Source: an optimization exercise on an open RTL-to-GDS flow (aim: small area). Production flows keep margins and buffers that such runs may drop. At most, simulation tests tie the RTL to the original design; equivalence was not proved. Some runs may be left out. An edit can pass the tests and still lose a function that they never use. For runs 1, 2, 15 and 16, only the layout was checked, not whether the RTL still works.

[flow/design.v]
module math_sqrtf32
(
	input logic 		clk,
	input logic 		rst_n,
	input logic 		sqrt_op_en,
	input logic [31:0] 	sqrt_rb,
	output logic 		sqrt_ra_en,
	output logic [31:0] sqrt_ra,
	output logic 		sqrt_lvf_flag
);
logic [4:0] vld;
logic [6:0] q_r1;
logic [8:0] rm_r1;
logic [33:25] n_r1;
logic [7:0] code_r1;
logic [10:0] q_r2;
logic [12:0] rm_r2;
logic [25:25] n_r2;
logic [7:0] code_r2;
logic [15:0] q_r3;
logic [17:3] rm_r3;
logic [7:0] code_r3;
logic [19:0] q_r4;
logic [21:3] rm_r4;
logic [7:0] code_r4;
logic [23:0] q_r5;
logic [7:0] code_r5;
wire w39 = ~sqrt_rb[23] & ~sqrt_rb[24];
wire w40 = ~sqrt_rb[25] & ~sqrt_rb[26];
wire w41 = ~sqrt_rb[27] & ~sqrt_rb[28];
wire w42 = ~sqrt_rb[29] & ~sqrt_rb[30];
wire w43 = w39 & w40;
wire w44 = w41 & w42;
wire w45 = w43 & w44;
wire w46 = sqrt_rb[23] & sqrt_rb[24];
wire w47 = sqrt_rb[25] & sqrt_rb[26];
wire w48 = sqrt_rb[27] & sqrt_rb[28];
wire w49 = sqrt_rb[29] & sqrt_rb[30];
wire w50 = w46 & w47;
wire w51 = w48 & w49;
wire w52 = w50 & w51;
wire w53 = sqrt_rb[23] ^ sqrt_rb[24];
wire w54 = sqrt_rb[25] ^ w39;
wire w55 = ~sqrt_rb[25] & w39;
wire w56 = sqrt_rb[26] ^ w55;
wire w57 = ~sqrt_rb[26] & w55;
wire w58 = sqrt_rb[27] ^ w57;
wire w59 = ~sqrt_rb[27] & w57;
wire w60 = sqrt_rb[28] ^ w59;
wire w61 = ~sqrt_rb[28] & w59;
wire w62 = sqrt_rb[29] ^ w61;
wire w63 = ~sqrt_rb[29] & w61;
wire w64 = sqrt_rb[30] ^ w63;
wire w66 = ~w52 & w53;
wire w67 = ~sqrt_rb[31] & w66;
wire w68 = ~w45 & ~w67;
wire w69 = ~w52 & ~w54;
wire w70 = ~sqrt_rb[31] & ~w69;
wire w71 = ~w45 & w70;
wire w72 = ~w52 & ~w56;
wire w73 = ~sqrt_rb[31] & ~w72;
wire w74 = ~w45 & w73;
wire w75 = ~w52 & ~w58;
wire w76 = ~sqrt_rb[31] & ~w75;
wire w77 = ~w45 & w76;
wire w78 = ~w52 & ~w60;
wire w79 = ~sqrt_rb[31] & ~w78;
wire w80 = ~w45 & w79;
wire w81 = ~w52 & ~w62;
wire w82 = ~sqrt_rb[31] & ~w81;
wire w83 = ~w45 & w82;
wire w84 = ~w52 & w64;
wire w85 = ~sqrt_rb[31] & ~w84;
wire w86 = ~w45 & w85;
wire w87 = ~w52 & ~w64;
wire w88 = ~sqrt_rb[31] & ~w87;
wire w89 = ~w45 & w88;
wire w90 = sqrt_rb[0] & sqrt_rb[23];
wire w91 = sqrt_rb[23] ? sqrt_rb[1] : sqrt_rb[0];
wire w92 = sqrt_rb[23] ? sqrt_rb[2] : sqrt_rb[1];
wire w93 = sqrt_rb[23] ? sqrt_rb[3] : sqrt_rb[2];
wire w94 = sqrt_rb[23] ? sqrt_rb[4] : sqrt_rb[3];
wire w95 = sqrt_rb[23] ? sqrt_rb[5] : sqrt_rb[4];
wire w96 = sqrt_rb[23] ? sqrt_rb[6] : sqrt_rb[5];
wire w97 = sqrt_rb[23] ? sqrt_rb[7] : sqrt_rb[6];
wire w98 = sqrt_rb[23] ? sqrt_rb[8] : sqrt_rb[7];
wire w99 = sqrt_rb[23] ? sqrt_rb[9] : sqrt_rb[8];
wire w100 = sqrt_rb[23] ? sqrt_rb[10] : sqrt_rb[9];
wire w101 = sqrt_rb[23] ? sqrt_rb[11] : sqrt_rb[10];
wire w102 = sqrt_rb[23] ? sqrt_rb[12] : sqrt_rb[11];
wire w103 = sqrt_rb[23] ? sqrt_rb[13] : sqrt_rb[12];
wire w104 = sqrt_rb[23] ? sqrt_rb[14] : sqrt_rb[13];
wire w105 = sqrt_rb[23] ? sqrt_rb[15] : sqrt_rb[14];
wire w106 = sqrt_rb[23] ? sqrt_rb[16] : sqrt_rb[15];
wire w107 = sqrt_rb[23] ? sqrt_rb[17] : sqrt_rb[16];
wire w108 = sqrt_rb[23] ? sqrt_rb[18] : sqrt_rb[17];
wire w109 = sqrt_rb[23] ? sqrt_rb[19] : sqrt_rb[18];
wire w110 = sqrt_rb[23] ? sqrt_rb[20] : sqrt_rb[19];
wire w111 = sqrt_rb[23] ? sqrt_rb[21] : sqrt_rb[20];
wire w112 = sqrt_rb[23] ? sqrt_rb[22] : sqrt_rb[21];
wire w113 = ~sqrt_rb[22] & ~sqrt_rb[23];
wire w114 = sqrt_rb[22] & ~sqrt_rb[23];
wire w115 = w111 ^ w112;
wire w116 = ~w111 & ~w112;
wire w117 = w113 ^ w116;
wire w118 = w113 & ~w116;
wire w119 = w114 ^ w118;
wire w121 = w109 ^ w110;
wire w122 = ~w109 & ~w110;
wire w123 = w111 ^ w122;
wire w124 = ~w111 & ~w122;
wire w125 = w115 ^ w119 ^ ~w124;
wire w126 = (w115 & w119) | (w115 & ~w124) | (w119 & ~w124);
wire w127 = w117 ^ ~w119 ^ w126;
wire w129 = w119 ^ w127;
wire w130 = w107 ^ w108;
wire w131 = ~w107 & ~w108;
wire w132 = w109 ^ w131;
wire w133 = ~w109 & ~w131;
wire w134 = ~w121 ^ w129 ^ w133;
wire w135 = (~w121 & w129) | (~w121 & w133) | (w129 & w133);
wire w136 = w123 ^ ~w127 ^ w135;
wire w137 = (w123 & ~w127) | (w123 & w135) | (~w127 & w135);
wire w138 = ~w125 ^ w127 ^ w137;
wire w140 = w127 ^ w138;
wire w141 = w119 ^ w138;
wire w142 = w105 ^ w106;
wire w143 = ~w105 & ~w106;
wire w144 = w107 ^ w143;
wire w145 = ~w107 & ~w143;
wire w146 = w130 ^ w140 ^ ~w145;
wire w147 = (w130 & w140) | (w130 & ~w145) | (w140 & ~w145);
wire w148 = ~w132 ^ w141 ^ w147;
wire w149 = (~w132 & w141) | (~w132 & w147) | (w141 & w147);
wire w150 = w134 ^ w138 ^ ~w149;
wire w151 = (w134 & w138) | (w134 & ~w149) | (w138 & ~w149);
wire w152 = w136 ^ ~w138 ^ w151;
wire w154 = w138 ^ w152;
wire w155 = w127 ^ w152;
wire w156 = w119 ^ w152;
wire w157 = w103 ^ w104;
wire w158 = ~w103 & ~w104;
wire w159 = w105 ^ w158;
wire w160 = ~w105 & ~w158;
wire w161 = ~w142 ^ w154 ^ w160;
wire w162 = (~w142 & w154) | (~w142 & w160) | (w154 & w160);
wire w163 = w144 ^ ~w155 ^ w162;
wire w164 = (w144 & ~w155) | (w144 & w162) | (~w155 & w162);
wire w165 = w146 ^ w156 ^ ~w164;
wire w166 = (w146 & w156) | (w146 & ~w164) | (w156 & ~w164);
wire w167 = w148 ^ ~w152 ^ w166;
wire w168 = (w148 & ~w152) | (w148 & w166) | (~w152 & w166);
wire w169 = ~w150 ^ w152 ^ w168;
wire w171 = w152 ^ w169;
wire w172 = w138 ^ w169;
wire w173 = w127 ^ w169;
wire w174 = w119 ^ w169;
wire w175 = w101 ^ w102;
wire w176 = ~w101 & ~w102;
wire w177 = w103 ^ w176;
wire w178 = ~w103 & ~w176;
wire w179 = ~w157 & ~w171;
wire w180 = w157 & w171;
wire w181 = w179 | (~w180 & w178);
wire w182 = ~w179 & ~w180;
wire w183 = w178 ^ w182;
wire w184 = w159 & ~w172;
wire w185 = ~w159 & w172;
wire w186 = w184 | (~w185 & w181);
wire w187 = ~w184 & ~w185;
wire w188 = w181 ^ w187;
wire w189 = w161 & w173;
wire w190 = ~w161 & ~w173;
wire w191 = w189 | (~w190 & w186);
wire w192 = ~w189 & ~w190;
wire w193 = w186 ^ w192;
wire w194 = w163 & w174;
wire w195 = ~w163 & ~w174;
wire w196 = w194 | (~w195 & w191);
wire w197 = ~w194 & ~w195;
wire w198 = w191 ^ w197;
wire w199 = ~w165 & ~w169;
wire w200 = w165 & w169;
wire w201 = w199 | (~w200 & w196);
wire w202 = ~w199 & ~w200;
wire w203 = w196 ^ w202;
wire w204 = ~w167 & w169;
wire w205 = w167 & ~w169;
wire w207 = ~w204 & ~w205;
wire w208 = w201 ^ w207;
wire w209 = w169 ^ w208;
wire w210 = w152 ^ w208;
wire w211 = w138 ^ w208;
wire w212 = w127 ^ w208;
wire w213 = w119 ^ w208;
wire w214 = w99 ^ w100;
wire w215 = ~w99 & ~w100;
wire w216 = w101 ^ w215;
wire w217 = ~w101 & ~w215;
wire w218 = w175 ^ w209 ^ ~w217;
wire w219 = (w175 & w209) | (w175 & ~w217) | (w209 & ~w217);
wire w220 = w177 & w210;
wire w221 = ~w177 & ~w210;
wire w222 = w220 | (~w221 & ~w219);
wire w223 = ~w220 & ~w221;
wire w224 = w219 ^ w223;
wire w225 = w183 & w211;
wire w226 = ~w183 & ~w211;
wire w227 = w225 | (~w226 & w222);
wire w228 = ~w225 & ~w226;
wire w229 = w222 ^ w228;
wire w230 = w188 & ~w212;
wire w231 = ~w188 & w212;
wire w232 = w230 | (~w231 & w227);
wire w233 = ~w230 & ~w231;
wire w234 = w227 ^ w233;
wire w235 = w193 & ~w213;
wire w236 = ~w193 & w213;
wire w237 = w235 | (~w236 & w232);
wire w238 = ~w235 & ~w236;
wire w239 = w232 ^ w238;
wire w240 = w198 & w208;
wire w241 = ~w198 & ~w208;
wire w242 = w240 | (~w241 & w237);
wire w243 = ~w240 & ~w241;
wire w244 = w237 ^ w243;
wire w245 = w203 & ~w208;
wire w246 = ~w203 & w208;
wire w248 = ~w245 & ~w246;
wire w249 = w242 ^ w248;
wire w283 = q_r1[1] ^ q_r1[0];
wire w284 = q_r1[2] ^ q_r1[0];
wire w285 = q_r1[3] ^ q_r1[0];
wire w286 = q_r1[4] ^ q_r1[0];
wire w287 = q_r1[5] ^ q_r1[0];
wire w288 = q_r1[6] ^ q_r1[0];
wire w289 = n_r1[32] ^ n_r1[33];
wire w290 = ~n_r1[32] & ~n_r1[33];
wire w291 = rm_r1[0] ^ w290;
wire w292 = rm_r1[0] & ~w290;
wire w293 = rm_r1[1] ^ w283 ^ w292;
wire w294 = (rm_r1[1] & w283) | (rm_r1[1] & w292) | (w283 & w292);
wire w295 = rm_r1[2] ^ w284 ^ w294;
wire w296 = (rm_r1[2] & w284) | (rm_r1[2] & w294) | (w284 & w294);
wire w297 = rm_r1[3] ^ w285 ^ w296;
wire w298 = (rm_r1[3] & w285) | (rm_r1[3] & w296) | (w285 & w296);
wire w299 = rm_r1[4] ^ w286 ^ w298;
wire w300 = (rm_r1[4] & w286) | (rm_r1[4] & w298) | (w286 & w298);
wire w301 = rm_r1[5] ^ w287 ^ w300;
wire w302 = (rm_r1[5] & w287) | (rm_r1[5] & w300) | (w287 & w300);
wire w303 = rm_r1[6] ^ w288 ^ w302;
wire w304 = (rm_r1[6] & w288) | (rm_r1[6] & w302) | (w288 & w302);
wire w305 = rm_r1[7] ^ ~q_r1[0] ^ w304;
wire w306 = (rm_r1[7] & ~q_r1[0]) | (rm_r1[7] & w304) | (~q_r1[0] & w304);
wire w307 = rm_r1[8] ^ q_r1[0] ^ w306;
wire w309 = q_r1[0] ^ w307;
wire w310 = q_r1[1] ^ w307;
wire w311 = q_r1[2] ^ w307;
wire w312 = q_r1[3] ^ w307;
wire w313 = q_r1[4] ^ w307;
wire w314 = q_r1[5] ^ w307;
wire w315 = q_r1[6] ^ w307;
wire w316 = n_r1[30] ^ n_r1[31];
wire w317 = ~n_r1[30] & ~n_r1[31];
wire w318 = n_r1[32] ^ w317;
wire w319 = ~n_r1[32] & ~w317;
wire w320 = w289 ^ w309 ^ ~w319;
wire w321 = (w289 & w309) | (w289 & ~w319) | (w309 & ~w319);
wire w322 = w291 ^ w310 ^ w321;
wire w323 = (w291 & w310) | (w291 & w321) | (w310 & w321);
wire w324 = ~w293 ^ w311 ^ w323;
wire w325 = (~w293 & w311) | (~w293 & w323) | (w311 & w323);
wire w326 = ~w295 ^ w312 ^ w325;
wire w327 = (~w295 & w312) | (~w295 & w325) | (w312 & w325);
wire w328 = ~w297 ^ w313 ^ w327;
wire w329 = (~w297 & w313) | (~w297 & w327) | (w313 & w327);
wire w330 = ~w299 ^ w314 ^ w329;
wire w331 = (~w299 & w314) | (~w299 & w329) | (w314 & w329);
wire w332 = ~w301 ^ w315 ^ w331;
wire w333 = (~w301 & w315) | (~w301 & w331) | (w315 & w331);
wire w334 = w303 ^ w307 ^ ~w333;
wire w335 = (w303 & w307) | (w303 & ~w333) | (w307 & ~w333);
wire w336 = w305 ^ ~w307 ^ w335;
wire w338 = w307 ^ w336;
wire w339 = q_r1[0] ^ w336;
wire w340 = q_r1[1] ^ w336;
wire w341 = q_r1[2] ^ w336;
wire w342 = q_r1[3] ^ w336;
wire w343 = q_r1[4] ^ w336;
wire w344 = q_r1[5] ^ w336;
wire w345 = q_r1[6] ^ w336;
wire w346 = n_r1[28] ^ n_r1[29];
wire w347 = ~n_r1[28] & ~n_r1[29];
wire w348 = n_r1[30] ^ w347;
wire w349 = ~n_r1[30] & ~w347;
wire w350 = ~w316 ^ w338 ^ w349;
wire w351 = (~w316 & w338) | (~w316 & w349) | (w338 & w349);
wire w352 = w318 ^ ~w339 ^ w351;
wire w353 = (w318 & ~w339) | (w318 & w351) | (~w339 & w351);
wire w354 = w320 ^ w340 ^ ~w353;
wire w355 = (w320 & w340) | (w320 & ~w353) | (w340 & ~w353);
wire w356 = w322 ^ w341 ^ w355;
wire w357 = (w322 & w341) | (w322 & w355) | (w341 & w355);
wire w358 = ~w324 & ~w342;
wire w359 = w324 & w342;
wire w360 = w358 | (~w359 & ~w357);
wire w361 = ~w358 & ~w359;
wire w362 = w357 ^ w361;
wire w363 = ~w326 & ~w343;
wire w364 = w326 & w343;
wire w365 = w363 | (~w364 & w360);
wire w366 = ~w363 & ~w364;
wire w367 = w360 ^ w366;
wire w368 = ~w328 & ~w344;
wire w369 = w328 & w344;
wire w370 = w368 | (~w369 & w365);
wire w371 = ~w368 & ~w369;
wire w372 = w365 ^ w371;
wire w373 = ~w330 & ~w345;
wire w374 = w330 & w345;
wire w375 = w373 | (~w374 & w370);
wire w376 = ~w373 & ~w374;
wire w377 = w370 ^ w376;
wire w378 = ~w332 & w336;
wire w379 = w332 & ~w336;
wire w380 = w378 | (~w379 & w375);
wire w381 = ~w378 & ~w379;
wire w382 = w375 ^ w381;
wire w383 = w334 & ~w336;
wire w384 = ~w334 & w336;
wire w386 = ~w383 & ~w384;
wire w387 = w380 ^ w386;
wire w388 = w336 ^ w387;
wire w389 = w307 ^ w387;
wire w390 = q_r1[0] ^ w387;
wire w391 = q_r1[1] ^ w387;
wire w392 = q_r1[2] ^ w387;
wire w393 = q_r1[3] ^ w387;
wire w394 = q_r1[4] ^ w387;
wire w395 = q_r1[5] ^ w387;
wire w396 = q_r1[6] ^ w387;
wire w397 = n_r1[26] ^ n_r1[27];
wire w398 = ~n_r1[26] & ~n_r1[27];
wire w399 = n_r1[28] ^ w398;
wire w400 = ~n_r1[28] & ~w398;
wire w401 = ~w346 ^ w388 ^ w400;
wire w402 = (~w346 & w388) | (~w346 & w400) | (w388 & w400);
wire w403 = w348 ^ w389 ^ w402;
wire w404 = (w348 & w389) | (w348 & w402) | (w389 & w402);
wire w405 = w350 ^ ~w390 ^ w404;
wire w406 = (w350 & ~w390) | (w350 & w404) | (~w390 & w404);
wire w407 = w352 ^ ~w391 ^ w406;
wire w408 = (w352 & ~w391) | (w352 & w406) | (~w391 & w406);
wire w409 = w354 ^ w392 ^ ~w408;
wire w410 = (w354 & w392) | (w354 & ~w408) | (w392 & ~w408);
wire w411 = ~w356 & ~w393;
wire w412 = w356 & w393;
wire w413 = w411 | (~w412 & ~w410);
wire w414 = ~w411 & ~w412;
wire w415 = w410 ^ w414;
wire w416 = ~w362 & ~w394;
wire w417 = w362 & w394;
wire w418 = w416 | (~w417 & w413);
wire w419 = ~w416 & ~w417;
wire w420 = w413 ^ w419;
wire w421 = w367 & ~w395;
wire w422 = ~w367 & w395;
wire w423 = w421 | (~w422 & w418);
wire w424 = ~w421 & ~w422;
wire w425 = w418 ^ w424;
wire w426 = w372 & ~w396;
wire w427 = ~w372 & w396;
wire w428 = w426 | (~w427 & w423);
wire w429 = ~w426 & ~w427;
wire w430 = w423 ^ w429;
wire w431 = w377 & w387;
wire w432 = ~w377 & ~w387;
wire w433 = w431 | (~w432 & w428);
wire w434 = ~w431 & ~w432;
wire w435 = w428 ^ w434;
wire w436 = w382 & ~w387;
wire w437 = ~w382 & w387;
wire w439 = ~w436 & ~w437;
wire w440 = w433 ^ w439;
wire w474 = q_r2[1] ^ q_r2[0];
wire w475 = q_r2[2] ^ q_r2[0];
wire w476 = q_r2[3] ^ q_r2[0];
wire w477 = q_r2[4] ^ q_r2[0];
wire w478 = q_r2[5] ^ q_r2[0];
wire w479 = q_r2[6] ^ q_r2[0];
wire w480 = q_r2[7] ^ q_r2[0];
wire w481 = q_r2[8] ^ q_r2[0];
wire w482 = q_r2[9] ^ q_r2[0];
wire w483 = q_r2[10] ^ q_r2[0];
wire w484 = rm_r2[0] ^ n_r2[25];
wire w485 = rm_r2[0] & n_r2[25];
wire w486 = rm_r2[1] & w474;
wire w487 = ~rm_r2[1] & ~w474;
wire w488 = w486 | (~w487 & w485);
wire w489 = ~w486 & ~w487;
wire w490 = w485 ^ w489;
wire w491 = rm_r2[2] & w475;
wire w492 = ~rm_r2[2] & ~w475;
wire w493 = w491 | (~w492 & w488);
wire w494 = ~w491 & ~w492;
wire w495 = w488 ^ w494;
wire w496 = rm_r2[3] & w476;
wire w497 = ~rm_r2[3] & ~w476;
wire w498 = w496 | (~w497 & w493);
wire w499 = ~w496 & ~w497;
wire w500 = w493 ^ w499;
wire w501 = rm_r2[4] & w477;
wire w502 = ~rm_r2[4] & ~w477;
wire w503 = w501 | (~w502 & w498);
wire w504 = ~w501 & ~w502;
wire w505 = w498 ^ w504;
wire w506 = rm_r2[5] & w478;
wire w507 = ~rm_r2[5] & ~w478;
wire w508 = w506 | (~w507 & w503);
wire w509 = ~w506 & ~w507;
wire w510 = w503 ^ w509;
wire w511 = rm_r2[6] & w479;
wire w512 = ~rm_r2[6] & ~w479;
wire w513 = w511 | (~w512 & w508);
wire w514 = ~w511 & ~w512;
wire w515 = w508 ^ w514;
wire w516 = rm_r2[7] & w480;
wire w517 = ~rm_r2[7] & ~w480;
wire w518 = w516 | (~w517 & w513);
wire w519 = ~w516 & ~w517;
wire w520 = w513 ^ w519;
wire w521 = rm_r2[8] & w481;
wire w522 = ~rm_r2[8] & ~w481;
wire w523 = w521 | (~w522 & w518);
wire w524 = ~w521 & ~w522;
wire w525 = w518 ^ w524;
wire w526 = rm_r2[9] & w482;
wire w527 = ~rm_r2[9] & ~w482;
wire w528 = w526 | (~w527 & w523);
wire w529 = ~w526 & ~w527;
wire w530 = w523 ^ w529;
wire w531 = rm_r2[10] & w483;
wire w532 = ~rm_r2[10] & ~w483;
wire w533 = w531 | (~w532 & w528);
wire w534 = ~w531 & ~w532;
wire w535 = w528 ^ w534;
wire w536 = ~q_r2[0] & rm_r2[11];
wire w537 = q_r2[0] & ~rm_r2[11];
wire w538 = w536 | (~w537 & w533);
wire w539 = ~w536 & ~w537;
wire w540 = w533 ^ w539;
wire w541 = q_r2[0] & rm_r2[12];
wire w542 = ~q_r2[0] & ~rm_r2[12];
wire w544 = ~w541 & ~w542;
wire w545 = w538 ^ w544;
wire w546 = q_r2[0] ^ w545;
wire w547 = q_r2[1] ^ w545;
wire w548 = q_r2[2] ^ w545;
wire w549 = q_r2[3] ^ w545;
wire w550 = q_r2[4] ^ w545;
wire w551 = q_r2[5] ^ w545;
wire w552 = q_r2[6] ^ w545;
wire w553 = q_r2[7] ^ w545;
wire w554 = q_r2[8] ^ w545;
wire w555 = q_r2[9] ^ w545;
wire w556 = q_r2[10] ^ w545;
wire w557 = n_r2[25] ^ w546;
wire w558 = ~n_r2[25] & ~w546;
wire w559 = w484 & ~w547;
wire w560 = ~w484 & w547;
wire w561 = w559 | (~w560 & w558);
wire w562 = ~w559 & ~w560;
wire w563 = w558 ^ w562;
wire w564 = w490 & ~w548;
wire w565 = ~w490 & w548;
wire w566 = w564 | (~w565 & w561);
wire w567 = ~w564 & ~w565;
wire w568 = w561 ^ w567;
wire w569 = w495 & ~w549;
wire w570 = ~w495 & w549;
wire w571 = w569 | (~w570 & w566);
wire w572 = ~w569 & ~w570;
wire w573 = w566 ^ w572;
wire w574 = w500 & ~w550;
wire w575 = ~w500 & w550;
wire w576 = w574 | (~w575 & w571);
wire w577 = ~w574 & ~w575;
wire w578 = w571 ^ w577;
wire w579 = w505 & ~w551;
wire w580 = ~w505 & w551;
wire w581 = w579 | (~w580 & w576);
wire w582 = ~w579 & ~w580;
wire w583 = w576 ^ w582;
wire w584 = w510 & ~w552;
wire w585 = ~w510 & w552;
wire w586 = w584 | (~w585 & w581);
wire w587 = ~w584 & ~w585;
wire w588 = w581 ^ w587;
wire w589 = w515 & ~w553;
wire w590 = ~w515 & w553;
wire w591 = w589 | (~w590 & w586);
wire w592 = ~w589 & ~w590;
wire w593 = w586 ^ w592;
wire w594 = w520 & ~w554;
wire w595 = ~w520 & w554;
wire w596 = w594 | (~w595 & w591);
wire w597 = ~w594 & ~w595;
wire w598 = w591 ^ w597;
wire w599 = w525 & ~w555;
wire w600 = ~w525 & w555;
wire w601 = w599 | (~w600 & w596);
wire w602 = ~w599 & ~w600;
wire w603 = w596 ^ w602;
wire w604 = w530 & ~w556;
wire w605 = ~w530 & w556;
wire w606 = w604 | (~w605 & w601);
wire w607 = ~w604 & ~w605;
wire w608 = w601 ^ w607;
wire w609 = w535 & w545;
wire w610 = ~w535 & ~w545;
wire w611 = w609 | (~w610 & w606);
wire w612 = ~w609 & ~w610;
wire w613 = w606 ^ w612;
wire w614 = w540 & ~w545;
wire w615 = ~w540 & w545;
wire w617 = ~w614 & ~w615;
wire w618 = w611 ^ w617;
wire w619 = w545 ^ w618;
wire w620 = q_r2[0] ^ w618;
wire w621 = q_r2[1] ^ w618;
wire w622 = q_r2[2] ^ w618;
wire w623 = q_r2[3] ^ w618;
wire w624 = q_r2[4] ^ w618;
wire w625 = q_r2[5] ^ w618;
wire w626 = q_r2[6] ^ w618;
wire w627 = q_r2[7] ^ w618;
wire w628 = q_r2[8] ^ w618;
wire w629 = q_r2[9] ^ w618;
wire w630 = q_r2[10] ^ w618;
wire w631 = w619 ^ w620;
wire w632 = ~w619 & w620;
wire w633 = w557 & ~w621;
wire w634 = ~w557 & w621;
wire w635 = w633 | (~w634 & ~w632);
wire w636 = ~w633 & ~w634;
wire w637 = w632 ^ w636;
wire w638 = w563 & ~w622;
wire w639 = ~w563 & w622;
wire w640 = w638 | (~w639 & w635);
wire w641 = ~w638 & ~w639;
wire w642 = w635 ^ w641;
wire w643 = w568 & ~w623;
wire w644 = ~w568 & w623;
wire w645 = w643 | (~w644 & w640);
wire w646 = ~w643 & ~w644;
wire w647 = w640 ^ w646;
wire w648 = w573 & ~w624;
wire w649 = ~w573 & w624;
wire w650 = w648 | (~w649 & w645);
wire w651 = ~w648 & ~w649;
wire w652 = w645 ^ w651;
wire w653 = w578 & ~w625;
wire w654 = ~w578 & w625;
wire w655 = w653 | (~w654 & w650);
wire w656 = ~w653 & ~w654;
wire w657 = w650 ^ w656;
wire w658 = w583 & ~w626;
wire w659 = ~w583 & w626;
wire w660 = w658 | (~w659 & w655);
wire w661 = ~w658 & ~w659;
wire w662 = w655 ^ w661;
wire w663 = w588 & ~w627;
wire w664 = ~w588 & w627;
wire w665 = w663 | (~w664 & w660);
wire w666 = ~w663 & ~w664;
wire w667 = w660 ^ w666;
wire w668 = w593 & ~w628;
wire w669 = ~w593 & w628;
wire w670 = w668 | (~w669 & w665);
wire w671 = ~w668 & ~w669;
wire w672 = w665 ^ w671;
wire w673 = w598 & ~w629;
wire w674 = ~w598 & w629;
wire w675 = w673 | (~w674 & w670);
wire w676 = ~w673 & ~w674;
wire w677 = w670 ^ w676;
wire w678 = w603 & ~w630;
wire w679 = ~w603 & w630;
wire w680 = w678 | (~w679 & w675);
wire w681 = ~w678 & ~w679;
wire w682 = w675 ^ w681;
wire w683 = w608 & w618;
wire w684 = ~w608 & ~w618;
wire w685 = w683 | (~w684 & w680);
wire w686 = ~w683 & ~w684;
wire w687 = w680 ^ w686;
wire w688 = w613 & ~w618;
wire w689 = ~w613 & w618;
wire w691 = ~w688 & ~w689;
wire w692 = w685 ^ w691;
wire w693 = w618 ^ w692;
wire w694 = w545 ^ w692;
wire w695 = q_r2[0] ^ w692;
wire w696 = q_r2[1] ^ w692;
wire w697 = q_r2[2] ^ w692;
wire w698 = q_r2[3] ^ w692;
wire w699 = q_r2[4] ^ w692;
wire w700 = q_r2[5] ^ w692;
wire w701 = q_r2[6] ^ w692;
wire w702 = q_r2[7] ^ w692;
wire w703 = q_r2[8] ^ w692;
wire w704 = q_r2[9] ^ w692;
wire w705 = q_r2[10] ^ w692;
wire w706 = w693 ^ w694;
wire w707 = ~w693 & ~w694;
wire w708 = ~w619 & ~w695;
wire w709 = w619 & w695;
wire w710 = w708 | (~w709 & ~w707);
wire w711 = ~w708 & ~w709;
wire w712 = w707 ^ w711;
wire w713 = w631 & ~w696;
wire w714 = ~w631 & w696;
wire w715 = w713 | (~w714 & w710);
wire w716 = ~w713 & ~w714;
wire w717 = w710 ^ w716;
wire w718 = ~w637 & ~w697;
wire w719 = w637 & w697;
wire w720 = w718 | (~w719 & w715);
wire w721 = ~w718 & ~w719;
wire w722 = w715 ^ w721;
wire w723 = w642 & ~w698;
wire w724 = ~w642 & w698;
wire w725 = w723 | (~w724 & w720);
wire w726 = ~w723 & ~w724;
wire w727 = w720 ^ w726;
wire w728 = w647 & ~w699;
wire w729 = ~w647 & w699;
wire w730 = w728 | (~w729 & w725);
wire w731 = ~w728 & ~w729;
wire w732 = w725 ^ w731;
wire w733 = w652 & ~w700;
wire w734 = ~w652 & w700;
wire w735 = w733 | (~w734 & w730);
wire w736 = ~w733 & ~w734;
wire w737 = w730 ^ w736;
wire w738 = w657 & ~w701;
wire w739 = ~w657 & w701;
wire w740 = w738 | (~w739 & w735);
wire w741 = ~w738 & ~w739;
wire w742 = w735 ^ w741;
wire w743 = w662 & ~w702;
wire w744 = ~w662 & w702;
wire w745 = w743 | (~w744 & w740);
wire w746 = ~w743 & ~w744;
wire w747 = w740 ^ w746;
wire w748 = w667 & ~w703;
wire w749 = ~w667 & w703;
wire w750 = w748 | (~w749 & w745);
wire w751 = ~w748 & ~w749;
wire w752 = w745 ^ w751;
wire w753 = w672 & ~w704;
wire w754 = ~w672 & w704;
wire w755 = w753 | (~w754 & w750);
wire w756 = ~w753 & ~w754;
wire w757 = w750 ^ w756;
wire w758 = w677 & ~w705;
wire w759 = ~w677 & w705;
wire w760 = w758 | (~w759 & w755);
wire w761 = ~w758 & ~w759;
wire w762 = w755 ^ w761;
wire w763 = w682 & w692;
wire w764 = ~w682 & ~w692;
wire w765 = w763 | (~w764 & w760);
wire w766 = ~w763 & ~w764;
wire w767 = w760 ^ w766;
wire w768 = w687 & ~w692;
wire w769 = ~w687 & w692;
wire w771 = ~w768 & ~w769;
wire w772 = w765 ^ w771;
wire w773 = w692 ^ w772;
wire w774 = w618 ^ w772;
wire w775 = w545 ^ w772;
wire w776 = q_r2[0] ^ w772;
wire w777 = q_r2[1] ^ w772;
wire w778 = q_r2[2] ^ w772;
wire w779 = q_r2[3] ^ w772;
wire w780 = q_r2[4] ^ w772;
wire w781 = q_r2[5] ^ w772;
wire w782 = q_r2[6] ^ w772;
wire w783 = q_r2[7] ^ w772;
wire w784 = q_r2[8] ^ w772;
wire w785 = q_r2[9] ^ w772;
wire w786 = q_r2[10] ^ w772;
wire w787 = w773 ^ w774;
wire w788 = ~w773 & ~w774;
wire w789 = ~w693 & w775;
wire w790 = w693 & ~w775;
wire w791 = w789 | (~w790 & ~w788);
wire w792 = ~w789 & ~w790;
wire w793 = w788 ^ w792;
wire w794 = ~w706 & ~w776;
wire w795 = w706 & w776;
wire w796 = w794 | (~w795 & w791);
wire w797 = ~w794 & ~w795;
wire w798 = w791 ^ w797;
wire w799 = ~w712 & ~w777;
wire w800 = w712 & w777;
wire w801 = w799 | (~w800 & w796);
wire w802 = ~w799 & ~w800;
wire w803 = w796 ^ w802;
wire w804 = w717 & ~w778;
wire w805 = ~w717 & w778;
wire w806 = w804 | (~w805 & w801);
wire w807 = ~w804 & ~w805;
wire w808 = w801 ^ w807;
wire w809 = w722 & ~w779;
wire w810 = ~w722 & w779;
wire w811 = w809 | (~w810 & w806);
wire w812 = ~w809 & ~w810;
wire w813 = w806 ^ w812;
wire w814 = w727 & ~w780;
wire w815 = ~w727 & w780;
wire w816 = w814 | (~w815 & w811);
wire w817 = ~w814 & ~w815;
wire w818 = w811 ^ w817;
wire w819 = w732 & ~w781;
wire w820 = ~w732 & w781;
wire w821 = w819 | (~w820 & w816);
wire w822 = ~w819 & ~w820;
wire w823 = w816 ^ w822;
wire w824 = w737 & ~w782;
wire w825 = ~w737 & w782;
wire w826 = w824 | (~w825 & w821);
wire w827 = ~w824 & ~w825;
wire w828 = w821 ^ w827;
wire w829 = w742 & ~w783;
wire w830 = ~w742 & w783;
wire w831 = w829 | (~w830 & w826);
wire w832 = ~w829 & ~w830;
wire w833 = w826 ^ w832;
wire w834 = w747 & ~w784;
wire w835 = ~w747 & w784;
wire w836 = w834 | (~w835 & w831);
wire w837 = ~w834 & ~w835;
wire w838 = w831 ^ w837;
wire w839 = w752 & ~w785;
wire w840 = ~w752 & w785;
wire w841 = w839 | (~w840 & w836);
wire w842 = ~w839 & ~w840;
wire w843 = w836 ^ w842;
wire w844 = w757 & ~w786;
wire w845 = ~w757 & w786;
wire w846 = w844 | (~w845 & w841);
wire w847 = ~w844 & ~w845;
wire w848 = w841 ^ w847;
wire w849 = w762 & w772;
wire w850 = ~w762 & ~w772;
wire w851 = w849 | (~w850 & w846);
wire w852 = ~w849 & ~w850;
wire w853 = w846 ^ w852;
wire w854 = w767 & ~w772;
wire w855 = ~w767 & w772;
wire w857 = ~w854 & ~w855;
wire w858 = w851 ^ w857;
wire w898 = q_r3[1] ^ q_r3[0];
wire w899 = q_r3[2] ^ q_r3[0];
wire w900 = q_r3[3] ^ q_r3[0];
wire w901 = q_r3[4] ^ q_r3[0];
wire w902 = q_r3[5] ^ q_r3[0];
wire w903 = q_r3[6] ^ q_r3[0];
wire w904 = q_r3[7] ^ q_r3[0];
wire w905 = q_r3[8] ^ q_r3[0];
wire w906 = q_r3[9] ^ q_r3[0];
wire w907 = q_r3[10] ^ q_r3[0];
wire w908 = q_r3[11] ^ q_r3[0];
wire w909 = q_r3[12] ^ q_r3[0];
wire w910 = q_r3[13] ^ q_r3[0];
wire w911 = q_r3[14] ^ q_r3[0];
wire w912 = q_r3[15] ^ q_r3[0];
wire w913 = w898 ^ w899;
wire w914 = ~w898 & ~w899;
wire w915 = rm_r3[3] & w900;
wire w916 = ~rm_r3[3] & ~w900;
wire w917 = w915 | (~w916 & ~w914);
wire w918 = ~w915 & ~w916;
wire w919 = w914 ^ w918;
wire w920 = rm_r3[4] & w901;
wire w921 = ~rm_r3[4] & ~w901;
wire w922 = w920 | (~w921 & w917);
wire w923 = ~w920 & ~w921;
wire w924 = w917 ^ w923;
wire w925 = rm_r3[5] & w902;
wire w926 = ~rm_r3[5] & ~w902;
wire w927 = w925 | (~w926 & w922);
wire w928 = ~w925 & ~w926;
wire w929 = w922 ^ w928;
wire w930 = rm_r3[6] & w903;
wire w931 = ~rm_r3[6] & ~w903;
wire w932 = w930 | (~w931 & w927);
wire w933 = ~w930 & ~w931;
wire w934 = w927 ^ w933;
wire w935 = rm_r3[7] & w904;
wire w936 = ~rm_r3[7] & ~w904;
wire w937 = w935 | (~w936 & w932);
wire w938 = ~w935 & ~w936;
wire w939 = w932 ^ w938;
wire w940 = rm_r3[8] & w905;
wire w941 = ~rm_r3[8] & ~w905;
wire w942 = w940 | (~w941 & w937);
wire w943 = ~w940 & ~w941;
wire w944 = w937 ^ w943;
wire w945 = rm_r3[9] & w906;
wire w946 = ~rm_r3[9] & ~w906;
wire w947 = w945 | (~w946 & w942);
wire w948 = ~w945 & ~w946;
wire w949 = w942 ^ w948;
wire w950 = rm_r3[10] & w907;
wire w951 = ~rm_r3[10] & ~w907;
wire w952 = w950 | (~w951 & w947);
wire w953 = ~w950 & ~w951;
wire w954 = w947 ^ w953;
wire w955 = rm_r3[11] & w908;
wire w956 = ~rm_r3[11] & ~w908;
wire w957 = w955 | (~w956 & w952);
wire w958 = ~w955 & ~w956;
wire w959 = w952 ^ w958;
wire w960 = rm_r3[12] & w909;
wire w961 = ~rm_r3[12] & ~w909;
wire w962 = w960 | (~w961 & w957);
wire w963 = ~w960 & ~w961;
wire w964 = w957 ^ w963;
wire w965 = rm_r3[13] & w910;
wire w966 = ~rm_r3[13] & ~w910;
wire w967 = w965 | (~w966 & w962);
wire w968 = ~w965 & ~w966;
wire w969 = w962 ^ w968;
wire w970 = rm_r3[14] & w911;
wire w971 = ~rm_r3[14] & ~w911;
wire w972 = w970 | (~w971 & w967);
wire w973 = ~w970 & ~w971;
wire w974 = w967 ^ w973;
wire w975 = rm_r3[15] & w912;
wire w976 = ~rm_r3[15] & ~w912;
wire w977 = w975 | (~w976 & w972);
wire w978 = ~w975 & ~w976;
wire w979 = w972 ^ w978;
wire w980 = ~q_r3[0] & rm_r3[16];
wire w981 = q_r3[0] & ~rm_r3[16];
wire w982 = w980 | (~w981 & w977);
wire w983 = ~w980 & ~w981;
wire w984 = w977 ^ w983;
wire w985 = q_r3[0] & rm_r3[17];
wire w986 = ~q_r3[0] & ~rm_r3[17];
wire w988 = ~w985 & ~w986;
wire w989 = w982 ^ w988;
wire w990 = q_r3[0] ^ w989;
wire w991 = q_r3[1] ^ w989;
wire w992 = q_r3[2] ^ w989;
wire w993 = q_r3[3] ^ w989;
wire w994 = q_r3[4] ^ w989;
wire w995 = q_r3[5] ^ w989;
wire w996 = q_r3[6] ^ w989;
wire w997 = q_r3[7] ^ w989;
wire w998 = q_r3[8] ^ w989;
wire w999 = q_r3[9] ^ w989;
wire w1000 = q_r3[10] ^ w989;
wire w1001 = q_r3[11] ^ w989;
wire w1002 = q_r3[12] ^ w989;
wire w1003 = q_r3[13] ^ w989;
wire w1004 = q_r3[14] ^ w989;
wire w1005 = q_r3[15] ^ w989;
wire w1006 = w990 ^ w991;
wire w1007 = w990 & w991;
wire w1008 = ~w898 & ~w992;
wire w1009 = w898 & w992;
wire w1010 = w1008 | (~w1009 & ~w1007);
wire w1011 = ~w1008 & ~w1009;
wire w1012 = w1007 ^ w1011;
wire w1013 = ~w913 & ~w993;
wire w1014 = w913 & w993;
wire w1015 = w1013 | (~w1014 & w1010);
wire w1016 = ~w1013 & ~w1014;
wire w1017 = w1010 ^ w1016;
wire w1018 = ~w919 & ~w994;
wire w1019 = w919 & w994;
wire w1020 = w1018 | (~w1019 & w1015);
wire w1021 = ~w1018 & ~w1019;
wire w1022 = w1015 ^ w1021;
wire w1023 = w924 & ~w995;
wire w1024 = ~w924 & w995;
wire w1025 = w1023 | (~w1024 & w1020);
wire w1026 = ~w1023 & ~w1024;
wire w1027 = w1020 ^ w1026;
wire w1028 = w929 & ~w996;
wire w1029 = ~w929 & w996;
wire w1030 = w1028 | (~w1029 & w1025);
wire w1031 = ~w1028 & ~w1029;
wire w1032 = w1025 ^ w1031;
wire w1033 = w934 & ~w997;
wire w1034 = ~w934 & w997;
wire w1035 = w1033 | (~w1034 & w1030);
wire w1036 = ~w1033 & ~w1034;
wire w1037 = w1030 ^ w1036;
wire w1038 = w939 & ~w998;
wire w1039 = ~w939 & w998;
wire w1040 = w1038 | (~w1039 & w1035);
wire w1041 = ~w1038 & ~w1039;
wire w1042 = w1035 ^ w1041;
wire w1043 = w944 & ~w999;
wire w1044 = ~w944 & w999;
wire w1045 = w1043 | (~w1044 & w1040);
wire w1046 = ~w1043 & ~w1044;
wire w1047 = w1040 ^ w1046;
wire w1048 = w949 & ~w1000;
wire w1049 = ~w949 & w1000;
wire w1050 = w1048 | (~w1049 & w1045);
wire w1051 = ~w1048 & ~w1049;
wire w1052 = w1045 ^ w1051;
wire w1053 = w954 & ~w1001;
wire w1054 = ~w954 & w1001;
wire w1055 = w1053 | (~w1054 & w1050);
wire w1056 = ~w1053 & ~w1054;
wire w1057 = w1050 ^ w1056;
wire w1058 = w959 & ~w1002;
wire w1059 = ~w959 & w1002;
wire w1060 = w1058 | (~w1059 & w1055);
wire w1061 = ~w1058 & ~w1059;
wire w1062 = w1055 ^ w1061;
wire w1063 = w964 & ~w1003;
wire w1064 = ~w964 & w1003;
wire w1065 = w1063 | (~w1064 & w1060);
wire w1066 = ~w1063 & ~w1064;
wire w1067 = w1060 ^ w1066;
wire w1068 = w969 & ~w1004;
wire w1069 = ~w969 & w1004;
wire w1070 = w1068 | (~w1069 & w1065);
wire w1071 = ~w1068 & ~w1069;
wire w1072 = w1065 ^ w1071;
wire w1073 = w974 & ~w1005;
wire w1074 = ~w974 & w1005;
wire w1075 = w1073 | (~w1074 & w1070);
wire w1076 = ~w1073 & ~w1074;
wire w1077 = w1070 ^ w1076;
wire w1078 = w979 & w989;
wire w1079 = ~w979 & ~w989;
wire w1080 = w1078 | (~w1079 & w1075);
wire w1081 = ~w1078 & ~w1079;
wire w1082 = w1075 ^ w1081;
wire w1083 = w984 & ~w989;
wire w1084 = ~w984 & w989;
wire w1086 = ~w1083 & ~w1084;
wire w1087 = w1080 ^ w1086;
wire w1088 = w989 ^ w1087;
wire w1089 = q_r3[0] ^ w1087;
wire w1090 = q_r3[1] ^ w1087;
wire w1091 = q_r3[2] ^ w1087;
wire w1092 = q_r3[3] ^ w1087;
wire w1093 = q_r3[4] ^ w1087;
wire w1094 = q_r3[5] ^ w1087;
wire w1095 = q_r3[6] ^ w1087;
wire w1096 = q_r3[7] ^ w1087;
wire w1097 = q_r3[8] ^ w1087;
wire w1098 = q_r3[9] ^ w1087;
wire w1099 = q_r3[10] ^ w1087;
wire w1100 = q_r3[11] ^ w1087;
wire w1101 = q_r3[12] ^ w1087;
wire w1102 = q_r3[13] ^ w1087;
wire w1103 = q_r3[14] ^ w1087;
wire w1104 = q_r3[15] ^ w1087;
wire w1105 = w1088 ^ w1089;
wire w1106 = ~w1088 & w1089;
wire w1107 = w990 & ~w1090;
wire w1108 = ~w990 & w1090;
wire w1109 = w1107 | (~w1108 & ~w1106);
wire w1110 = ~w1107 & ~w1108;
wire w1111 = w1106 ^ w1110;
wire w1112 = ~w1006 & ~w1091;
wire w1113 = w1006 & w1091;
wire w1114 = w1112 | (~w1113 & w1109);
wire w1115 = ~w1112 & ~w1113;
wire w1116 = w1109 ^ w1115;
wire w1117 = ~w1012 & ~w1092;
wire w1118 = w1012 & w1092;
wire w1119 = w1117 | (~w1118 & w1114);
wire w1120 = ~w1117 & ~w1118;
wire w1121 = w1114 ^ w1120;
wire w1122 = w1017 & ~w1093;
wire w1123 = ~w1017 & w1093;
wire w1124 = w1122 | (~w1123 & w1119);
wire w1125 = ~w1122 & ~w1123;
wire w1126 = w1119 ^ w1125;
wire w1127 = w1022 & ~w1094;
wire w1128 = ~w1022 & w1094;
wire w1129 = w1127 | (~w1128 & w1124);
wire w1130 = ~w1127 & ~w1128;
wire w1131 = w1124 ^ w1130;
wire w1132 = w1027 & ~w1095;
wire w1133 = ~w1027 & w1095;
wire w1134 = w1132 | (~w1133 & w1129);
wire w1135 = ~w1132 & ~w1133;
wire w1136 = w1129 ^ w1135;
wire w1137 = w1032 & ~w1096;
wire w1138 = ~w1032 & w1096;
wire w1139 = w1137 | (~w1138 & w1134);
wire w1140 = ~w1137 & ~w1138;
wire w1141 = w1134 ^ w1140;
wire w1142 = w1037 & ~w1097;
wire w1143 = ~w1037 & w1097;
wire w1144 = w1142 | (~w1143 & w1139);
wire w1145 = ~w1142 & ~w1143;
wire w1146 = w1139 ^ w1145;
wire w1147 = w1042 & ~w1098;
wire w1148 = ~w1042 & w1098;
wire w1149 = w1147 | (~w1148 & w1144);
wire w1150 = ~w1147 & ~w1148;
wire w1151 = w1144 ^ w1150;
wire w1152 = w1047 & ~w1099;
wire w1153 = ~w1047 & w1099;
wire w1154 = w1152 | (~w1153 & w1149);
wire w1155 = ~w1152 & ~w1153;
wire w1156 = w1149 ^ w1155;
wire w1157 = w1052 & ~w1100;
wire w1158 = ~w1052 & w1100;
wire w1159 = w1157 | (~w1158 & w1154);
wire w1160 = ~w1157 & ~w1158;
wire w1161 = w1154 ^ w1160;
wire w1162 = w1057 & ~w1101;
wire w1163 = ~w1057 & w1101;
wire w1164 = w1162 | (~w1163 & w1159);
wire w1165 = ~w1162 & ~w1163;
wire w1166 = w1159 ^ w1165;
wire w1167 = w1062 & ~w1102;
wire w1168 = ~w1062 & w1102;
wire w1169 = w1167 | (~w1168 & w1164);
wire w1170 = ~w1167 & ~w1168;
wire w1171 = w1164 ^ w1170;
wire w1172 = w1067 & ~w1103;
wire w1173 = ~w1067 & w1103;
wire w1174 = w1172 | (~w1173 & w1169);
wire w1175 = ~w1172 & ~w1173;
wire w1176 = w1169 ^ w1175;
wire w1177 = w1072 & ~w1104;
wire w1178 = ~w1072 & w1104;
wire w1179 = w1177 | (~w1178 & w1174);
wire w1180 = ~w1177 & ~w1178;
wire w1181 = w1174 ^ w1180;
wire w1182 = w1077 & w1087;
wire w1183 = ~w1077 & ~w1087;
wire w1184 = w1182 | (~w1183 & w1179);
wire w1185 = ~w1182 & ~w1183;
wire w1186 = w1179 ^ w1185;
wire w1187 = w1082 & ~w1087;
wire w1188 = ~w1082 & w1087;
wire w1190 = ~w1187 & ~w1188;
wire w1191 = w1184 ^ w1190;
wire w1192 = w1087 ^ w1191;
wire w1193 = w989 ^ w1191;
wire w1194 = q_r3[0] ^ w1191;
wire w1195 = q_r3[1] ^ w1191;
wire w1196 = q_r3[2] ^ w1191;
wire w1197 = q_r3[3] ^ w1191;
wire w1198 = q_r3[4] ^ w1191;
wire w1199 = q_r3[5] ^ w1191;
wire w1200 = q_r3[6] ^ w1191;
wire w1201 = q_r3[7] ^ w1191;
wire w1202 = q_r3[8] ^ w1191;
wire w1203 = q_r3[9] ^ w1191;
wire w1204 = q_r3[10] ^ w1191;
wire w1205 = q_r3[11] ^ w1191;
wire w1206 = q_r3[12] ^ w1191;
wire w1207 = q_r3[13] ^ w1191;
wire w1208 = q_r3[14] ^ w1191;
wire w1209 = q_r3[15] ^ w1191;
wire w1210 = w1192 ^ w1193;
wire w1211 = ~w1192 & ~w1193;
wire w1212 = ~w1088 & ~w1194;
wire w1213 = w1088 & w1194;
wire w1214 = w1212 | (~w1213 & ~w1211);
wire w1215 = ~w1212 & ~w1213;
wire w1216 = w1211 ^ w1215;
wire w1217 = w1105 & ~w1195;
wire w1218 = ~w1105 & w1195;
wire w1219 = w1217 | (~w1218 & w1214);
wire w1220 = ~w1217 & ~w1218;
wire w1221 = w1214 ^ w1220;
wire w1222 = ~w1111 & ~w1196;
wire w1223 = w1111 & w1196;
wire w1224 = w1222 | (~w1223 & w1219);
wire w1225 = ~w1222 & ~w1223;
wire w1226 = w1219 ^ w1225;
wire w1227 = w1116 & ~w1197;
wire w1228 = ~w1116 & w1197;
wire w1229 = w1227 | (~w1228 & w1224);
wire w1230 = ~w1227 & ~w1228;
wire w1231 = w1224 ^ w1230;
wire w1232 = w1121 & ~w1198;
wire w1233 = ~w1121 & w1198;
wire w1234 = w1232 | (~w1233 & w1229);
wire w1235 = ~w1232 & ~w1233;
wire w1236 = w1229 ^ w1235;
wire w1237 = w1126 & ~w1199;
wire w1238 = ~w1126 & w1199;
wire w1239 = w1237 | (~w1238 & w1234);
wire w1240 = ~w1237 & ~w1238;
wire w1241 = w1234 ^ w1240;
wire w1242 = w1131 & ~w1200;
wire w1243 = ~w1131 & w1200;
wire w1244 = w1242 | (~w1243 & w1239);
wire w1245 = ~w1242 & ~w1243;
wire w1246 = w1239 ^ w1245;
wire w1247 = w1136 & ~w1201;
wire w1248 = ~w1136 & w1201;
wire w1249 = w1247 | (~w1248 & w1244);
wire w1250 = ~w1247 & ~w1248;
wire w1251 = w1244 ^ w1250;
wire w1252 = w1141 & ~w1202;
wire w1253 = ~w1141 & w1202;
wire w1254 = w1252 | (~w1253 & w1249);
wire w1255 = ~w1252 & ~w1253;
wire w1256 = w1249 ^ w1255;
wire w1257 = w1146 & ~w1203;
wire w1258 = ~w1146 & w1203;
wire w1259 = w1257 | (~w1258 & w1254);
wire w1260 = ~w1257 & ~w1258;
wire w1261 = w1254 ^ w1260;
wire w1262 = w1151 & ~w1204;
wire w1263 = ~w1151 & w1204;
wire w1264 = w1262 | (~w1263 & w1259);
wire w1265 = ~w1262 & ~w1263;
wire w1266 = w1259 ^ w1265;
wire w1267 = w1156 & ~w1205;
wire w1268 = ~w1156 & w1205;
wire w1269 = w1267 | (~w1268 & w1264);
wire w1270 = ~w1267 & ~w1268;
wire w1271 = w1264 ^ w1270;
wire w1272 = w1161 & ~w1206;
wire w1273 = ~w1161 & w1206;
wire w1274 = w1272 | (~w1273 & w1269);
wire w1275 = ~w1272 & ~w1273;
wire w1276 = w1269 ^ w1275;
wire w1277 = w1166 & ~w1207;
wire w1278 = ~w1166 & w1207;
wire w1279 = w1277 | (~w1278 & w1274);
wire w1280 = ~w1277 & ~w1278;
wire w1281 = w1274 ^ w1280;
wire w1282 = w1171 & ~w1208;
wire w1283 = ~w1171 & w1208;
wire w1284 = w1282 | (~w1283 & w1279);
wire w1285 = ~w1282 & ~w1283;
wire w1286 = w1279 ^ w1285;
wire w1287 = w1176 & ~w1209;
wire w1288 = ~w1176 & w1209;
wire w1289 = w1287 | (~w1288 & w1284);
wire w1290 = ~w1287 & ~w1288;
wire w1291 = w1284 ^ w1290;
wire w1292 = w1181 & w1191;
wire w1293 = ~w1181 & ~w1191;
wire w1294 = w1292 | (~w1293 & w1289);
wire w1295 = ~w1292 & ~w1293;
wire w1296 = w1289 ^ w1295;
wire w1297 = w1186 & ~w1191;
wire w1298 = ~w1186 & w1191;
wire w1300 = ~w1297 & ~w1298;
wire w1301 = w1294 ^ w1300;
wire w1349 = q_r4[1] ^ q_r4[0];
wire w1350 = q_r4[2] ^ q_r4[0];
wire w1351 = q_r4[3] ^ q_r4[0];
wire w1352 = q_r4[4] ^ q_r4[0];
wire w1353 = q_r4[5] ^ q_r4[0];
wire w1354 = q_r4[6] ^ q_r4[0];
wire w1355 = q_r4[7] ^ q_r4[0];
wire w1356 = q_r4[8] ^ q_r4[0];
wire w1357 = q_r4[9] ^ q_r4[0];
wire w1358 = q_r4[10] ^ q_r4[0];
wire w1359 = q_r4[11] ^ q_r4[0];
wire w1360 = q_r4[12] ^ q_r4[0];
wire w1361 = q_r4[13] ^ q_r4[0];
wire w1362 = q_r4[14] ^ q_r4[0];
wire w1363 = q_r4[15] ^ q_r4[0];
wire w1364 = q_r4[16] ^ q_r4[0];
wire w1365 = q_r4[17] ^ q_r4[0];
wire w1366 = q_r4[18] ^ q_r4[0];
wire w1367 = q_r4[19] ^ q_r4[0];
wire w1368 = w1349 ^ w1350;
wire w1369 = ~w1349 & ~w1350;
wire w1370 = rm_r4[3] & w1351;
wire w1371 = ~rm_r4[3] & ~w1351;
wire w1372 = w1370 | (~w1371 & ~w1369);
wire w1373 = ~w1370 & ~w1371;
wire w1374 = w1369 ^ w1373;
wire w1375 = rm_r4[4] & w1352;
wire w1376 = ~rm_r4[4] & ~w1352;
wire w1377 = w1375 | (~w1376 & w1372);
wire w1378 = ~w1375 & ~w1376;
wire w1379 = w1372 ^ w1378;
wire w1380 = rm_r4[5] & w1353;
wire w1381 = ~rm_r4[5] & ~w1353;
wire w1382 = w1380 | (~w1381 & w1377);
wire w1383 = ~w1380 & ~w1381;
wire w1384 = w1377 ^ w1383;
wire w1385 = rm_r4[6] & w1354;
wire w1386 = ~rm_r4[6] & ~w1354;
wire w1387 = w1385 | (~w1386 & w1382);
wire w1388 = ~w1385 & ~w1386;
wire w1389 = w1382 ^ w1388;
wire w1390 = rm_r4[7] & w1355;
wire w1391 = ~rm_r4[7] & ~w1355;
wire w1392 = w1390 | (~w1391 & w1387);
wire w1393 = ~w1390 & ~w1391;
wire w1394 = w1387 ^ w1393;
wire w1395 = rm_r4[8] & w1356;
wire w1396 = ~rm_r4[8] & ~w1356;
wire w1397 = w1395 | (~w1396 & w1392);
wire w1398 = ~w1395 & ~w1396;
wire w1399 = w1392 ^ w1398;
wire w1400 = rm_r4[9] & w1357;
wire w1401 = ~rm_r4[9] & ~w1357;
wire w1402 = w1400 | (~w1401 & w1397);
wire w1403 = ~w1400 & ~w1401;
wire w1404 = w1397 ^ w1403;
wire w1405 = rm_r4[10] & w1358;
wire w1406 = ~rm_r4[10] & ~w1358;
wire w1407 = w1405 | (~w1406 & w1402);
wire w1408 = ~w1405 & ~w1406;
wire w1409 = w1402 ^ w1408;
wire w1410 = rm_r4[11] & w1359;
wire w1411 = ~rm_r4[11] & ~w1359;
wire w1412 = w1410 | (~w1411 & w1407);
wire w1413 = ~w1410 & ~w1411;
wire w1414 = w1407 ^ w1413;
wire w1415 = rm_r4[12] & w1360;
wire w1416 = ~rm_r4[12] & ~w1360;
wire w1417 = w1415 | (~w1416 & w1412);
wire w1418 = ~w1415 & ~w1416;
wire w1419 = w1412 ^ w1418;
wire w1420 = rm_r4[13] & w1361;
wire w1421 = ~rm_r4[13] & ~w1361;
wire w1422 = w1420 | (~w1421 & w1417);
wire w1423 = ~w1420 & ~w1421;
wire w1424 = w1417 ^ w1423;
wire w1425 = rm_r4[14] & w1362;
wire w1426 = ~rm_r4[14] & ~w1362;
wire w1427 = w1425 | (~w1426 & w1422);
wire w1428 = ~w1425 & ~w1426;
wire w1429 = w1422 ^ w1428;
wire w1430 = rm_r4[15] & w1363;
wire w1431 = ~rm_r4[15] & ~w1363;
wire w1432 = w1430 | (~w1431 & w1427);
wire w1433 = ~w1430 & ~w1431;
wire w1434 = w1427 ^ w1433;
wire w1435 = rm_r4[16] & w1364;
wire w1436 = ~rm_r4[16] & ~w1364;
wire w1437 = w1435 | (~w1436 & w1432);
wire w1438 = ~w1435 & ~w1436;
wire w1439 = w1432 ^ w1438;
wire w1440 = rm_r4[17] & w1365;
wire w1441 = ~rm_r4[17] & ~w1365;
wire w1442 = w1440 | (~w1441 & w1437);
wire w1443 = ~w1440 & ~w1441;
wire w1444 = w1437 ^ w1443;
wire w1445 = rm_r4[18] & w1366;
wire w1446 = ~rm_r4[18] & ~w1366;
wire w1447 = w1445 | (~w1446 & w1442);
wire w1448 = ~w1445 & ~w1446;
wire w1449 = w1442 ^ w1448;
wire w1450 = rm_r4[19] & w1367;
wire w1451 = ~rm_r4[19] & ~w1367;
wire w1452 = w1450 | (~w1451 & w1447);
wire w1453 = ~w1450 & ~w1451;
wire w1454 = w1447 ^ w1453;
wire w1455 = ~q_r4[0] & rm_r4[20];
wire w1456 = q_r4[0] & ~rm_r4[20];
wire w1457 = w1455 | (~w1456 & w1452);
wire w1458 = ~w1455 & ~w1456;
wire w1459 = w1452 ^ w1458;
wire w1460 = q_r4[0] & rm_r4[21];
wire w1461 = ~q_r4[0] & ~rm_r4[21];
wire w1463 = ~w1460 & ~w1461;
wire w1464 = w1457 ^ w1463;
wire w1465 = q_r4[0] ^ w1464;
wire w1466 = q_r4[1] ^ w1464;
wire w1467 = q_r4[2] ^ w1464;
wire w1468 = q_r4[3] ^ w1464;
wire w1469 = q_r4[4] ^ w1464;
wire w1470 = q_r4[5] ^ w1464;
wire w1471 = q_r4[6] ^ w1464;
wire w1472 = q_r4[7] ^ w1464;
wire w1473 = q_r4[8] ^ w1464;
wire w1474 = q_r4[9] ^ w1464;
wire w1475 = q_r4[10] ^ w1464;
wire w1476 = q_r4[11] ^ w1464;
wire w1477 = q_r4[12] ^ w1464;
wire w1478 = q_r4[13] ^ w1464;
wire w1479 = q_r4[14] ^ w1464;
wire w1480 = q_r4[15] ^ w1464;
wire w1481 = q_r4[16] ^ w1464;
wire w1482 = q_r4[17] ^ w1464;
wire w1483 = q_r4[18] ^ w1464;
wire w1484 = q_r4[19] ^ w1464;
wire w1485 = w1465 ^ w1466;
wire w1486 = w1465 & w1466;
wire w1487 = ~w1349 & ~w1467;
wire w1488 = w1349 & w1467;
wire w1489 = w1487 | (~w1488 & ~w1486);
wire w1490 = ~w1487 & ~w1488;
wire w1491 = w1486 ^ w1490;
wire w1492 = ~w1368 & ~w1468;
wire w1493 = w1368 & w1468;
wire w1494 = w1492 | (~w1493 & w1489);
wire w1495 = ~w1492 & ~w1493;
wire w1496 = w1489 ^ w1495;
wire w1497 = ~w1374 & ~w1469;
wire w1498 = w1374 & w1469;
wire w1499 = w1497 | (~w1498 & w1494);
wire w1500 = ~w1497 & ~w1498;
wire w1501 = w1494 ^ w1500;
wire w1502 = w1379 & ~w1470;
wire w1503 = ~w1379 & w1470;
wire w1504 = w1502 | (~w1503 & w1499);
wire w1505 = ~w1502 & ~w1503;
wire w1506 = w1499 ^ w1505;
wire w1507 = w1384 & ~w1471;
wire w1508 = ~w1384 & w1471;
wire w1509 = w1507 | (~w1508 & w1504);
wire w1510 = ~w1507 & ~w1508;
wire w1511 = w1504 ^ w1510;
wire w1512 = w1389 & ~w1472;
wire w1513 = ~w1389 & w1472;
wire w1514 = w1512 | (~w1513 & w1509);
wire w1515 = ~w1512 & ~w1513;
wire w1516 = w1509 ^ w1515;
wire w1517 = w1394 & ~w1473;
wire w1518 = ~w1394 & w1473;
wire w1519 = w1517 | (~w1518 & w1514);
wire w1520 = ~w1517 & ~w1518;
wire w1521 = w1514 ^ w1520;
wire w1522 = w1399 & ~w1474;
wire w1523 = ~w1399 & w1474;
wire w1524 = w1522 | (~w1523 & w1519);
wire w1525 = ~w1522 & ~w1523;
wire w1526 = w1519 ^ w1525;
wire w1527 = w1404 & ~w1475;
wire w1528 = ~w1404 & w1475;
wire w1529 = w1527 | (~w1528 & w1524);
wire w1530 = ~w1527 & ~w1528;
wire w1531 = w1524 ^ w1530;
wire w1532 = w1409 & ~w1476;
wire w1533 = ~w1409 & w1476;
wire w1534 = w1532 | (~w1533 & w1529);
wire w1535 = ~w1532 & ~w1533;
wire w1536 = w1529 ^ w1535;
wire w1537 = w1414 & ~w1477;
wire w1538 = ~w1414 & w1477;
wire w1539 = w1537 | (~w1538 & w1534);
wire w1540 = ~w1537 & ~w1538;
wire w1541 = w1534 ^ w1540;
wire w1542 = w1419 & ~w1478;
wire w1543 = ~w1419 & w1478;
wire w1544 = w1542 | (~w1543 & w1539);
wire w1545 = ~w1542 & ~w1543;
wire w1546 = w1539 ^ w1545;
wire w1547 = w1424 & ~w1479;
wire w1548 = ~w1424 & w1479;
wire w1549 = w1547 | (~w1548 & w1544);
wire w1550 = ~w1547 & ~w1548;
wire w1551 = w1544 ^ w1550;
wire w1552 = w1429 & ~w1480;
wire w1553 = ~w1429 & w1480;
wire w1554 = w1552 | (~w1553 & w1549);
wire w1555 = ~w1552 & ~w1553;
wire w1556 = w1549 ^ w1555;
wire w1557 = w1434 & ~w1481;
wire w1558 = ~w1434 & w1481;
wire w1559 = w1557 | (~w1558 & w1554);
wire w1560 = ~w1557 & ~w1558;
wire w1561 = w1554 ^ w1560;
wire w1562 = w1439 & ~w1482;
wire w1563 = ~w1439 & w1482;
wire w1564 = w1562 | (~w1563 & w1559);
wire w1565 = ~w1562 & ~w1563;
wire w1566 = w1559 ^ w1565;
wire w1567 = w1444 & ~w1483;
wire w1568 = ~w1444 & w1483;
wire w1569 = w1567 | (~w1568 & w1564);
wire w1570 = ~w1567 & ~w1568;
wire w1571 = w1564 ^ w1570;
wire w1572 = w1449 & ~w1484;
wire w1573 = ~w1449 & w1484;
wire w1574 = w1572 | (~w1573 & w1569);
wire w1575 = ~w1572 & ~w1573;
wire w1576 = w1569 ^ w1575;
wire w1577 = w1454 & w1464;
wire w1578 = ~w1454 & ~w1464;
wire w1579 = w1577 | (~w1578 & w1574);
wire w1580 = ~w1577 & ~w1578;
wire w1581 = w1574 ^ w1580;
wire w1582 = w1459 & ~w1464;
wire w1583 = ~w1459 & w1464;
wire w1585 = ~w1582 & ~w1583;
wire w1586 = w1579 ^ w1585;
wire w1587 = w1464 ^ w1586;
wire w1588 = q_r4[0] ^ w1586;
wire w1589 = q_r4[1] ^ w1586;
wire w1590 = q_r4[2] ^ w1586;
wire w1591 = q_r4[3] ^ w1586;
wire w1592 = q_r4[4] ^ w1586;
wire w1593 = q_r4[5] ^ w1586;
wire w1594 = q_r4[6] ^ w1586;
wire w1595 = q_r4[7] ^ w1586;
wire w1596 = q_r4[8] ^ w1586;
wire w1597 = q_r4[9] ^ w1586;
wire w1598 = q_r4[10] ^ w1586;
wire w1599 = q_r4[11] ^ w1586;
wire w1600 = q_r4[12] ^ w1586;
wire w1601 = q_r4[13] ^ w1586;
wire w1602 = q_r4[14] ^ w1586;
wire w1603 = q_r4[15] ^ w1586;
wire w1604 = q_r4[16] ^ w1586;
wire w1605 = q_r4[17] ^ w1586;
wire w1606 = q_r4[18] ^ w1586;
wire w1607 = q_r4[19] ^ w1586;
wire w1608 = w1587 ^ w1588;
wire w1609 = ~w1587 & w1588;
wire w1610 = w1465 & ~w1589;
wire w1611 = ~w1465 & w1589;
wire w1612 = w1610 | (~w1611 & ~w1609);
wire w1613 = ~w1610 & ~w1611;
wire w1614 = w1609 ^ w1613;
wire w1615 = ~w1485 & ~w1590;
wire w1616 = w1485 & w1590;
wire w1617 = w1615 | (~w1616 & w1612);
wire w1618 = ~w1615 & ~w1616;
wire w1619 = w1612 ^ w1618;
wire w1620 = ~w1491 & ~w1591;
wire w1621 = w1491 & w1591;
wire w1622 = w1620 | (~w1621 & w1617);
wire w1623 = ~w1620 & ~w1621;
wire w1624 = w1617 ^ w1623;
wire w1625 = w1496 & ~w1592;
wire w1626 = ~w1496 & w1592;
wire w1627 = w1625 | (~w1626 & w1622);
wire w1628 = ~w1625 & ~w1626;
wire w1629 = w1622 ^ w1628;
wire w1630 = w1501 & ~w1593;
wire w1631 = ~w1501 & w1593;
wire w1632 = w1630 | (~w1631 & w1627);
wire w1633 = ~w1630 & ~w1631;
wire w1634 = w1627 ^ w1633;
wire w1635 = w1506 & ~w1594;
wire w1636 = ~w1506 & w1594;
wire w1637 = w1635 | (~w1636 & w1632);
wire w1638 = ~w1635 & ~w1636;
wire w1639 = w1632 ^ w1638;
wire w1640 = w1511 & ~w1595;
wire w1641 = ~w1511 & w1595;
wire w1642 = w1640 | (~w1641 & w1637);
wire w1643 = ~w1640 & ~w1641;
wire w1644 = w1637 ^ w1643;
wire w1645 = w1516 & ~w1596;
wire w1646 = ~w1516 & w1596;
wire w1647 = w1645 | (~w1646 & w1642);
wire w1648 = ~w1645 & ~w1646;
wire w1649 = w1642 ^ w1648;
wire w1650 = w1521 & ~w1597;
wire w1651 = ~w1521 & w1597;
wire w1652 = w1650 | (~w1651 & w1647);
wire w1653 = ~w1650 & ~w1651;
wire w1654 = w1647 ^ w1653;
wire w1655 = w1526 & ~w1598;
wire w1656 = ~w1526 & w1598;
wire w1657 = w1655 | (~w1656 & w1652);
wire w1658 = ~w1655 & ~w1656;
wire w1659 = w1652 ^ w1658;
wire w1660 = w1531 & ~w1599;
wire w1661 = ~w1531 & w1599;
wire w1662 = w1660 | (~w1661 & w1657);
wire w1663 = ~w1660 & ~w1661;
wire w1664 = w1657 ^ w1663;
wire w1665 = w1536 & ~w1600;
wire w1666 = ~w1536 & w1600;
wire w1667 = w1665 | (~w1666 & w1662);
wire w1668 = ~w1665 & ~w1666;
wire w1669 = w1662 ^ w1668;
wire w1670 = w1541 & ~w1601;
wire w1671 = ~w1541 & w1601;
wire w1672 = w1670 | (~w1671 & w1667);
wire w1673 = ~w1670 & ~w1671;
wire w1674 = w1667 ^ w1673;
wire w1675 = w1546 & ~w1602;
wire w1676 = ~w1546 & w1602;
wire w1677 = w1675 | (~w1676 & w1672);
wire w1678 = ~w1675 & ~w1676;
wire w1679 = w1672 ^ w1678;
wire w1680 = w1551 & ~w1603;
wire w1681 = ~w1551 & w1603;
wire w1682 = w1680 | (~w1681 & w1677);
wire w1683 = ~w1680 & ~w1681;
wire w1684 = w1677 ^ w1683;
wire w1685 = w1556 & ~w1604;
wire w1686 = ~w1556 & w1604;
wire w1687 = w1685 | (~w1686 & w1682);
wire w1688 = ~w1685 & ~w1686;
wire w1689 = w1682 ^ w1688;
wire w1690 = w1561 & ~w1605;
wire w1691 = ~w1561 & w1605;
wire w1692 = w1690 | (~w1691 & w1687);
wire w1693 = ~w1690 & ~w1691;
wire w1694 = w1687 ^ w1693;
wire w1695 = w1566 & ~w1606;
wire w1696 = ~w1566 & w1606;
wire w1697 = w1695 | (~w1696 & w1692);
wire w1698 = ~w1695 & ~w1696;
wire w1699 = w1692 ^ w1698;
wire w1700 = w1571 & ~w1607;
wire w1701 = ~w1571 & w1607;
wire w1702 = w1700 | (~w1701 & w1697);
wire w1703 = ~w1700 & ~w1701;
wire w1704 = w1697 ^ w1703;
wire w1705 = w1576 & w1586;
wire w1706 = ~w1576 & ~w1586;
wire w1707 = w1705 | (~w1706 & w1702);
wire w1708 = ~w1705 & ~w1706;
wire w1709 = w1702 ^ w1708;
wire w1710 = w1581 & ~w1586;
wire w1711 = ~w1581 & w1586;
wire w1713 = ~w1710 & ~w1711;
wire w1714 = w1707 ^ w1713;
wire w1715 = w1586 ^ w1714;
wire w1716 = w1464 ^ w1714;
wire w1717 = q_r4[0] ^ w1714;
wire w1718 = q_r4[1] ^ w1714;
wire w1719 = q_r4[2] ^ w1714;
wire w1720 = q_r4[3] ^ w1714;
wire w1721 = q_r4[4] ^ w1714;
wire w1722 = q_r4[5] ^ w1714;
wire w1723 = q_r4[6] ^ w1714;
wire w1724 = q_r4[7] ^ w1714;
wire w1725 = q_r4[8] ^ w1714;
wire w1726 = q_r4[9] ^ w1714;
wire w1727 = q_r4[10] ^ w1714;
wire w1728 = q_r4[11] ^ w1714;
wire w1729 = q_r4[12] ^ w1714;
wire w1730 = q_r4[13] ^ w1714;
wire w1731 = q_r4[14] ^ w1714;
wire w1732 = q_r4[15] ^ w1714;
wire w1733 = q_r4[16] ^ w1714;
wire w1734 = q_r4[17] ^ w1714;
wire w1735 = q_r4[18] ^ w1714;
wire w1736 = q_r4[19] ^ w1714;
wire w1738 = ~w1715 & ~w1716;
wire w1739 = ~w1587 & ~w1717;
wire w1740 = w1587 & w1717;
wire w1741 = w1739 | (~w1740 & ~w1738);
wire w1744 = w1608 & ~w1718;
wire w1745 = ~w1608 & w1718;
wire w1746 = w1744 | (~w1745 & w1741);
wire w1749 = ~w1614 & ~w1719;
wire w1750 = w1614 & w1719;
wire w1751 = w1749 | (~w1750 & w1746);
wire w1754 = w1619 & ~w1720;
wire w1755 = ~w1619 & w1720;
wire w1756 = w1754 | (~w1755 & w1751);
wire w1759 = w1624 & ~w1721;
wire w1760 = ~w1624 & w1721;
wire w1761 = w1759 | (~w1760 & w1756);
wire w1764 = w1629 & ~w1722;
wire w1765 = ~w1629 & w1722;
wire w1766 = w1764 | (~w1765 & w1761);
wire w1769 = w1634 & ~w1723;
wire w1770 = ~w1634 & w1723;
wire w1771 = w1769 | (~w1770 & w1766);
wire w1774 = w1639 & ~w1724;
wire w1775 = ~w1639 & w1724;
wire w1776 = w1774 | (~w1775 & w1771);
wire w1779 = w1644 & ~w1725;
wire w1780 = ~w1644 & w1725;
wire w1781 = w1779 | (~w1780 & w1776);
wire w1784 = w1649 & ~w1726;
wire w1785 = ~w1649 & w1726;
wire w1786 = w1784 | (~w1785 & w1781);
wire w1789 = w1654 & ~w1727;
wire w1790 = ~w1654 & w1727;
wire w1791 = w1789 | (~w1790 & w1786);
wire w1794 = w1659 & ~w1728;
wire w1795 = ~w1659 & w1728;
wire w1796 = w1794 | (~w1795 & w1791);
wire w1799 = w1664 & ~w1729;
wire w1800 = ~w1664 & w1729;
wire w1801 = w1799 | (~w1800 & w1796);
wire w1804 = w1669 & ~w1730;
wire w1805 = ~w1669 & w1730;
wire w1806 = w1804 | (~w1805 & w1801);
wire w1809 = w1674 & ~w1731;
wire w1810 = ~w1674 & w1731;
wire w1811 = w1809 | (~w1810 & w1806);
wire w1814 = w1679 & ~w1732;
wire w1815 = ~w1679 & w1732;
wire w1816 = w1814 | (~w1815 & w1811);
wire w1819 = w1684 & ~w1733;
wire w1820 = ~w1684 & w1733;
wire w1821 = w1819 | (~w1820 & w1816);
wire w1824 = w1689 & ~w1734;
wire w1825 = ~w1689 & w1734;
wire w1826 = w1824 | (~w1825 & w1821);
wire w1829 = w1694 & ~w1735;
wire w1830 = ~w1694 & w1735;
wire w1831 = w1829 | (~w1830 & w1826);
wire w1834 = w1699 & ~w1736;
wire w1835 = ~w1699 & w1736;
wire w1836 = w1834 | (~w1835 & w1831);
wire w1839 = w1704 & w1714;
wire w1840 = ~w1704 & ~w1714;
wire w1841 = w1839 | (~w1840 & w1836);
wire w1844 = w1709 & ~w1714;
wire w1845 = ~w1709 & w1714;
wire w1847 = ~w1844 & ~w1845;
wire w1848 = w1841 ^ w1847;
wire w1881 = ~code_r4[1] & ~code_r4[2];
wire w1882 = ~code_r4[3] & ~code_r4[4];
wire w1883 = ~code_r4[5] & ~code_r4[6];
wire w1884 = w1881 & w1882;
wire w1885 = ~code_r4[7] & w1883;
wire w1886 = w1884 & w1885;
wire w1887 = code_r4[1] & code_r4[2];
wire w1888 = code_r4[3] & code_r4[4];
wire w1889 = code_r4[5] & code_r4[6];
wire w1890 = w1887 & w1888;
wire w1891 = code_r4[7] & w1889;
wire w1892 = w1890 & w1891;
wire w1893 = ~w1886 & ~w1892;
wire w1894 = code_r4[0] & ~w1893;
wire w1895 = vld[3] & w1894;
wire w1896 = ~code_r5[1] & ~code_r5[2];
wire w1897 = ~code_r5[3] & ~code_r5[4];
wire w1898 = ~code_r5[5] & ~code_r5[6];
wire w1899 = w1896 & w1897;
wire w1900 = ~code_r5[7] & w1898;
wire w1901 = w1899 & w1900;
wire w1902 = code_r5[1] & code_r5[2];
wire w1903 = code_r5[3] & code_r5[4];
wire w1904 = code_r5[5] & code_r5[6];
wire w1905 = w1902 & w1903;
wire w1906 = code_r5[7] & w1904;
wire w1907 = w1905 & w1906;
wire w1908 = code_r5[0] & w1907;
wire w1909 = ~w1901 & ~w1908;
wire w1910 = code_r5[0] & ~w1901;
wire w1911 = code_r5[1] & ~w1901;
wire w1912 = code_r5[2] & ~w1901;
wire w1913 = code_r5[3] & ~w1901;
wire w1914 = code_r5[4] & ~w1901;
wire w1915 = code_r5[5] & ~w1901;
wire w1916 = code_r5[6] & ~w1901;
wire w1917 = code_r5[7] & ~w1901;
wire w1918 = q_r5[1] ^ q_r5[0];
wire w1919 = q_r5[1] & q_r5[0];
wire w1920 = w1909 & w1918;
wire w1921 = q_r5[2] ^ w1919;
wire w1922 = q_r5[2] & w1919;
wire w1923 = w1909 & w1921;
wire w1924 = q_r5[3] ^ w1922;
wire w1925 = q_r5[3] & w1922;
wire w1926 = w1909 & w1924;
wire w1927 = q_r5[4] ^ w1925;
wire w1928 = q_r5[4] & w1925;
wire w1929 = w1909 & w1927;
wire w1930 = q_r5[5] ^ w1928;
wire w1931 = q_r5[5] & w1928;
wire w1932 = w1909 & w1930;
wire w1933 = q_r5[6] ^ w1931;
wire w1934 = q_r5[6] & w1931;
wire w1935 = w1909 & w1933;
wire w1936 = q_r5[7] ^ w1934;
wire w1937 = q_r5[7] & w1934;
wire w1938 = w1909 & w1936;
wire w1939 = q_r5[8] ^ w1937;
wire w1940 = q_r5[8] & w1937;
wire w1941 = w1909 & w1939;
wire w1942 = q_r5[9] ^ w1940;
wire w1943 = q_r5[9] & w1940;
wire w1944 = w1909 & w1942;
wire w1945 = q_r5[10] ^ w1943;
wire w1946 = q_r5[10] & w1943;
wire w1947 = w1909 & w1945;
wire w1948 = q_r5[11] ^ w1946;
wire w1949 = q_r5[11] & w1946;
wire w1950 = w1909 & w1948;
wire w1951 = q_r5[12] ^ w1949;
wire w1952 = q_r5[12] & w1949;
wire w1953 = w1909 & w1951;
wire w1954 = q_r5[13] ^ w1952;
wire w1955 = q_r5[13] & w1952;
wire w1956 = w1909 & w1954;
wire w1957 = q_r5[14] ^ w1955;
wire w1958 = q_r5[14] & w1955;
wire w1959 = w1909 & w1957;
wire w1960 = q_r5[15] ^ w1958;
wire w1961 = q_r5[15] & w1958;
wire w1962 = w1909 & w1960;
wire w1963 = q_r5[16] ^ w1961;
wire w1964 = q_r5[16] & w1961;
wire w1965 = w1909 & w1963;
wire w1966 = q_r5[17] ^ w1964;
wire w1967 = q_r5[17] & w1964;
wire w1968 = w1909 & w1966;
wire w1969 = q_r5[18] ^ w1967;
wire w1970 = q_r5[18] & w1967;
wire w1971 = w1909 & w1969;
wire w1972 = q_r5[19] ^ w1970;
wire w1973 = q_r5[19] & w1970;
wire w1974 = w1909 & w1972;
wire w1975 = q_r5[20] ^ w1973;
wire w1976 = q_r5[20] & w1973;
wire w1977 = w1909 & w1975;
wire w1978 = q_r5[21] ^ w1976;
wire w1979 = q_r5[21] & w1976;
wire w1980 = w1909 & w1978;
wire w1981 = q_r5[22] ^ w1979;
wire w1982 = q_r5[22] & w1979;
wire w1983 = w1909 & w1981;
wire w1984 = q_r5[23] ^ w1982;
wire w1986 = w1909 & w1984;
always_ff @(posedge clk or negedge rst_n)
begin
	if (~rst_n)
		vld <= 5'b0;
	else begin
		vld[0] <= sqrt_op_en;
		vld[1] <= vld[0];
		vld[2] <= vld[1];
		vld[3] <= vld[2];
		vld[4] <= vld[3];
	end
end
always_ff @(posedge clk)
begin
	q_r1[6] <= w119;
	q_r1[5] <= w127;
	q_r1[4] <= ~w138;
	q_r1[3] <= ~w152;
	q_r1[2] <= w169;
	q_r1[1] <= ~w208;
	q_r1[0] <= ~w249;
	rm_r1[0] <= ~w99;
	rm_r1[1] <= ~w214;
	rm_r1[2] <= w216;
	rm_r1[3] <= ~w218;
	rm_r1[4] <= ~w224;
	rm_r1[5] <= w229;
	rm_r1[6] <= w234;
	rm_r1[7] <= w239;
	rm_r1[8] <= w244;
	n_r1[25] <= w90;
	n_r1[26] <= w91;
	n_r1[27] <= w92;
	n_r1[28] <= w93;
	n_r1[29] <= w94;
	n_r1[30] <= w95;
	n_r1[31] <= w96;
	n_r1[32] <= w97;
	n_r1[33] <= w98;
	code_r1[0] <= w68;
	code_r1[1] <= w71;
	code_r1[2] <= w74;
	code_r1[3] <= w77;
	code_r1[4] <= w80;
	code_r1[5] <= w83;
	code_r1[6] <= w86;
	code_r1[7] <= w89;
	q_r2[10] <= q_r1[6];
	q_r2[9] <= q_r1[5];
	q_r2[8] <= q_r1[4];
	q_r2[7] <= q_r1[3];
	q_r2[6] <= q_r1[2];
	q_r2[5] <= q_r1[1];
	q_r2[4] <= q_r1[0];
	q_r2[3] <= ~w307;
	q_r2[2] <= ~w336;
	q_r2[1] <= ~w387;
	q_r2[0] <= ~w440;
	rm_r2[0] <= ~n_r1[26];
	rm_r2[1] <= ~w397;
	rm_r2[2] <= w399;
	rm_r2[3] <= w401;
	rm_r2[4] <= w403;
	rm_r2[5] <= w405;
	rm_r2[6] <= w407;
	rm_r2[7] <= ~w409;
	rm_r2[8] <= ~w415;
	rm_r2[9] <= w420;
	rm_r2[10] <= w425;
	rm_r2[11] <= w430;
	rm_r2[12] <= w435;
	n_r2[25] <= n_r1[25];
	code_r2[0] <= code_r1[0];
	code_r2[1] <= code_r1[1];
	code_r2[2] <= code_r1[2];
	code_r2[3] <= code_r1[3];
	code_r2[4] <= code_r1[4];
	code_r2[5] <= code_r1[5];
	code_r2[6] <= code_r1[6];
	code_r2[7] <= code_r1[7];
	q_r3[15] <= q_r2[10];
	q_r3[14] <= q_r2[9];
	q_r3[13] <= q_r2[8];
	q_r3[12] <= q_r2[7];
	q_r3[11] <= q_r2[6];
	q_r3[10] <= q_r2[5];
	q_r3[9] <= q_r2[4];
	q_r3[8] <= q_r2[3];
	q_r3[7] <= q_r2[2];
	q_r3[6] <= q_r2[1];
	q_r3[5] <= q_r2[0];
	q_r3[4] <= ~w545;
	q_r3[3] <= ~w618;
	q_r3[2] <= ~w692;
	q_r3[1] <= ~w772;
	q_r3[0] <= ~w858;
	rm_r3[3] <= ~w773;
	rm_r3[4] <= ~w787;
	rm_r3[5] <= ~w793;
	rm_r3[6] <= w798;
	rm_r3[7] <= w803;
	rm_r3[8] <= w808;
	rm_r3[9] <= w813;
	rm_r3[10] <= w818;
	rm_r3[11] <= w823;
	rm_r3[12] <= w828;
	rm_r3[13] <= w833;
	rm_r3[14] <= w838;
	rm_r3[15] <= w843;
	rm_r3[16] <= w848;
	rm_r3[17] <= w853;
	code_r3[0] <= code_r2[0];
	code_r3[1] <= code_r2[1];
	code_r3[2] <= code_r2[2];
	code_r3[3] <= code_r2[3];
	code_r3[4] <= code_r2[4];
	code_r3[5] <= code_r2[5];
	code_r3[6] <= code_r2[6];
	code_r3[7] <= code_r2[7];
	q_r4[19] <= q_r3[15];
	q_r4[18] <= q_r3[14];
	q_r4[17] <= q_r3[13];
	q_r4[16] <= q_r3[12];
	q_r4[15] <= q_r3[11];
	q_r4[14] <= q_r3[10];
	q_r4[13] <= q_r3[9];
	q_r4[12] <= q_r3[8];
	q_r4[11] <= q_r3[7];
	q_r4[10] <= q_r3[6];
	q_r4[9] <= q_r3[5];
	q_r4[8] <= q_r3[4];
	q_r4[7] <= q_r3[3];
	q_r4[6] <= q_r3[2];
	q_r4[5] <= q_r3[1];
	q_r4[4] <= q_r3[0];
	q_r4[3] <= ~w989;
	q_r4[2] <= ~w1087;
	q_r4[1] <= ~w1191;
	q_r4[0] <= ~w1301;
	rm_r4[3] <= ~w1192;
	rm_r4[4] <= ~w1210;
	rm_r4[5] <= ~w1216;
	rm_r4[6] <= w1221;
	rm_r4[7] <= w1226;
	rm_r4[8] <= w1231;
	rm_r4[9] <= w1236;
	rm_r4[10] <= w1241;
	rm_r4[11] <= w1246;
	rm_r4[12] <= w1251;
	rm_r4[13] <= w1256;
	rm_r4[14] <= w1261;
	rm_r4[15] <= w1266;
	rm_r4[16] <= w1271;
	rm_r4[17] <= w1276;
	rm_r4[18] <= w1281;
	rm_r4[19] <= w1286;
	rm_r4[20] <= w1291;
	rm_r4[21] <= w1296;
	code_r4[0] <= code_r3[0];
	code_r4[1] <= code_r3[1];
	code_r4[2] <= code_r3[2];
	code_r4[3] <= code_r3[3];
	code_r4[4] <= code_r3[4];
	code_r4[5] <= code_r3[5];
	code_r4[6] <= code_r3[6];
	code_r4[7] <= code_r3[7];
	q_r5[23] <= q_r4[19];
	q_r5[22] <= q_r4[18];
	q_r5[21] <= q_r4[17];
	q_r5[20] <= q_r4[16];
	q_r5[19] <= q_r4[15];
	q_r5[18] <= q_r4[14];
	q_r5[17] <= q_r4[13];
	q_r5[16] <= q_r4[12];
	q_r5[15] <= q_r4[11];
	q_r5[14] <= q_r4[10];
	q_r5[13] <= q_r4[9];
	q_r5[12] <= q_r4[8];
	q_r5[11] <= q_r4[7];
	q_r5[10] <= q_r4[6];
	q_r5[9] <= q_r4[5];
	q_r5[8] <= q_r4[4];
	q_r5[7] <= q_r4[3];
	q_r5[6] <= q_r4[2];
	q_r5[5] <= q_r4[1];
	q_r5[4] <= q_r4[0];
	q_r5[3] <= ~w1464;
	q_r5[2] <= ~w1586;
	q_r5[1] <= ~w1714;
	q_r5[0] <= ~w1848;
	code_r5[0] <= code_r4[0];
	code_r5[1] <= code_r4[1];
	code_r5[2] <= code_r4[2];
	code_r5[3] <= code_r4[3];
	code_r5[4] <= code_r4[4];
	code_r5[5] <= code_r4[5];
	code_r5[6] <= code_r4[6];
	code_r5[7] <= code_r4[7];
end
assign sqrt_lvf_flag = w1895;
assign sqrt_ra[31] = 1'b0;
assign sqrt_ra[23] = w1910;
assign sqrt_ra[24] = w1911;
assign sqrt_ra[25] = w1912;
assign sqrt_ra[26] = w1913;
assign sqrt_ra[27] = w1914;
assign sqrt_ra[28] = w1915;
assign sqrt_ra[29] = w1916;
assign sqrt_ra[30] = w1917;
assign sqrt_ra[0] = w1920;
assign sqrt_ra[1] = w1923;
assign sqrt_ra[2] = w1926;
assign sqrt_ra[3] = w1929;
assign sqrt_ra[4] = w1932;
assign sqrt_ra[5] = w1935;
assign sqrt_ra[6] = w1938;
assign sqrt_ra[7] = w1941;
assign sqrt_ra[8] = w1944;
assign sqrt_ra[9] = w1947;
assign sqrt_ra[10] = w1950;
assign sqrt_ra[11] = w1953;
assign sqrt_ra[12] = w1956;
assign sqrt_ra[13] = w1959;
assign sqrt_ra[14] = w1962;
assign sqrt_ra[15] = w1965;
assign sqrt_ra[16] = w1968;
assign sqrt_ra[17] = w1971;
assign sqrt_ra[18] = w1974;
assign sqrt_ra[19] = w1977;
assign sqrt_ra[20] = w1980;
assign sqrt_ra[21] = w1983;
assign sqrt_ra[22] = w1986;
assign sqrt_ra_en = vld[4];
endmodule
[flow/flow/run.sh]
#!/bin/bash
# Own flow: the standard synthesis; then flow/gen4.py writes the same logic as a
# gate netlist (full adders and and-or carry chains mapped by hand) that keeps the
# standard synthesis's registers, names and cell types; then the standard layout.
# If the register sets do not match, the standard netlist is laid out instead.
set -uo pipefail
R=orfs/results/${FLOW_PLATFORM:-sky130hd}/math_sqrtf32/base
bash standard.sh synth > run_synth.log 2>&1 || exit 1
cp $R/1_2_yosys.v std_netlist.v
if python3 flow/gen4.py net flow/params.txt std_netlist.v gate_netlist.v > run_gen.log 2>&1; then
  cp gate_netlist.v $R/1_2_yosys.v
  rm -f $R/1_synth.odb $R/1_synth.sdc
  bash standard.sh synth > run_synth2.log 2>&1 || exit 1
fi
BUFFER_PORTS_ARGS="-buffer_cell sky130_fd_sc_hd__buf_1" bash standard.sh > run_layout.log 2>&1
[flow/flow/gen4.py]
#!/usr/bin/env python3
"""math_sqrtf32 generator: one bit-level description, written out two ways.

  gen4.py rtl PARAMS OUT.sv          the RTL (rtl/math_sqrtf32.sv)
  gen4.py net PARAMS STD.v OUT.v     a gate netlist of the same logic, using the
                                     register instances of STD.v (the standard
                                     synthesis of that RTL) for its registers
  gen4.py eval PARAMS                check the logic against a reference model

PARAMS is a file with two lines: the four rank cuts (rows after which ranks
R1..R4 sit, e.g. 17,13,10,3) and, for each row 23..0, how many of its top bits
use a fast carry chain of and-or-invert gates (the rest use full adders).

The mantissa is round(sqrt(B * 2^23)), B = {01,m} (odd exponent) or {1,m,0}:
a non-restoring square root of N = B << 25 gives the 25-bit floor root
(24-bit floor root and round bit), then the output adds the round bit.
"""
import random
import re
import sys

# ---------------------------------------------------------------- logic IR
# A signal is (node, inv).  Node 0 is constant 0.
S0 = (0, 0)
S1 = (0, 1)


def inv(s):
    return (s[0], s[1] ^ 1)


class IR:
    def __init__(self):
        self.kind = ["c0"]
        self.args = [()]
        self.hc = {}
        self.flops = []   # dict(group, bit, d, reset)
        self.outs = {}    # port bit name -> sig
        self.names = {}   # node -> display name (inputs, flops)

    def node(self, kind, *args):
        key = (kind,) + args
        n = self.hc.get(key)
        if n is None:
            n = len(self.kind)
            self.kind.append(kind)
            self.args.append(args)
            self.hc[key] = n
        return (n, 0)

    def inp(self, name):
        s = self.node("in", name)
        self.names[s[0]] = name
        return s

    def AND(self, a, b):
        if a == S0 or b == S0:
            return S0
        if a == S1:
            return b
        if b == S1:
            return a
        if a == b:
            return a
        if a == inv(b):
            return S0
        if a > b:
            a, b = b, a
        return self.node("and", a, b)

    def OR(self, a, b):
        return inv(self.AND(inv(a), inv(b)))

    def XOR(self, a, b):
        if a[0] == 0:
            return b if a[1] == 0 else inv(b)
        if b[0] == 0:
            return a if b[1] == 0 else inv(a)
        p = a[1] ^ b[1]
        a, b = (a[0], 0), (b[0], 0)
        if a == b:
            return (0, p)
        if a > b:
            a, b = b, a
        r = self.node("xor", a, b)
        return (r[0], p)

    def MUX(self, s, a0, a1):
        """s ? a1 : a0"""
        if s[0] == 0:
            return a1 if s[1] else a0
        if a0 == a1:
            return a0
        if s[1]:
            s, a0, a1 = inv(s), a1, a0
        if a0 == S0:
            return self.AND(s, a1)
        if a1 == S0:
            return self.AND(inv(s), a0)
        if a0 == S1:
            return self.OR(inv(s), a1)
        if a1 == S1:
            return self.OR(s, a0)
        if a0 == inv(a1):
            return self.XOR(s, a0)
        if a0[1]:
            return inv(self.node("mux", s, inv(a0), inv(a1)))
        return self.node("mux", s, a0, a1)

    def ANDN(self, xs):
        xs = list(xs)
        while len(xs) > 1:
            xs = [self.AND(xs[k], xs[k + 1]) if k + 1 < len(xs) else xs[k] for k in range(0, len(xs), 2)]
        return xs[0]

    def ADD(self, a, b, c, style):
        """(sum, carry) of a + b + c."""
        ins = [a, b, c]
        consts = [x for x in ins if x[0] == 0]
        if consts:
            k = consts[0]
            ins.remove(k)
            x, y = ins
            if k == S0:
                return self.XOR(x, y), self.AND(x, y)
            return inv(self.XOR(x, y)), self.OR(x, y)
        if style == "f":
            g = self.AND(a, b)
            t = self.OR(a, b)
            cy = self.node("cf", g, t, c)
            return self.XOR(self.AND(t, inv(g)), c), cy
        # full adder; self-dual, so keep at most one inverted input
        p = 0
        if a[1] + b[1] + c[1] >= 2:
            a, b, c, p = inv(a), inv(b), inv(c), 1
        s = self.node("fas", a, b, c)
        cy = self.node("fac", a, b, c)
        return (s[0], p), (cy[0], p)

    def flop(self, group, bit, d, reset=False):
        q = self.node("q", group, bit)
        self.names[q[0]] = "%s[%d]" % (group, bit)
        self.flops.append(dict(group=group, bit=bit, d=d, reset=reset, q=q))
        return q

    # evaluation on python ints (bit-parallel over many samples)
    def evaluate(self, env, qvals, mask):
        val = [0] * len(self.kind)
        for n in range(1, len(self.kind)):
            k, a = self.kind[n], self.args[n]

            def g(s):
                v = val[s[0]]
                return v ^ mask if s[1] else v
            if k == "in":
                val[n] = env[a[0]]
            elif k == "q":
                val[n] = qvals["%s[%d]" % a]
            elif k == "and":
                val[n] = g(a[0]) & g(a[1])
            elif k == "xor":
                val[n] = g(a[0]) ^ g(a[1])
            elif k == "mux":
                s = g(a[0])
                val[n] = (s & g(a[2])) | (~s & mask & g(a[1]))
            elif k == "cf":
                val[n] = g(a[0]) | (g(a[1]) & g(a[2]))
            elif k == "fas":
                val[n] = g(a[0]) ^ g(a[1]) ^ g(a[2])
            elif k == "fac":
                x, y, z = g(a[0]), g(a[1]), g(a[2])
                val[n] = (x & y) | (x & z) | (y & z)
        return val


def sv(ir, val, s):
    v = val[s[0]]
    return v ^ (-1 if s[1] else 0)


# ---------------------------------------------------------------- design
def build(cuts, styles):
    ir = IR()
    rb = [ir.inp("sqrt_rb[%d]" % k) for k in range(32)]
    op_en = ir.inp("sqrt_op_en")
    par = rb[23]

    # valid chain (the only reset registers)
    v = op_en
    vld = []
    for k in range(5):
        v = ir.flop("vld", k, v, reset=True)
        vld.append(v)

    # exponent/class code: 0 zero, 1 negative, 255 inf/nan, else exponent field
    e = rb[23:31]
    in_zero = ir.ANDN(inv(x) for x in e)
    in_inf = ir.ANDN(e)
    neg = rb[31]
    bo = inv(par)
    d = []
    for j in range(7):
        kj = rb[24 + j]
        d.append(ir.XOR(kj, bo))
        bo = ir.AND(inv(kj), bo)
    E = d[:6] + [inv(d[6]), d[6]]
    nz = inv(in_zero)
    code = [ir.AND(nz, ir.OR(neg, ir.OR(in_inf, E[0])))]
    for j in range(1, 8):
        code.append(ir.AND(nz, ir.AND(inv(neg), ir.OR(in_inf, E[j]))))

    # radicand bits
    N = {}
    for k in range(50):
        if k <= 24:
            N[k] = S0
        elif k == 49:
            N[k] = inv(par)
        elif k == 48:
            N[k] = ir.OR(par, rb[22])
        elif k == 25:
            N[k] = ir.AND(par, rb[0])
        else:
            N[k] = ir.MUX(par, rb[k - 26], rb[k - 25])

    # row 24: root bit 1, remainder N[49:48] - 1 (0..2), LSB first
    R = [ir.AND(inv(par), inv(rb[22])), ir.AND(inv(par), rb[22]), S0]
    Q = [S1]   # root so far, MSB first
    rank = 0
    for i in range(23, -1, -1):
        tw = 27 - i
        nf = styles[23 - i]
        A = [N[2 * i], N[2 * i + 1]] + R[:tw - 2]        # LSB first
        s = Q[-1]
        B = [S1, S1, S0] + [ir.XOR(q, s) for q in reversed(Q[:-1])] + [s]
        assert len(A) == tw and len(B) == tw
        c = S0
        R = []
        for b in range(tw):
            sm, c = ir.ADD(A[b], B[b], c, "f" if b >= tw - nf else "r")
            R.append(sm)
        Q.append(inv(R[tw - 1]))
        if rank < 4 and i == cuts[rank]:
            rank += 1
            nq = len(Q) - 1
            Q = [S1] + [reg(ir, "q_r%d" % rank, nq - 1 - t, Q[1 + t]) for t in range(nq)]
            R = [reg(ir, "rm_r%d" % rank, b, R[b]) for b in range(tw - 1)]
            for k in range(25, 2 * i):
                N[k] = reg(ir, "n_r%d" % rank, k, N[k])
            code = [reg(ir, "code_r%d" % rank, j, code[j]) for j in range(8)]
            if rank == 4:
                code4 = code
    q5 = [reg(ir, "q_r5", 23 - t, Q[1 + t]) for t in range(24)]   # MSB first
    q5 = list(reversed(q5))   # LSB first: q5[j] = r25 bit j
    code5 = [reg(ir, "code_r5", j, code[j]) for j in range(8)]

    def z_o(cd):
        z = ir.ANDN(inv(x) for x in cd[1:])
        o = ir.ANDN(cd[1:])
        return z, o
    z4, o4 = z_o(code4)
    ir.outs["sqrt_lvf_flag"] = ir.AND(vld[3], ir.AND(code4[0], ir.OR(z4, o4)))
    z5, o5 = z_o(code5)
    special = ir.OR(z5, ir.AND(o5, code5[0]))
    ir.outs["sqrt_ra[31]"] = S0
    for j in range(8):
        ir.outs["sqrt_ra[%d]" % (23 + j)] = ir.AND(inv(z5), code5[j])
    cy = q5[0]
    for j in range(23):
        m = ir.XOR(q5[j + 1], cy)
        cy = ir.AND(q5[j + 1], cy)
        ir.outs["sqrt_ra[%d]" % j] = ir.AND(inv(special), m)
    ir.outs["sqrt_ra_en"] = vld[4]
    return ir


def reg(ir, group, bit, d):
    """A register unless its input is a constant."""
    if d[0] == 0:
        return d
    return ir.flop(group, bit, d)


# ---------------------------------------------------------------- reference
def ref_sqrt(rb):
    import math
    e = (rb >> 23) & 0xff
    if e == 0:
        return 0, 0
    if rb >> 31:
        return 0, 1
    if e == 255:
        return 0x7f800000, 1
    m = rb & 0x7fffff
    par = (rb >> 23) & 1
    B = ((1 << 23) | m) if par else ((1 << 24) | (m << 1))
    X = B << 23
    r = math.isqrt(X)
    R = r + (1 if X - r * r > r else 0)
    ex = ((rb >> 24) & 0x7f) + 63 + par
    return (ex << 23) | (R & 0x7fffff), 0


def evaluate(ir, nsamp=20000):
    """Runs the pipeline as five separate combinational evaluations."""
    rnd = random.Random(1)
    samples = []
    for _ in range(nsamp):
        k = rnd.random()
        if k < 0.1:
            x = rnd.getrandbits(32)
        elif k < 0.2:
            x = (rnd.getrandbits(9) << 23) | rnd.choice([0, 0x7fffff, 1, rnd.getrandbits(23)])
        else:
            x = (rnd.randint(1, 254) << 23) | rnd.getrandbits(23)
        samples.append(x)
    mask = (1 << nsamp) - 1
    env = {"sqrt_op_en": mask}
    for k in range(32):
        env["sqrt_rb[%d]" % k] = sum(((x >> k) & 1) << t for t, x in enumerate(samples))
    qv = {}
    for f in ir.flops:
        qv["%s[%d]" % (f["group"], f["bit"])] = 0
    # iterate: evaluate, latch, 6 times (the inputs stay the same)
    for _ in range(6):
        val = ir.evaluate(env, qv, mask)
        nq = {}
        for f in ir.flops:
            d = f["d"]
            nq["%s[%d]" % (f["group"], f["bit"])] = val[d[0]] ^ (mask if d[1] else 0)
        qv = nq
    val = ir.evaluate(env, qv, mask)

    def out(name):
        s = ir.outs[name]
        return val[s[0]] ^ (mask if s[1] else 0)
    ra = [out("sqrt_ra[%d]" % k) for k in range(32)]
    bad = 0
    for t, x in enumerate(samples):
        got = sum(((ra[k] >> t) & 1) << k for k in range(32))
        want, _ = ref_sqrt(x)
        if got != want:
            bad += 1
            if bad < 5:
                print("mismatch %08x got %08x want %08x" % (x, got, want))
    print("eval: %d samples, %d mismatches" % (nsamp, bad))
    return bad == 0


# ---------------------------------------------------------------- RTL
def emit_rtl(ir, out):
    L = []
    w = L.append
    w("// Generated by gen4.py (see gen/README.md): non-restoring square root,")
    w("// one bit per line; the rows of the root are full adders or and-or carry chains.")
    w("module math_sqrtf32")
    w("(")
    w("\tinput logic \t\tclk,")
    w("\tinput logic \t\trst_n,")
    w("\tinput logic \t\tsqrt_op_en,")
    w("\tinput logic [31:0] \tsqrt_rb,")
    w("\toutput logic \t\tsqrt_ra_en,")
    w("\toutput logic [31:0] sqrt_ra,")
    w("\toutput logic \t\tsqrt_lvf_flag")
    w(");")
    groups = {}
    for f in ir.flops:
        groups.setdefault(f["group"], []).append(f["bit"])
    for g, bits in groups.items():
        w("logic [%d:%d] %s;" % (max(bits), min(bits), g))

    def nm(s):
        n, i = s
        if n == 0:
            return "1'b1" if i else "1'b0"
        k = ir.kind[n]
        base = ir.names[n] if k in ("in", "q") else "w%d" % n
        return ("~" + base) if i else base
    used = needed(ir)
    for n in range(1, len(ir.kind)):
        k, a = ir.kind[n], ir.args[n]
        if k in ("in", "q") or n not in used:
            continue
        if k == "and":
            e = "%s & %s" % (nm(a[0]), nm(a[1]))
        elif k == "xor":
            e = "%s ^ %s" % (nm(a[0]), nm(a[1]))
        elif k == "mux":
            e = "%s ? %s : %s" % (nm(a[0]), nm(a[2]), nm(a[1]))
        elif k == "cf":
            e = "%s | (%s & %s)" % (nm(a[0]), nm(a[1]), nm(a[2]))
        elif k == "fas":
            e = "%s ^ %s ^ %s" % (nm(a[0]), nm(a[1]), nm(a[2]))
        elif k == "fac":
            x, y, z = nm(a[0]), nm(a[1]), nm(a[2])
            e = "(%s & %s) | (%s & %s) | (%s & %s)" % (x, y, x, z, y, z)
        w("wire w%d = %s;" % (n, e))
    w("always_ff @(posedge clk or negedge rst_n)")
    w("begin")
    w("\tif (~rst_n)")
    w("\t\tvld <= 5'b0;")
    w("\telse begin")
    for f in ir.flops:
        if f["reset"]:
            w("\t\tvld[%d] <= %s;" % (f["bit"], nm(f["d"])))
    w("\tend")
    w("end")
    w("always_ff @(posedge clk)")
    w("begin")
    for f in ir.flops:
        if not f["reset"]:
            w("\t%s[%d] <= %s;" % (f["group"], f["bit"], nm(f["d"])))
    w("end")
    for o, s in ir.outs.items():
        w("assign %s = %s;" % (o, nm(s)))
    w("endmodule")
    open(out, "w").write("\n".join(L) + "\n")


def needed(ir):
    used = set()
    stack = [f["d"][0] for f in ir.flops] + [s[0] for s in ir.outs.values()]
    while stack:
        n = stack.pop()
        if n in used or n == 0:
            continue
        used.add(n)
        for a in ir.args[n]:
            if isinstance(a, tuple):
                stack.append(a[0])
    return used


# ---------------------------------------------------------------- netlist
class Net:
    def __init__(self, ir):
        self.ir = ir
        self.cells = []   # (type, name, {pin: net})
        self.real = {}    # node -> (net, p): net carries node ^ p
        self.invc = {}
        self.nid = 0
        self.used = needed(ir)
        self.uses = {}
        for n in self.used:
            for a in ir.args[n]:
                if isinstance(a, tuple):
                    self.uses[a[0]] = self.uses.get(a[0], 0) + 1
        # which fa nodes need which output
        self.need_s = set()
        self.need_c = set()
        for n in self.used:
            k = ir.kind[n]
            if k == "fas":
                self.need_s.add(ir.args[n])
            if k == "fac":
                self.need_c.add(ir.args[n])
        self.tie = None

    def new(self):
        self.nid += 1
        return "n%d" % self.nid

    def cell(self, typ, **pins):
        self.cells.append(("sky130_fd_sc_hd__" + typ, "g%d" % len(self.cells), pins))

    def const(self, v):
        if self.tie is None:
            hi, lo = self.new(), self.new()
            self.cell("conb_1", HI=hi, LO=lo)
            self.tie = (lo, hi)
        return self.tie[v]

    def get(self, s, pref=None):
        """A net and its polarity e: the net carries value(s) ^ e.  pref asks
        for a polarity where it is free."""
        n, i = s
        if n == 0:
            return self.const(i), 0
        if n not in self.real:
            self.realize(n, (pref ^ i) if pref is not None else 0)
        net, p = self.real[n]
        return net, p ^ i

    def exact(self, s):
        net, e = self.get(s, 0)
        if e == 0:
            return net
        if net not in self.invc:
            o = self.new()
            self.cell("inv_1", A=net, Y=o)
            self.invc[net] = o
        return self.invc[net]

    def pol(self, s, want):
        """net carrying value(s) ^ want"""
        net, e = self.get(s, want)
        if e == want:
            return net
        return self.exact(s) if want == 0 else self.exact_inv(s)

    def exact_inv(self, s):
        return self.exact(inv(s))

    def realize(self, n, want):
        ir = self.ir
        k, a = ir.kind[n], ir.args[n]
        if k == "in":
            name = a[0]
            self.real[n] = (name, 0)
        elif k == "q":
            self.real[n] = ("%s_%d" % a, 0)
        elif k == "xor":
            na, ea = self.get(a[0])
            nb, eb = self.get(a[1])
            o = self.new()
            # xor2 gives v ^ ea ^ eb; xnor2 gives that inverted
            if ea ^ eb == want:
                self.cell("xor2_1", A=na, B=nb, X=o)
            else:
                self.cell("xnor2_1", A=na, B=nb, Y=o)
            self.real[n] = (o, want)
        elif k == "and":
            # want 1: nand2 of positive inputs; want 0: nor2 of inverted inputs
            pref = 0 if want else 1
            na, ea = self.get(a[0], pref)
            nb, eb = self.get(a[1], pref)
            o = self.new()
            if ea == 0 and eb == 0:
                if want:
                    self.cell("nand2_1", A=na, B=nb, Y=o)
                else:
                    self.cell("and2_1", A=na, B=nb, X=o)
            elif ea == 1 and eb == 1:
                if want:
                    self.cell("or2_1", A=na, B=nb, X=o)
                else:
                    self.cell("nor2_1", A=na, B=nb, Y=o)
            else:
                if ea == 0:
                    na, nb = nb, na    # na is the inverted one
                # na carries ~x, nb carries y
                if want:
                    self.cell("nand2b_1", A_N=na, B=nb, Y=o)
                else:
                    self.cell("nor2b_1", A=na, B_N=nb, Y=o)
            self.real[n] = (o, want)
        elif k == "mux":
            s, a0, a1 = a
            ns_, es = self.get(s)
            d = want ^ 1   # data polarity that lets mux2i give want
            n0, e0 = self.get(a0, d)
            n1, e1 = self.get(a1, d)
            if e0 != e1:
                n1 = self.pol(a1, e0)
                e1 = e0
            if es:
                n0, n1 = n1, n0
            o = self.new()
            if e0 == want ^ 1:
                self.cell("mux2i_1", A0=n0, A1=n1, S=ns_, Y=o)
            else:
                self.cell("mux2_1", A0=n0, A1=n1, S=ns_, X=o)
            self.real[n] = (o, want)
        elif k == "cf":
            g, t, c = a
            nc, ec = self.get(c)
            o = self.new()
            if ec == 0:
                # ~(g | t & c)
                self.cell("a21oi_1", A1=self.pol(t, 0), A2=nc, B1=self.pol(g, 0), Y=o)
                self.real[n] = (o, 1)
            else:
                # ~((~t | ~c) & ~g) = g | t & c
                self.cell("o21ai_1", A1=self.pol(t, 1), A2=nc, B1=self.pol(g, 1), Y=o)
                self.real[n] = (o, 0)
        elif k in ("fas", "fac"):
            x, y, z = a
            ns = ir.hc.get(("fas",) + a)
            ncy = ir.hc.get(("fac",) + a)
            want_s = a in self.need_s
            want_c = a in self.need_c
            nz, ez = self.get(z)
            dom = ez
            nx = self.pol(x, dom)
            ny = self.pol(y, dom)
            if want_s and want_c:
                so, co = self.new(), self.new()
                self.cell("fa_1", A=nx, B=ny, CIN=nz, COUT=co, SUM=so)
                self.real[ns] = (so, dom)
                self.real[ncy] = (co, dom)
            elif want_c:
                co = self.new()
                self.cell("maj3_1", A=nx, B=ny, C=nz, X=co)
                self.real[ncy] = (co, dom)
            else:
                t1, so = self.new(), self.new()
                self.cell("xor2_1", A=nx, B=ny, X=t1)
                self.cell("xor2_1", A=t1, B=nz, X=so)
                self.real[ns] = (so, dom)
        else:
            raise ValueError(k)


def emit_net(ir, std, out):
    if std == "-":
        txt = "".join("sky130_fd_sc_hd__%s %s_%d_ (.Q(%s[%d]));\n" % ("dfrtp_1" if f["reset"] else "dfxtp_1", f["group"], f["bit"], f["group"], f["bit"]) for f in ir.flops)
    else:
        txt = open(std).read()
    # the standard synthesis's registers: instance name, cell, Q net
    regs = {}
    for m in re.finditer(r"(sky130_fd_sc_hd__df\w+)\s+(\\\S+|\S+)\s*\((.*?)\);", txt, re.S):
        typ, name, body = m.group(1), m.group(2), m.group(3)
        pins = dict((p, v.strip()) for p, v in re.findall(r"\.(\w+)\(([^()]*)\)", body))
        qn = pins["Q"].lstrip("\\").strip()
        regs[qn] = (typ, name)
    mine = {"%s[%d]" % (f["group"], f["bit"]): f for f in ir.flops}
    for o, sg in ir.outs.items():
        if sg[1] == 0 and ir.kind[sg[0]] == "q" and o in regs:
            mine[o] = mine.pop(ir.names[sg[0]])
    if set(regs) != set(mine):
        print("register sets differ: only standard %s, only mine %s" % (
            sorted(set(regs) - set(mine))[:10], sorted(set(mine) - set(regs))[:10]))
        return False
    for qn, (typ, name) in regs.items():
        f = mine[qn]
        if ("dfrtp" in typ) != f["reset"]:
            print("register kind differs for", qn)
            return False
    nt = Net(ir)
    # outputs first so that they may take the driving net's name
    outnets = {}
    for o, s in ir.outs.items():
        if s[0] == 0:
            outnets[o] = ("const", s[1])
        else:
            outnets[o] = nt.exact(s)
    for f in ir.flops:
        f["dnet"] = nt.exact(f["d"])
    # rename: a net that drives an output port takes the port's name
    ren = {}
    taken = set()
    for o, v in outnets.items():
        if isinstance(v, tuple):
            continue
        if v in taken or v.startswith("sqrt_") or v in ren:
            # shared or an input: buffer
            b = nt.new()
            nt.cell("buf_1", A=v, X=o)
            continue
        ren[v] = o
        taken.add(v)
    cells = list(nt.cells)
    for o, v in outnets.items():
        if isinstance(v, tuple):
            cells.append(("sky130_fd_sc_hd__conb_1", "tie_" + re.sub(r"\W", "_", o), {"HI": "nc_tie_" + re.sub(r"\W", "_", o), "LO": o} if v[1] == 0 else {"HI": o, "LO": "nc_tie_" + re.sub(r"\W", "_", o)}))
    for qn, (typ, name) in regs.items():
        f = mine[qn]
        pins = {"CLK": "clk", "D": f["dnet"], "Q": "%s_%d" % (f["group"], f["bit"])}
        if f["reset"]:
            pins["RESET_B"] = "rst_n"
        cells.append((typ, name, pins))

    def r(x):
        return ren.get(x, x)
    nets = set()
    for typ, name, pins in cells:
        for p, v in pins.items():
            nets.add(r(v))
    ports = {"clk", "rst_n", "sqrt_op_en", "sqrt_ra_en", "sqrt_lvf_flag"}
    L = []
    w = L.append
    w("module math_sqrtf32(clk, rst_n, sqrt_op_en, sqrt_rb, sqrt_ra_en, sqrt_ra, sqrt_lvf_flag);")
    w("  input clk;\n  input rst_n;\n  input sqrt_op_en;\n  input [31:0] sqrt_rb;")
    w("  output sqrt_ra_en;\n  output [31:0] sqrt_ra;\n  output sqrt_lvf_flag;")
    for x in sorted(nets):
        if x in ports or x.startswith("sqrt_rb[") or x.startswith("sqrt_ra["):
            continue
        w("  wire %s;" % x)
    for typ, name, pins in cells:
        nm = name if not name.startswith("\\") else name + " "
        w("  %s %s(%s);" % (typ, nm, ", ".join(".%s(%s)" % (p, r(v)) for p, v in pins.items())))
    w("endmodule")
    open(out, "w").write("\n".join(L) + "\n")
    area = {}
    for typ, name, pins in cells:
        area[typ] = area.get(typ, 0) + 1
    print("cells:", sorted(area.items(), key=lambda x: -x[1]))
    return True


def params(path):
    """cuts, then the number of fast carry bits (at the top) of each row 23..0"""
    lines = open(path).read().split()
    return [int(x) for x in lines[0].split(",")], [int(x) for x in lines[1].split(",")]


if __name__ == "__main__":
    mode = sys.argv[1]
    cuts, styles = params(sys.argv[2])
    ir = build(cuts, styles)
    if mode == "eval":
        sys.exit(0 if evaluate(ir) else 1)
    elif mode == "rtl":
        emit_rtl(ir, sys.argv[3])
    elif mode == "net":
        sys.exit(0 if emit_net(ir, sys.argv[3], sys.argv[4]) else 1)
[flow/flow/params.txt]
17,13,8,4
0,0,0,0,0,6,6,0,0,6,6,15,16,17,18,19,20,21,22,23,24,24,24,24
[flow/standard.sh]
#!/bin/bash
# synth_recipe.tcl (not shown) runs the flow's synth.tcl, then flattens the netlist and writes it again
# the make line also repeats each setting of config.mk as NAME=value (left out here)
make -C /OpenROAD-flow-scripts/flow DESIGN_CONFIG=/design/flow/config.mk WORK_HOME=/design/flow/orfs CLKGATE_MAP_FILE= SYNTH_SCRIPT=/design/flow/synth_recipe.tcl "${@:-finish}"
[flow/config.mk]
export PLATFORM = sky130hd
export DESIGN_NAME = math_sqrtf32
export DESIGN_NICKNAME = math_sqrtf32
export VERILOG_FILES = /design/flow/design.v
export SDC_FILE = /design/flow/constraint.sdc
export NUM_CORES = 4
export LEC_CHECK = 0
export ABC_AREA = 1
export CAP_MARGIN = 20
export CORE_MARGIN = 2
export CORE_UTILIZATION = 40
export CTS_BUF_LIST = sky130_fd_sc_hd__clkbuf_8
export SLEW_MARGIN = 20
export SYNTH_MEMORY_MAX_BITS = 65536
[flow/constraint.sdc]
create_clock -name core_clock -period 16.0 [get_ports {clk}]
set_input_delay 3.2000 -clock core_clock [delete_from_list [all_inputs] [get_ports {clk}]]
set_output_delay 3.2000 -clock core_clock [all_outputs]
set_load 0.01 [all_outputs]
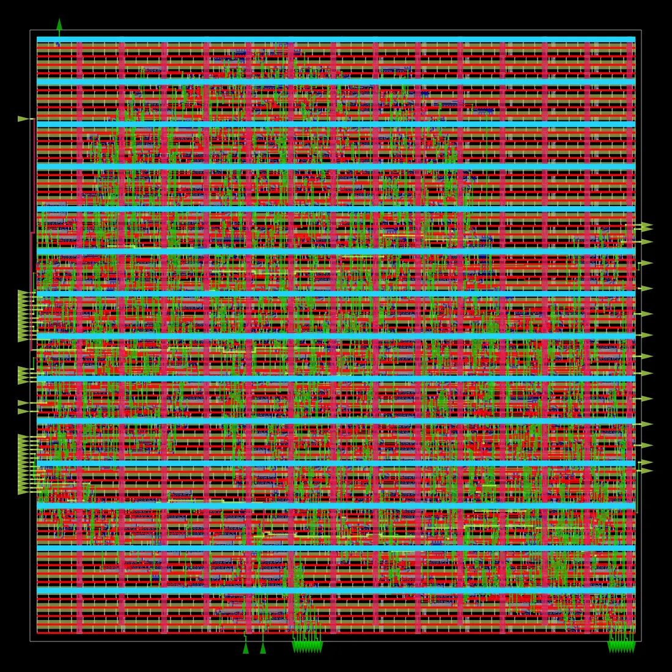
run_1/final_all.png
Ports: 69
chip width: 196 um
die area: 38500 um^2
WL final: 26800 um
fin cells: 2501

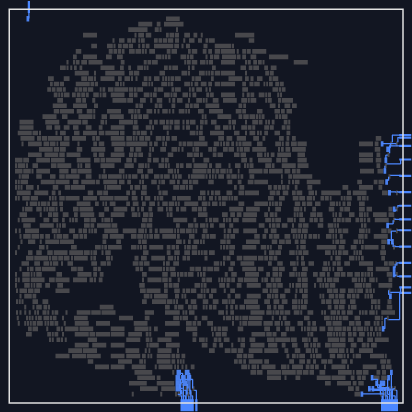
run_1/port_nets.png
Scale: 2 px per um.
legend:
  sqrt_ra:
    color: blue
    bits: 32
    direction: output
    end_cells: 32
    buffers: 31
    wire: 351 um

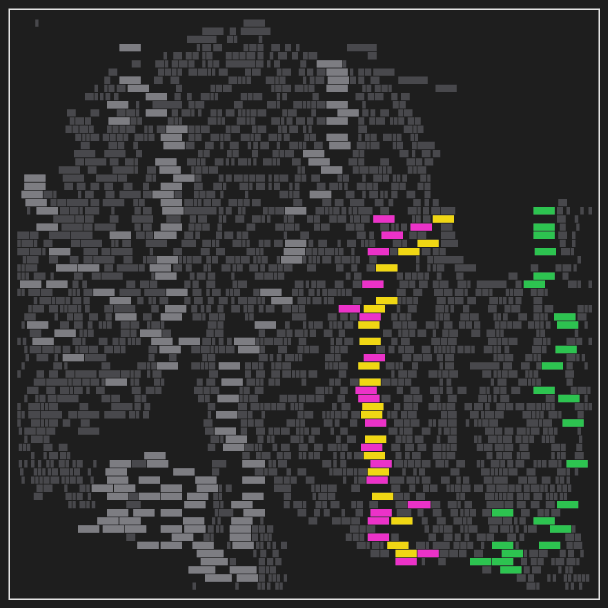
run_1/registers.png
Scale: 3 px per um. Other sequential cells in the stronger gray, the rest of the logic in the fainter gray.
legend:
  rm_r4:
    color: yellow
    placed_flops: 19
  q_r5:
    color: green
    placed_flops: 24
  q_r4:
    color: magenta
    placed_flops: 20
not colored: 126

==> metrics.yaml, run 1 <==
outcome: "timing/DRC/antenna clean"
crit_start: "sqrt_rb[23]"
core_area_um2: 36500
cts_setup_buffers: 2
period_needed_ns: 14.67
first_pass_iters: 4
drc: 0
hold_depth: 0
cts_resized: 0
nClkBuffers: 17
use_met3_pct: 2.63
seqCellArea_um2: 3820
hold_end: "code_r4[5]"
htreeDepth: 4
fin_util_pct: 46.3
crit_fanout: 10
critPathLaunchType: "input pin"
route.layer.met1.wl_um: 11900
hold_ws_ns: 0.331
syn2layout_area_growth_pct: 14.5
top_register: "q_r5"
use_met1_pct: 16.2
worstSetupEndpointType: "register"
reg2reg_setup_slack_ns: 1.36
setup_viol: 0
grt_max_degree: 24
final_cell_mix: "xnor2_1 (317), nor2b_1 (282), nor2_1 (276), xor2_1 (215), nand2_1 (201)"
start_util_pct: 40.4
num_rows: 70
max_stage_delay_ns: 0.81
required_ns: 16.44
top_usage_layer: "met2"
r2r_start: "q_r4[0]"
fin_area_um2: 16900
drt-initial-drc-count: 308
seq_share_pct: 22.6
min_period_over_period_pct: 91.7
fin_setup_tns_ns: 0
fillers: 3558
avgViaCountPerCell: 4.58
maxSlewViolCount: 0
buf_share_pct: 4.81
placed_area_um2: 16200
worst-path-stages: 42
critPathTopFamily: "adder cells"
clk_latency_ns: 0.49
dp_cells: 2459
hold_violations: 0
max_cap_viol_count: 0
finalNetCount: 2090
antenna_found_initial: 0
setup_slack_ns: 1.33
cts_tree: "yes"
cp_common_cell: "fa_1"
multi_input_cells: 1667
multi_input_area_share_pct: 66.5
mostFrequentLayoutCell: "xnor2_1"
place_hpwl_um: 22300
wl_per_cell_um: 10.7
routed.top_layer: "met4"
overflow: 0
use_met2_pct: 28.9
ys_warn_count: 1
clk_share_pct: 2.39
fmax_mhz: 68.2
ant_nets: 0
synth_nets: 1938
inverters_excl_clock: 12
n_antenna_cell: 0
cts.path.max_buffers: 2
hold_buffers: 0
crit_path_top_delay_cell: "xor2_1"
clk_pin_slew_ns: 0.11
gp_congestion: 0.785
clockRootBuffer: "clkbuf_8"
synth_cells: 1868
met2WireLength_um: 13800
crit_end: "q_r1[0]"
vias: 11466
relSlewSlack_pct: 32.4
worst-path-buf-inv: 5
grt_pass1_wl_um: 47400
cp_data_arrival_time_ns: 15.11
worst_pin_slew_ns: 1.01
pre_cts_slack_ns: -0.245
hp-class: "register to register"
reg.largest.list: "q_r5: 24 flops, q_r4: 20 flops, rm_r4: 19 flops"
grt_use_total_pct: 14.8
netlist_area_um2: 14800
tap_cells: 468
layout-drive-gt1-share_pct: 7.48
grt_pass1_vias: 11109
critical_path_class: "input pin to register"
skew_ns: 0.0217
wl_met3_um: 552
clkSinkCount: 189
signal_buffers: 133
cts-buffers-inserted: 17
io_buffers: 67
seq_cell_count: 189
r2r_end: "q_r5[0]"
multi_input_comb_area_um2: 11200
largest_reg_flops: 24
synth_area_per_cell_um2: 7.91
r2r_cells: 94
dominant_cells: "multi-input gates"
min-delay-start: "code_r3[5]"
==> run 1 -> run 2 <==
--- a/flow/config.mk
+++ b/flow/config.mk
@@ -10,5 +10,5 @@
 export CORE_MARGIN = 2
 export CORE_UTILIZATION = 40
-export CTS_BUF_LIST = sky130_fd_sc_hd__clkbuf_8
+export CTS_BUF_LIST = sky130_fd_sc_hd__clkbuf_4 sky130_fd_sc_hd__clkbuf_8
 export SLEW_MARGIN = 20
 export SYNTH_MEMORY_MAX_BITS = 65536
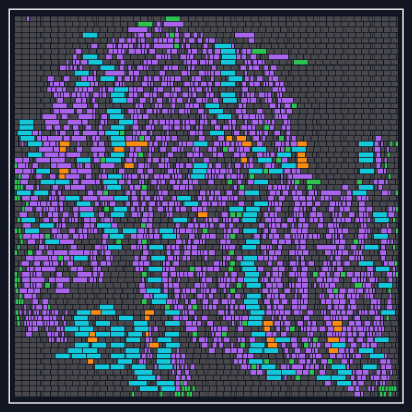
run_2/cell_classes.png
Scale: 2 px per um. Fill, decap, tap and diode cells in gray.
legend:
  clock drivers and dummy loads:
    color: orange
    cells: 32
    share_of_their_area: 2.5%
  all other logic:
    color: purple
    cells: 1679
    share_of_their_area: 69%
  other buffers and delay cells:
    color: green
    cells: 133
    share_of_their_area: 5.0%
  flip-flops:
    color: cyan
    cells: 189
    share_of_their_area: 23%
Row Count: 70
Final Util: 46.3%
Final Instance Area: 16900 um^2
Seq area share: 22.6%
core box area: 36500 um^2

==> metrics.yaml, run 2 <==
htreeDepth: 4  # unchanged
overflow: 0  # unchanged
top_register: "q_r5"  # unchanged
crit_start: "sqrt_rb[23]"  # unchanged
use_met2_pct: 28.9  # unchanged
hold_depth: 0  # unchanged
mostFrequentLayoutCell: "xnor2_1"  # unchanged
cts_resized: 0  # unchanged
ys_warn_count: 1  # unchanged
required_ns: 16.44  # about the same
min-delay-start: "code_r3[5]"  # unchanged
inverters_excl_clock: 12  # unchanged
instances_no_fill: 2501  # unchanged
use_met3_pct: 2.63  # unchanged
r2r_start: "q_r4[0]"  # unchanged
setup_slack_ns: 1.33  # unchanged
worst-path-buf-inv: 5  # unchanged
r2r_end: "q_r5[0]"  # unchanged
io_pins: 69  # unchanged
drt-initial-drc-count: 308  # unchanged
clkSinkCount: 189  # unchanged
multi_input_cells: 1667  # unchanged
synth_nets: 1938  # unchanged
n_antenna_cell: 0  # unchanged
fmax_mhz: 68.2  # unchanged
placed_area_um2: 16200  # unchanged
cts_tree: "yes"  # unchanged
reg2reg_setup_slack_ns: 1.36  # about the same
critical_path_class: "input pin to register"  # unchanged
cts-buffers-inserted: 17  # unchanged
cts.path.max_buffers: 2  # unchanged
wl_um: 26800  # unchanged
final_cell_mix: "xnor2_1 (317), nor2b_1 (282), nor2_1 (276), xor2_1 (215), nand2_1 (201)"  # unchanged
synth_area_per_cell_um2: 7.91  # unchanged
vias: 11466  # unchanged
netlist_area_um2: 14800  # unchanged
fillers: 3558  # unchanged
worstSetupEndpointType: "register"  # unchanged
start_util_pct: 40.4  # unchanged
clockRootBuffer: "clkbuf_8"  # unchanged
ant_nets: 0  # unchanged
multi_input_area_share_pct: 66.5  # unchanged
die_w_um: 196  # unchanged
hold_buffers: 0  # unchanged
cts_setup_buffers: 2  # unchanged
crit_path_top_delay_cell: "xor2_1"  # unchanged
pre_cts_slack_ns: -0.245  # unchanged
grt_max_degree: 24  # unchanged
cp_common_cell: "fa_1"  # unchanged
use_met1_pct: 16.2  # unchanged
antenna_found_initial: 0  # unchanged
crit_fanout: 10  # unchanged
r2r_cells: 94  # unchanged
seq_cell_count: 189  # unchanged
clk_pin_slew_ns: 0.11  # about the same
gp_congestion: 0.785  # unchanged
max_stage_delay_ns: 0.81  # about the same
clk_share_pct: 2.39  # unchanged
place_hpwl_um: 22300  # unchanged
grt_use_total_pct: 14.8  # unchanged
crit_end: "q_r1[0]"  # unchanged
skew_ns: 0.0217  # unchanged
wl_per_cell_um: 10.7  # unchanged
seqCellArea_um2: 3820  # unchanged
drc: 0  # unchanged
period_needed_ns: 14.67  # unchanged
grt_pass1_vias: 11109  # unchanged
critPathTopFamily: "adder cells"  # unchanged
min_period_over_period_pct: 91.7  # unchanged
io_buffers: 67  # unchanged
reg.largest.list: "q_r5: 24 flops, q_r4: 20 flops, rm_r4: 19 flops"  # unchanged
dp_cells: 2459  # unchanged
first_pass_iters: 4  # unchanged
hp-class: "register to register"  # unchanged
nClkBuffers: 17  # unchanged
avgViaCountPerCell: 4.58  # unchanged
worst_pin_slew_ns: 1.01  # unchanged
multi_input_comb_area_um2: 11200  # unchanged
route.layer.met1.wl_um: 11900  # unchanged
routed.top_layer: "met4"  # unchanged
top_usage_layer: "met2"  # unchanged
outcome: "timing/DRC/antenna clean"  # unchanged
maxSlewViolCount: 0  # unchanged
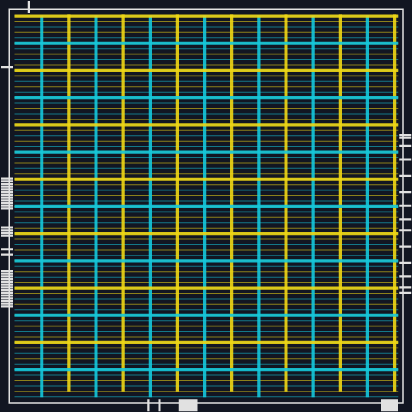
run_2/pdn.png
Scale: 2 px per um. Pins as bars on the die edge.
legend:
  VDD:
    color: yellow
  VSS:
    color: cyan
met4 straps: 14
signal pins: 69
rows: 70
met1 rails: 71
Die Ht: 196 um

--- run 3: outline of the changes from run 2 ---
flow/design.v: 1956 -> 1922 lines; modules unchanged: 0
  math_sqrtf32: edited, 1956 -> 1922 lines
--- a/flow/flow/gen4.py
+++ b/flow/flow/gen4.py
@@ -129,5 +129,5 @@
             t = self.OR(a, b)
             cy = self.node("cf", g, t, c)
-            return self.XOR(self.AND(t, inv(g)), c), cy
+            return self.XOR(self.XOR(a, b), c), cy
         # full adder; self-dual, so keep at most one inverted input
         p = 0
@@ -543,5 +543,5 @@
                     self.cell("nand2b_1", A_N=na, B=nb, Y=o)
                 else:
-                    self.cell("nor2b_1", A=na, B_N=nb, Y=o)
+                    self.cell("and2b_1", A_N=na, B=nb, X=o)
             self.real[n] = (o, want)
         elif k == "mux":
--- a/flow/config.mk
+++ b/flow/config.mk
@@ -10,5 +10,5 @@
 export CORE_MARGIN = 2
 export CORE_UTILIZATION = 40
-export CTS_BUF_LIST = sky130_fd_sc_hd__clkbuf_4 sky130_fd_sc_hd__clkbuf_8
+export CTS_BUF_LIST = sky130_fd_sc_hd__clkbuf_8
 export SLEW_MARGIN = 20
 export SYNTH_MEMORY_MAX_BITS = 65536
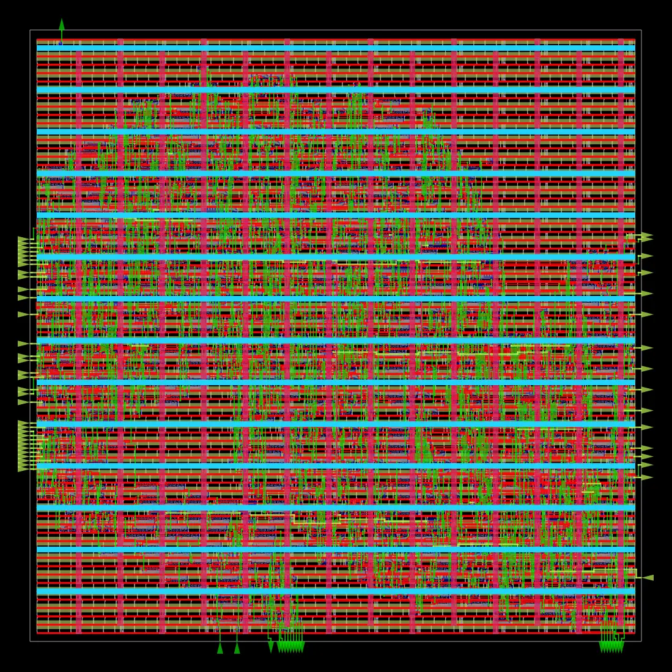
run_3/final_all.png
die area: 39600 um^2
chip width: 199 um
Final Instance Area: 17300 um^2

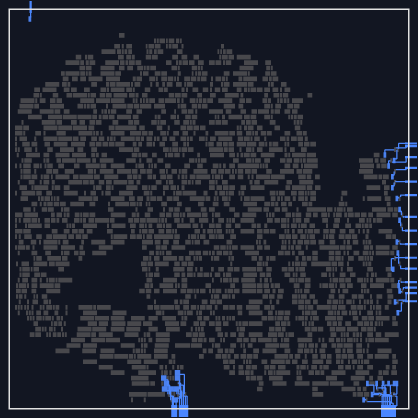
run_3/port_nets.png
Scale: 2 px per um.
legend:
  sqrt_ra:
    color: blue
    bits: 32
    direction: output
    end_cells: 32
    buffers: 31
    wire: 362 um
PortBufs: 67

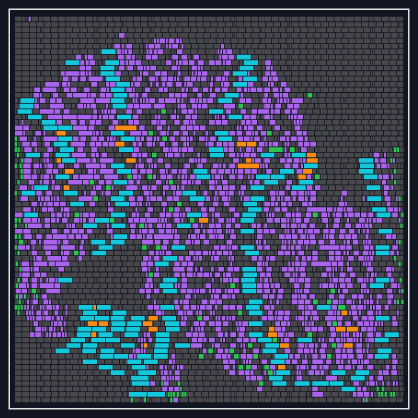
run_3/cell_classes.png
Scale: 2 px per um. Fill, decap, tap and diode cells in gray.
legend:
  all other logic:
    color: purple
    cells: 1645
    share_of_their_area: 71%
  flip-flops:
    color: cyan
    cells: 189
    share_of_their_area: 23%
  other buffers and delay cells:
    color: green
    cells: 119
    share_of_their_area: 3.9%
  clock drivers and dummy loads:
    color: orange
    cells: 32
    share_of_their_area: 2.5%
core box area: 37600 um^2
Final Util: 46.1%
Seq area share: 22.0%

==> metrics.yaml, run 3 <==
gp_congestion: 0.780  # was 0.785
routed.top_layer: "met4"  # unchanged
reg2reg_setup_slack_ns: 1.44  # was 1.36 ns
hold_depth: 0  # unchanged
buf_share_pct: 3.80  # was 4.81%
synth_cells: 1834  # was 1868
cts_tree: "yes"  # unchanged
critPathLaunchType: "register"  # was input pin
reg.largest.list: "q_r5: 24 flops, q_r4: 20 flops, rm_r4: 19 flops"  # unchanged
mostFrequentLayoutCell: "xor2_1"  # was xnor2_1
worst_pin_slew_ns: 0.956  # was 1.01 ns
finalNetCount: 2042  # was 2090
clk_share_pct: 2.45  # was 2.39%
grt_use_total_pct: 14.4  # was 14.8%
final_cell_mix: "xor2_1 (384), xnor2_1 (354), nor2_1 (255), nand2_1 (201), dfxtp_1 (178)"  # was xnor2_1 (317), nor2b_1 (282), nor2_1 (276), xor2_1 (215), nand2_1 (201)
multi_input_cells: 1633  # was 1667
top_usage_layer: "met2"  # unchanged
cts_resized: 2  # was 0
overflow: 0  # unchanged
setup_viol: 0  # unchanged
cts.path.max_buffers: 2  # unchanged
wl_per_cell_um: 10.9  # was 10.7 um
relSlewSlack_pct: 36.3  # was 32.4%
clockRootBuffer: "clkbuf_8"  # unchanged
top_register: "q_r5"  # unchanged
cts-buffers-inserted: 17  # unchanged
grt_pass1_wl_um: 46700  # was 47400 um
dominant_cells: "multi-input gates"  # unchanged
num_rows: 71  # was 70
maxSlewViolCount: 0  # unchanged
use_met3_pct: 2.68  # was 2.63%
drc: 0  # unchanged
worstSetupEndpointType: "register"  # unchanged
ant_nets: 0  # unchanged
multi_input_comb_area_um2: 11700  # was 11200 um^2
outcome: "timing/DRC/antenna clean"  # unchanged
syn2layout_area_growth_pct: 13.9  # was 14.5%
cp_data_arrival_time_ns: 14.94  # was 15.11 ns
largest_reg_flops: 24  # unchanged
grt_pass1_vias: 10745  # was 11109
place_hpwl_um: 22700  # was 22300 um
fillers: 3587  # was 3558
max_cap_viol_count: 0  # unchanged
route.layer.met1.wl_um: 11600  # was 11900 um
fmax_mhz: 68.7  # was 68.2 MHz
tap_cells: 511  # was 468
placed_area_um2: 16600  # was 16200 um^2
synth_nets: 1904  # was 1938
r2r_cells: 90  # was 94
hold_ws_ns: 0.330  # was 0.331 ns
layout-drive-gt1-share_pct: 8.06  # was 7.48%
use_met2_pct: 28.2  # was 28.9%
r2r_end: "q_r5[0]"  # unchanged
hold_end: "code_r3[7]"  # was code_r4[5]
dp_cells: 2457  # was 2459
n_antenna_cell: 0  # unchanged
required_ns: 16.38  # was 16.44 ns
htreeDepth: 4  # unchanged
vias: 11226  # was 11466
use_met1_pct: 15.6  # was 16.2%
run_3/pdn.png
Scale: 2 px per um. Pins as bars on the die edge.
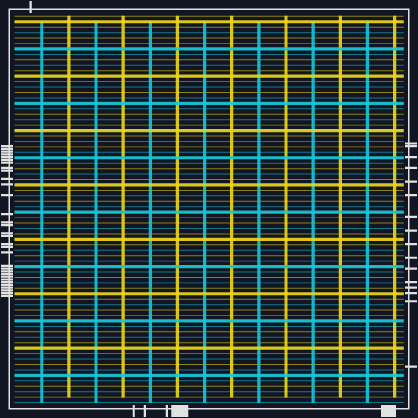

==> run 4: too many edits to list; what changed since run 3 <==
flow/design.v: 1922 -> 1881 lines; modules unchanged: 0
  math_sqrtf32: edited, 1922 -> 1881 lines
--- a/flow/flow/gen4.py
+++ b/flow/flow/gen4.py
@@ -129,5 +129,5 @@
             t = self.OR(a, b)
             cy = self.node("cf", g, t, c)
-            return self.XOR(self.XOR(a, b), c), cy
+            return self.XOR(self.AND(t, inv(g)), c), cy
         # full adder; self-dual, so keep at most one inverted input
         p = 0
@@ -543,5 +543,5 @@
                     self.cell("nand2b_1", A_N=na, B=nb, Y=o)
                 else:
-                    self.cell("and2b_1", A_N=na, B=nb, X=o)
+                    self.cell("nor2b_1", A=na, B_N=nb, Y=o)
             self.real[n] = (o, want)
         elif k == "mux":
==> flow/flow/params.txt (replaced) <==
17,13,8,4
0,0,0,0,0,0,6,0,0,0,2,8,16,17,18,19,11,21,22,23,18,24,24,24
--- a/flow/config.mk
+++ b/flow/config.mk
@@ -7,8 +7,8 @@
 export LEC_CHECK = 0
 export ABC_AREA = 1
-export CAP_MARGIN = 20
+export CAP_MARGIN = 5
 export CORE_MARGIN = 2
 export CORE_UTILIZATION = 40
 export CTS_BUF_LIST = sky130_fd_sc_hd__clkbuf_8
-export SLEW_MARGIN = 20
+export SLEW_MARGIN = 5
 export SYNTH_MEMORY_MAX_BITS = 65536
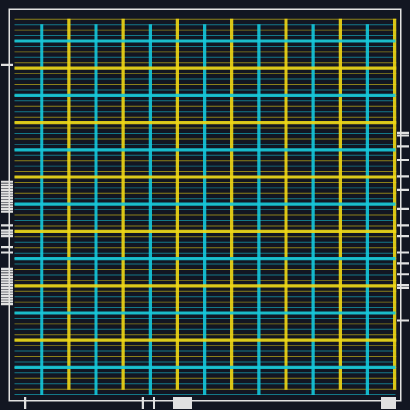
run_4/pdn.png
Scale: 2 px per um. Pins as bars on the die edge.
core box area: 35700 um^2
chip width: 195 um

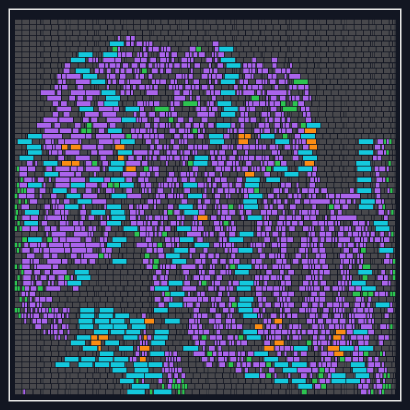
run_4/cell_classes.png
Scale: 2 px per um. Fill, decap, tap and diode cells in gray.
Row Count: 69
Final Instance Area: 16800 um^2
Final Util: 47.0%

==> metrics.yaml, run 4 <==
grt_max_degree: 24  # unchanged
vias: 10958  # was 11226
wl_met3_um: 719  # was 555 um
worst_pin_slew_ns: 0.919  # was 0.956 ns
grt_pass1_wl_um: 45700  # was 46700 um
hold_depth: 0  # unchanged
largest_reg_flops: 24  # unchanged
min-delay-start: "code_r1[7]"  # was code_r2[7]
required_ns: 16.42  # was 16.38 ns
reg.largest.list: "q_r5: 24 flops, q_r4: 20 flops, rm_r4: 19 flops"  # unchanged
crit_end: "q_r2[0]"  # was q_r5[0]
use_met3_pct: 2.97  # was 2.68%
clk_latency_ns: 0.50  # was 0.49 ns
cts-buffers-inserted: 17  # unchanged
netlist_area_um2: 14600  # was 15200 um^2
hold_end: "code_r2[7]"  # was code_r3[7]
antenna_found_initial: 0  # unchanged
placed_area_um2: 16100  # was 16600 um^2
ys_warn_count: 1  # unchanged
cts_tree: "yes"  # unchanged
max_stage_delay_ns: 0.52  # was 0.41 ns
drt-initial-drc-count: 213  # was 238
io_buffers: 67  # unchanged
min_period_over_period_pct: 96.3  # was 91.0%
use_met1_pct: 16.8  # was 15.6%
layout-drive-gt1-share_pct: 9.36  # was 8.06%
use_met2_pct: 27.3  # was 28.2%
start_util_pct: 40.8  # was 40.5%
r2r_end: "q_r2[0]"  # was q_r5[0]
clockRootBuffer: "clkbuf_8"  # unchanged
top_usage_layer: "met2"  # unchanged
pre_cts_slack_ns: -0.0290  # was -0.267 ns
multi_input_comb_area_um2: 11100  # was 11700 um^2
synth_cells: 1779  # was 1834
htreeDepth: 4  # unchanged
period_needed_ns: 15.40  # was 14.56 ns
r2r_start: "q_r1[1]"  # was q_r4[0]
place_hpwl_um: 21500  # was 22700 um
maxSlewViolCount: 0  # unchanged
dominant_cells: "multi-input gates"  # unchanged
route.layer.met1.wl_um: 11800  # was 11600 um
wl_per_cell_um: 11.0  # was 10.9 um
cts.path.max_buffers: 2  # unchanged
outcome: "timing/DRC/antenna clean"  # unchanged
crit_start: "q_r1[1]"  # was q_r4[0]
seq_share_pct: 22.7  # was 22.0%
crit_path_top_delay_cell: "dfxtp_1"  # was dfxtp_4
grt_use_total_pct: 14.5  # was 14.4%
seq_cell_count: 189  # unchanged
drc: 0  # unchanged
hp-class: "register to register"  # unchanged
r2r_cells: 42  # was 90
avgViaCountPerCell: 4.56  # was 4.50
syn2layout_area_growth_pct: 15.1  # was 13.9%
io_pins: 69  # unchanged
finalNetCount: 2024  # was 2042
worst-path-buf-inv: 0  # was 2
worstSetupEndpointType: "register"  # unchanged
critPathLaunchType: "register"  # unchanged
hold_buffers: 0  # unchanged
tap_cells: 461  # was 511
clk_share_pct: 2.29  # was 2.45%
gp_congestion: 0.846  # was 0.780
skew_ns: 0.0200  # was 0.0173 ns
nClkBuffers: 17  # was 18
overflow: 0  # unchanged
clk_pin_slew_ns: 0.12  # was 0.10 ns
routed.top_layer: "met4"  # unchanged
fmax_mhz: 64.9  # was 68.7 MHz
worst-path-stages: 42  # was 90
cp_common_cell: "fa_1"  # was o21ai_1
crit_fanout: 5  # was 9
synth_nets: 1872  # was 1904
top_register: "q_r5"  # unchanged
cp_data_arrival_time_ns: 15.83  # was 14.94 ns
met2WireLength_um: 13800  # was 14700 um
hold_violations: 0  # unchanged
first_pass_iters: 4  # unchanged
signal_buffers: 133  # was 119
setup_viol: 0  # unchanged
ant_nets: 0  # unchanged
setup_slack_ns: 0.596  # was 1.44 ns
n_antenna_cell: 0  # unchanged
relSlewSlack_pct: 38.7  # was 36.3%
mostFrequentLayoutCell: "xnor2_1"  # was xor2_1
dp_cells: 2365  # was 2457
cts_setup_buffers: 0  # was 3
multi_input_area_share_pct: 66.3  # was 67.8%
synth_area_per_cell_um2: 8.20  # was 8.29 um^2
max_cap_viol_count: 0  # unchanged
critical_path_class: "register to register"  # unchanged
hold_ws_ns: 0.330  # about the same
cts_resized: 1  # was 2
fillers: 3540  # was 3587
fin_setup_tns_ns: 0  # unchanged
inverters_excl_clock: 19  # was 12
final_cell_mix: "xnor2_1 (296), nor2b_1 (253), nor2_1 (252), xor2_1 (209), nand2_1 (180)"  # was xor2_1 (384), xnor2_1 (354), nor2_1 (255), nand2_1 (201), dfxtp_1 (178)
reg2reg_setup_slack_ns: 0.60  # was 1.44 ns
grt_pass1_vias: 10256  # was 10745
multi_input_cells: 1571  # was 1633
clkSinkCount: 189  # unchanged
seqCellArea_um2: 3810  # was 3820 um^2
buf_share_pct: 4.81  # was 3.80%
critPathTopFamily: "adder cells"  # was compound AO/OA/AOI/OAI gates
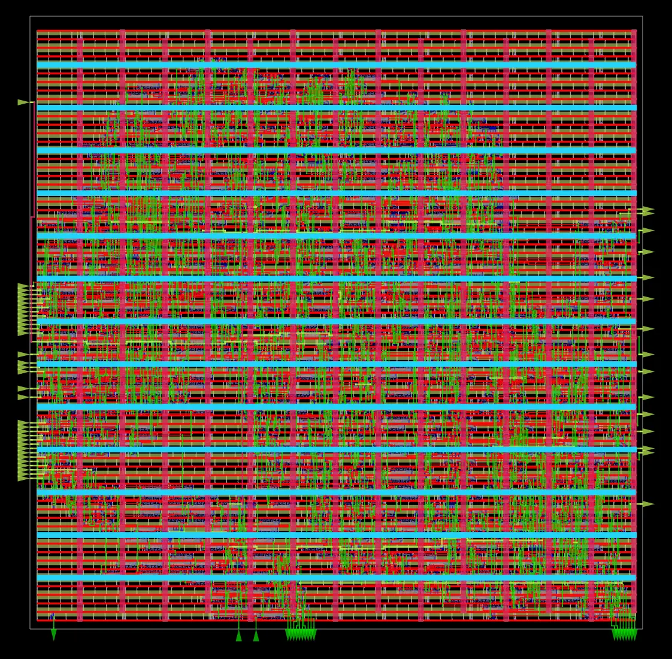
run_4/final_all.png
WL final: 26600 um
fin cells: 2405
die area: 38000 um^2
Die Ht: 195 um

run_4/port_nets.png
Scale: 2 px per um.
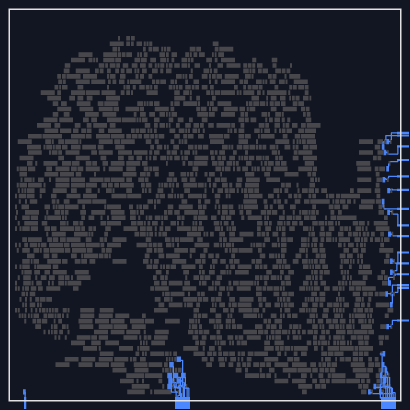

==> run 4 -> run 5 <==
--- a/flow/config.mk
+++ b/flow/config.mk
@@ -7,8 +7,8 @@
 export LEC_CHECK = 0
 export ABC_AREA = 1
-export CAP_MARGIN = 5
+export CAP_MARGIN = 20
 export CORE_MARGIN = 2
-export CORE_UTILIZATION = 40
+export CORE_UTILIZATION = 60
 export CTS_BUF_LIST = sky130_fd_sc_hd__clkbuf_8
-export SLEW_MARGIN = 5
+export SLEW_MARGIN = 20
 export SYNTH_MEMORY_MAX_BITS = 65536
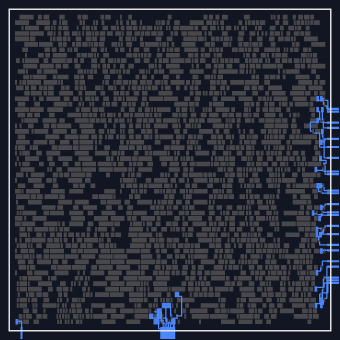
run_5/port_nets.png
Scale: 2 px per um.
legend:
  sqrt_ra:
    color: blue
    bits: 32
    direction: output
    end_cells: 32
    buffers: 31
    wire: 324 um

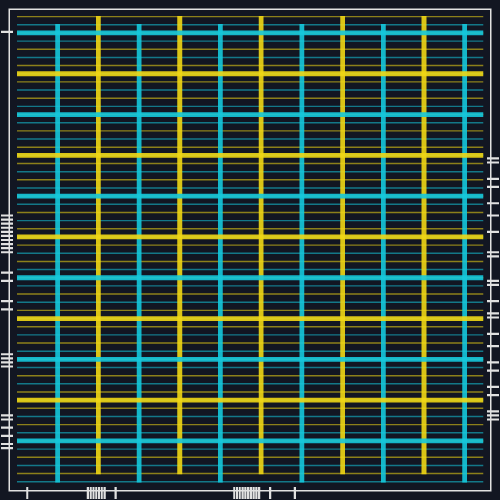
run_5/pdn.png
Scale: 3 px per um. Pins as bars on the die edge.
legend:
  VSS:
    color: cyan
  VDD:
    color: yellow
met4 straps: 11
signal pins: 69
rows: 57
Die Ht: 160 um

==> metrics.yaml, run 5 <==
placed_area_um2: 15900  # was 16100 um^2
maxSlewViolCount: 0  # unchanged
finalNetCount: 2036  # was 2024
pre_cts_slack_ns: 0.168  # was -0.0290 ns
instances_no_fill: 2280  # was 2405
start_util_pct: 60.5  # was 40.8%
grt_pass1_wl_um: 45900  # was 45700 um
grt_max_degree: 24  # unchanged
crit_fanout: 14  # was 5
outcome: "timing/DRC/antenna clean"  # unchanged
tap_cells: 324  # was 461
ys_warn_count: 1  # unchanged
crit_end: "q_r2[0]"  # unchanged
overflow: 0  # unchanged
wl_per_cell_um: 11.9  # was 11.0 um
relSlewSlack_pct: 41.4  # was 38.7%
clk_latency_ns: 0.47  # was 0.50 ns
use_met1_pct: 24.6  # was 16.8%
fmax_mhz: 64.8  # was 64.9 MHz
skew_ns: 0.0158  # was 0.0200 ns
use_met2_pct: 42.2  # was 27.3%
top_register: "q_r5"  # unchanged
r2r_cells: 43  # was 42
buf_share_pct: 5.24  # was 4.81%
fin_setup_tns_ns: 0  # unchanged
place_hpwl_um: 22100  # was 21500 um
seq_cell_count: 189  # unchanged
signal_buffers: 145  # was 133
routed.top_layer: "met4"  # unchanged
fillers: 2044  # was 3540
min-delay-start: "code_r1[1]"  # was code_r1[7]
fin_util_pct: 69.1  # was 47.0%
io_pins: 69  # unchanged
setup_viol: 0  # unchanged
hold_end: "code_r2[1]"  # was code_r2[7]
worst_pin_slew_ns: 0.878  # was 0.919 ns
cts.path.max_buffers: 2  # unchanged
wl_met3_um: 551  # was 719 um
reg2reg_setup_slack_ns: 0.57  # was 0.60 ns
hold_violations: 0  # unchanged
seqCellArea_um2: 3810  # unchanged
mostFrequentLayoutCell: "xnor2_1"  # unchanged
clkSinkCount: 189  # unchanged
reg.largest.list: "q_r5: 24 flops, q_r4: 20 flops, rm_r4: 19 flops"  # unchanged
gp_congestion: 0.844  # was 0.846
multi_input_area_share_pct: 66.4  # was 66.3%
core_area_um2: 24100  # was 35700 um^2
drt-initial-drc-count: 250  # was 213
required_ns: 16.41  # was 16.42 ns
clk_share_pct: 2.55  # was 2.29%
synth_cells: 1779  # unchanged
cp_common_cell: "fa_1"  # unchanged
crit_path_top_delay_cell: "fa_1"  # was dfxtp_1
avgViaCountPerCell: 4.93  # was 4.56
clk_pin_slew_ns: 0.11  # was 0.12 ns
period_needed_ns: 15.43  # was 15.40 ns
first_pass_iters: 5  # was 4
inverters_excl_clock: 19  # unchanged
worst-path-buf-inv: 1  # was 0
r2r_start: "q_r1[1]"  # unchanged
n_antenna_cell: 0  # unchanged
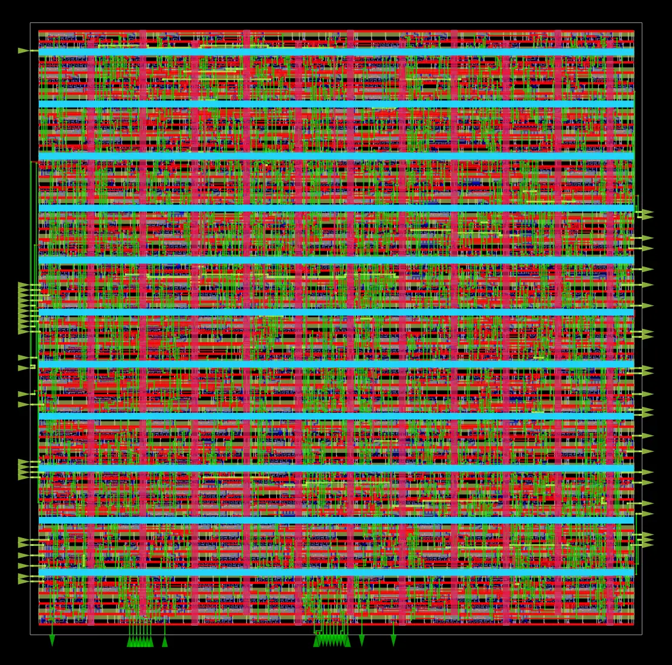
run_5/final_all.png
die area: 25600 um^2
Final Instance Area: 16700 um^2
chip width: 160 um
WL final: 27100 um
Row Count: 57

run_5/registers.png
Scale: 4 px per um. Other sequential cells in the stronger gray, the rest of the logic in the fainter gray.
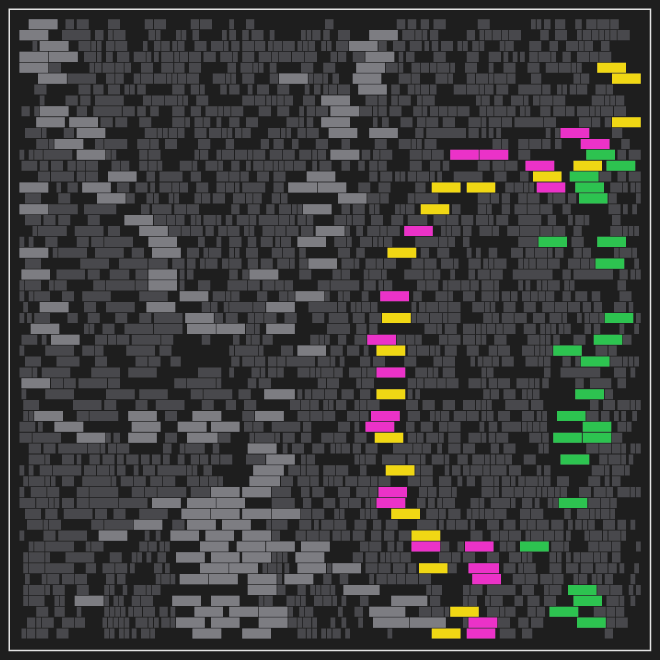

==> run 5 -> run 6 <==
--- a/flow/config.mk
+++ b/flow/config.mk
@@ -9,6 +9,8 @@
 export CAP_MARGIN = 20
 export CORE_MARGIN = 2
-export CORE_UTILIZATION = 60
+export CORE_UTILIZATION = 40
 export CTS_BUF_LIST = sky130_fd_sc_hd__clkbuf_8
+export CTS_CLUSTER_DIAMETER = 120
+export CTS_CLUSTER_SIZE = 40
 export SLEW_MARGIN = 20
 export SYNTH_MEMORY_MAX_BITS = 65536
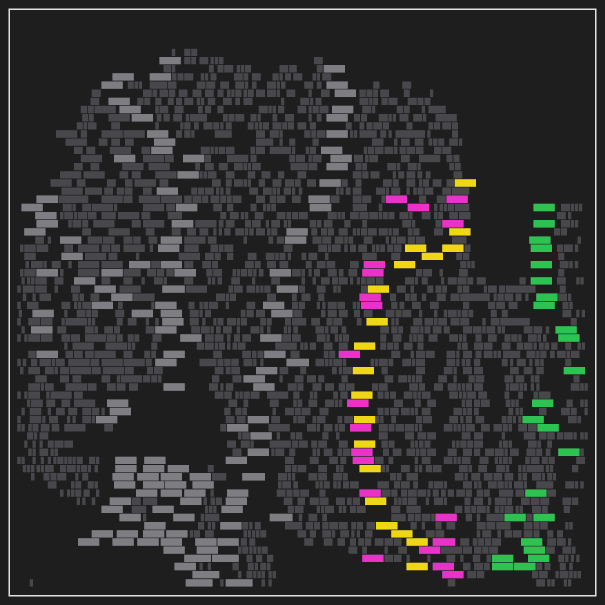
run_6/registers.png
Scale: 3 px per um. Other sequential cells in the stronger gray, the rest of the logic in the fainter gray.
Seq area share: 22.7%
Sequential Area: 3810 um^2

==> metrics.yaml, run 6 <==
outcome: "timing/DRC/antenna clean"  # unchanged
worst-path-buf-inv: 0  # was 1
htreeDepth: 4  # unchanged
top_usage_layer: "met2"  # unchanged
period_needed_ns: 15.40  # was 15.43 ns
pre_cts_slack_ns: -0.0290  # was 0.168 ns
skew_ns: 0.0200  # was 0.0158 ns
dp_cells: 2365  # was 2237
reg.largest.list: "q_r5: 24 flops, q_r4: 20 flops, rm_r4: 19 flops"  # unchanged
wl_per_cell_um: 11.0  # was 11.9 um
grt_pass1_wl_um: 45700  # was 45900 um
cp_common_cell: "fa_1"  # unchanged
num_rows: 69  # was 57
largest_reg_flops: 24  # unchanged
n_antenna_cell: 0  # unchanged
critPathLaunchType: "register"  # unchanged
synth_area_per_cell_um2: 8.20  # unchanged
layout-drive-gt1-share_pct: 9.36  # was 9.41%
ys_warn_count: 1  # unchanged
first_pass_iters: 4  # was 5
signal_buffers: 133  # was 145
maxSlewViolCount: 0  # unchanged
routed.top_layer: "met4"  # unchanged
vias: 10958  # was 11251
fin_area_um2: 16800  # was 16700 um^2
required_ns: 16.42  # was 16.41 ns
die_h_um: 195  # was 160 um
route.layer.met1.wl_um: 11800  # was 11700 um
final_cell_mix: "xnor2_1 (296), nor2b_1 (253), nor2_1 (252), xor2_1 (209), nand2_1 (180)"  # was xnor2_1 (297), nor2b_1 (252), nor2_1 (251), xor2_1 (212), nand2_1 (180)
cts_resized: 1  # was 0
min-delay-start: "code_r1[7]"  # was code_r1[1]
synth_nets: 1872  # unchanged
nClkBuffers: 17  # was 19
multi_input_area_share_pct: 66.3  # was 66.4%
io_pins: 69  # unchanged
drc: 0  # unchanged
crit_start: "q_r1[1]"  # unchanged
fillers: 3540  # was 2044
finalNetCount: 2024  # was 2036
critical_path_class: "register to register"  # unchanged
clk_share_pct: 2.29  # was 2.55%
core_area_um2: 35700  # was 24100 um^2
clk_latency_ns: 0.50  # was 0.47 ns
dominant_cells: "multi-input gates"  # unchanged
cts_setup_buffers: 0  # unchanged
cp_data_arrival_time_ns: 15.83  # was 15.85 ns
avgViaCountPerCell: 4.56  # was 4.93
tap_cells: 461  # was 324
hold_buffers: 0  # unchanged
setup_viol: 0  # unchanged
use_met3_pct: 2.97  # was 3.61%
crit_fanout: 5  # was 14
hp-class: "register to register"  # unchanged
==> run 6 -> run 7 <==
--- a/flow/config.mk
+++ b/flow/config.mk
@@ -11,6 +11,5 @@
 export CORE_UTILIZATION = 40
 export CTS_BUF_LIST = sky130_fd_sc_hd__clkbuf_8
-export CTS_CLUSTER_DIAMETER = 120
-export CTS_CLUSTER_SIZE = 40
+export PLACE_DENSITY = 0.95
 export SLEW_MARGIN = 20
 export SYNTH_MEMORY_MAX_BITS = 65536
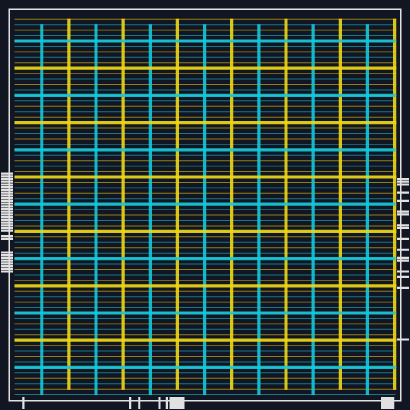
run_7/pdn.png
Scale: 2 px per um. Pins as bars on the die edge.
legend:
  VSS:
    color: cyan
  VDD:
    color: yellow
met5 straps: 13
met4 straps: 14
met1 rails: 70

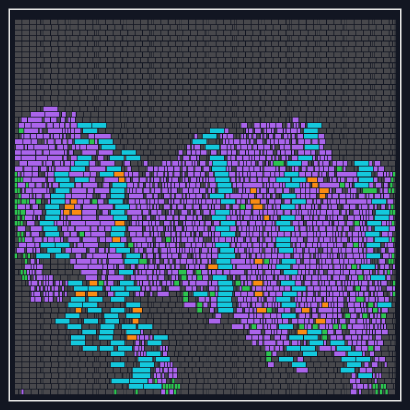
run_7/cell_classes.png
Scale: 2 px per um. Fill, decap, tap and diode cells in gray.
legend:
  clock drivers and dummy loads:
    color: orange
    cells: 32
    share_of_their_area: 2.3%
  flip-flops:
    color: cyan
    cells: 189
    share_of_their_area: 24%
  all other logic:
    color: purple
    cells: 1590
    share_of_their_area: 70%
  other buffers and delay cells:
    color: green
    cells: 118
    share_of_their_area: 4.2%

==> metrics.yaml, run 7 <==
outcome: "timing/DRC/antenna clean"  # unchanged
grt_pass1_wl_um: 50400  # was 45700 um
hold_violations: 0  # unchanged
setup_slack_ns: 0.413  # was 0.596 ns
largest_reg_flops: 24  # unchanged
ant_nets: 0  # unchanged
vias: 11844  # was 10958
multi_input_cells: 1571  # unchanged
num_rows: 69  # unchanged
multi_input_area_share_pct: 67.0  # was 66.3%
synth_area_per_cell_um2: 8.20  # unchanged
dp_cells: 2339  # was 2365
buf_share_pct: 4.01  # was 4.81%
crit_start: "q_r1[0]"  # was q_r1[1]
synth_nets: 1872  # unchanged
period_needed_ns: 15.59  # was 15.40 ns
crit_path_top_delay_cell: "fa_1"  # was dfxtp_1
grt_max_degree: 24  # unchanged
first_pass_iters: 5  # was 4
routed.top_layer: "met4"  # unchanged
avgViaCountPerCell: 4.96  # was 4.56
reg.largest.list: "q_r5: 24 flops, q_r4: 20 flops, rm_r4: 19 flops"  # unchanged
hold_buffers: 0  # unchanged
tap_cells: 461  # unchanged
gp_congestion: 0.877  # was 0.846
overflow: 0  # unchanged
final_cell_mix: "xnor2_1 (296), nor2b_1 (253), nor2_1 (253), xor2_1 (202)"  # was xnor2_1 (296), nor2b_1 (253), nor2_1 (252), xor2_1 (209), nand2_1 (180)
use_met2_pct: 31.8  # was 27.3%
min-delay-start: "code_r2[0]"  # was code_r1[7]
r2r_end: "q_r2[0]"  # unchanged
fin_util_pct: 46.7  # was 47.0%
die_w_um: 195  # unchanged
hold_end: "code_r3[0]"  # was code_r2[7]
clockRootBuffer: "clkbuf_8"  # unchanged
finalNetCount: 2009  # was 2024
seqCellArea_um2: 3820  # was 3810 um^2
syn2layout_area_growth_pct: 14.4  # was 15.1%
core_area_um2: 35700  # unchanged
critPathTopFamily: "adder cells"  # unchanged
cp_common_cell: "fa_1"  # unchanged
netlist_area_um2: 14600  # unchanged
max_stage_delay_ns: 0.44  # was 0.52 ns
top_usage_layer: "met2"  # unchanged
worst-path-stages: 44  # was 42
start_util_pct: 40.8  # unchanged
reg2reg_setup_slack_ns: 0.41  # was 0.60 ns
worstSetupEndpointType: "register"  # unchanged
crit_fanout: 14  # was 5
die_h_um: 195  # unchanged
grt_pass1_vias: 12054  # was 10256
clkSinkCount: 189  # unchanged
clk_share_pct: 2.26  # was 2.29%
critPathLaunchType: "register"  # unchanged
r2r_cells: 44  # was 42
place_hpwl_um: 23400  # was 21500 um
signal_buffers: 118  # was 133
layout-drive-gt1-share_pct: 9.18  # was 9.36%
maxSlewViolCount: 0  # unchanged
max_cap_viol_count: 0  # unchanged
synth_cells: 1779  # unchanged
n_antenna_cell: 0  # unchanged
dominant_cells: "multi-input gates"  # unchanged
clk_pin_slew_ns: 0.10  # was 0.12 ns
io_pins: 69  # unchanged
r2r_start: "q_r1[0]"  # was q_r1[1]
instances_no_fill: 2390  # was 2405
inverters_excl_clock: 19  # unchanged
seq_cell_count: 189  # unchanged
hold_ws_ns: 0.326  # was 0.330 ns
antenna_found_initial: 0  # unchanged
wl_met3_um: 1030  # was 719 um
wl_um: 30600  # was 26600 um
pre_cts_slack_ns: -0.673  # was -0.0290 ns
fin_setup_tns_ns: 0  # unchanged
htreeDepth: 4  # unchanged
worst-path-buf-inv: 2  # was 0
top_register: "q_r5"  # unchanged
min_period_over_period_pct: 97.4  # was 96.3%
mostFrequentLayoutCell: "xnor2_1"  # unchanged
ys_warn_count: 1  # unchanged
relSlewSlack_pct: 38.4  # was 38.7%
placed_area_um2: 15800  # was 16100 um^2
setup_viol: 0  # unchanged
cp_data_arrival_time_ns: 15.99  # was 15.83 ns
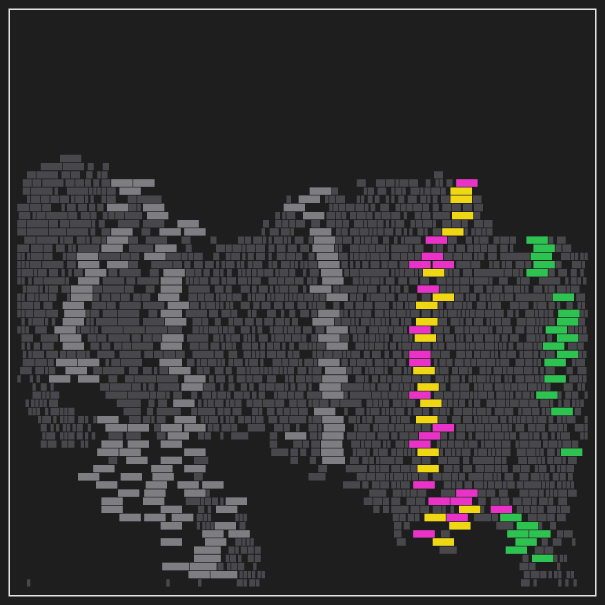
run_7/registers.png
Scale: 3 px per um. Other sequential cells in the stronger gray, the rest of the logic in the fainter gray.
Seq area share: 22.9%

run_7/final_all.png
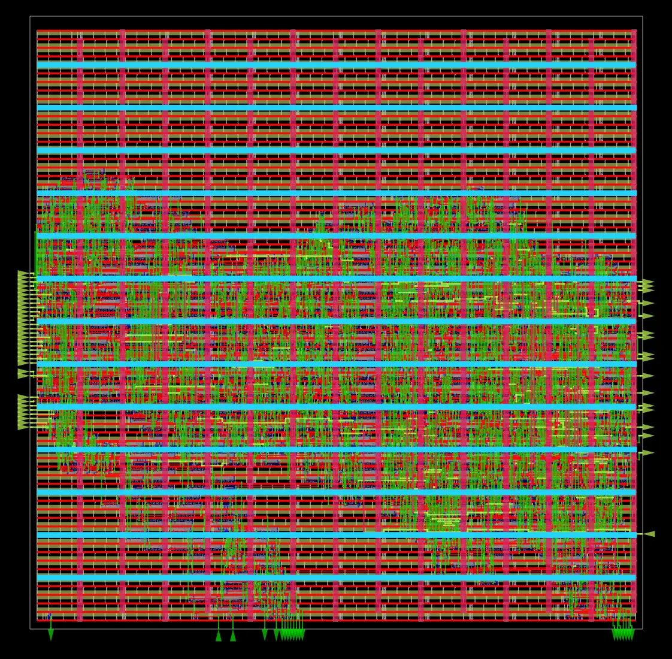

==> run 7 -> run 8 <==
--- a/flow/config.mk
+++ b/flow/config.mk
@@ -11,5 +11,5 @@
 export CORE_UTILIZATION = 40
 export CTS_BUF_LIST = sky130_fd_sc_hd__clkbuf_8
-export PLACE_DENSITY = 0.95
+export PLACE_DENSITY = 0.9
 export SLEW_MARGIN = 20
 export SYNTH_MEMORY_MAX_BITS = 65536
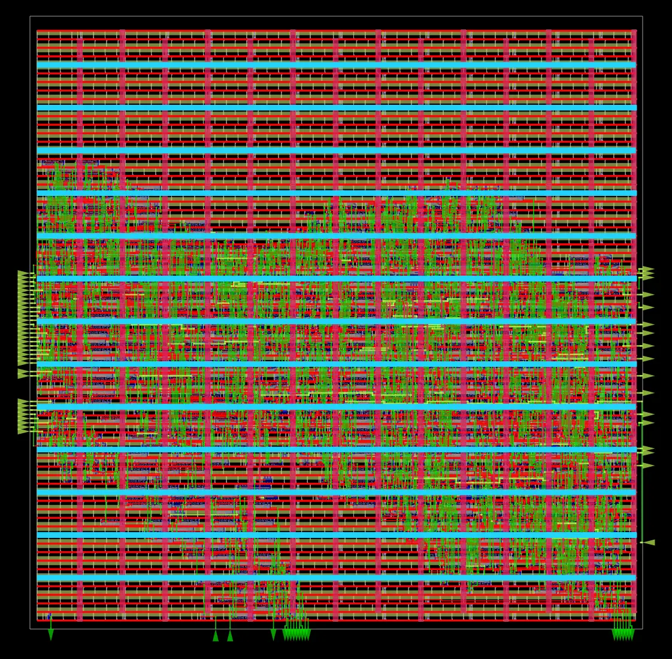
run_8/final_all.png
Final Util: 46.8%
chip width: 195 um
Row Count: 69
fin cells: 2392
Final Instance Area: 16700 um^2

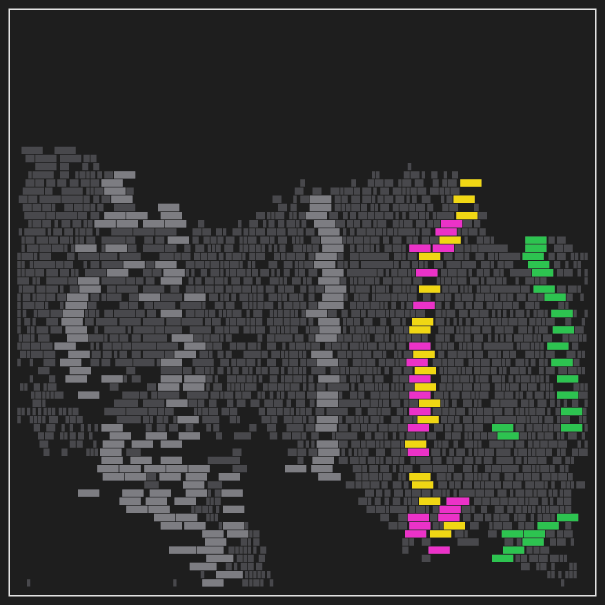
run_8/registers.png
Scale: 3 px per um. Other sequential cells in the stronger gray, the rest of the logic in the fainter gray.
legend:
  q_r5:
    color: green
    placed_flops: 24
  rm_r4:
    color: yellow
    placed_flops: 19
  q_r4:
    color: magenta
    placed_flops: 20
Seq area share: 22.8%

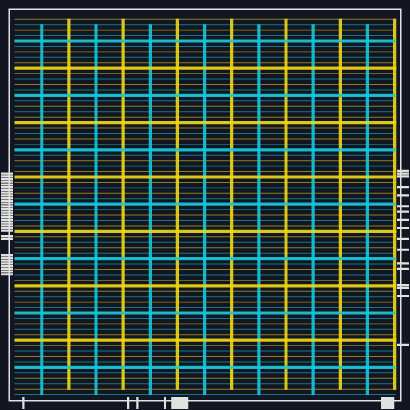
run_8/pdn.png
Scale: 2 px per um. Pins as bars on the die edge.
Die Ht: 195 um

==> metrics.yaml, run 8 <==
cts_setup_buffers: 4  # was 8
place_hpwl_um: 22100  # was 23400 um
relSlewSlack_pct: 41.7  # was 38.4%
hp-class: "register to register"  # unchanged
avgViaCountPerCell: 4.77  # was 4.96
reg2reg_setup_slack_ns: 0.46  # was 0.41 ns
clockRootBuffer: "clkbuf_8"  # unchanged
crit_start: "q_r1[0]"  # unchanged
critPathTopFamily: "adder cells"  # unchanged
maxSlewViolCount: 0  # unchanged
dominant_cells: "multi-input gates"  # unchanged
synth_nets: 1872  # unchanged
ant_nets: 0  # unchanged
mostFrequentLayoutCell: "xnor2_1"  # unchanged
die_area_um2: 38000  # unchanged
grt_pass1_wl_um: 47800  # was 50400 um
worst_pin_slew_ns: 0.875  # was 0.924 ns
worst-path-buf-inv: 2  # unchanged
critical_path_class: "register to register"  # unchanged
met2WireLength_um: 15700  # was 17100 um
fin_setup_tns_ns: 0  # unchanged
clk_latency_ns: 0.48  # about the same
fillers: 3215  # was 3156
hold_ws_ns: 0.332  # was 0.326 ns
hold_violations: 0  # unchanged
wl_um: 28400  # was 30600 um
seq_cell_count: 189  # unchanged
clk_pin_slew_ns: 0.10  # about the same
nClkBuffers: 17  # unchanged
multi_input_cells: 1571  # unchanged
use_met3_pct: 2.57  # was 2.82%
multi_input_comb_area_um2: 11100  # was 11200 um^2
largest_reg_flops: 24  # unchanged
synth_cells: 1779  # unchanged
core_area_um2: 35700  # unchanged
grt_use_total_pct: 14.8  # was 15.6%
final_cell_mix: "xnor2_1 (296), nor2b_1 (253), nor2_1 (253), xor2_1 (210), dfxtp_1 (181)"  # was xnor2_1 (296), nor2b_1 (253), nor2_1 (253), xor2_1 (202)
ys_warn_count: 1  # unchanged
top_usage_layer: "met2"  # unchanged
wl_met3_um: 704  # was 1030 um
syn2layout_area_growth_pct: 14.5  # was 14.4%
n_antenna_cell: 0  # unchanged
worst-path-stages: 44  # unchanged
drc: 0  # unchanged
r2r_start: "q_r1[0]"  # unchanged
dp_cells: 2347  # was 2339
cp_common_cell: "fa_1"  # unchanged
route.layer.met1.wl_um: 11300  # was 11400 um
routed.top_layer: "met4"  # unchanged
netlist_area_um2: 14600  # unchanged
top_register: "q_r5"  # unchanged
tap_cells: 461  # unchanged
critPathLaunchType: "register"  # unchanged
cts.path.max_buffers: 2  # unchanged
min-delay-start: "code_r3[1]"  # was code_r2[0]
grt_max_degree: 29  # was 24
r2r_end: "q_r2[0]"  # unchanged
max_stage_delay_ns: 0.44  # about the same
setup_viol: 0  # unchanged
inverters_excl_clock: 19  # unchanged
first_pass_iters: 8  # was 5
clkSinkCount: 189  # unchanged
cts_resized: 3  # was 8
reg.largest.list: "q_r5: 24 flops, q_r4: 20 flops, rm_r4: 19 flops"  # unchanged
seqCellArea_um2: 3810  # was 3820 um^2
io_pins: 69  # unchanged
hold_depth: 0  # unchanged
cts_tree: "yes"  # unchanged
layout-drive-gt1-share_pct: 8.54  # was 9.18%
setup_slack_ns: 0.462  # was 0.413 ns
outcome: "timing/DRC/antenna clean"  # unchanged
overflow: 0  # unchanged
start_util_pct: 40.8  # unchanged
worstSetupEndpointType: "register"  # unchanged
fmax_mhz: 64.4  # was 64.2 MHz
signal_buffers: 120  # was 118
use_met1_pct: 14.9  # was 15.1%
crit_path_top_delay_cell: "fa_1"  # unchanged
grt_pass1_vias: 11530  # was 12054
hold_buffers: 0  # unchanged
hold_end: "code_r4[1]"  # was code_r3[0]
skew_ns: 0.0142  # was 0.0145 ns
use_met2_pct: 29.9  # was 31.8%
vias: 11401  # was 11844
wl_per_cell_um: 11.9  # was 12.8 um
finalNetCount: 2011  # was 2009
r2r_cells: 44  # unchanged
drt-initial-drc-count: 457  # was 463
max_cap_viol_count: 0  # unchanged
io_buffers: 67  # unchanged
antenna_found_initial: 0  # unchanged
htreeDepth: 4  # unchanged
cts-buffers-inserted: 17  # unchanged
cp_data_arrival_time_ns: 15.95  # was 15.99 ns
placed_area_um2: 15900  # was 15800 um^2
synth_area_per_cell_um2: 8.20  # unchanged
gp_congestion: 0.868  # was 0.877
crit_fanout: 14  # unchanged
clk_share_pct: 2.59  # was 2.26%
crit_end: "q_r2[0]"  # unchanged
min_period_over_period_pct: 97.1  # was 97.4%
buf_share_pct: 4.18  # was 4.01%
required_ns: 16.41  # was 16.40 ns
multi_input_area_share_pct: 66.5  # was 67.0%
pre_cts_slack_ns: -0.574  # was -0.673 ns
period_needed_ns: 15.54  # was 15.59 ns
run_8/port_nets.png
Scale: 2 px per um.
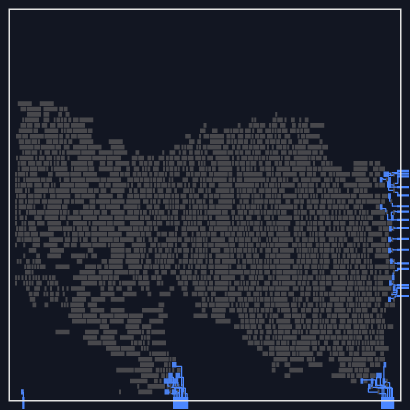

==> run 8 -> run 9 <==
--- a/flow/config.mk
+++ b/flow/config.mk
@@ -11,5 +11,5 @@
 export CORE_UTILIZATION = 40
 export CTS_BUF_LIST = sky130_fd_sc_hd__clkbuf_8
-export PLACE_DENSITY = 0.9
+export PLACE_DENSITY = 0.8
 export SLEW_MARGIN = 20
 export SYNTH_MEMORY_MAX_BITS = 65536
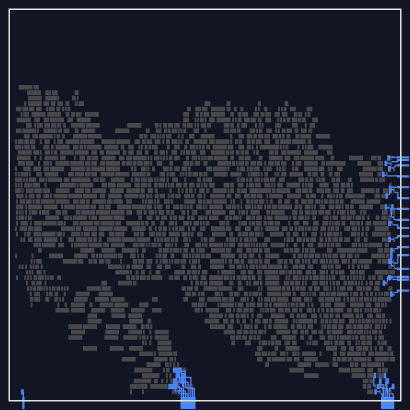
run_9/port_nets.png
Scale: 2 px per um.
legend:
  sqrt_ra:
    color: blue
    bits: 32
    direction: output
    end_cells: 32
    buffers: 31
    wire: 284 um

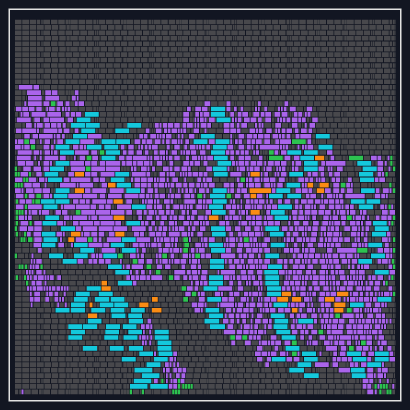
run_9/cell_classes.png
Scale: 2 px per um. Fill, decap, tap and diode cells in gray.
legend:
  clock drivers and dummy loads:
    color: orange
    cells: 32
    share_of_their_area: 2.6%
  all other logic:
    color: purple
    cells: 1590
    share_of_their_area: 70%
  other buffers and delay cells:
    color: green
    cells: 111
    share_of_their_area: 3.9%
  flip-flops:
    color: cyan
    cells: 189
    share_of_their_area: 24%
Final Instance Area: 16700 um^2
Final Util: 46.7%
Seq area share: 22.9%

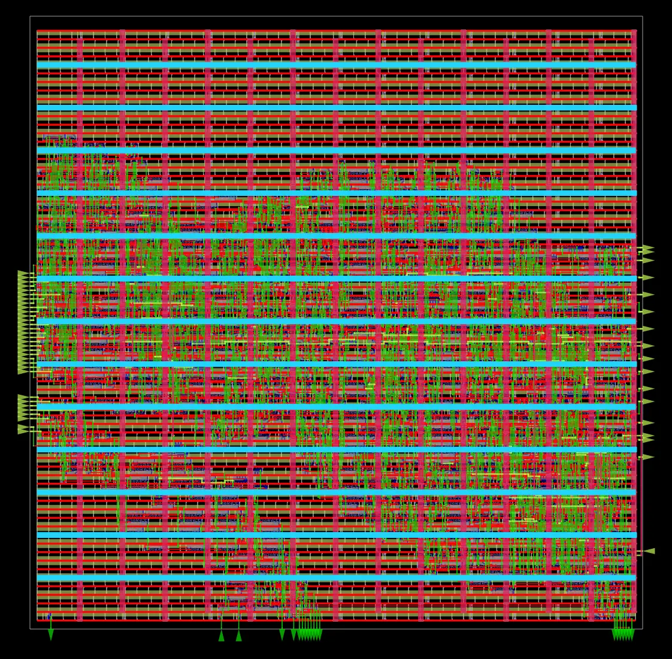
run_9/final_all.png
WL final: 27200 um
fin cells: 2383

==> metrics.yaml, run 9 <==
outcome: "timing/DRC/antenna clean"  # unchanged
placed_area_um2: 15800  # was 15900 um^2
critPathLaunchType: "register"  # unchanged
antenna_found_initial: 0  # unchanged
netlist_area_um2: 14600  # unchanged
seq_cell_count: 189  # unchanged
use_met1_pct: 14.9  # about the same
pre_cts_slack_ns: -0.0687  # was -0.574 ns
fillers: 3286  # was 3215
num_rows: 69  # unchanged
drt-initial-drc-count: 385  # was 457
clockRootBuffer: "clkbuf_8"  # unchanged
first_pass_iters: 6  # was 8
signal_buffers: 111  # was 120
grt_pass1_vias: 10891  # was 11530
synth_area_per_cell_um2: 8.20  # unchanged
n_antenna_cell: 0  # unchanged
hold_buffers: 0  # unchanged
mostFrequentLayoutCell: "xnor2_1"  # unchanged
critPathTopFamily: "adder cells"  # unchanged
seqCellArea_um2: 3820  # was 3810 um^2
r2r_end: "q_r2[0]"  # unchanged
maxSlewViolCount: 0  # unchanged
fin_setup_tns_ns: 0  # unchanged
multi_input_comb_area_um2: 11200  # was 11100 um^2
avgViaCountPerCell: 4.72  # was 4.77
relSlewSlack_pct: 40.9  # was 41.7%
buf_share_pct: 3.75  # was 4.18%
largest_reg_flops: 24  # unchanged
cts_setup_buffers: 0  # was 4
core_area_um2: 35700  # unchanged
io_buffers: 67  # unchanged
clkSinkCount: 189  # unchanged
wl_met3_um: 664  # was 704 um
wl_per_cell_um: 11.4  # was 11.9 um
ys_warn_count: 1  # unchanged
worst-path-buf-inv: 1  # was 2
die_area_um2: 38000  # unchanged
skew_ns: 0.0289  # was 0.0142 ns
die_h_um: 195  # unchanged
final_cell_mix: "xnor2_1 (296), nor2b_1 (253), nor2_1 (250), xor2_1 (206), nand2_1 (180)"  # was xnor2_1 (296), nor2b_1 (253), nor2_1 (253), xor2_1 (210), dfxtp_1 (181)
hold_ws_ns: 0.334  # was 0.332 ns
worst-path-stages: 44  # unchanged
syn2layout_area_growth_pct: 14.4  # was 14.5%
overflow: 0  # unchanged
use_met2_pct: 28.2  # was 29.9%
nClkBuffers: 18  # was 17
clk_pin_slew_ns: 0.11  # was 0.10 ns
crit_end: "q_r2[0]"  # unchanged
max_cap_viol_count: 0  # unchanged
setup_slack_ns: 0.452  # was 0.462 ns
multi_input_area_share_pct: 67.0  # was 66.5%
grt_pass1_wl_um: 45400  # was 47800 um
grt_max_degree: 24  # was 29
hold_depth: 0  # unchanged
synth_nets: 1872  # unchanged
fmax_mhz: 64.3  # was 64.4 MHz
die_w_um: 195  # unchanged
hold_violations: 0  # unchanged
cts_tree: "yes"  # unchanged
cts-buffers-inserted: 17  # unchanged
crit_fanout: 14  # unchanged
top_usage_layer: "met2"  # unchanged
required_ns: 16.40  # was 16.41 ns
dominant_cells: "multi-input gates"  # unchanged
drc: 0  # unchanged
critical_path_class: "register to register"  # unchanged
clk_share_pct: 2.53  # was 2.59%
crit_start: "n_r1[32]"  # was q_r1[0]
layout-drive-gt1-share_pct: 9.00  # was 8.54%
worst_pin_slew_ns: 0.887  # was 0.875 ns
reg2reg_setup_slack_ns: 0.45  # was 0.46 ns
route.layer.met1.wl_um: 11200  # was 11300 um
dp_cells: 2340  # was 2347
==> run 9 -> run 10 <==
--- a/flow/config.mk
+++ b/flow/config.mk
@@ -11,5 +11,4 @@
 export CORE_UTILIZATION = 40
 export CTS_BUF_LIST = sky130_fd_sc_hd__clkbuf_8
-export PLACE_DENSITY = 0.8
 export SLEW_MARGIN = 20
 export SYNTH_MEMORY_MAX_BITS = 65536
==> metrics.yaml, run 10 <==
nClkBuffers: 17  # was 18
dp_cells: 2365  # was 2340
period_needed_ns: 15.40  # was 15.55 ns
place_hpwl_um: 21500  # about the same
cts_tree: "yes"  # unchanged
avgViaCountPerCell: 4.56  # was 4.72
critical_path_class: "register to register"  # unchanged
cp_data_arrival_time_ns: 15.83  # was 15.95 ns
synth_nets: 1872  # unchanged
max_stage_delay_ns: 0.52  # was 0.43 ns
layout-drive-gt1-share_pct: 9.36  # was 9.00%
seq_cell_count: 189  # unchanged
routed.top_layer: "met4"  # unchanged
hold_violations: 0  # unchanged
drt-initial-drc-count: 213  # was 385
placed_area_um2: 16100  # was 15800 um^2
skew_ns: 0.0200  # was 0.0289 ns
met2WireLength_um: 13800  # was 14800 um
clk_latency_ns: 0.50  # was 0.49 ns
grt_max_degree: 24  # unchanged
finalNetCount: 2024  # was 2002
setup_slack_ns: 0.596  # was 0.452 ns
grt_pass1_wl_um: 45700  # was 45400 um
vias: 10958  # was 11242
final_cell_mix: "xnor2_1 (296), nor2b_1 (253), nor2_1 (252), xor2_1 (209), nand2_1 (180)"  # was xnor2_1 (296), nor2b_1 (253), nor2_1 (250), xor2_1 (206), nand2_1 (180)
overflow: 0  # unchanged
clk_share_pct: 2.29  # was 2.53%
worst_pin_slew_ns: 0.919  # was 0.887 ns
r2r_start: "q_r1[1]"  # was n_r1[32]
outcome: "timing/DRC/antenna clean"  # unchanged
htreeDepth: 4  # unchanged
min-delay-start: "code_r1[7]"  # was code_r3[4]
cts_setup_buffers: 0  # unchanged
route.layer.met1.wl_um: 11800  # was 11200 um
top_usage_layer: "met2"  # unchanged
syn2layout_area_growth_pct: 15.1  # was 14.4%
relSlewSlack_pct: 38.7  # was 40.9%
required_ns: 16.42  # was 16.40 ns
start_util_pct: 40.8  # unchanged
clockRootBuffer: "clkbuf_8"  # unchanged
die_h_um: 195  # unchanged
hold_ws_ns: 0.330  # was 0.334 ns
crit_path_top_delay_cell: "dfxtp_1"  # was fa_1
fin_area_um2: 16800  # was 16700 um^2
num_rows: 69  # unchanged
reg.largest.list: "q_r5: 24 flops, q_r4: 20 flops, rm_r4: 19 flops"  # unchanged
setup_viol: 0  # unchanged
use_met1_pct: 16.8  # was 14.9%
cp_common_cell: "fa_1"  # unchanged
top_register: "q_r5"  # unchanged
drc: 0  # unchanged
synth_area_per_cell_um2: 8.20  # unchanged
r2r_cells: 42  # was 44
pre_cts_slack_ns: -0.0290  # was -0.0687 ns
ant_nets: 0  # unchanged
wl_met3_um: 719  # was 664 um
first_pass_iters: 4  # was 6
die_area_um2: 38000  # unchanged
cts-buffers-inserted: 17  # unchanged
fillers: 3540  # was 3286
worstSetupEndpointType: "register"  # unchanged
antenna_found_initial: 0  # unchanged
maxSlewViolCount: 0  # unchanged
clk_pin_slew_ns: 0.12  # was 0.11 ns
largest_reg_flops: 24  # unchanged
fin_util_pct: 47.0  # was 46.7%
hold_depth: 0  # unchanged
critPathLaunchType: "register"  # unchanged
fin_setup_tns_ns: 0  # unchanged
worst-path-buf-inv: 0  # was 1
min_period_over_period_pct: 96.3  # was 97.2%
hp-class: "register to register"  # unchanged
crit_fanout: 5  # was 14
multi_input_cells: 1571  # unchanged
seqCellArea_um2: 3810  # was 3820 um^2
reg2reg_setup_slack_ns: 0.60  # was 0.45 ns
synth_cells: 1779  # unchanged
multi_input_area_share_pct: 66.3  # was 67.0%
tap_cells: 461  # unchanged
grt_use_total_pct: 14.5  # was 14.1%
netlist_area_um2: 14600  # unchanged
fmax_mhz: 64.9  # was 64.3 MHz
io_buffers: 67  # unchanged
crit_end: "q_r2[0]"  # unchanged
io_pins: 69  # unchanged
core_area_um2: 35700  # unchanged
hold_buffers: 0  # unchanged
clkSinkCount: 189  # unchanged
use_met3_pct: 2.97  # was 2.44%
r2r_end: "q_r2[0]"  # unchanged
dominant_cells: "multi-input gates"  # unchanged
crit_start: "q_r1[1]"  # was n_r1[32]
worst-path-stages: 42  # was 44
buf_share_pct: 4.81  # was 3.75%
inverters_excl_clock: 19  # unchanged
hold_end: "code_r2[7]"  # was code_r4[4]
instances_no_fill: 2405  # was 2383
wl_um: 26600  # was 27200 um
multi_input_comb_area_um2: 11100  # was 11200 um^2
ys_warn_count: 1  # unchanged
grt_pass1_vias: 10256  # was 10891
gp_congestion: 0.846  # was 0.827
use_met2_pct: 27.3  # was 28.2%
mostFrequentLayoutCell: "xnor2_1"  # unchanged
die_w_um: 195  # unchanged
signal_buffers: 133  # was 111
max_cap_viol_count: 0  # unchanged
wl_per_cell_um: 11.0  # was 11.4 um
n_antenna_cell: 0  # unchanged
cts_resized: 1  # was 4
critPathTopFamily: "adder cells"  # unchanged
cts.path.max_buffers: 2  # unchanged
seq_share_pct: 22.7  # was 22.9%
==> run 10 -> run 11 <==
--- a/flow/config.mk
+++ b/flow/config.mk
@@ -11,4 +11,5 @@
 export CORE_UTILIZATION = 40
 export CTS_BUF_LIST = sky130_fd_sc_hd__clkbuf_8
+export PLACE_DENSITY = 0.85
 export SLEW_MARGIN = 20
 export SYNTH_MEMORY_MAX_BITS = 65536
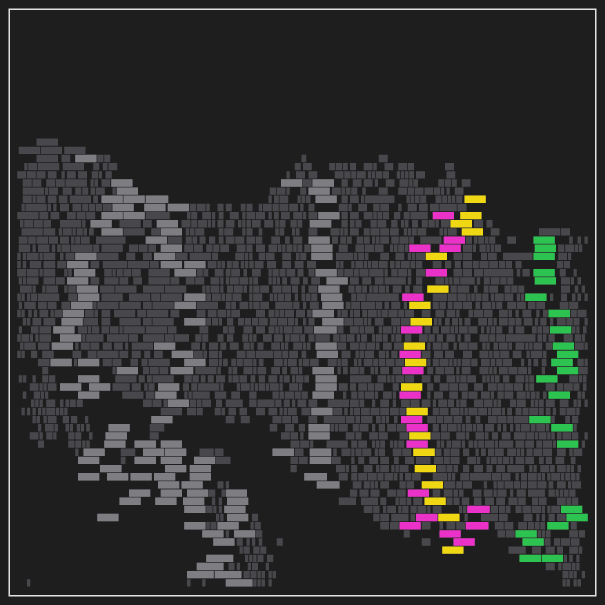
run_11/registers.png
Scale: 3 px per um. Other sequential cells in the stronger gray, the rest of the logic in the fainter gray.
legend:
  q_r4:
    color: magenta
    placed_flops: 20
  rm_r4:
    color: yellow
    placed_flops: 19
  q_r5:
    color: green
    placed_flops: 24
not colored: 126

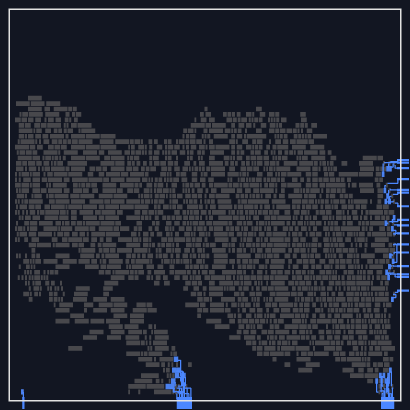
run_11/port_nets.png
Scale: 2 px per um.
legend:
  sqrt_ra:
    color: blue
    bits: 32
    direction: output
    end_cells: 32
    buffers: 31
    wire: 325 um

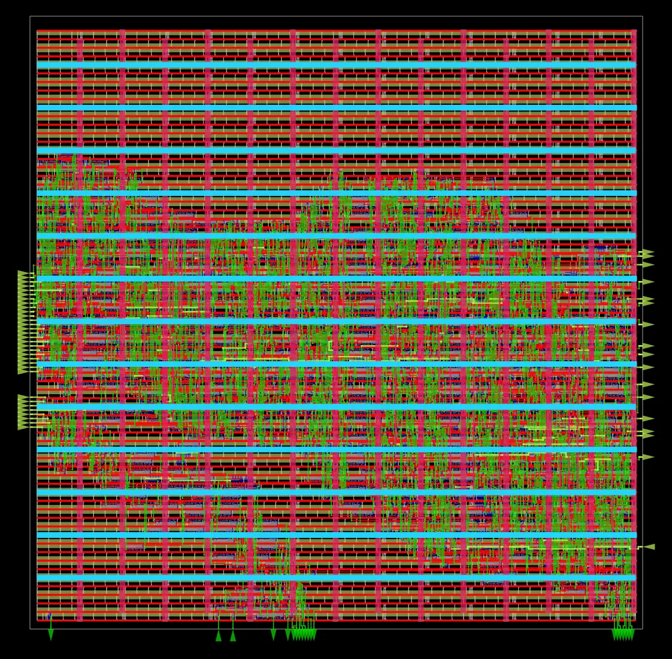
run_11/final_all.png
Final Util: 46.7%
Final Instance Area: 16700 um^2

==> metrics.yaml, run 11 <==
crit_path_top_delay_cell: "fa_1"  # was dfxtp_1
crit_fanout: 14  # was 5
cp_data_arrival_time_ns: 15.92  # was 15.83 ns
worst-path-buf-inv: 1  # was 0
netlist_area_um2: 14600  # unchanged
use_met3_pct: 2.61  # was 2.97%
use_met2_pct: 28.5  # was 27.3%
buf_share_pct: 3.87  # was 4.81%
ant_nets: 0  # unchanged
skew_ns: 0.0183  # was 0.0200 ns
gp_congestion: 0.870  # was 0.846
signal_buffers: 113  # was 133
required_ns: 16.41  # was 16.42 ns
routed.top_layer: "met4"  # unchanged
wl_um: 28000  # was 26600 um
largest_reg_flops: 24  # unchanged
synth_area_per_cell_um2: 8.20  # unchanged
grt_use_total_pct: 14.4  # was 14.5%
max_stage_delay_ns: 0.43  # was 0.52 ns
first_pass_iters: 5  # was 4
avgViaCountPerCell: 4.79  # was 4.56
r2r_cells: 44  # was 42
outcome: "timing/DRC/antenna clean"  # unchanged
crit_start: "n_r1[32]"  # was q_r1[1]
dp_cells: 2337  # was 2365
layout-drive-gt1-share_pct: 9.04  # was 9.36%
seq_share_pct: 22.9  # was 22.7%
clk_pin_slew_ns: 0.11  # was 0.12 ns
grt_max_degree: 24  # unchanged
synth_cells: 1779  # unchanged
core_area_um2: 35700  # unchanged
htreeDepth: 4  # unchanged
syn2layout_area_growth_pct: 14.3  # was 15.1%
period_needed_ns: 15.51  # was 15.40 ns
multi_input_cells: 1571  # unchanged
die_area_um2: 38000  # unchanged
n_antenna_cell: 0  # unchanged
wl_met3_um: 647  # was 719 um
hold_violations: 0  # unchanged
mostFrequentLayoutCell: "xnor2_1"  # unchanged
tap_cells: 461  # unchanged
place_hpwl_um: 21900  # was 21500 um
top_usage_layer: "met2"  # unchanged
worst-path-stages: 44  # was 42
met2WireLength_um: 15200  # was 13800 um
maxSlewViolCount: 0  # unchanged
critical_path_class: "register to register"  # unchanged
seqCellArea_um2: 3820  # was 3810 um^2
vias: 11429  # was 10958
hold_buffers: 0  # unchanged
seq_cell_count: 189  # unchanged
drc: 0  # unchanged
finalNetCount: 2004  # was 2024
hp-class: "register to register"  # unchanged
placed_area_um2: 15800  # was 16100 um^2
min-delay-start: "code_r3[4]"  # was code_r1[7]
drt-initial-drc-count: 354  # was 213
hold_ws_ns: 0.334  # was 0.330 ns
grt_pass1_vias: 11151  # was 10256
cts_resized: 5  # was 1
hold_depth: 0  # unchanged
cts_setup_buffers: 0  # unchanged
io_pins: 69  # unchanged
clockRootBuffer: "clkbuf_8"  # unchanged
multi_input_area_share_pct: 67.0  # was 66.3%
nClkBuffers: 18  # was 17
synth_nets: 1872  # unchanged
cp_common_cell: "fa_1"  # unchanged
critPathTopFamily: "adder cells"  # unchanged
io_buffers: 67  # unchanged
cts.path.max_buffers: 2  # unchanged
multi_input_comb_area_um2: 11200  # was 11100 um^2
pre_cts_slack_ns: -0.0622  # was -0.0290 ns
crit_end: "q_r2[0]"  # unchanged
top_register: "q_r5"  # unchanged
route.layer.met1.wl_um: 11100  # was 11800 um
r2r_start: "n_r1[32]"  # was q_r1[1]
die_h_um: 195  # unchanged
min_period_over_period_pct: 96.9  # was 96.3%
worst_pin_slew_ns: 0.933  # was 0.919 ns
fin_setup_tns_ns: 0  # unchanged
overflow: 0  # unchanged
instances_no_fill: 2385  # was 2405
clkSinkCount: 189  # unchanged
ys_warn_count: 1  # unchanged
clk_latency_ns: 0.48  # was 0.50 ns
reg.largest.list: "q_r5: 24 flops, q_r4: 20 flops, rm_r4: 19 flops"  # unchanged
max_cap_viol_count: 0  # unchanged
==> run 11 -> run 12 <==
--- a/flow/config.mk
+++ b/flow/config.mk
@@ -11,4 +11,5 @@
 export CORE_UTILIZATION = 40
 export CTS_BUF_LIST = sky130_fd_sc_hd__clkbuf_8
+export GPL_ROUTABILITY_DRIVEN = 0
 export PLACE_DENSITY = 0.85
 export SLEW_MARGIN = 20
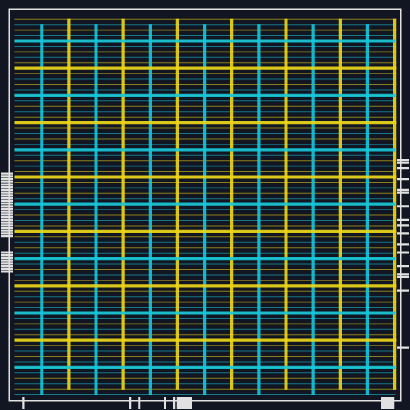
run_12/pdn.png
Scale: 2 px per um. Pins as bars on the die edge.

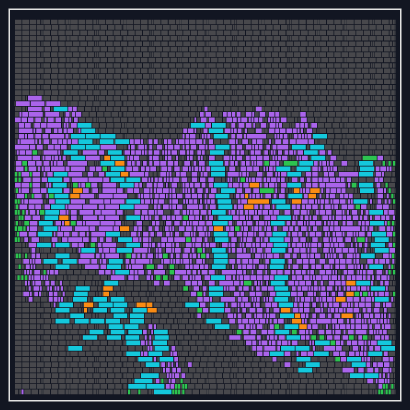
run_12/cell_classes.png
Scale: 2 px per um. Fill, decap, tap and diode cells in gray.
legend:
  flip-flops:
    color: cyan
    cells: 189
    share_of_their_area: 24%
  clock drivers and dummy loads:
    color: orange
    cells: 32
    share_of_their_area: 2.5%
  other buffers and delay cells:
    color: green
    cells: 113
    share_of_their_area: 4.0%
  all other logic:
    color: purple
    cells: 1590
    share_of_their_area: 70%

==> metrics.yaml, run 12 <==
outcome: "timing/DRC/antenna clean"  # unchanged
seqCellArea_um2: 3820  # unchanged
max_cap_viol_count: 0  # unchanged
use_met1_pct: 14.5  # unchanged
cts_setup_buffers: 0  # unchanged
syn2layout_area_growth_pct: 14.3  # unchanged
hold_end: "code_r4[4]"  # unchanged
fillers: 3256  # unchanged
top_register: "q_r5"  # unchanged
synth_cells: 1779  # unchanged
core_area_um2: 35700  # unchanged
drc: 0  # unchanged
fin_setup_tns_ns: 0  # unchanged
vias: 11429  # unchanged
min-delay-start: "code_r3[4]"  # unchanged
multi_input_area_share_pct: 67.0  # unchanged
largest_reg_flops: 24  # unchanged
buf_share_pct: 3.87  # unchanged
inverters_excl_clock: 19  # unchanged
die_w_um: 195  # unchanged
crit_path_top_delay_cell: "fa_1"  # unchanged
r2r_cells: 44  # unchanged
drt-initial-drc-count: 354  # unchanged
ant_nets: 0  # unchanged
use_met3_pct: 2.61  # unchanged
route.layer.met1.wl_um: 11100  # unchanged
seq_share_pct: 22.9  # unchanged
instances_no_fill: 2385  # unchanged
setup_viol: 0  # unchanged
num_rows: 69  # unchanged
relSlewSlack_pct: 37.8  # unchanged
ys_warn_count: 1  # unchanged
min_period_over_period_pct: 96.9  # unchanged
fmax_mhz: 64.5  # unchanged
mostFrequentLayoutCell: "xnor2_1"  # unchanged
clk_share_pct: 2.40  # unchanged
fin_util_pct: 46.7  # unchanged
routed.top_layer: "met4"  # unchanged
crit_start: "n_r1[32]"  # unchanged
nClkBuffers: 18  # unchanged
worst-path-buf-inv: 1  # unchanged
setup_slack_ns: 0.489  # unchanged
multi_input_cells: 1571  # unchanged
grt_max_degree: 24  # unchanged
reg2reg_setup_slack_ns: 0.49  # about the same
clkSinkCount: 189  # unchanged
pre_cts_slack_ns: -0.0622  # unchanged
finalNetCount: 2004  # unchanged
worstSetupEndpointType: "register"  # unchanged
crit_fanout: 14  # unchanged
hold_buffers: 0  # unchanged
wl_per_cell_um: 11.7  # unchanged
period_needed_ns: 15.51  # unchanged
cts.path.max_buffers: 2  # unchanged
required_ns: 16.41  # about the same
maxSlewViolCount: 0  # unchanged
io_buffers: 67  # unchanged
cts_tree: "yes"  # unchanged
signal_buffers: 113  # unchanged
dominant_cells: "multi-input gates"  # unchanged
synth_nets: 1872  # unchanged
final_cell_mix: "xnor2_1 (296), nor2b_1 (252), nor2_1 (249), xor2_1 (206), nand2_1 (180)"  # unchanged
htreeDepth: 4  # unchanged
use_met2_pct: 28.5  # unchanged
reg.largest.list: "q_r5: 24 flops, q_r4: 20 flops, rm_r4: 19 flops"  # unchanged
place_hpwl_um: 21900  # unchanged
first_pass_iters: 5  # unchanged
clockRootBuffer: "clkbuf_8"  # unchanged
critical_path_class: "register to register"  # unchanged
critPathLaunchType: "register"  # unchanged
seq_cell_count: 189  # unchanged
max_stage_delay_ns: 0.43  # about the same
avgViaCountPerCell: 4.79  # unchanged
clk_pin_slew_ns: 0.11  # about the same
cp_data_arrival_time_ns: 15.92  # about the same
die_area_um2: 38000  # unchanged
hold_ws_ns: 0.334  # unchanged
grt_pass1_wl_um: 46100  # unchanged
layout-drive-gt1-share_pct: 9.04  # unchanged
io_pins: 69  # unchanged
tap_cells: 461  # unchanged
hold_violations: 0  # unchanged
synth_area_per_cell_um2: 8.20  # unchanged
wl_met3_um: 647  # unchanged
netlist_area_um2: 14600  # unchanged
hp-class: "register to register"  # unchanged
skew_ns: 0.0183  # unchanged
overflow: 0  # unchanged
==> run 12 -> run 13 <==
--- a/flow/config.mk
+++ b/flow/config.mk
@@ -10,7 +10,7 @@
 export CORE_MARGIN = 2
 export CORE_UTILIZATION = 40
-export CTS_BUF_LIST = sky130_fd_sc_hd__clkbuf_8
-export GPL_ROUTABILITY_DRIVEN = 0
-export PLACE_DENSITY = 0.85
+export CTS_BUF_LIST = sky130_fd_sc_hd__clkbuf_16
+export CTS_CLUSTER_DIAMETER = 150
+export CTS_CLUSTER_SIZE = 50
 export SLEW_MARGIN = 20
 export SYNTH_MEMORY_MAX_BITS = 65536
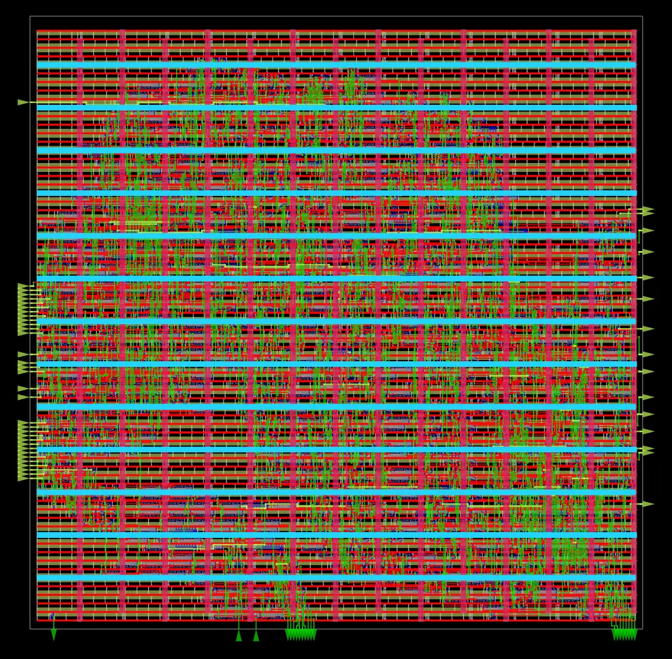
run_13/final_all.png
WL final: 26500 um
die area: 38000 um^2
fin cells: 2406
Final Util: 47.6%
Final Instance Area: 17000 um^2

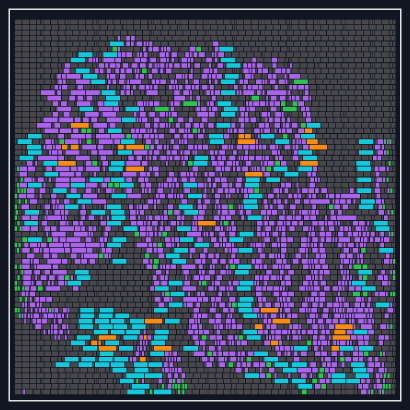
run_13/cell_classes.png
Scale: 2 px per um. Fill, decap, tap and diode cells in gray.
legend:
  flip-flops:
    color: cyan
    cells: 189
    share_of_their_area: 23%
  other buffers and delay cells:
    color: green
    cells: 134
    share_of_their_area: 5.0%
  clock drivers and dummy loads:
    color: orange
    cells: 32
    share_of_their_area: 3.5%
  all other logic:
    color: purple
    cells: 1590
    share_of_their_area: 68%
Seq area share: 22.4%

==> metrics.yaml, run 13 <==
outcome: "timing/DRC/antenna clean"  # unchanged
worstSetupEndpointType: "register"  # unchanged
hp-class: "register to register"  # unchanged
cts_tree: "yes"  # unchanged
avgViaCountPerCell: 4.55  # was 4.79
max_cap_viol_count: 0  # unchanged
mostFrequentLayoutCell: "xnor2_1"  # unchanged
hold_depth: 0  # unchanged
tap_cells: 461  # unchanged
grt_max_degree: 24  # unchanged
critical_path_class: "register to register"  # unchanged
wl_met3_um: 633  # was 647 um
required_ns: 16.36  # was 16.41 ns
use_met1_pct: 16.8  # was 14.5%
seq_cell_count: 189  # unchanged
inverters_excl_clock: 19  # unchanged
worst_pin_slew_ns: 0.954  # was 0.933 ns
overflow: 0  # unchanged
hold_violations: 0  # unchanged
synth_area_per_cell_um2: 8.20  # unchanged
io_buffers: 67  # unchanged
placed_area_um2: 16100  # was 15800 um^2
clk_latency_ns: 0.44  # was 0.48 ns
crit_start: "q_r1[1]"  # was n_r1[32]
hold_buffers: 0  # unchanged
reg2reg_setup_slack_ns: 0.58  # was 0.49 ns
clkSinkCount: 189  # unchanged
hold_end: "code_r2[7]"  # was code_r4[4]
fin_setup_tns_ns: 0  # unchanged
io_pins: 69  # unchanged
vias: 10958  # was 11429
skew_ns: 0.0101  # was 0.0183 ns
cp_data_arrival_time_ns: 15.79  # was 15.92 ns
min_period_over_period_pct: 96.4  # was 96.9%
syn2layout_area_growth_pct: 16.5  # was 14.3%
signal_buffers: 134  # was 113
num_rows: 69  # unchanged
seqCellArea_um2: 3810  # was 3820 um^2
maxSlewViolCount: 0  # unchanged
final_cell_mix: "xnor2_1 (296), nor2b_1 (253), nor2_1 (252), xor2_1 (209), nand2_1 (180)"  # was xnor2_1 (296), nor2b_1 (252), nor2_1 (249), xor2_1 (206), nand2_1 (180)
htreeDepth: 4  # unchanged
max_stage_delay_ns: 0.51  # was 0.43 ns
cts-buffers-inserted: 17  # unchanged
multi_input_area_share_pct: 65.6  # was 67.0%
wl_per_cell_um: 11.0  # was 11.7 um
cp_common_cell: "fa_1"  # unchanged
setup_viol: 0  # unchanged
pre_cts_slack_ns: -0.0290  # was -0.0622 ns
antenna_found_initial: 0  # unchanged
layout-drive-gt1-share_pct: 9.46  # was 9.04%
met2WireLength_um: 13700  # was 15200 um
reg.largest.list: "q_r5: 24 flops, q_r4: 20 flops, rm_r4: 19 flops"  # unchanged
top_register: "q_r5"  # unchanged
n_antenna_cell: 0  # unchanged
largest_reg_flops: 24  # unchanged
cts_setup_buffers: 0  # unchanged
routed.top_layer: "met4"  # unchanged
top_usage_layer: "met2"  # unchanged
cts.path.max_buffers: 2  # unchanged
critPathLaunchType: "register"  # unchanged
finalNetCount: 2025  # was 2004
fmax_mhz: 64.8  # was 64.5 MHz
start_util_pct: 40.8  # unchanged
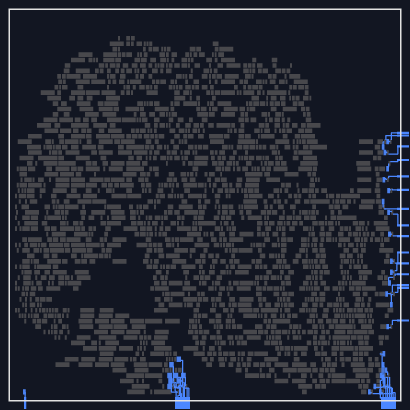
run_13/port_nets.png
Scale: 2 px per um.
legend:
  sqrt_ra:
    color: blue
    bits: 32
    direction: output
    end_cells: 32
    buffers: 31
    wire: 361 um

run_13/registers.png
Scale: 3 px per um. Other sequential cells in the stronger gray, the rest of the logic in the fainter gray.
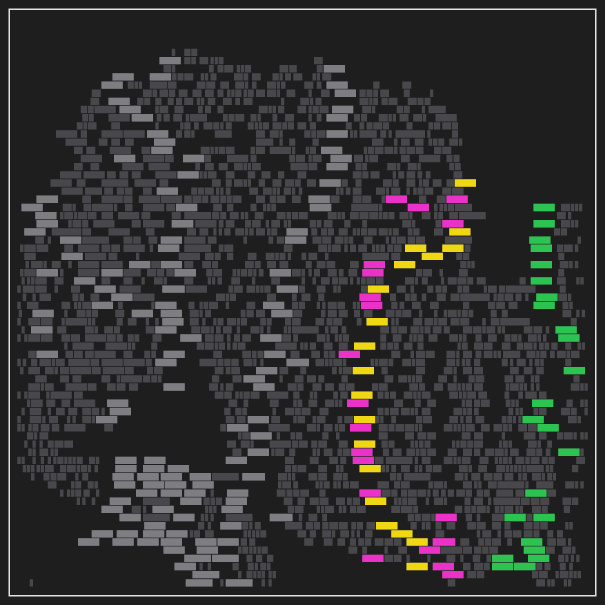

==> run 13 -> run 14 <==
--- a/flow/flow/gen4.py
+++ b/flow/flow/gen4.py
@@ -434,5 +434,5 @@
 # ---------------------------------------------------------------- netlist
 class Net:
-    def __init__(self, ir):
+    def __init__(self, ir, hint=None):
         self.ir = ir
         self.cells = []   # (type, name, {pin: net})
@@ -456,4 +456,6 @@
                 self.need_c.add(ir.args[n])
         self.tie = None
+        self.votes = {}
+        self.hint = hint or {}
 
     def new(self):
@@ -477,6 +479,14 @@
         if n == 0:
             return self.const(i), 0
+        if pref is not None:
+            v = self.votes.setdefault(n, [0, 0])
+            v[pref ^ i] += 1
         if n not in self.real:
-            self.realize(n, (pref ^ i) if pref is not None else 0)
+            if pref is not None:
+                want = pref ^ i
+            else:
+                h = self.hint.get(n)
+                want = 0 if h is None or h[0] >= h[1] else 1
+            self.realize(n, want)
         net, p = self.real[n]
         return net, p ^ i
@@ -627,14 +637,18 @@
             print("register kind differs for", qn)
             return False
-    nt = Net(ir)
-    # outputs first so that they may take the driving net's name
-    outnets = {}
-    for o, s in ir.outs.items():
-        if s[0] == 0:
-            outnets[o] = ("const", s[1])
-        else:
-            outnets[o] = nt.exact(s)
-    for f in ir.flops:
-        f["dnet"] = nt.exact(f["d"])
+    hint = None
+    for rnd in range(3):
+        nt = Net(ir, hint)
+        # outputs first so that they may take the driving net's name
+        outnets = {}
+        for o, s in ir.outs.items():
+            if s[0] == 0:
+                outnets[o] = ("const", s[1])
+            else:
+                outnets[o] = nt.exact(s)
+        for f in ir.flops:
+            f["dnet"] = nt.exact(f["d"])
+        print("round %d: %d cells" % (rnd, len(nt.cells)))
+        hint = nt.votes
     # rename: a net that drives an output port takes the port's name
     ren = {}
--- a/flow/config.mk
+++ b/flow/config.mk
@@ -10,7 +10,6 @@
 export CORE_MARGIN = 2
 export CORE_UTILIZATION = 40
-export CTS_BUF_LIST = sky130_fd_sc_hd__clkbuf_16
-export CTS_CLUSTER_DIAMETER = 150
-export CTS_CLUSTER_SIZE = 50
+export CTS_BUF_LIST = sky130_fd_sc_hd__clkbuf_8
+export PLACE_DENSITY = 0.85
 export SLEW_MARGIN = 20
 export SYNTH_MEMORY_MAX_BITS = 65536
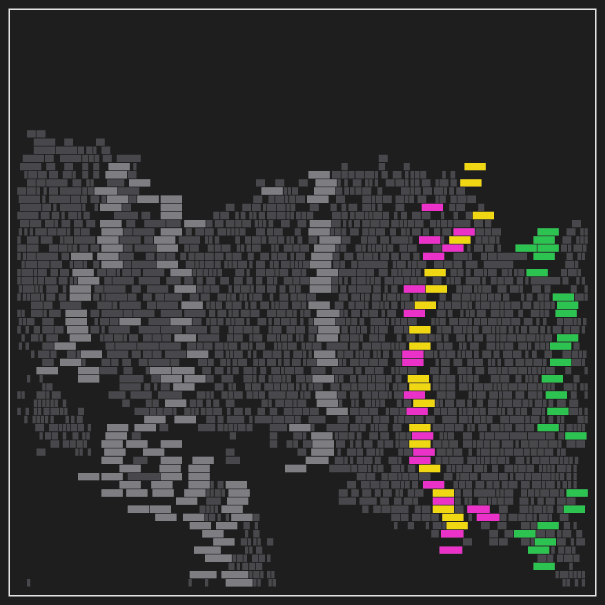
run_14/registers.png
Scale: 3 px per um. Other sequential cells in the stronger gray, the rest of the logic in the fainter gray.
Seq area share: 22.8%

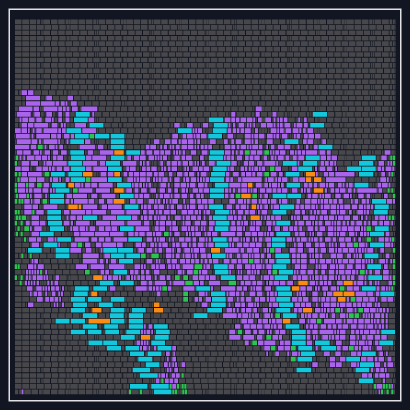
run_14/cell_classes.png
Scale: 2 px per um. Fill, decap, tap and diode cells in gray.
legend:
  flip-flops:
    color: cyan
    cells: 189
    share_of_their_area: 24%
  clock drivers and dummy loads:
    color: orange
    cells: 32
    share_of_their_area: 2.5%
  all other logic:
    color: purple
    cells: 1590
    share_of_their_area: 70%
  other buffers and delay cells:
    color: green
    cells: 118
    share_of_their_area: 4.0%
Final Util: 46.8%
Final Instance Area: 16700 um^2

==> metrics.yaml, run 14 <==
cts-buffers-inserted: 17  # unchanged
skew_ns: 0.0131  # was 0.0101 ns
wl_um: 27900  # was 26500 um
clk_pin_slew_ns: 0.10  # was 0.08 ns
use_met1_pct: 15.0  # was 16.8%
reg.largest.list: "q_r5: 24 flops, q_r4: 20 flops, rm_r4: 19 flops"  # unchanged
multi_input_area_share_pct: 67.0  # was 65.6%
tap_cells: 461  # unchanged
place_hpwl_um: 21800  # was 21500 um
nClkBuffers: 17  # unchanged
cts.path.max_buffers: 2  # unchanged
clk_share_pct: 2.42  # was 3.38%
r2r_cells: 44  # was 42
n_antenna_cell: 0  # unchanged
gp_congestion: 0.847  # was 0.846
die_w_um: 195  # about the same
clk_latency_ns: 0.48  # was 0.44 ns
setup_viol: 0  # unchanged
inverters_excl_clock: 19  # unchanged
crit_path_top_delay_cell: "fa_1"  # was dfxtp_1
drt-initial-drc-count: 330  # was 276
hold_buffers: 0  # unchanged
first_pass_iters: 5  # was 4
cp_data_arrival_time_ns: 15.95  # was 15.79 ns
hp-class: "register to register"  # unchanged
synth_cells: 1779  # unchanged
outcome: "timing/DRC/antenna clean"  # unchanged
r2r_end: "q_r2[0]"  # unchanged
min-delay-start: "code_r3[4]"  # was code_r1[7]
fillers: 3255  # was 3509
worst_pin_slew_ns: 0.951  # was 0.954 ns
critical_path_class: "register to register"  # unchanged
final_cell_mix: "xnor2_1 (294), nor2b_1 (251), nor2_1 (250), xor2_1 (208), nand2_1 (181)"  # was xnor2_1 (296), nor2b_1 (253), nor2_1 (252), xor2_1 (209), nand2_1 (180)
max_cap_viol_count: 0  # unchanged
reg2reg_setup_slack_ns: 0.46  # was 0.58 ns
overflow: 0  # unchanged
top_usage_layer: "met2"  # unchanged
buf_share_pct: 3.88  # was 4.80%
layout-drive-gt1-share_pct: 10.1  # was 9.46%
largest_reg_flops: 24  # unchanged
mostFrequentLayoutCell: "xnor2_1"  # unchanged
pre_cts_slack_ns: -0.239  # was -0.0290 ns
use_met2_pct: 28.9  # was 27.3%
grt_pass1_vias: 11218  # was 10245
required_ns: 16.41  # was 16.36 ns
ant_nets: 0  # unchanged
hold_ws_ns: 0.335  # was 0.327 ns
synth_area_per_cell_um2: 8.20  # about the same
route.layer.met1.wl_um: 11200  # was 11900 um
netlist_area_um2: 14600  # about the same
fin_setup_tns_ns: 0  # unchanged
grt_max_degree: 24  # unchanged
critPathLaunchType: "register"  # unchanged
io_pins: 69  # unchanged
maxSlewViolCount: 0  # unchanged
clockRootBuffer: "clkbuf_8"  # was clkbuf_16
fmax_mhz: 64.4  # was 64.8 MHz
hold_violations: 0  # unchanged
grt_pass1_wl_um: 47100  # was 45700 um
ys_warn_count: 1  # unchanged
dominant_cells: "multi-input gates"  # unchanged
cp_common_cell: "fa_1"  # unchanged
cts_setup_buffers: 6  # was 0
max_stage_delay_ns: 0.43  # was 0.51 ns
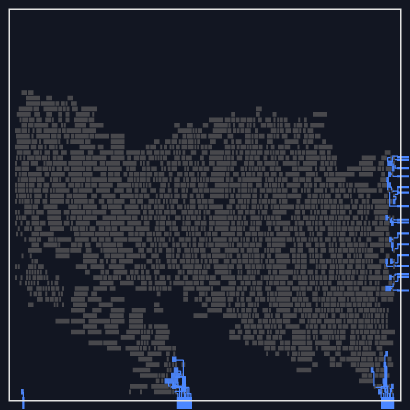
run_14/port_nets.png
Scale: 2 px per um.

run_14/final_all.png
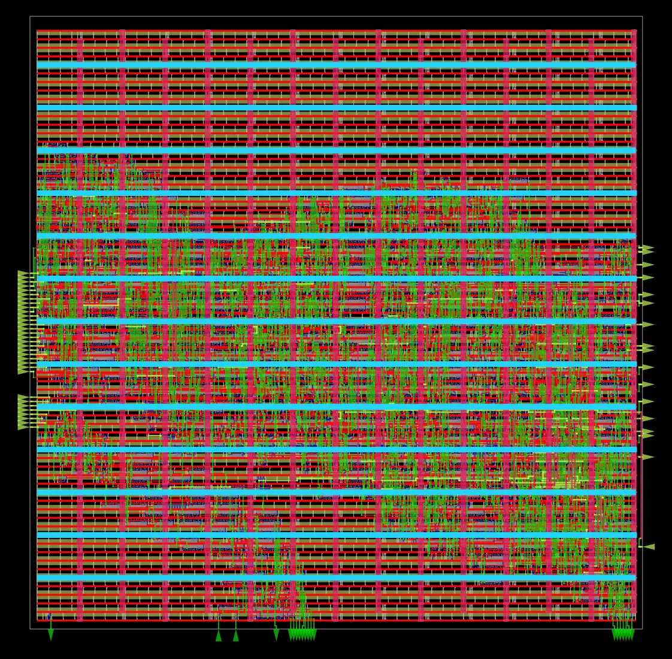

==> run 15: too many edits to list; what changed since run 14 <==
flow/design.v: 1881 -> 1845 lines; modules unchanged: 0
  math_sqrtf32: edited, 1881 -> 1845 lines
==> flow/flow/params.txt (replaced) <==
17,13,8,4
0,0,0,0,0,0,6,0,0,0,2,4,12,13,14,15,8,17,18,19,14,20,20,24
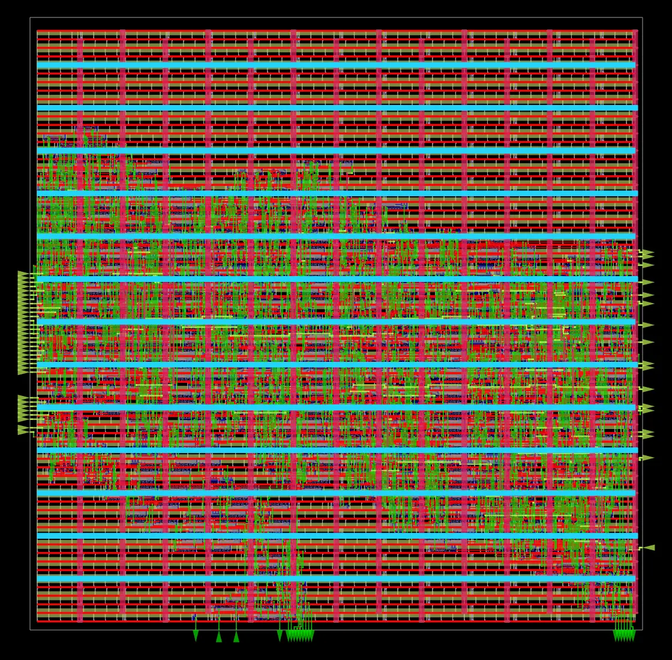
run_15/final_all.png
die area: 37900 um^2
chip width: 195 um
Final Util: 47.6%
Final Instance Area: 17000 um^2

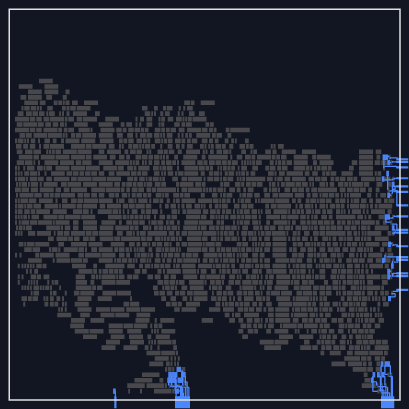
run_15/port_nets.png
Scale: 2 px per um.

==> metrics.yaml, run 15 <==
outcome: "timing/DRC/antenna clean"  # unchanged
dominant_cells: "multi-input gates"  # unchanged
worst-path-stages: 44  # unchanged
wl_met3_um: 771  # was 781 um
place_hpwl_um: 22300  # was 21800 um
cts_setup_buffers: 2  # was 6
final_cell_mix: "xnor2_1 (251), xor2_1 (242), nor2b_1 (241), nor2_1 (237), dfxtp_1 (178)"  # was xnor2_1 (294), nor2b_1 (251), nor2_1 (250), xor2_1 (208), nand2_1 (181)
wl_per_cell_um: 12.0  # was 11.7 um
drt-initial-drc-count: 306  # was 330
tap_cells: 461  # unchanged
instances_no_fill: 2371  # was 2390
clk_share_pct: 2.52  # was 2.42%
hold_end: "code_r3[3]"  # was code_r4[4]
antenna_found_initial: 0  # unchanged
reg.largest.list: "q_r5: 24 flops, q_r4: 20 flops, rm_r4: 19 flops"  # unchanged
worst-path-buf-inv: 2  # unchanged
finalNetCount: 2002  # was 2009
setup_viol: 0  # unchanged
synth_cells: 1738  # was 1779
dp_cells: 2326  # was 2342
clockRootBuffer: "clkbuf_8"  # unchanged
crit_start: "q_r1[0]"  # was q_r1[1]
ant_nets: 0  # unchanged
fillers: 3172  # was 3255
route.layer.met1.wl_um: 11400  # was 11200 um
num_rows: 69  # unchanged
r2r_cells: 44  # unchanged
skew_ns: 0.0259  # was 0.0131 ns
worst_pin_slew_ns: 0.938  # was 0.951 ns
critical_path_class: "register to register"  # unchanged
relSlewSlack_pct: 37.5  # was 36.6%
grt_max_degree: 24  # unchanged
r2r_end: "q_r2[0]"  # unchanged
critPathTopFamily: "adder cells"  # unchanged
buf_share_pct: 4.76  # was 3.88%
hold_ws_ns: 0.315  # was 0.335 ns
crit_path_top_delay_cell: "fa_1"  # unchanged
r2r_start: "q_r1[0]"  # was q_r1[1]
multi_input_area_share_pct: 66.2  # was 67.0%
gp_congestion: 0.833  # was 0.847
use_met2_pct: 29.5  # was 28.9%
min_period_over_period_pct: 96.7  # was 97.1%
inverters_excl_clock: 26  # was 19
min-delay-start: "code_r2[3]"  # was code_r3[4]
largest_reg_flops: 24  # unchanged
use_met3_pct: 2.55  # was 2.68%
clkSinkCount: 189  # unchanged
signal_buffers: 140  # was 118
clk_latency_ns: 0.49  # was 0.48 ns
io_buffers: 67  # unchanged
cts_resized: 22  # was 4
crit_end: "q_r2[0]"  # unchanged
grt_pass1_vias: 11435  # was 11218
maxSlewViolCount: 0  # unchanged
hold_depth: 0  # unchanged
use_met1_pct: 15.7  # was 15.0%
pre_cts_slack_ns: -0.657  # was -0.239 ns
ys_warn_count: 1  # unchanged
top_usage_layer: "met2"  # unchanged
required_ns: 16.42  # was 16.41 ns
cts-buffers-inserted: 17  # unchanged
seq_cell_count: 189  # unchanged
layout-drive-gt1-share_pct: 11.8  # was 10.1%
cts.path.max_buffers: 2  # unchanged
max_stage_delay_ns: 0.43  # about the same
io_pins: 69  # unchanged
critPathLaunchType: "register"  # unchanged
multi_input_cells: 1523  # was 1571
top_register: "q_r5"  # unchanged
wl_um: 28300  # was 27900 um
setup_slack_ns: 0.529  # was 0.464 ns
hold_violations: 0  # unchanged
multi_input_comb_area_um2: 11200  # about the same
hp-class: "register to register"  # unchanged
fmax_mhz: 64.6  # was 64.4 MHz
crit_fanout: 14  # unchanged
first_pass_iters: 4  # was 5
syn2layout_area_growth_pct: 16.7  # was 14.6%
placed_area_um2: 16000  # was 15800 um^2
met2WireLength_um: 15400  # was 15100 um
hold_buffers: 0  # unchanged
mostFrequentLayoutCell: "xnor2_1"  # unchanged
core_area_um2: 35700  # about the same
cts_tree: "yes"  # unchanged
htreeDepth: 4  # unchanged
fin_setup_tns_ns: 0  # unchanged
synth_area_per_cell_um2: 8.36  # was 8.20 um^2
netlist_area_um2: 14500  # was 14600 um^2
max_cap_viol_count: 0  # unchanged
clk_pin_slew_ns: 0.12  # was 0.10 ns
n_antenna_cell: 0  # unchanged
worstSetupEndpointType: "register"  # unchanged
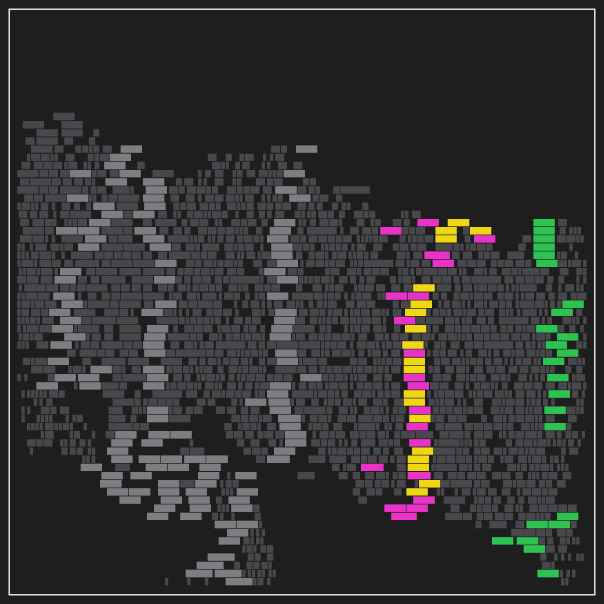
run_15/registers.png
Scale: 3 px per um. Other sequential cells in the stronger gray, the rest of the logic in the fainter gray.
Sequential Area: 3820 um^2
Seq area share: 22.5%

run_15/cell_classes.png
Scale: 2 px per um. Fill, decap, tap and diode cells in gray.
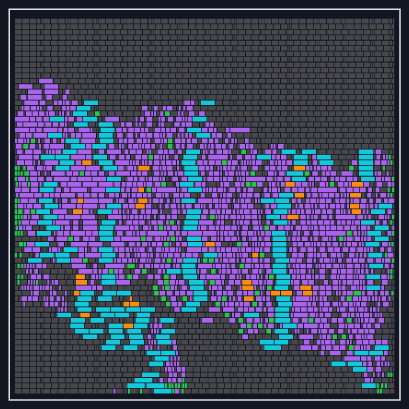

==> run 16: too many edits to list; what changed since run 15 <==
flow/design.v: 1845 -> 1905 lines; modules unchanged: 0
  math_sqrtf32: edited, 1845 -> 1905 lines
--- a/flow/flow/gen4.py
+++ b/flow/flow/gen4.py
@@ -434,5 +434,5 @@
 # ---------------------------------------------------------------- netlist
 class Net:
-    def __init__(self, ir, hint=None):
+    def __init__(self, ir):
         self.ir = ir
         self.cells = []   # (type, name, {pin: net})
@@ -456,6 +456,4 @@
                 self.need_c.add(ir.args[n])
         self.tie = None
-        self.votes = {}
-        self.hint = hint or {}
 
     def new(self):
@@ -479,14 +477,6 @@
         if n == 0:
             return self.const(i), 0
-        if pref is not None:
-            v = self.votes.setdefault(n, [0, 0])
-            v[pref ^ i] += 1
         if n not in self.real:
-            if pref is not None:
-                want = pref ^ i
-            else:
-                h = self.hint.get(n)
-                want = 0 if h is None or h[0] >= h[1] else 1
-            self.realize(n, want)
+            self.realize(n, (pref ^ i) if pref is not None else 0)
         net, p = self.real[n]
         return net, p ^ i
@@ -637,18 +627,14 @@
             print("register kind differs for", qn)
             return False
-    hint = None
-    for rnd in range(3):
-        nt = Net(ir, hint)
-        # outputs first so that they may take the driving net's name
-        outnets = {}
-        for o, s in ir.outs.items():
-            if s[0] == 0:
-                outnets[o] = ("const", s[1])
-            else:
-                outnets[o] = nt.exact(s)
-        for f in ir.flops:
-            f["dnet"] = nt.exact(f["d"])
-        print("round %d: %d cells" % (rnd, len(nt.cells)))
-        hint = nt.votes
+    nt = Net(ir)
+    # outputs first so that they may take the driving net's name
+    outnets = {}
+    for o, s in ir.outs.items():
+        if s[0] == 0:
+            outnets[o] = ("const", s[1])
+        else:
+            outnets[o] = nt.exact(s)
+    for f in ir.flops:
+        f["dnet"] = nt.exact(f["d"])
     # rename: a net that drives an output port takes the port's name
     ren = {}
==> flow/flow/params.txt (replaced) <==
17,13,8,4
0,0,0,0,0,0,6,0,0,4,6,8,16,17,18,19,11,21,22,23,18,24,24,24
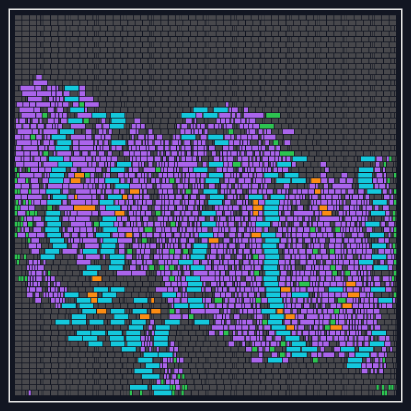
run_16/cell_classes.png
Scale: 2 px per um. Fill, decap, tap and diode cells in gray.
Final Util: 46.1%
Final Instance Area: 16700 um^2
Seq area share: 22.8%
core box area: 36300 um^2
Row Count: 70

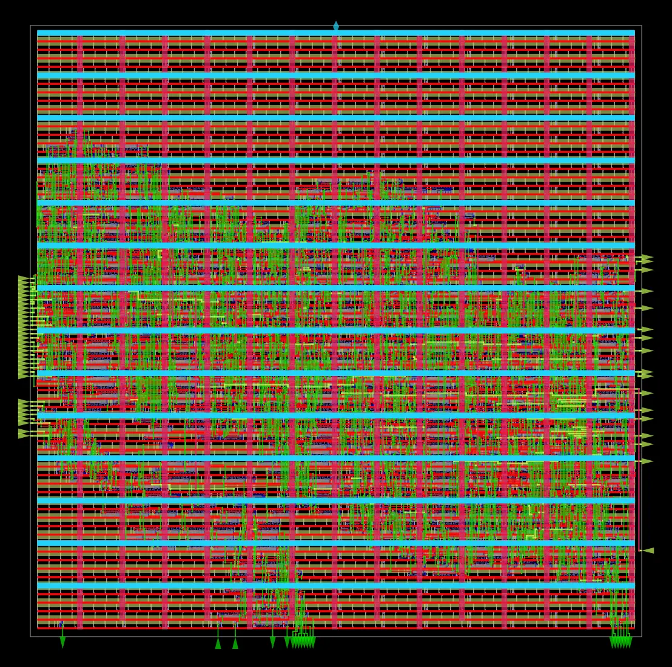
run_16/final_all.png
WL final: 28000 um
die area: 38200 um^2
Die Ht: 195 um
chip width: 195 um
fin cells: 2430

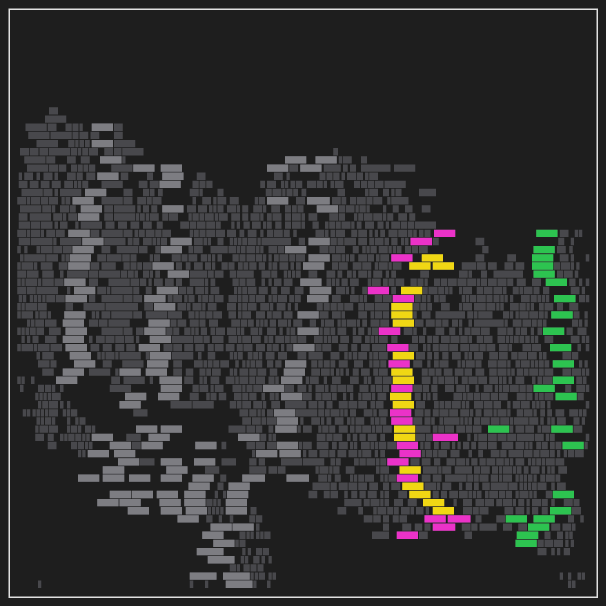
run_16/registers.png
Scale: 3 px per um. Other sequential cells in the stronger gray, the rest of the logic in the fainter gray.
legend:
  q_r4:
    color: magenta
    placed_flops: 20
  q_r5:
    color: green
    placed_flops: 24
  rm_r4:
    color: yellow
    placed_flops: 19
not colored: 126
Sequential Area: 3820 um^2

==> metrics.yaml, run 16 <==
grt_max_degree: 24  # unchanged
layout-drive-gt1-share_pct: 7.95  # was 11.8%
period_needed_ns: 14.95  # was 15.47 ns
hold_buffers: 0  # unchanged
cts-buffers-inserted: 17  # unchanged
use_met3_pct: 2.66  # was 2.55%
skew_ns: 0.0208  # was 0.0259 ns
route.layer.met1.wl_um: 11100  # was 11400 um
drt-initial-drc-count: 314  # was 306
cp_common_cell: "fa_1"  # unchanged
signal_buffers: 122  # was 140
outcome: "timing/DRC/antenna clean"  # unchanged
htreeDepth: 4  # unchanged
crit_start: "sqrt_rb[23]"  # was q_r1[0]
largest_reg_flops: 24  # unchanged
r2r_cells: 74  # was 44
dp_cells: 2379  # was 2326
final_cell_mix: "xnor2_1 (295), nor2b_1 (265), nor2_1 (258), xor2_1 (216), nand2_1 (184)"  # was xnor2_1 (251), xor2_1 (242), nor2b_1 (241), nor2_1 (237), dfxtp_1 (178)
ys_warn_count: 1  # unchanged
finalNetCount: 2035  # was 2002
top_register: "q_r5"  # unchanged
avgViaCountPerCell: 4.77  # was 4.75
gp_congestion: 0.805  # was 0.833
relSlewSlack_pct: 40.0  # was 37.5%
start_util_pct: 40.4  # was 40.8%
hp-class: "register to register"  # unchanged
hold_end: "code_r3[2]"  # was code_r3[3]
buf_share_pct: 4.33  # was 4.76%
maxSlewViolCount: 0  # unchanged
placed_area_um2: 15900  # was 16000 um^2
wl_met3_um: 782  # was 771 um
cts_setup_buffers: 2  # unchanged
netlist_area_um2: 14700  # was 14500 um^2
n_antenna_cell: 0  # unchanged
worst_pin_slew_ns: 0.899  # was 0.938 ns
max_cap_viol_count: 0  # unchanged
clk_pin_slew_ns: 0.10  # was 0.12 ns
io_pins: 69  # unchanged
hold_ws_ns: 0.331  # was 0.315 ns
place_hpwl_um: 22100  # was 22300 um
cp_data_arrival_time_ns: 15.37  # was 15.89 ns
pre_cts_slack_ns: -0.273  # was -0.657 ns
multi_input_cells: 1601  # was 1523
critPathLaunchType: "input pin"  # was register
antenna_found_initial: 0  # unchanged
critPathTopFamily: "adder cells"  # unchanged
top_usage_layer: "met2"  # unchanged
syn2layout_area_growth_pct: 14.2  # was 16.7%
min_period_over_period_pct: 93.5  # was 96.7%
use_met2_pct: 29.2  # was 29.5%
vias: 11596  # was 11259
grt_pass1_wl_um: 46700  # was 48200 um
hold_violations: 0  # unchanged
overflow: 0  # unchanged
routed.top_layer: "met4"  # unchanged
worst-path-stages: 43  # was 44
seq_cell_count: 189  # unchanged
max_stage_delay_ns: 0.65  # was 0.43 ns
crit_fanout: 15  # was 14
inverters_excl_clock: 18  # was 26

static timing again, ports no longer ideal:
The results above use ideal ports. As a check the final layouts listed here were re-extracted and re-timed, cells and wires unchanged. Step 1 (the two cells are an assumption about what drives the block):
set clk [get_ports {clk}]
set_driving_cell -lib_cell sky130_fd_sc_hd__clkbuf_16 $clk
set_driving_cell -lib_cell sky130_fd_sc_hd__buf_2 [delete_from_list [all_inputs] $clk]
Step 2 times the ports against the registers' clock, not the clock port: input delays grow and output delays shrink by t, the midpoint of the rising clock arrivals with the driver on. a / b / c = no drivers / after step 1 / after step 2; a / b = the first two.
| run | shift t [ns] | slack for setup (ns) | worst setup path after step 2 | worst data-port slew with drivers (ns) |
|---|---|---|---|---|
| run 1 | 0.526 | 1.327 / 1.334 / 0.808 | input to register | 0.04 |
| run 2 | 0.526 | 1.327 / 1.334 / 0.808 | input to register | 0.04 |
| run 3 | 0.531 | 1.442 / 1.442 / 1.056 | input to register | 0.04 |
| run 4 | 0.531 | 0.596 / 0.596 / 0.596 | register to register | 0.04 |
| run 5 | 0.506 | 0.566 / 0.566 / 0.564 | input to register | 0.05 |
| run 6 | 0.531 | 0.596 / 0.596 / 0.596 | register to register | 0.04 |
| run 7 | 0.512 | 0.413 / 0.413 / 0.405 | input to register | 0.03 |
| run 8 | 0.518 | 0.462 / 0.462 / 0.462 | register to register | 0.03 |
| run 9 | 0.520 | 0.452 / 0.452 / 0.452 | register to register | 0.03 |
| run 10 | 0.531 | 0.596 / 0.596 / 0.596 | register to register | 0.04 |
| run 11 | 0.518 | 0.489 / 0.489 / 0.489 | register to register | 0.04 |
| run 12 | 0.518 | 0.489 / 0.489 / 0.489 | register to register | 0.04 |
| run 13 | 0.489 | 0.576 / 0.576 / 0.576 | register to register | 0.04 |
| run 14 | 0.520 | 0.464 / 0.464 / 0.464 | register to register | 0.04 |
| run 15 | 0.524 | 0.529 / 0.529 / 0.293 | input to register | 0.04 |
| run 16 | 0.514 | 1.045 / 1.064 / 0.550 | input to register | 0.04 |
After both steps every run listed still meets setup and hold.
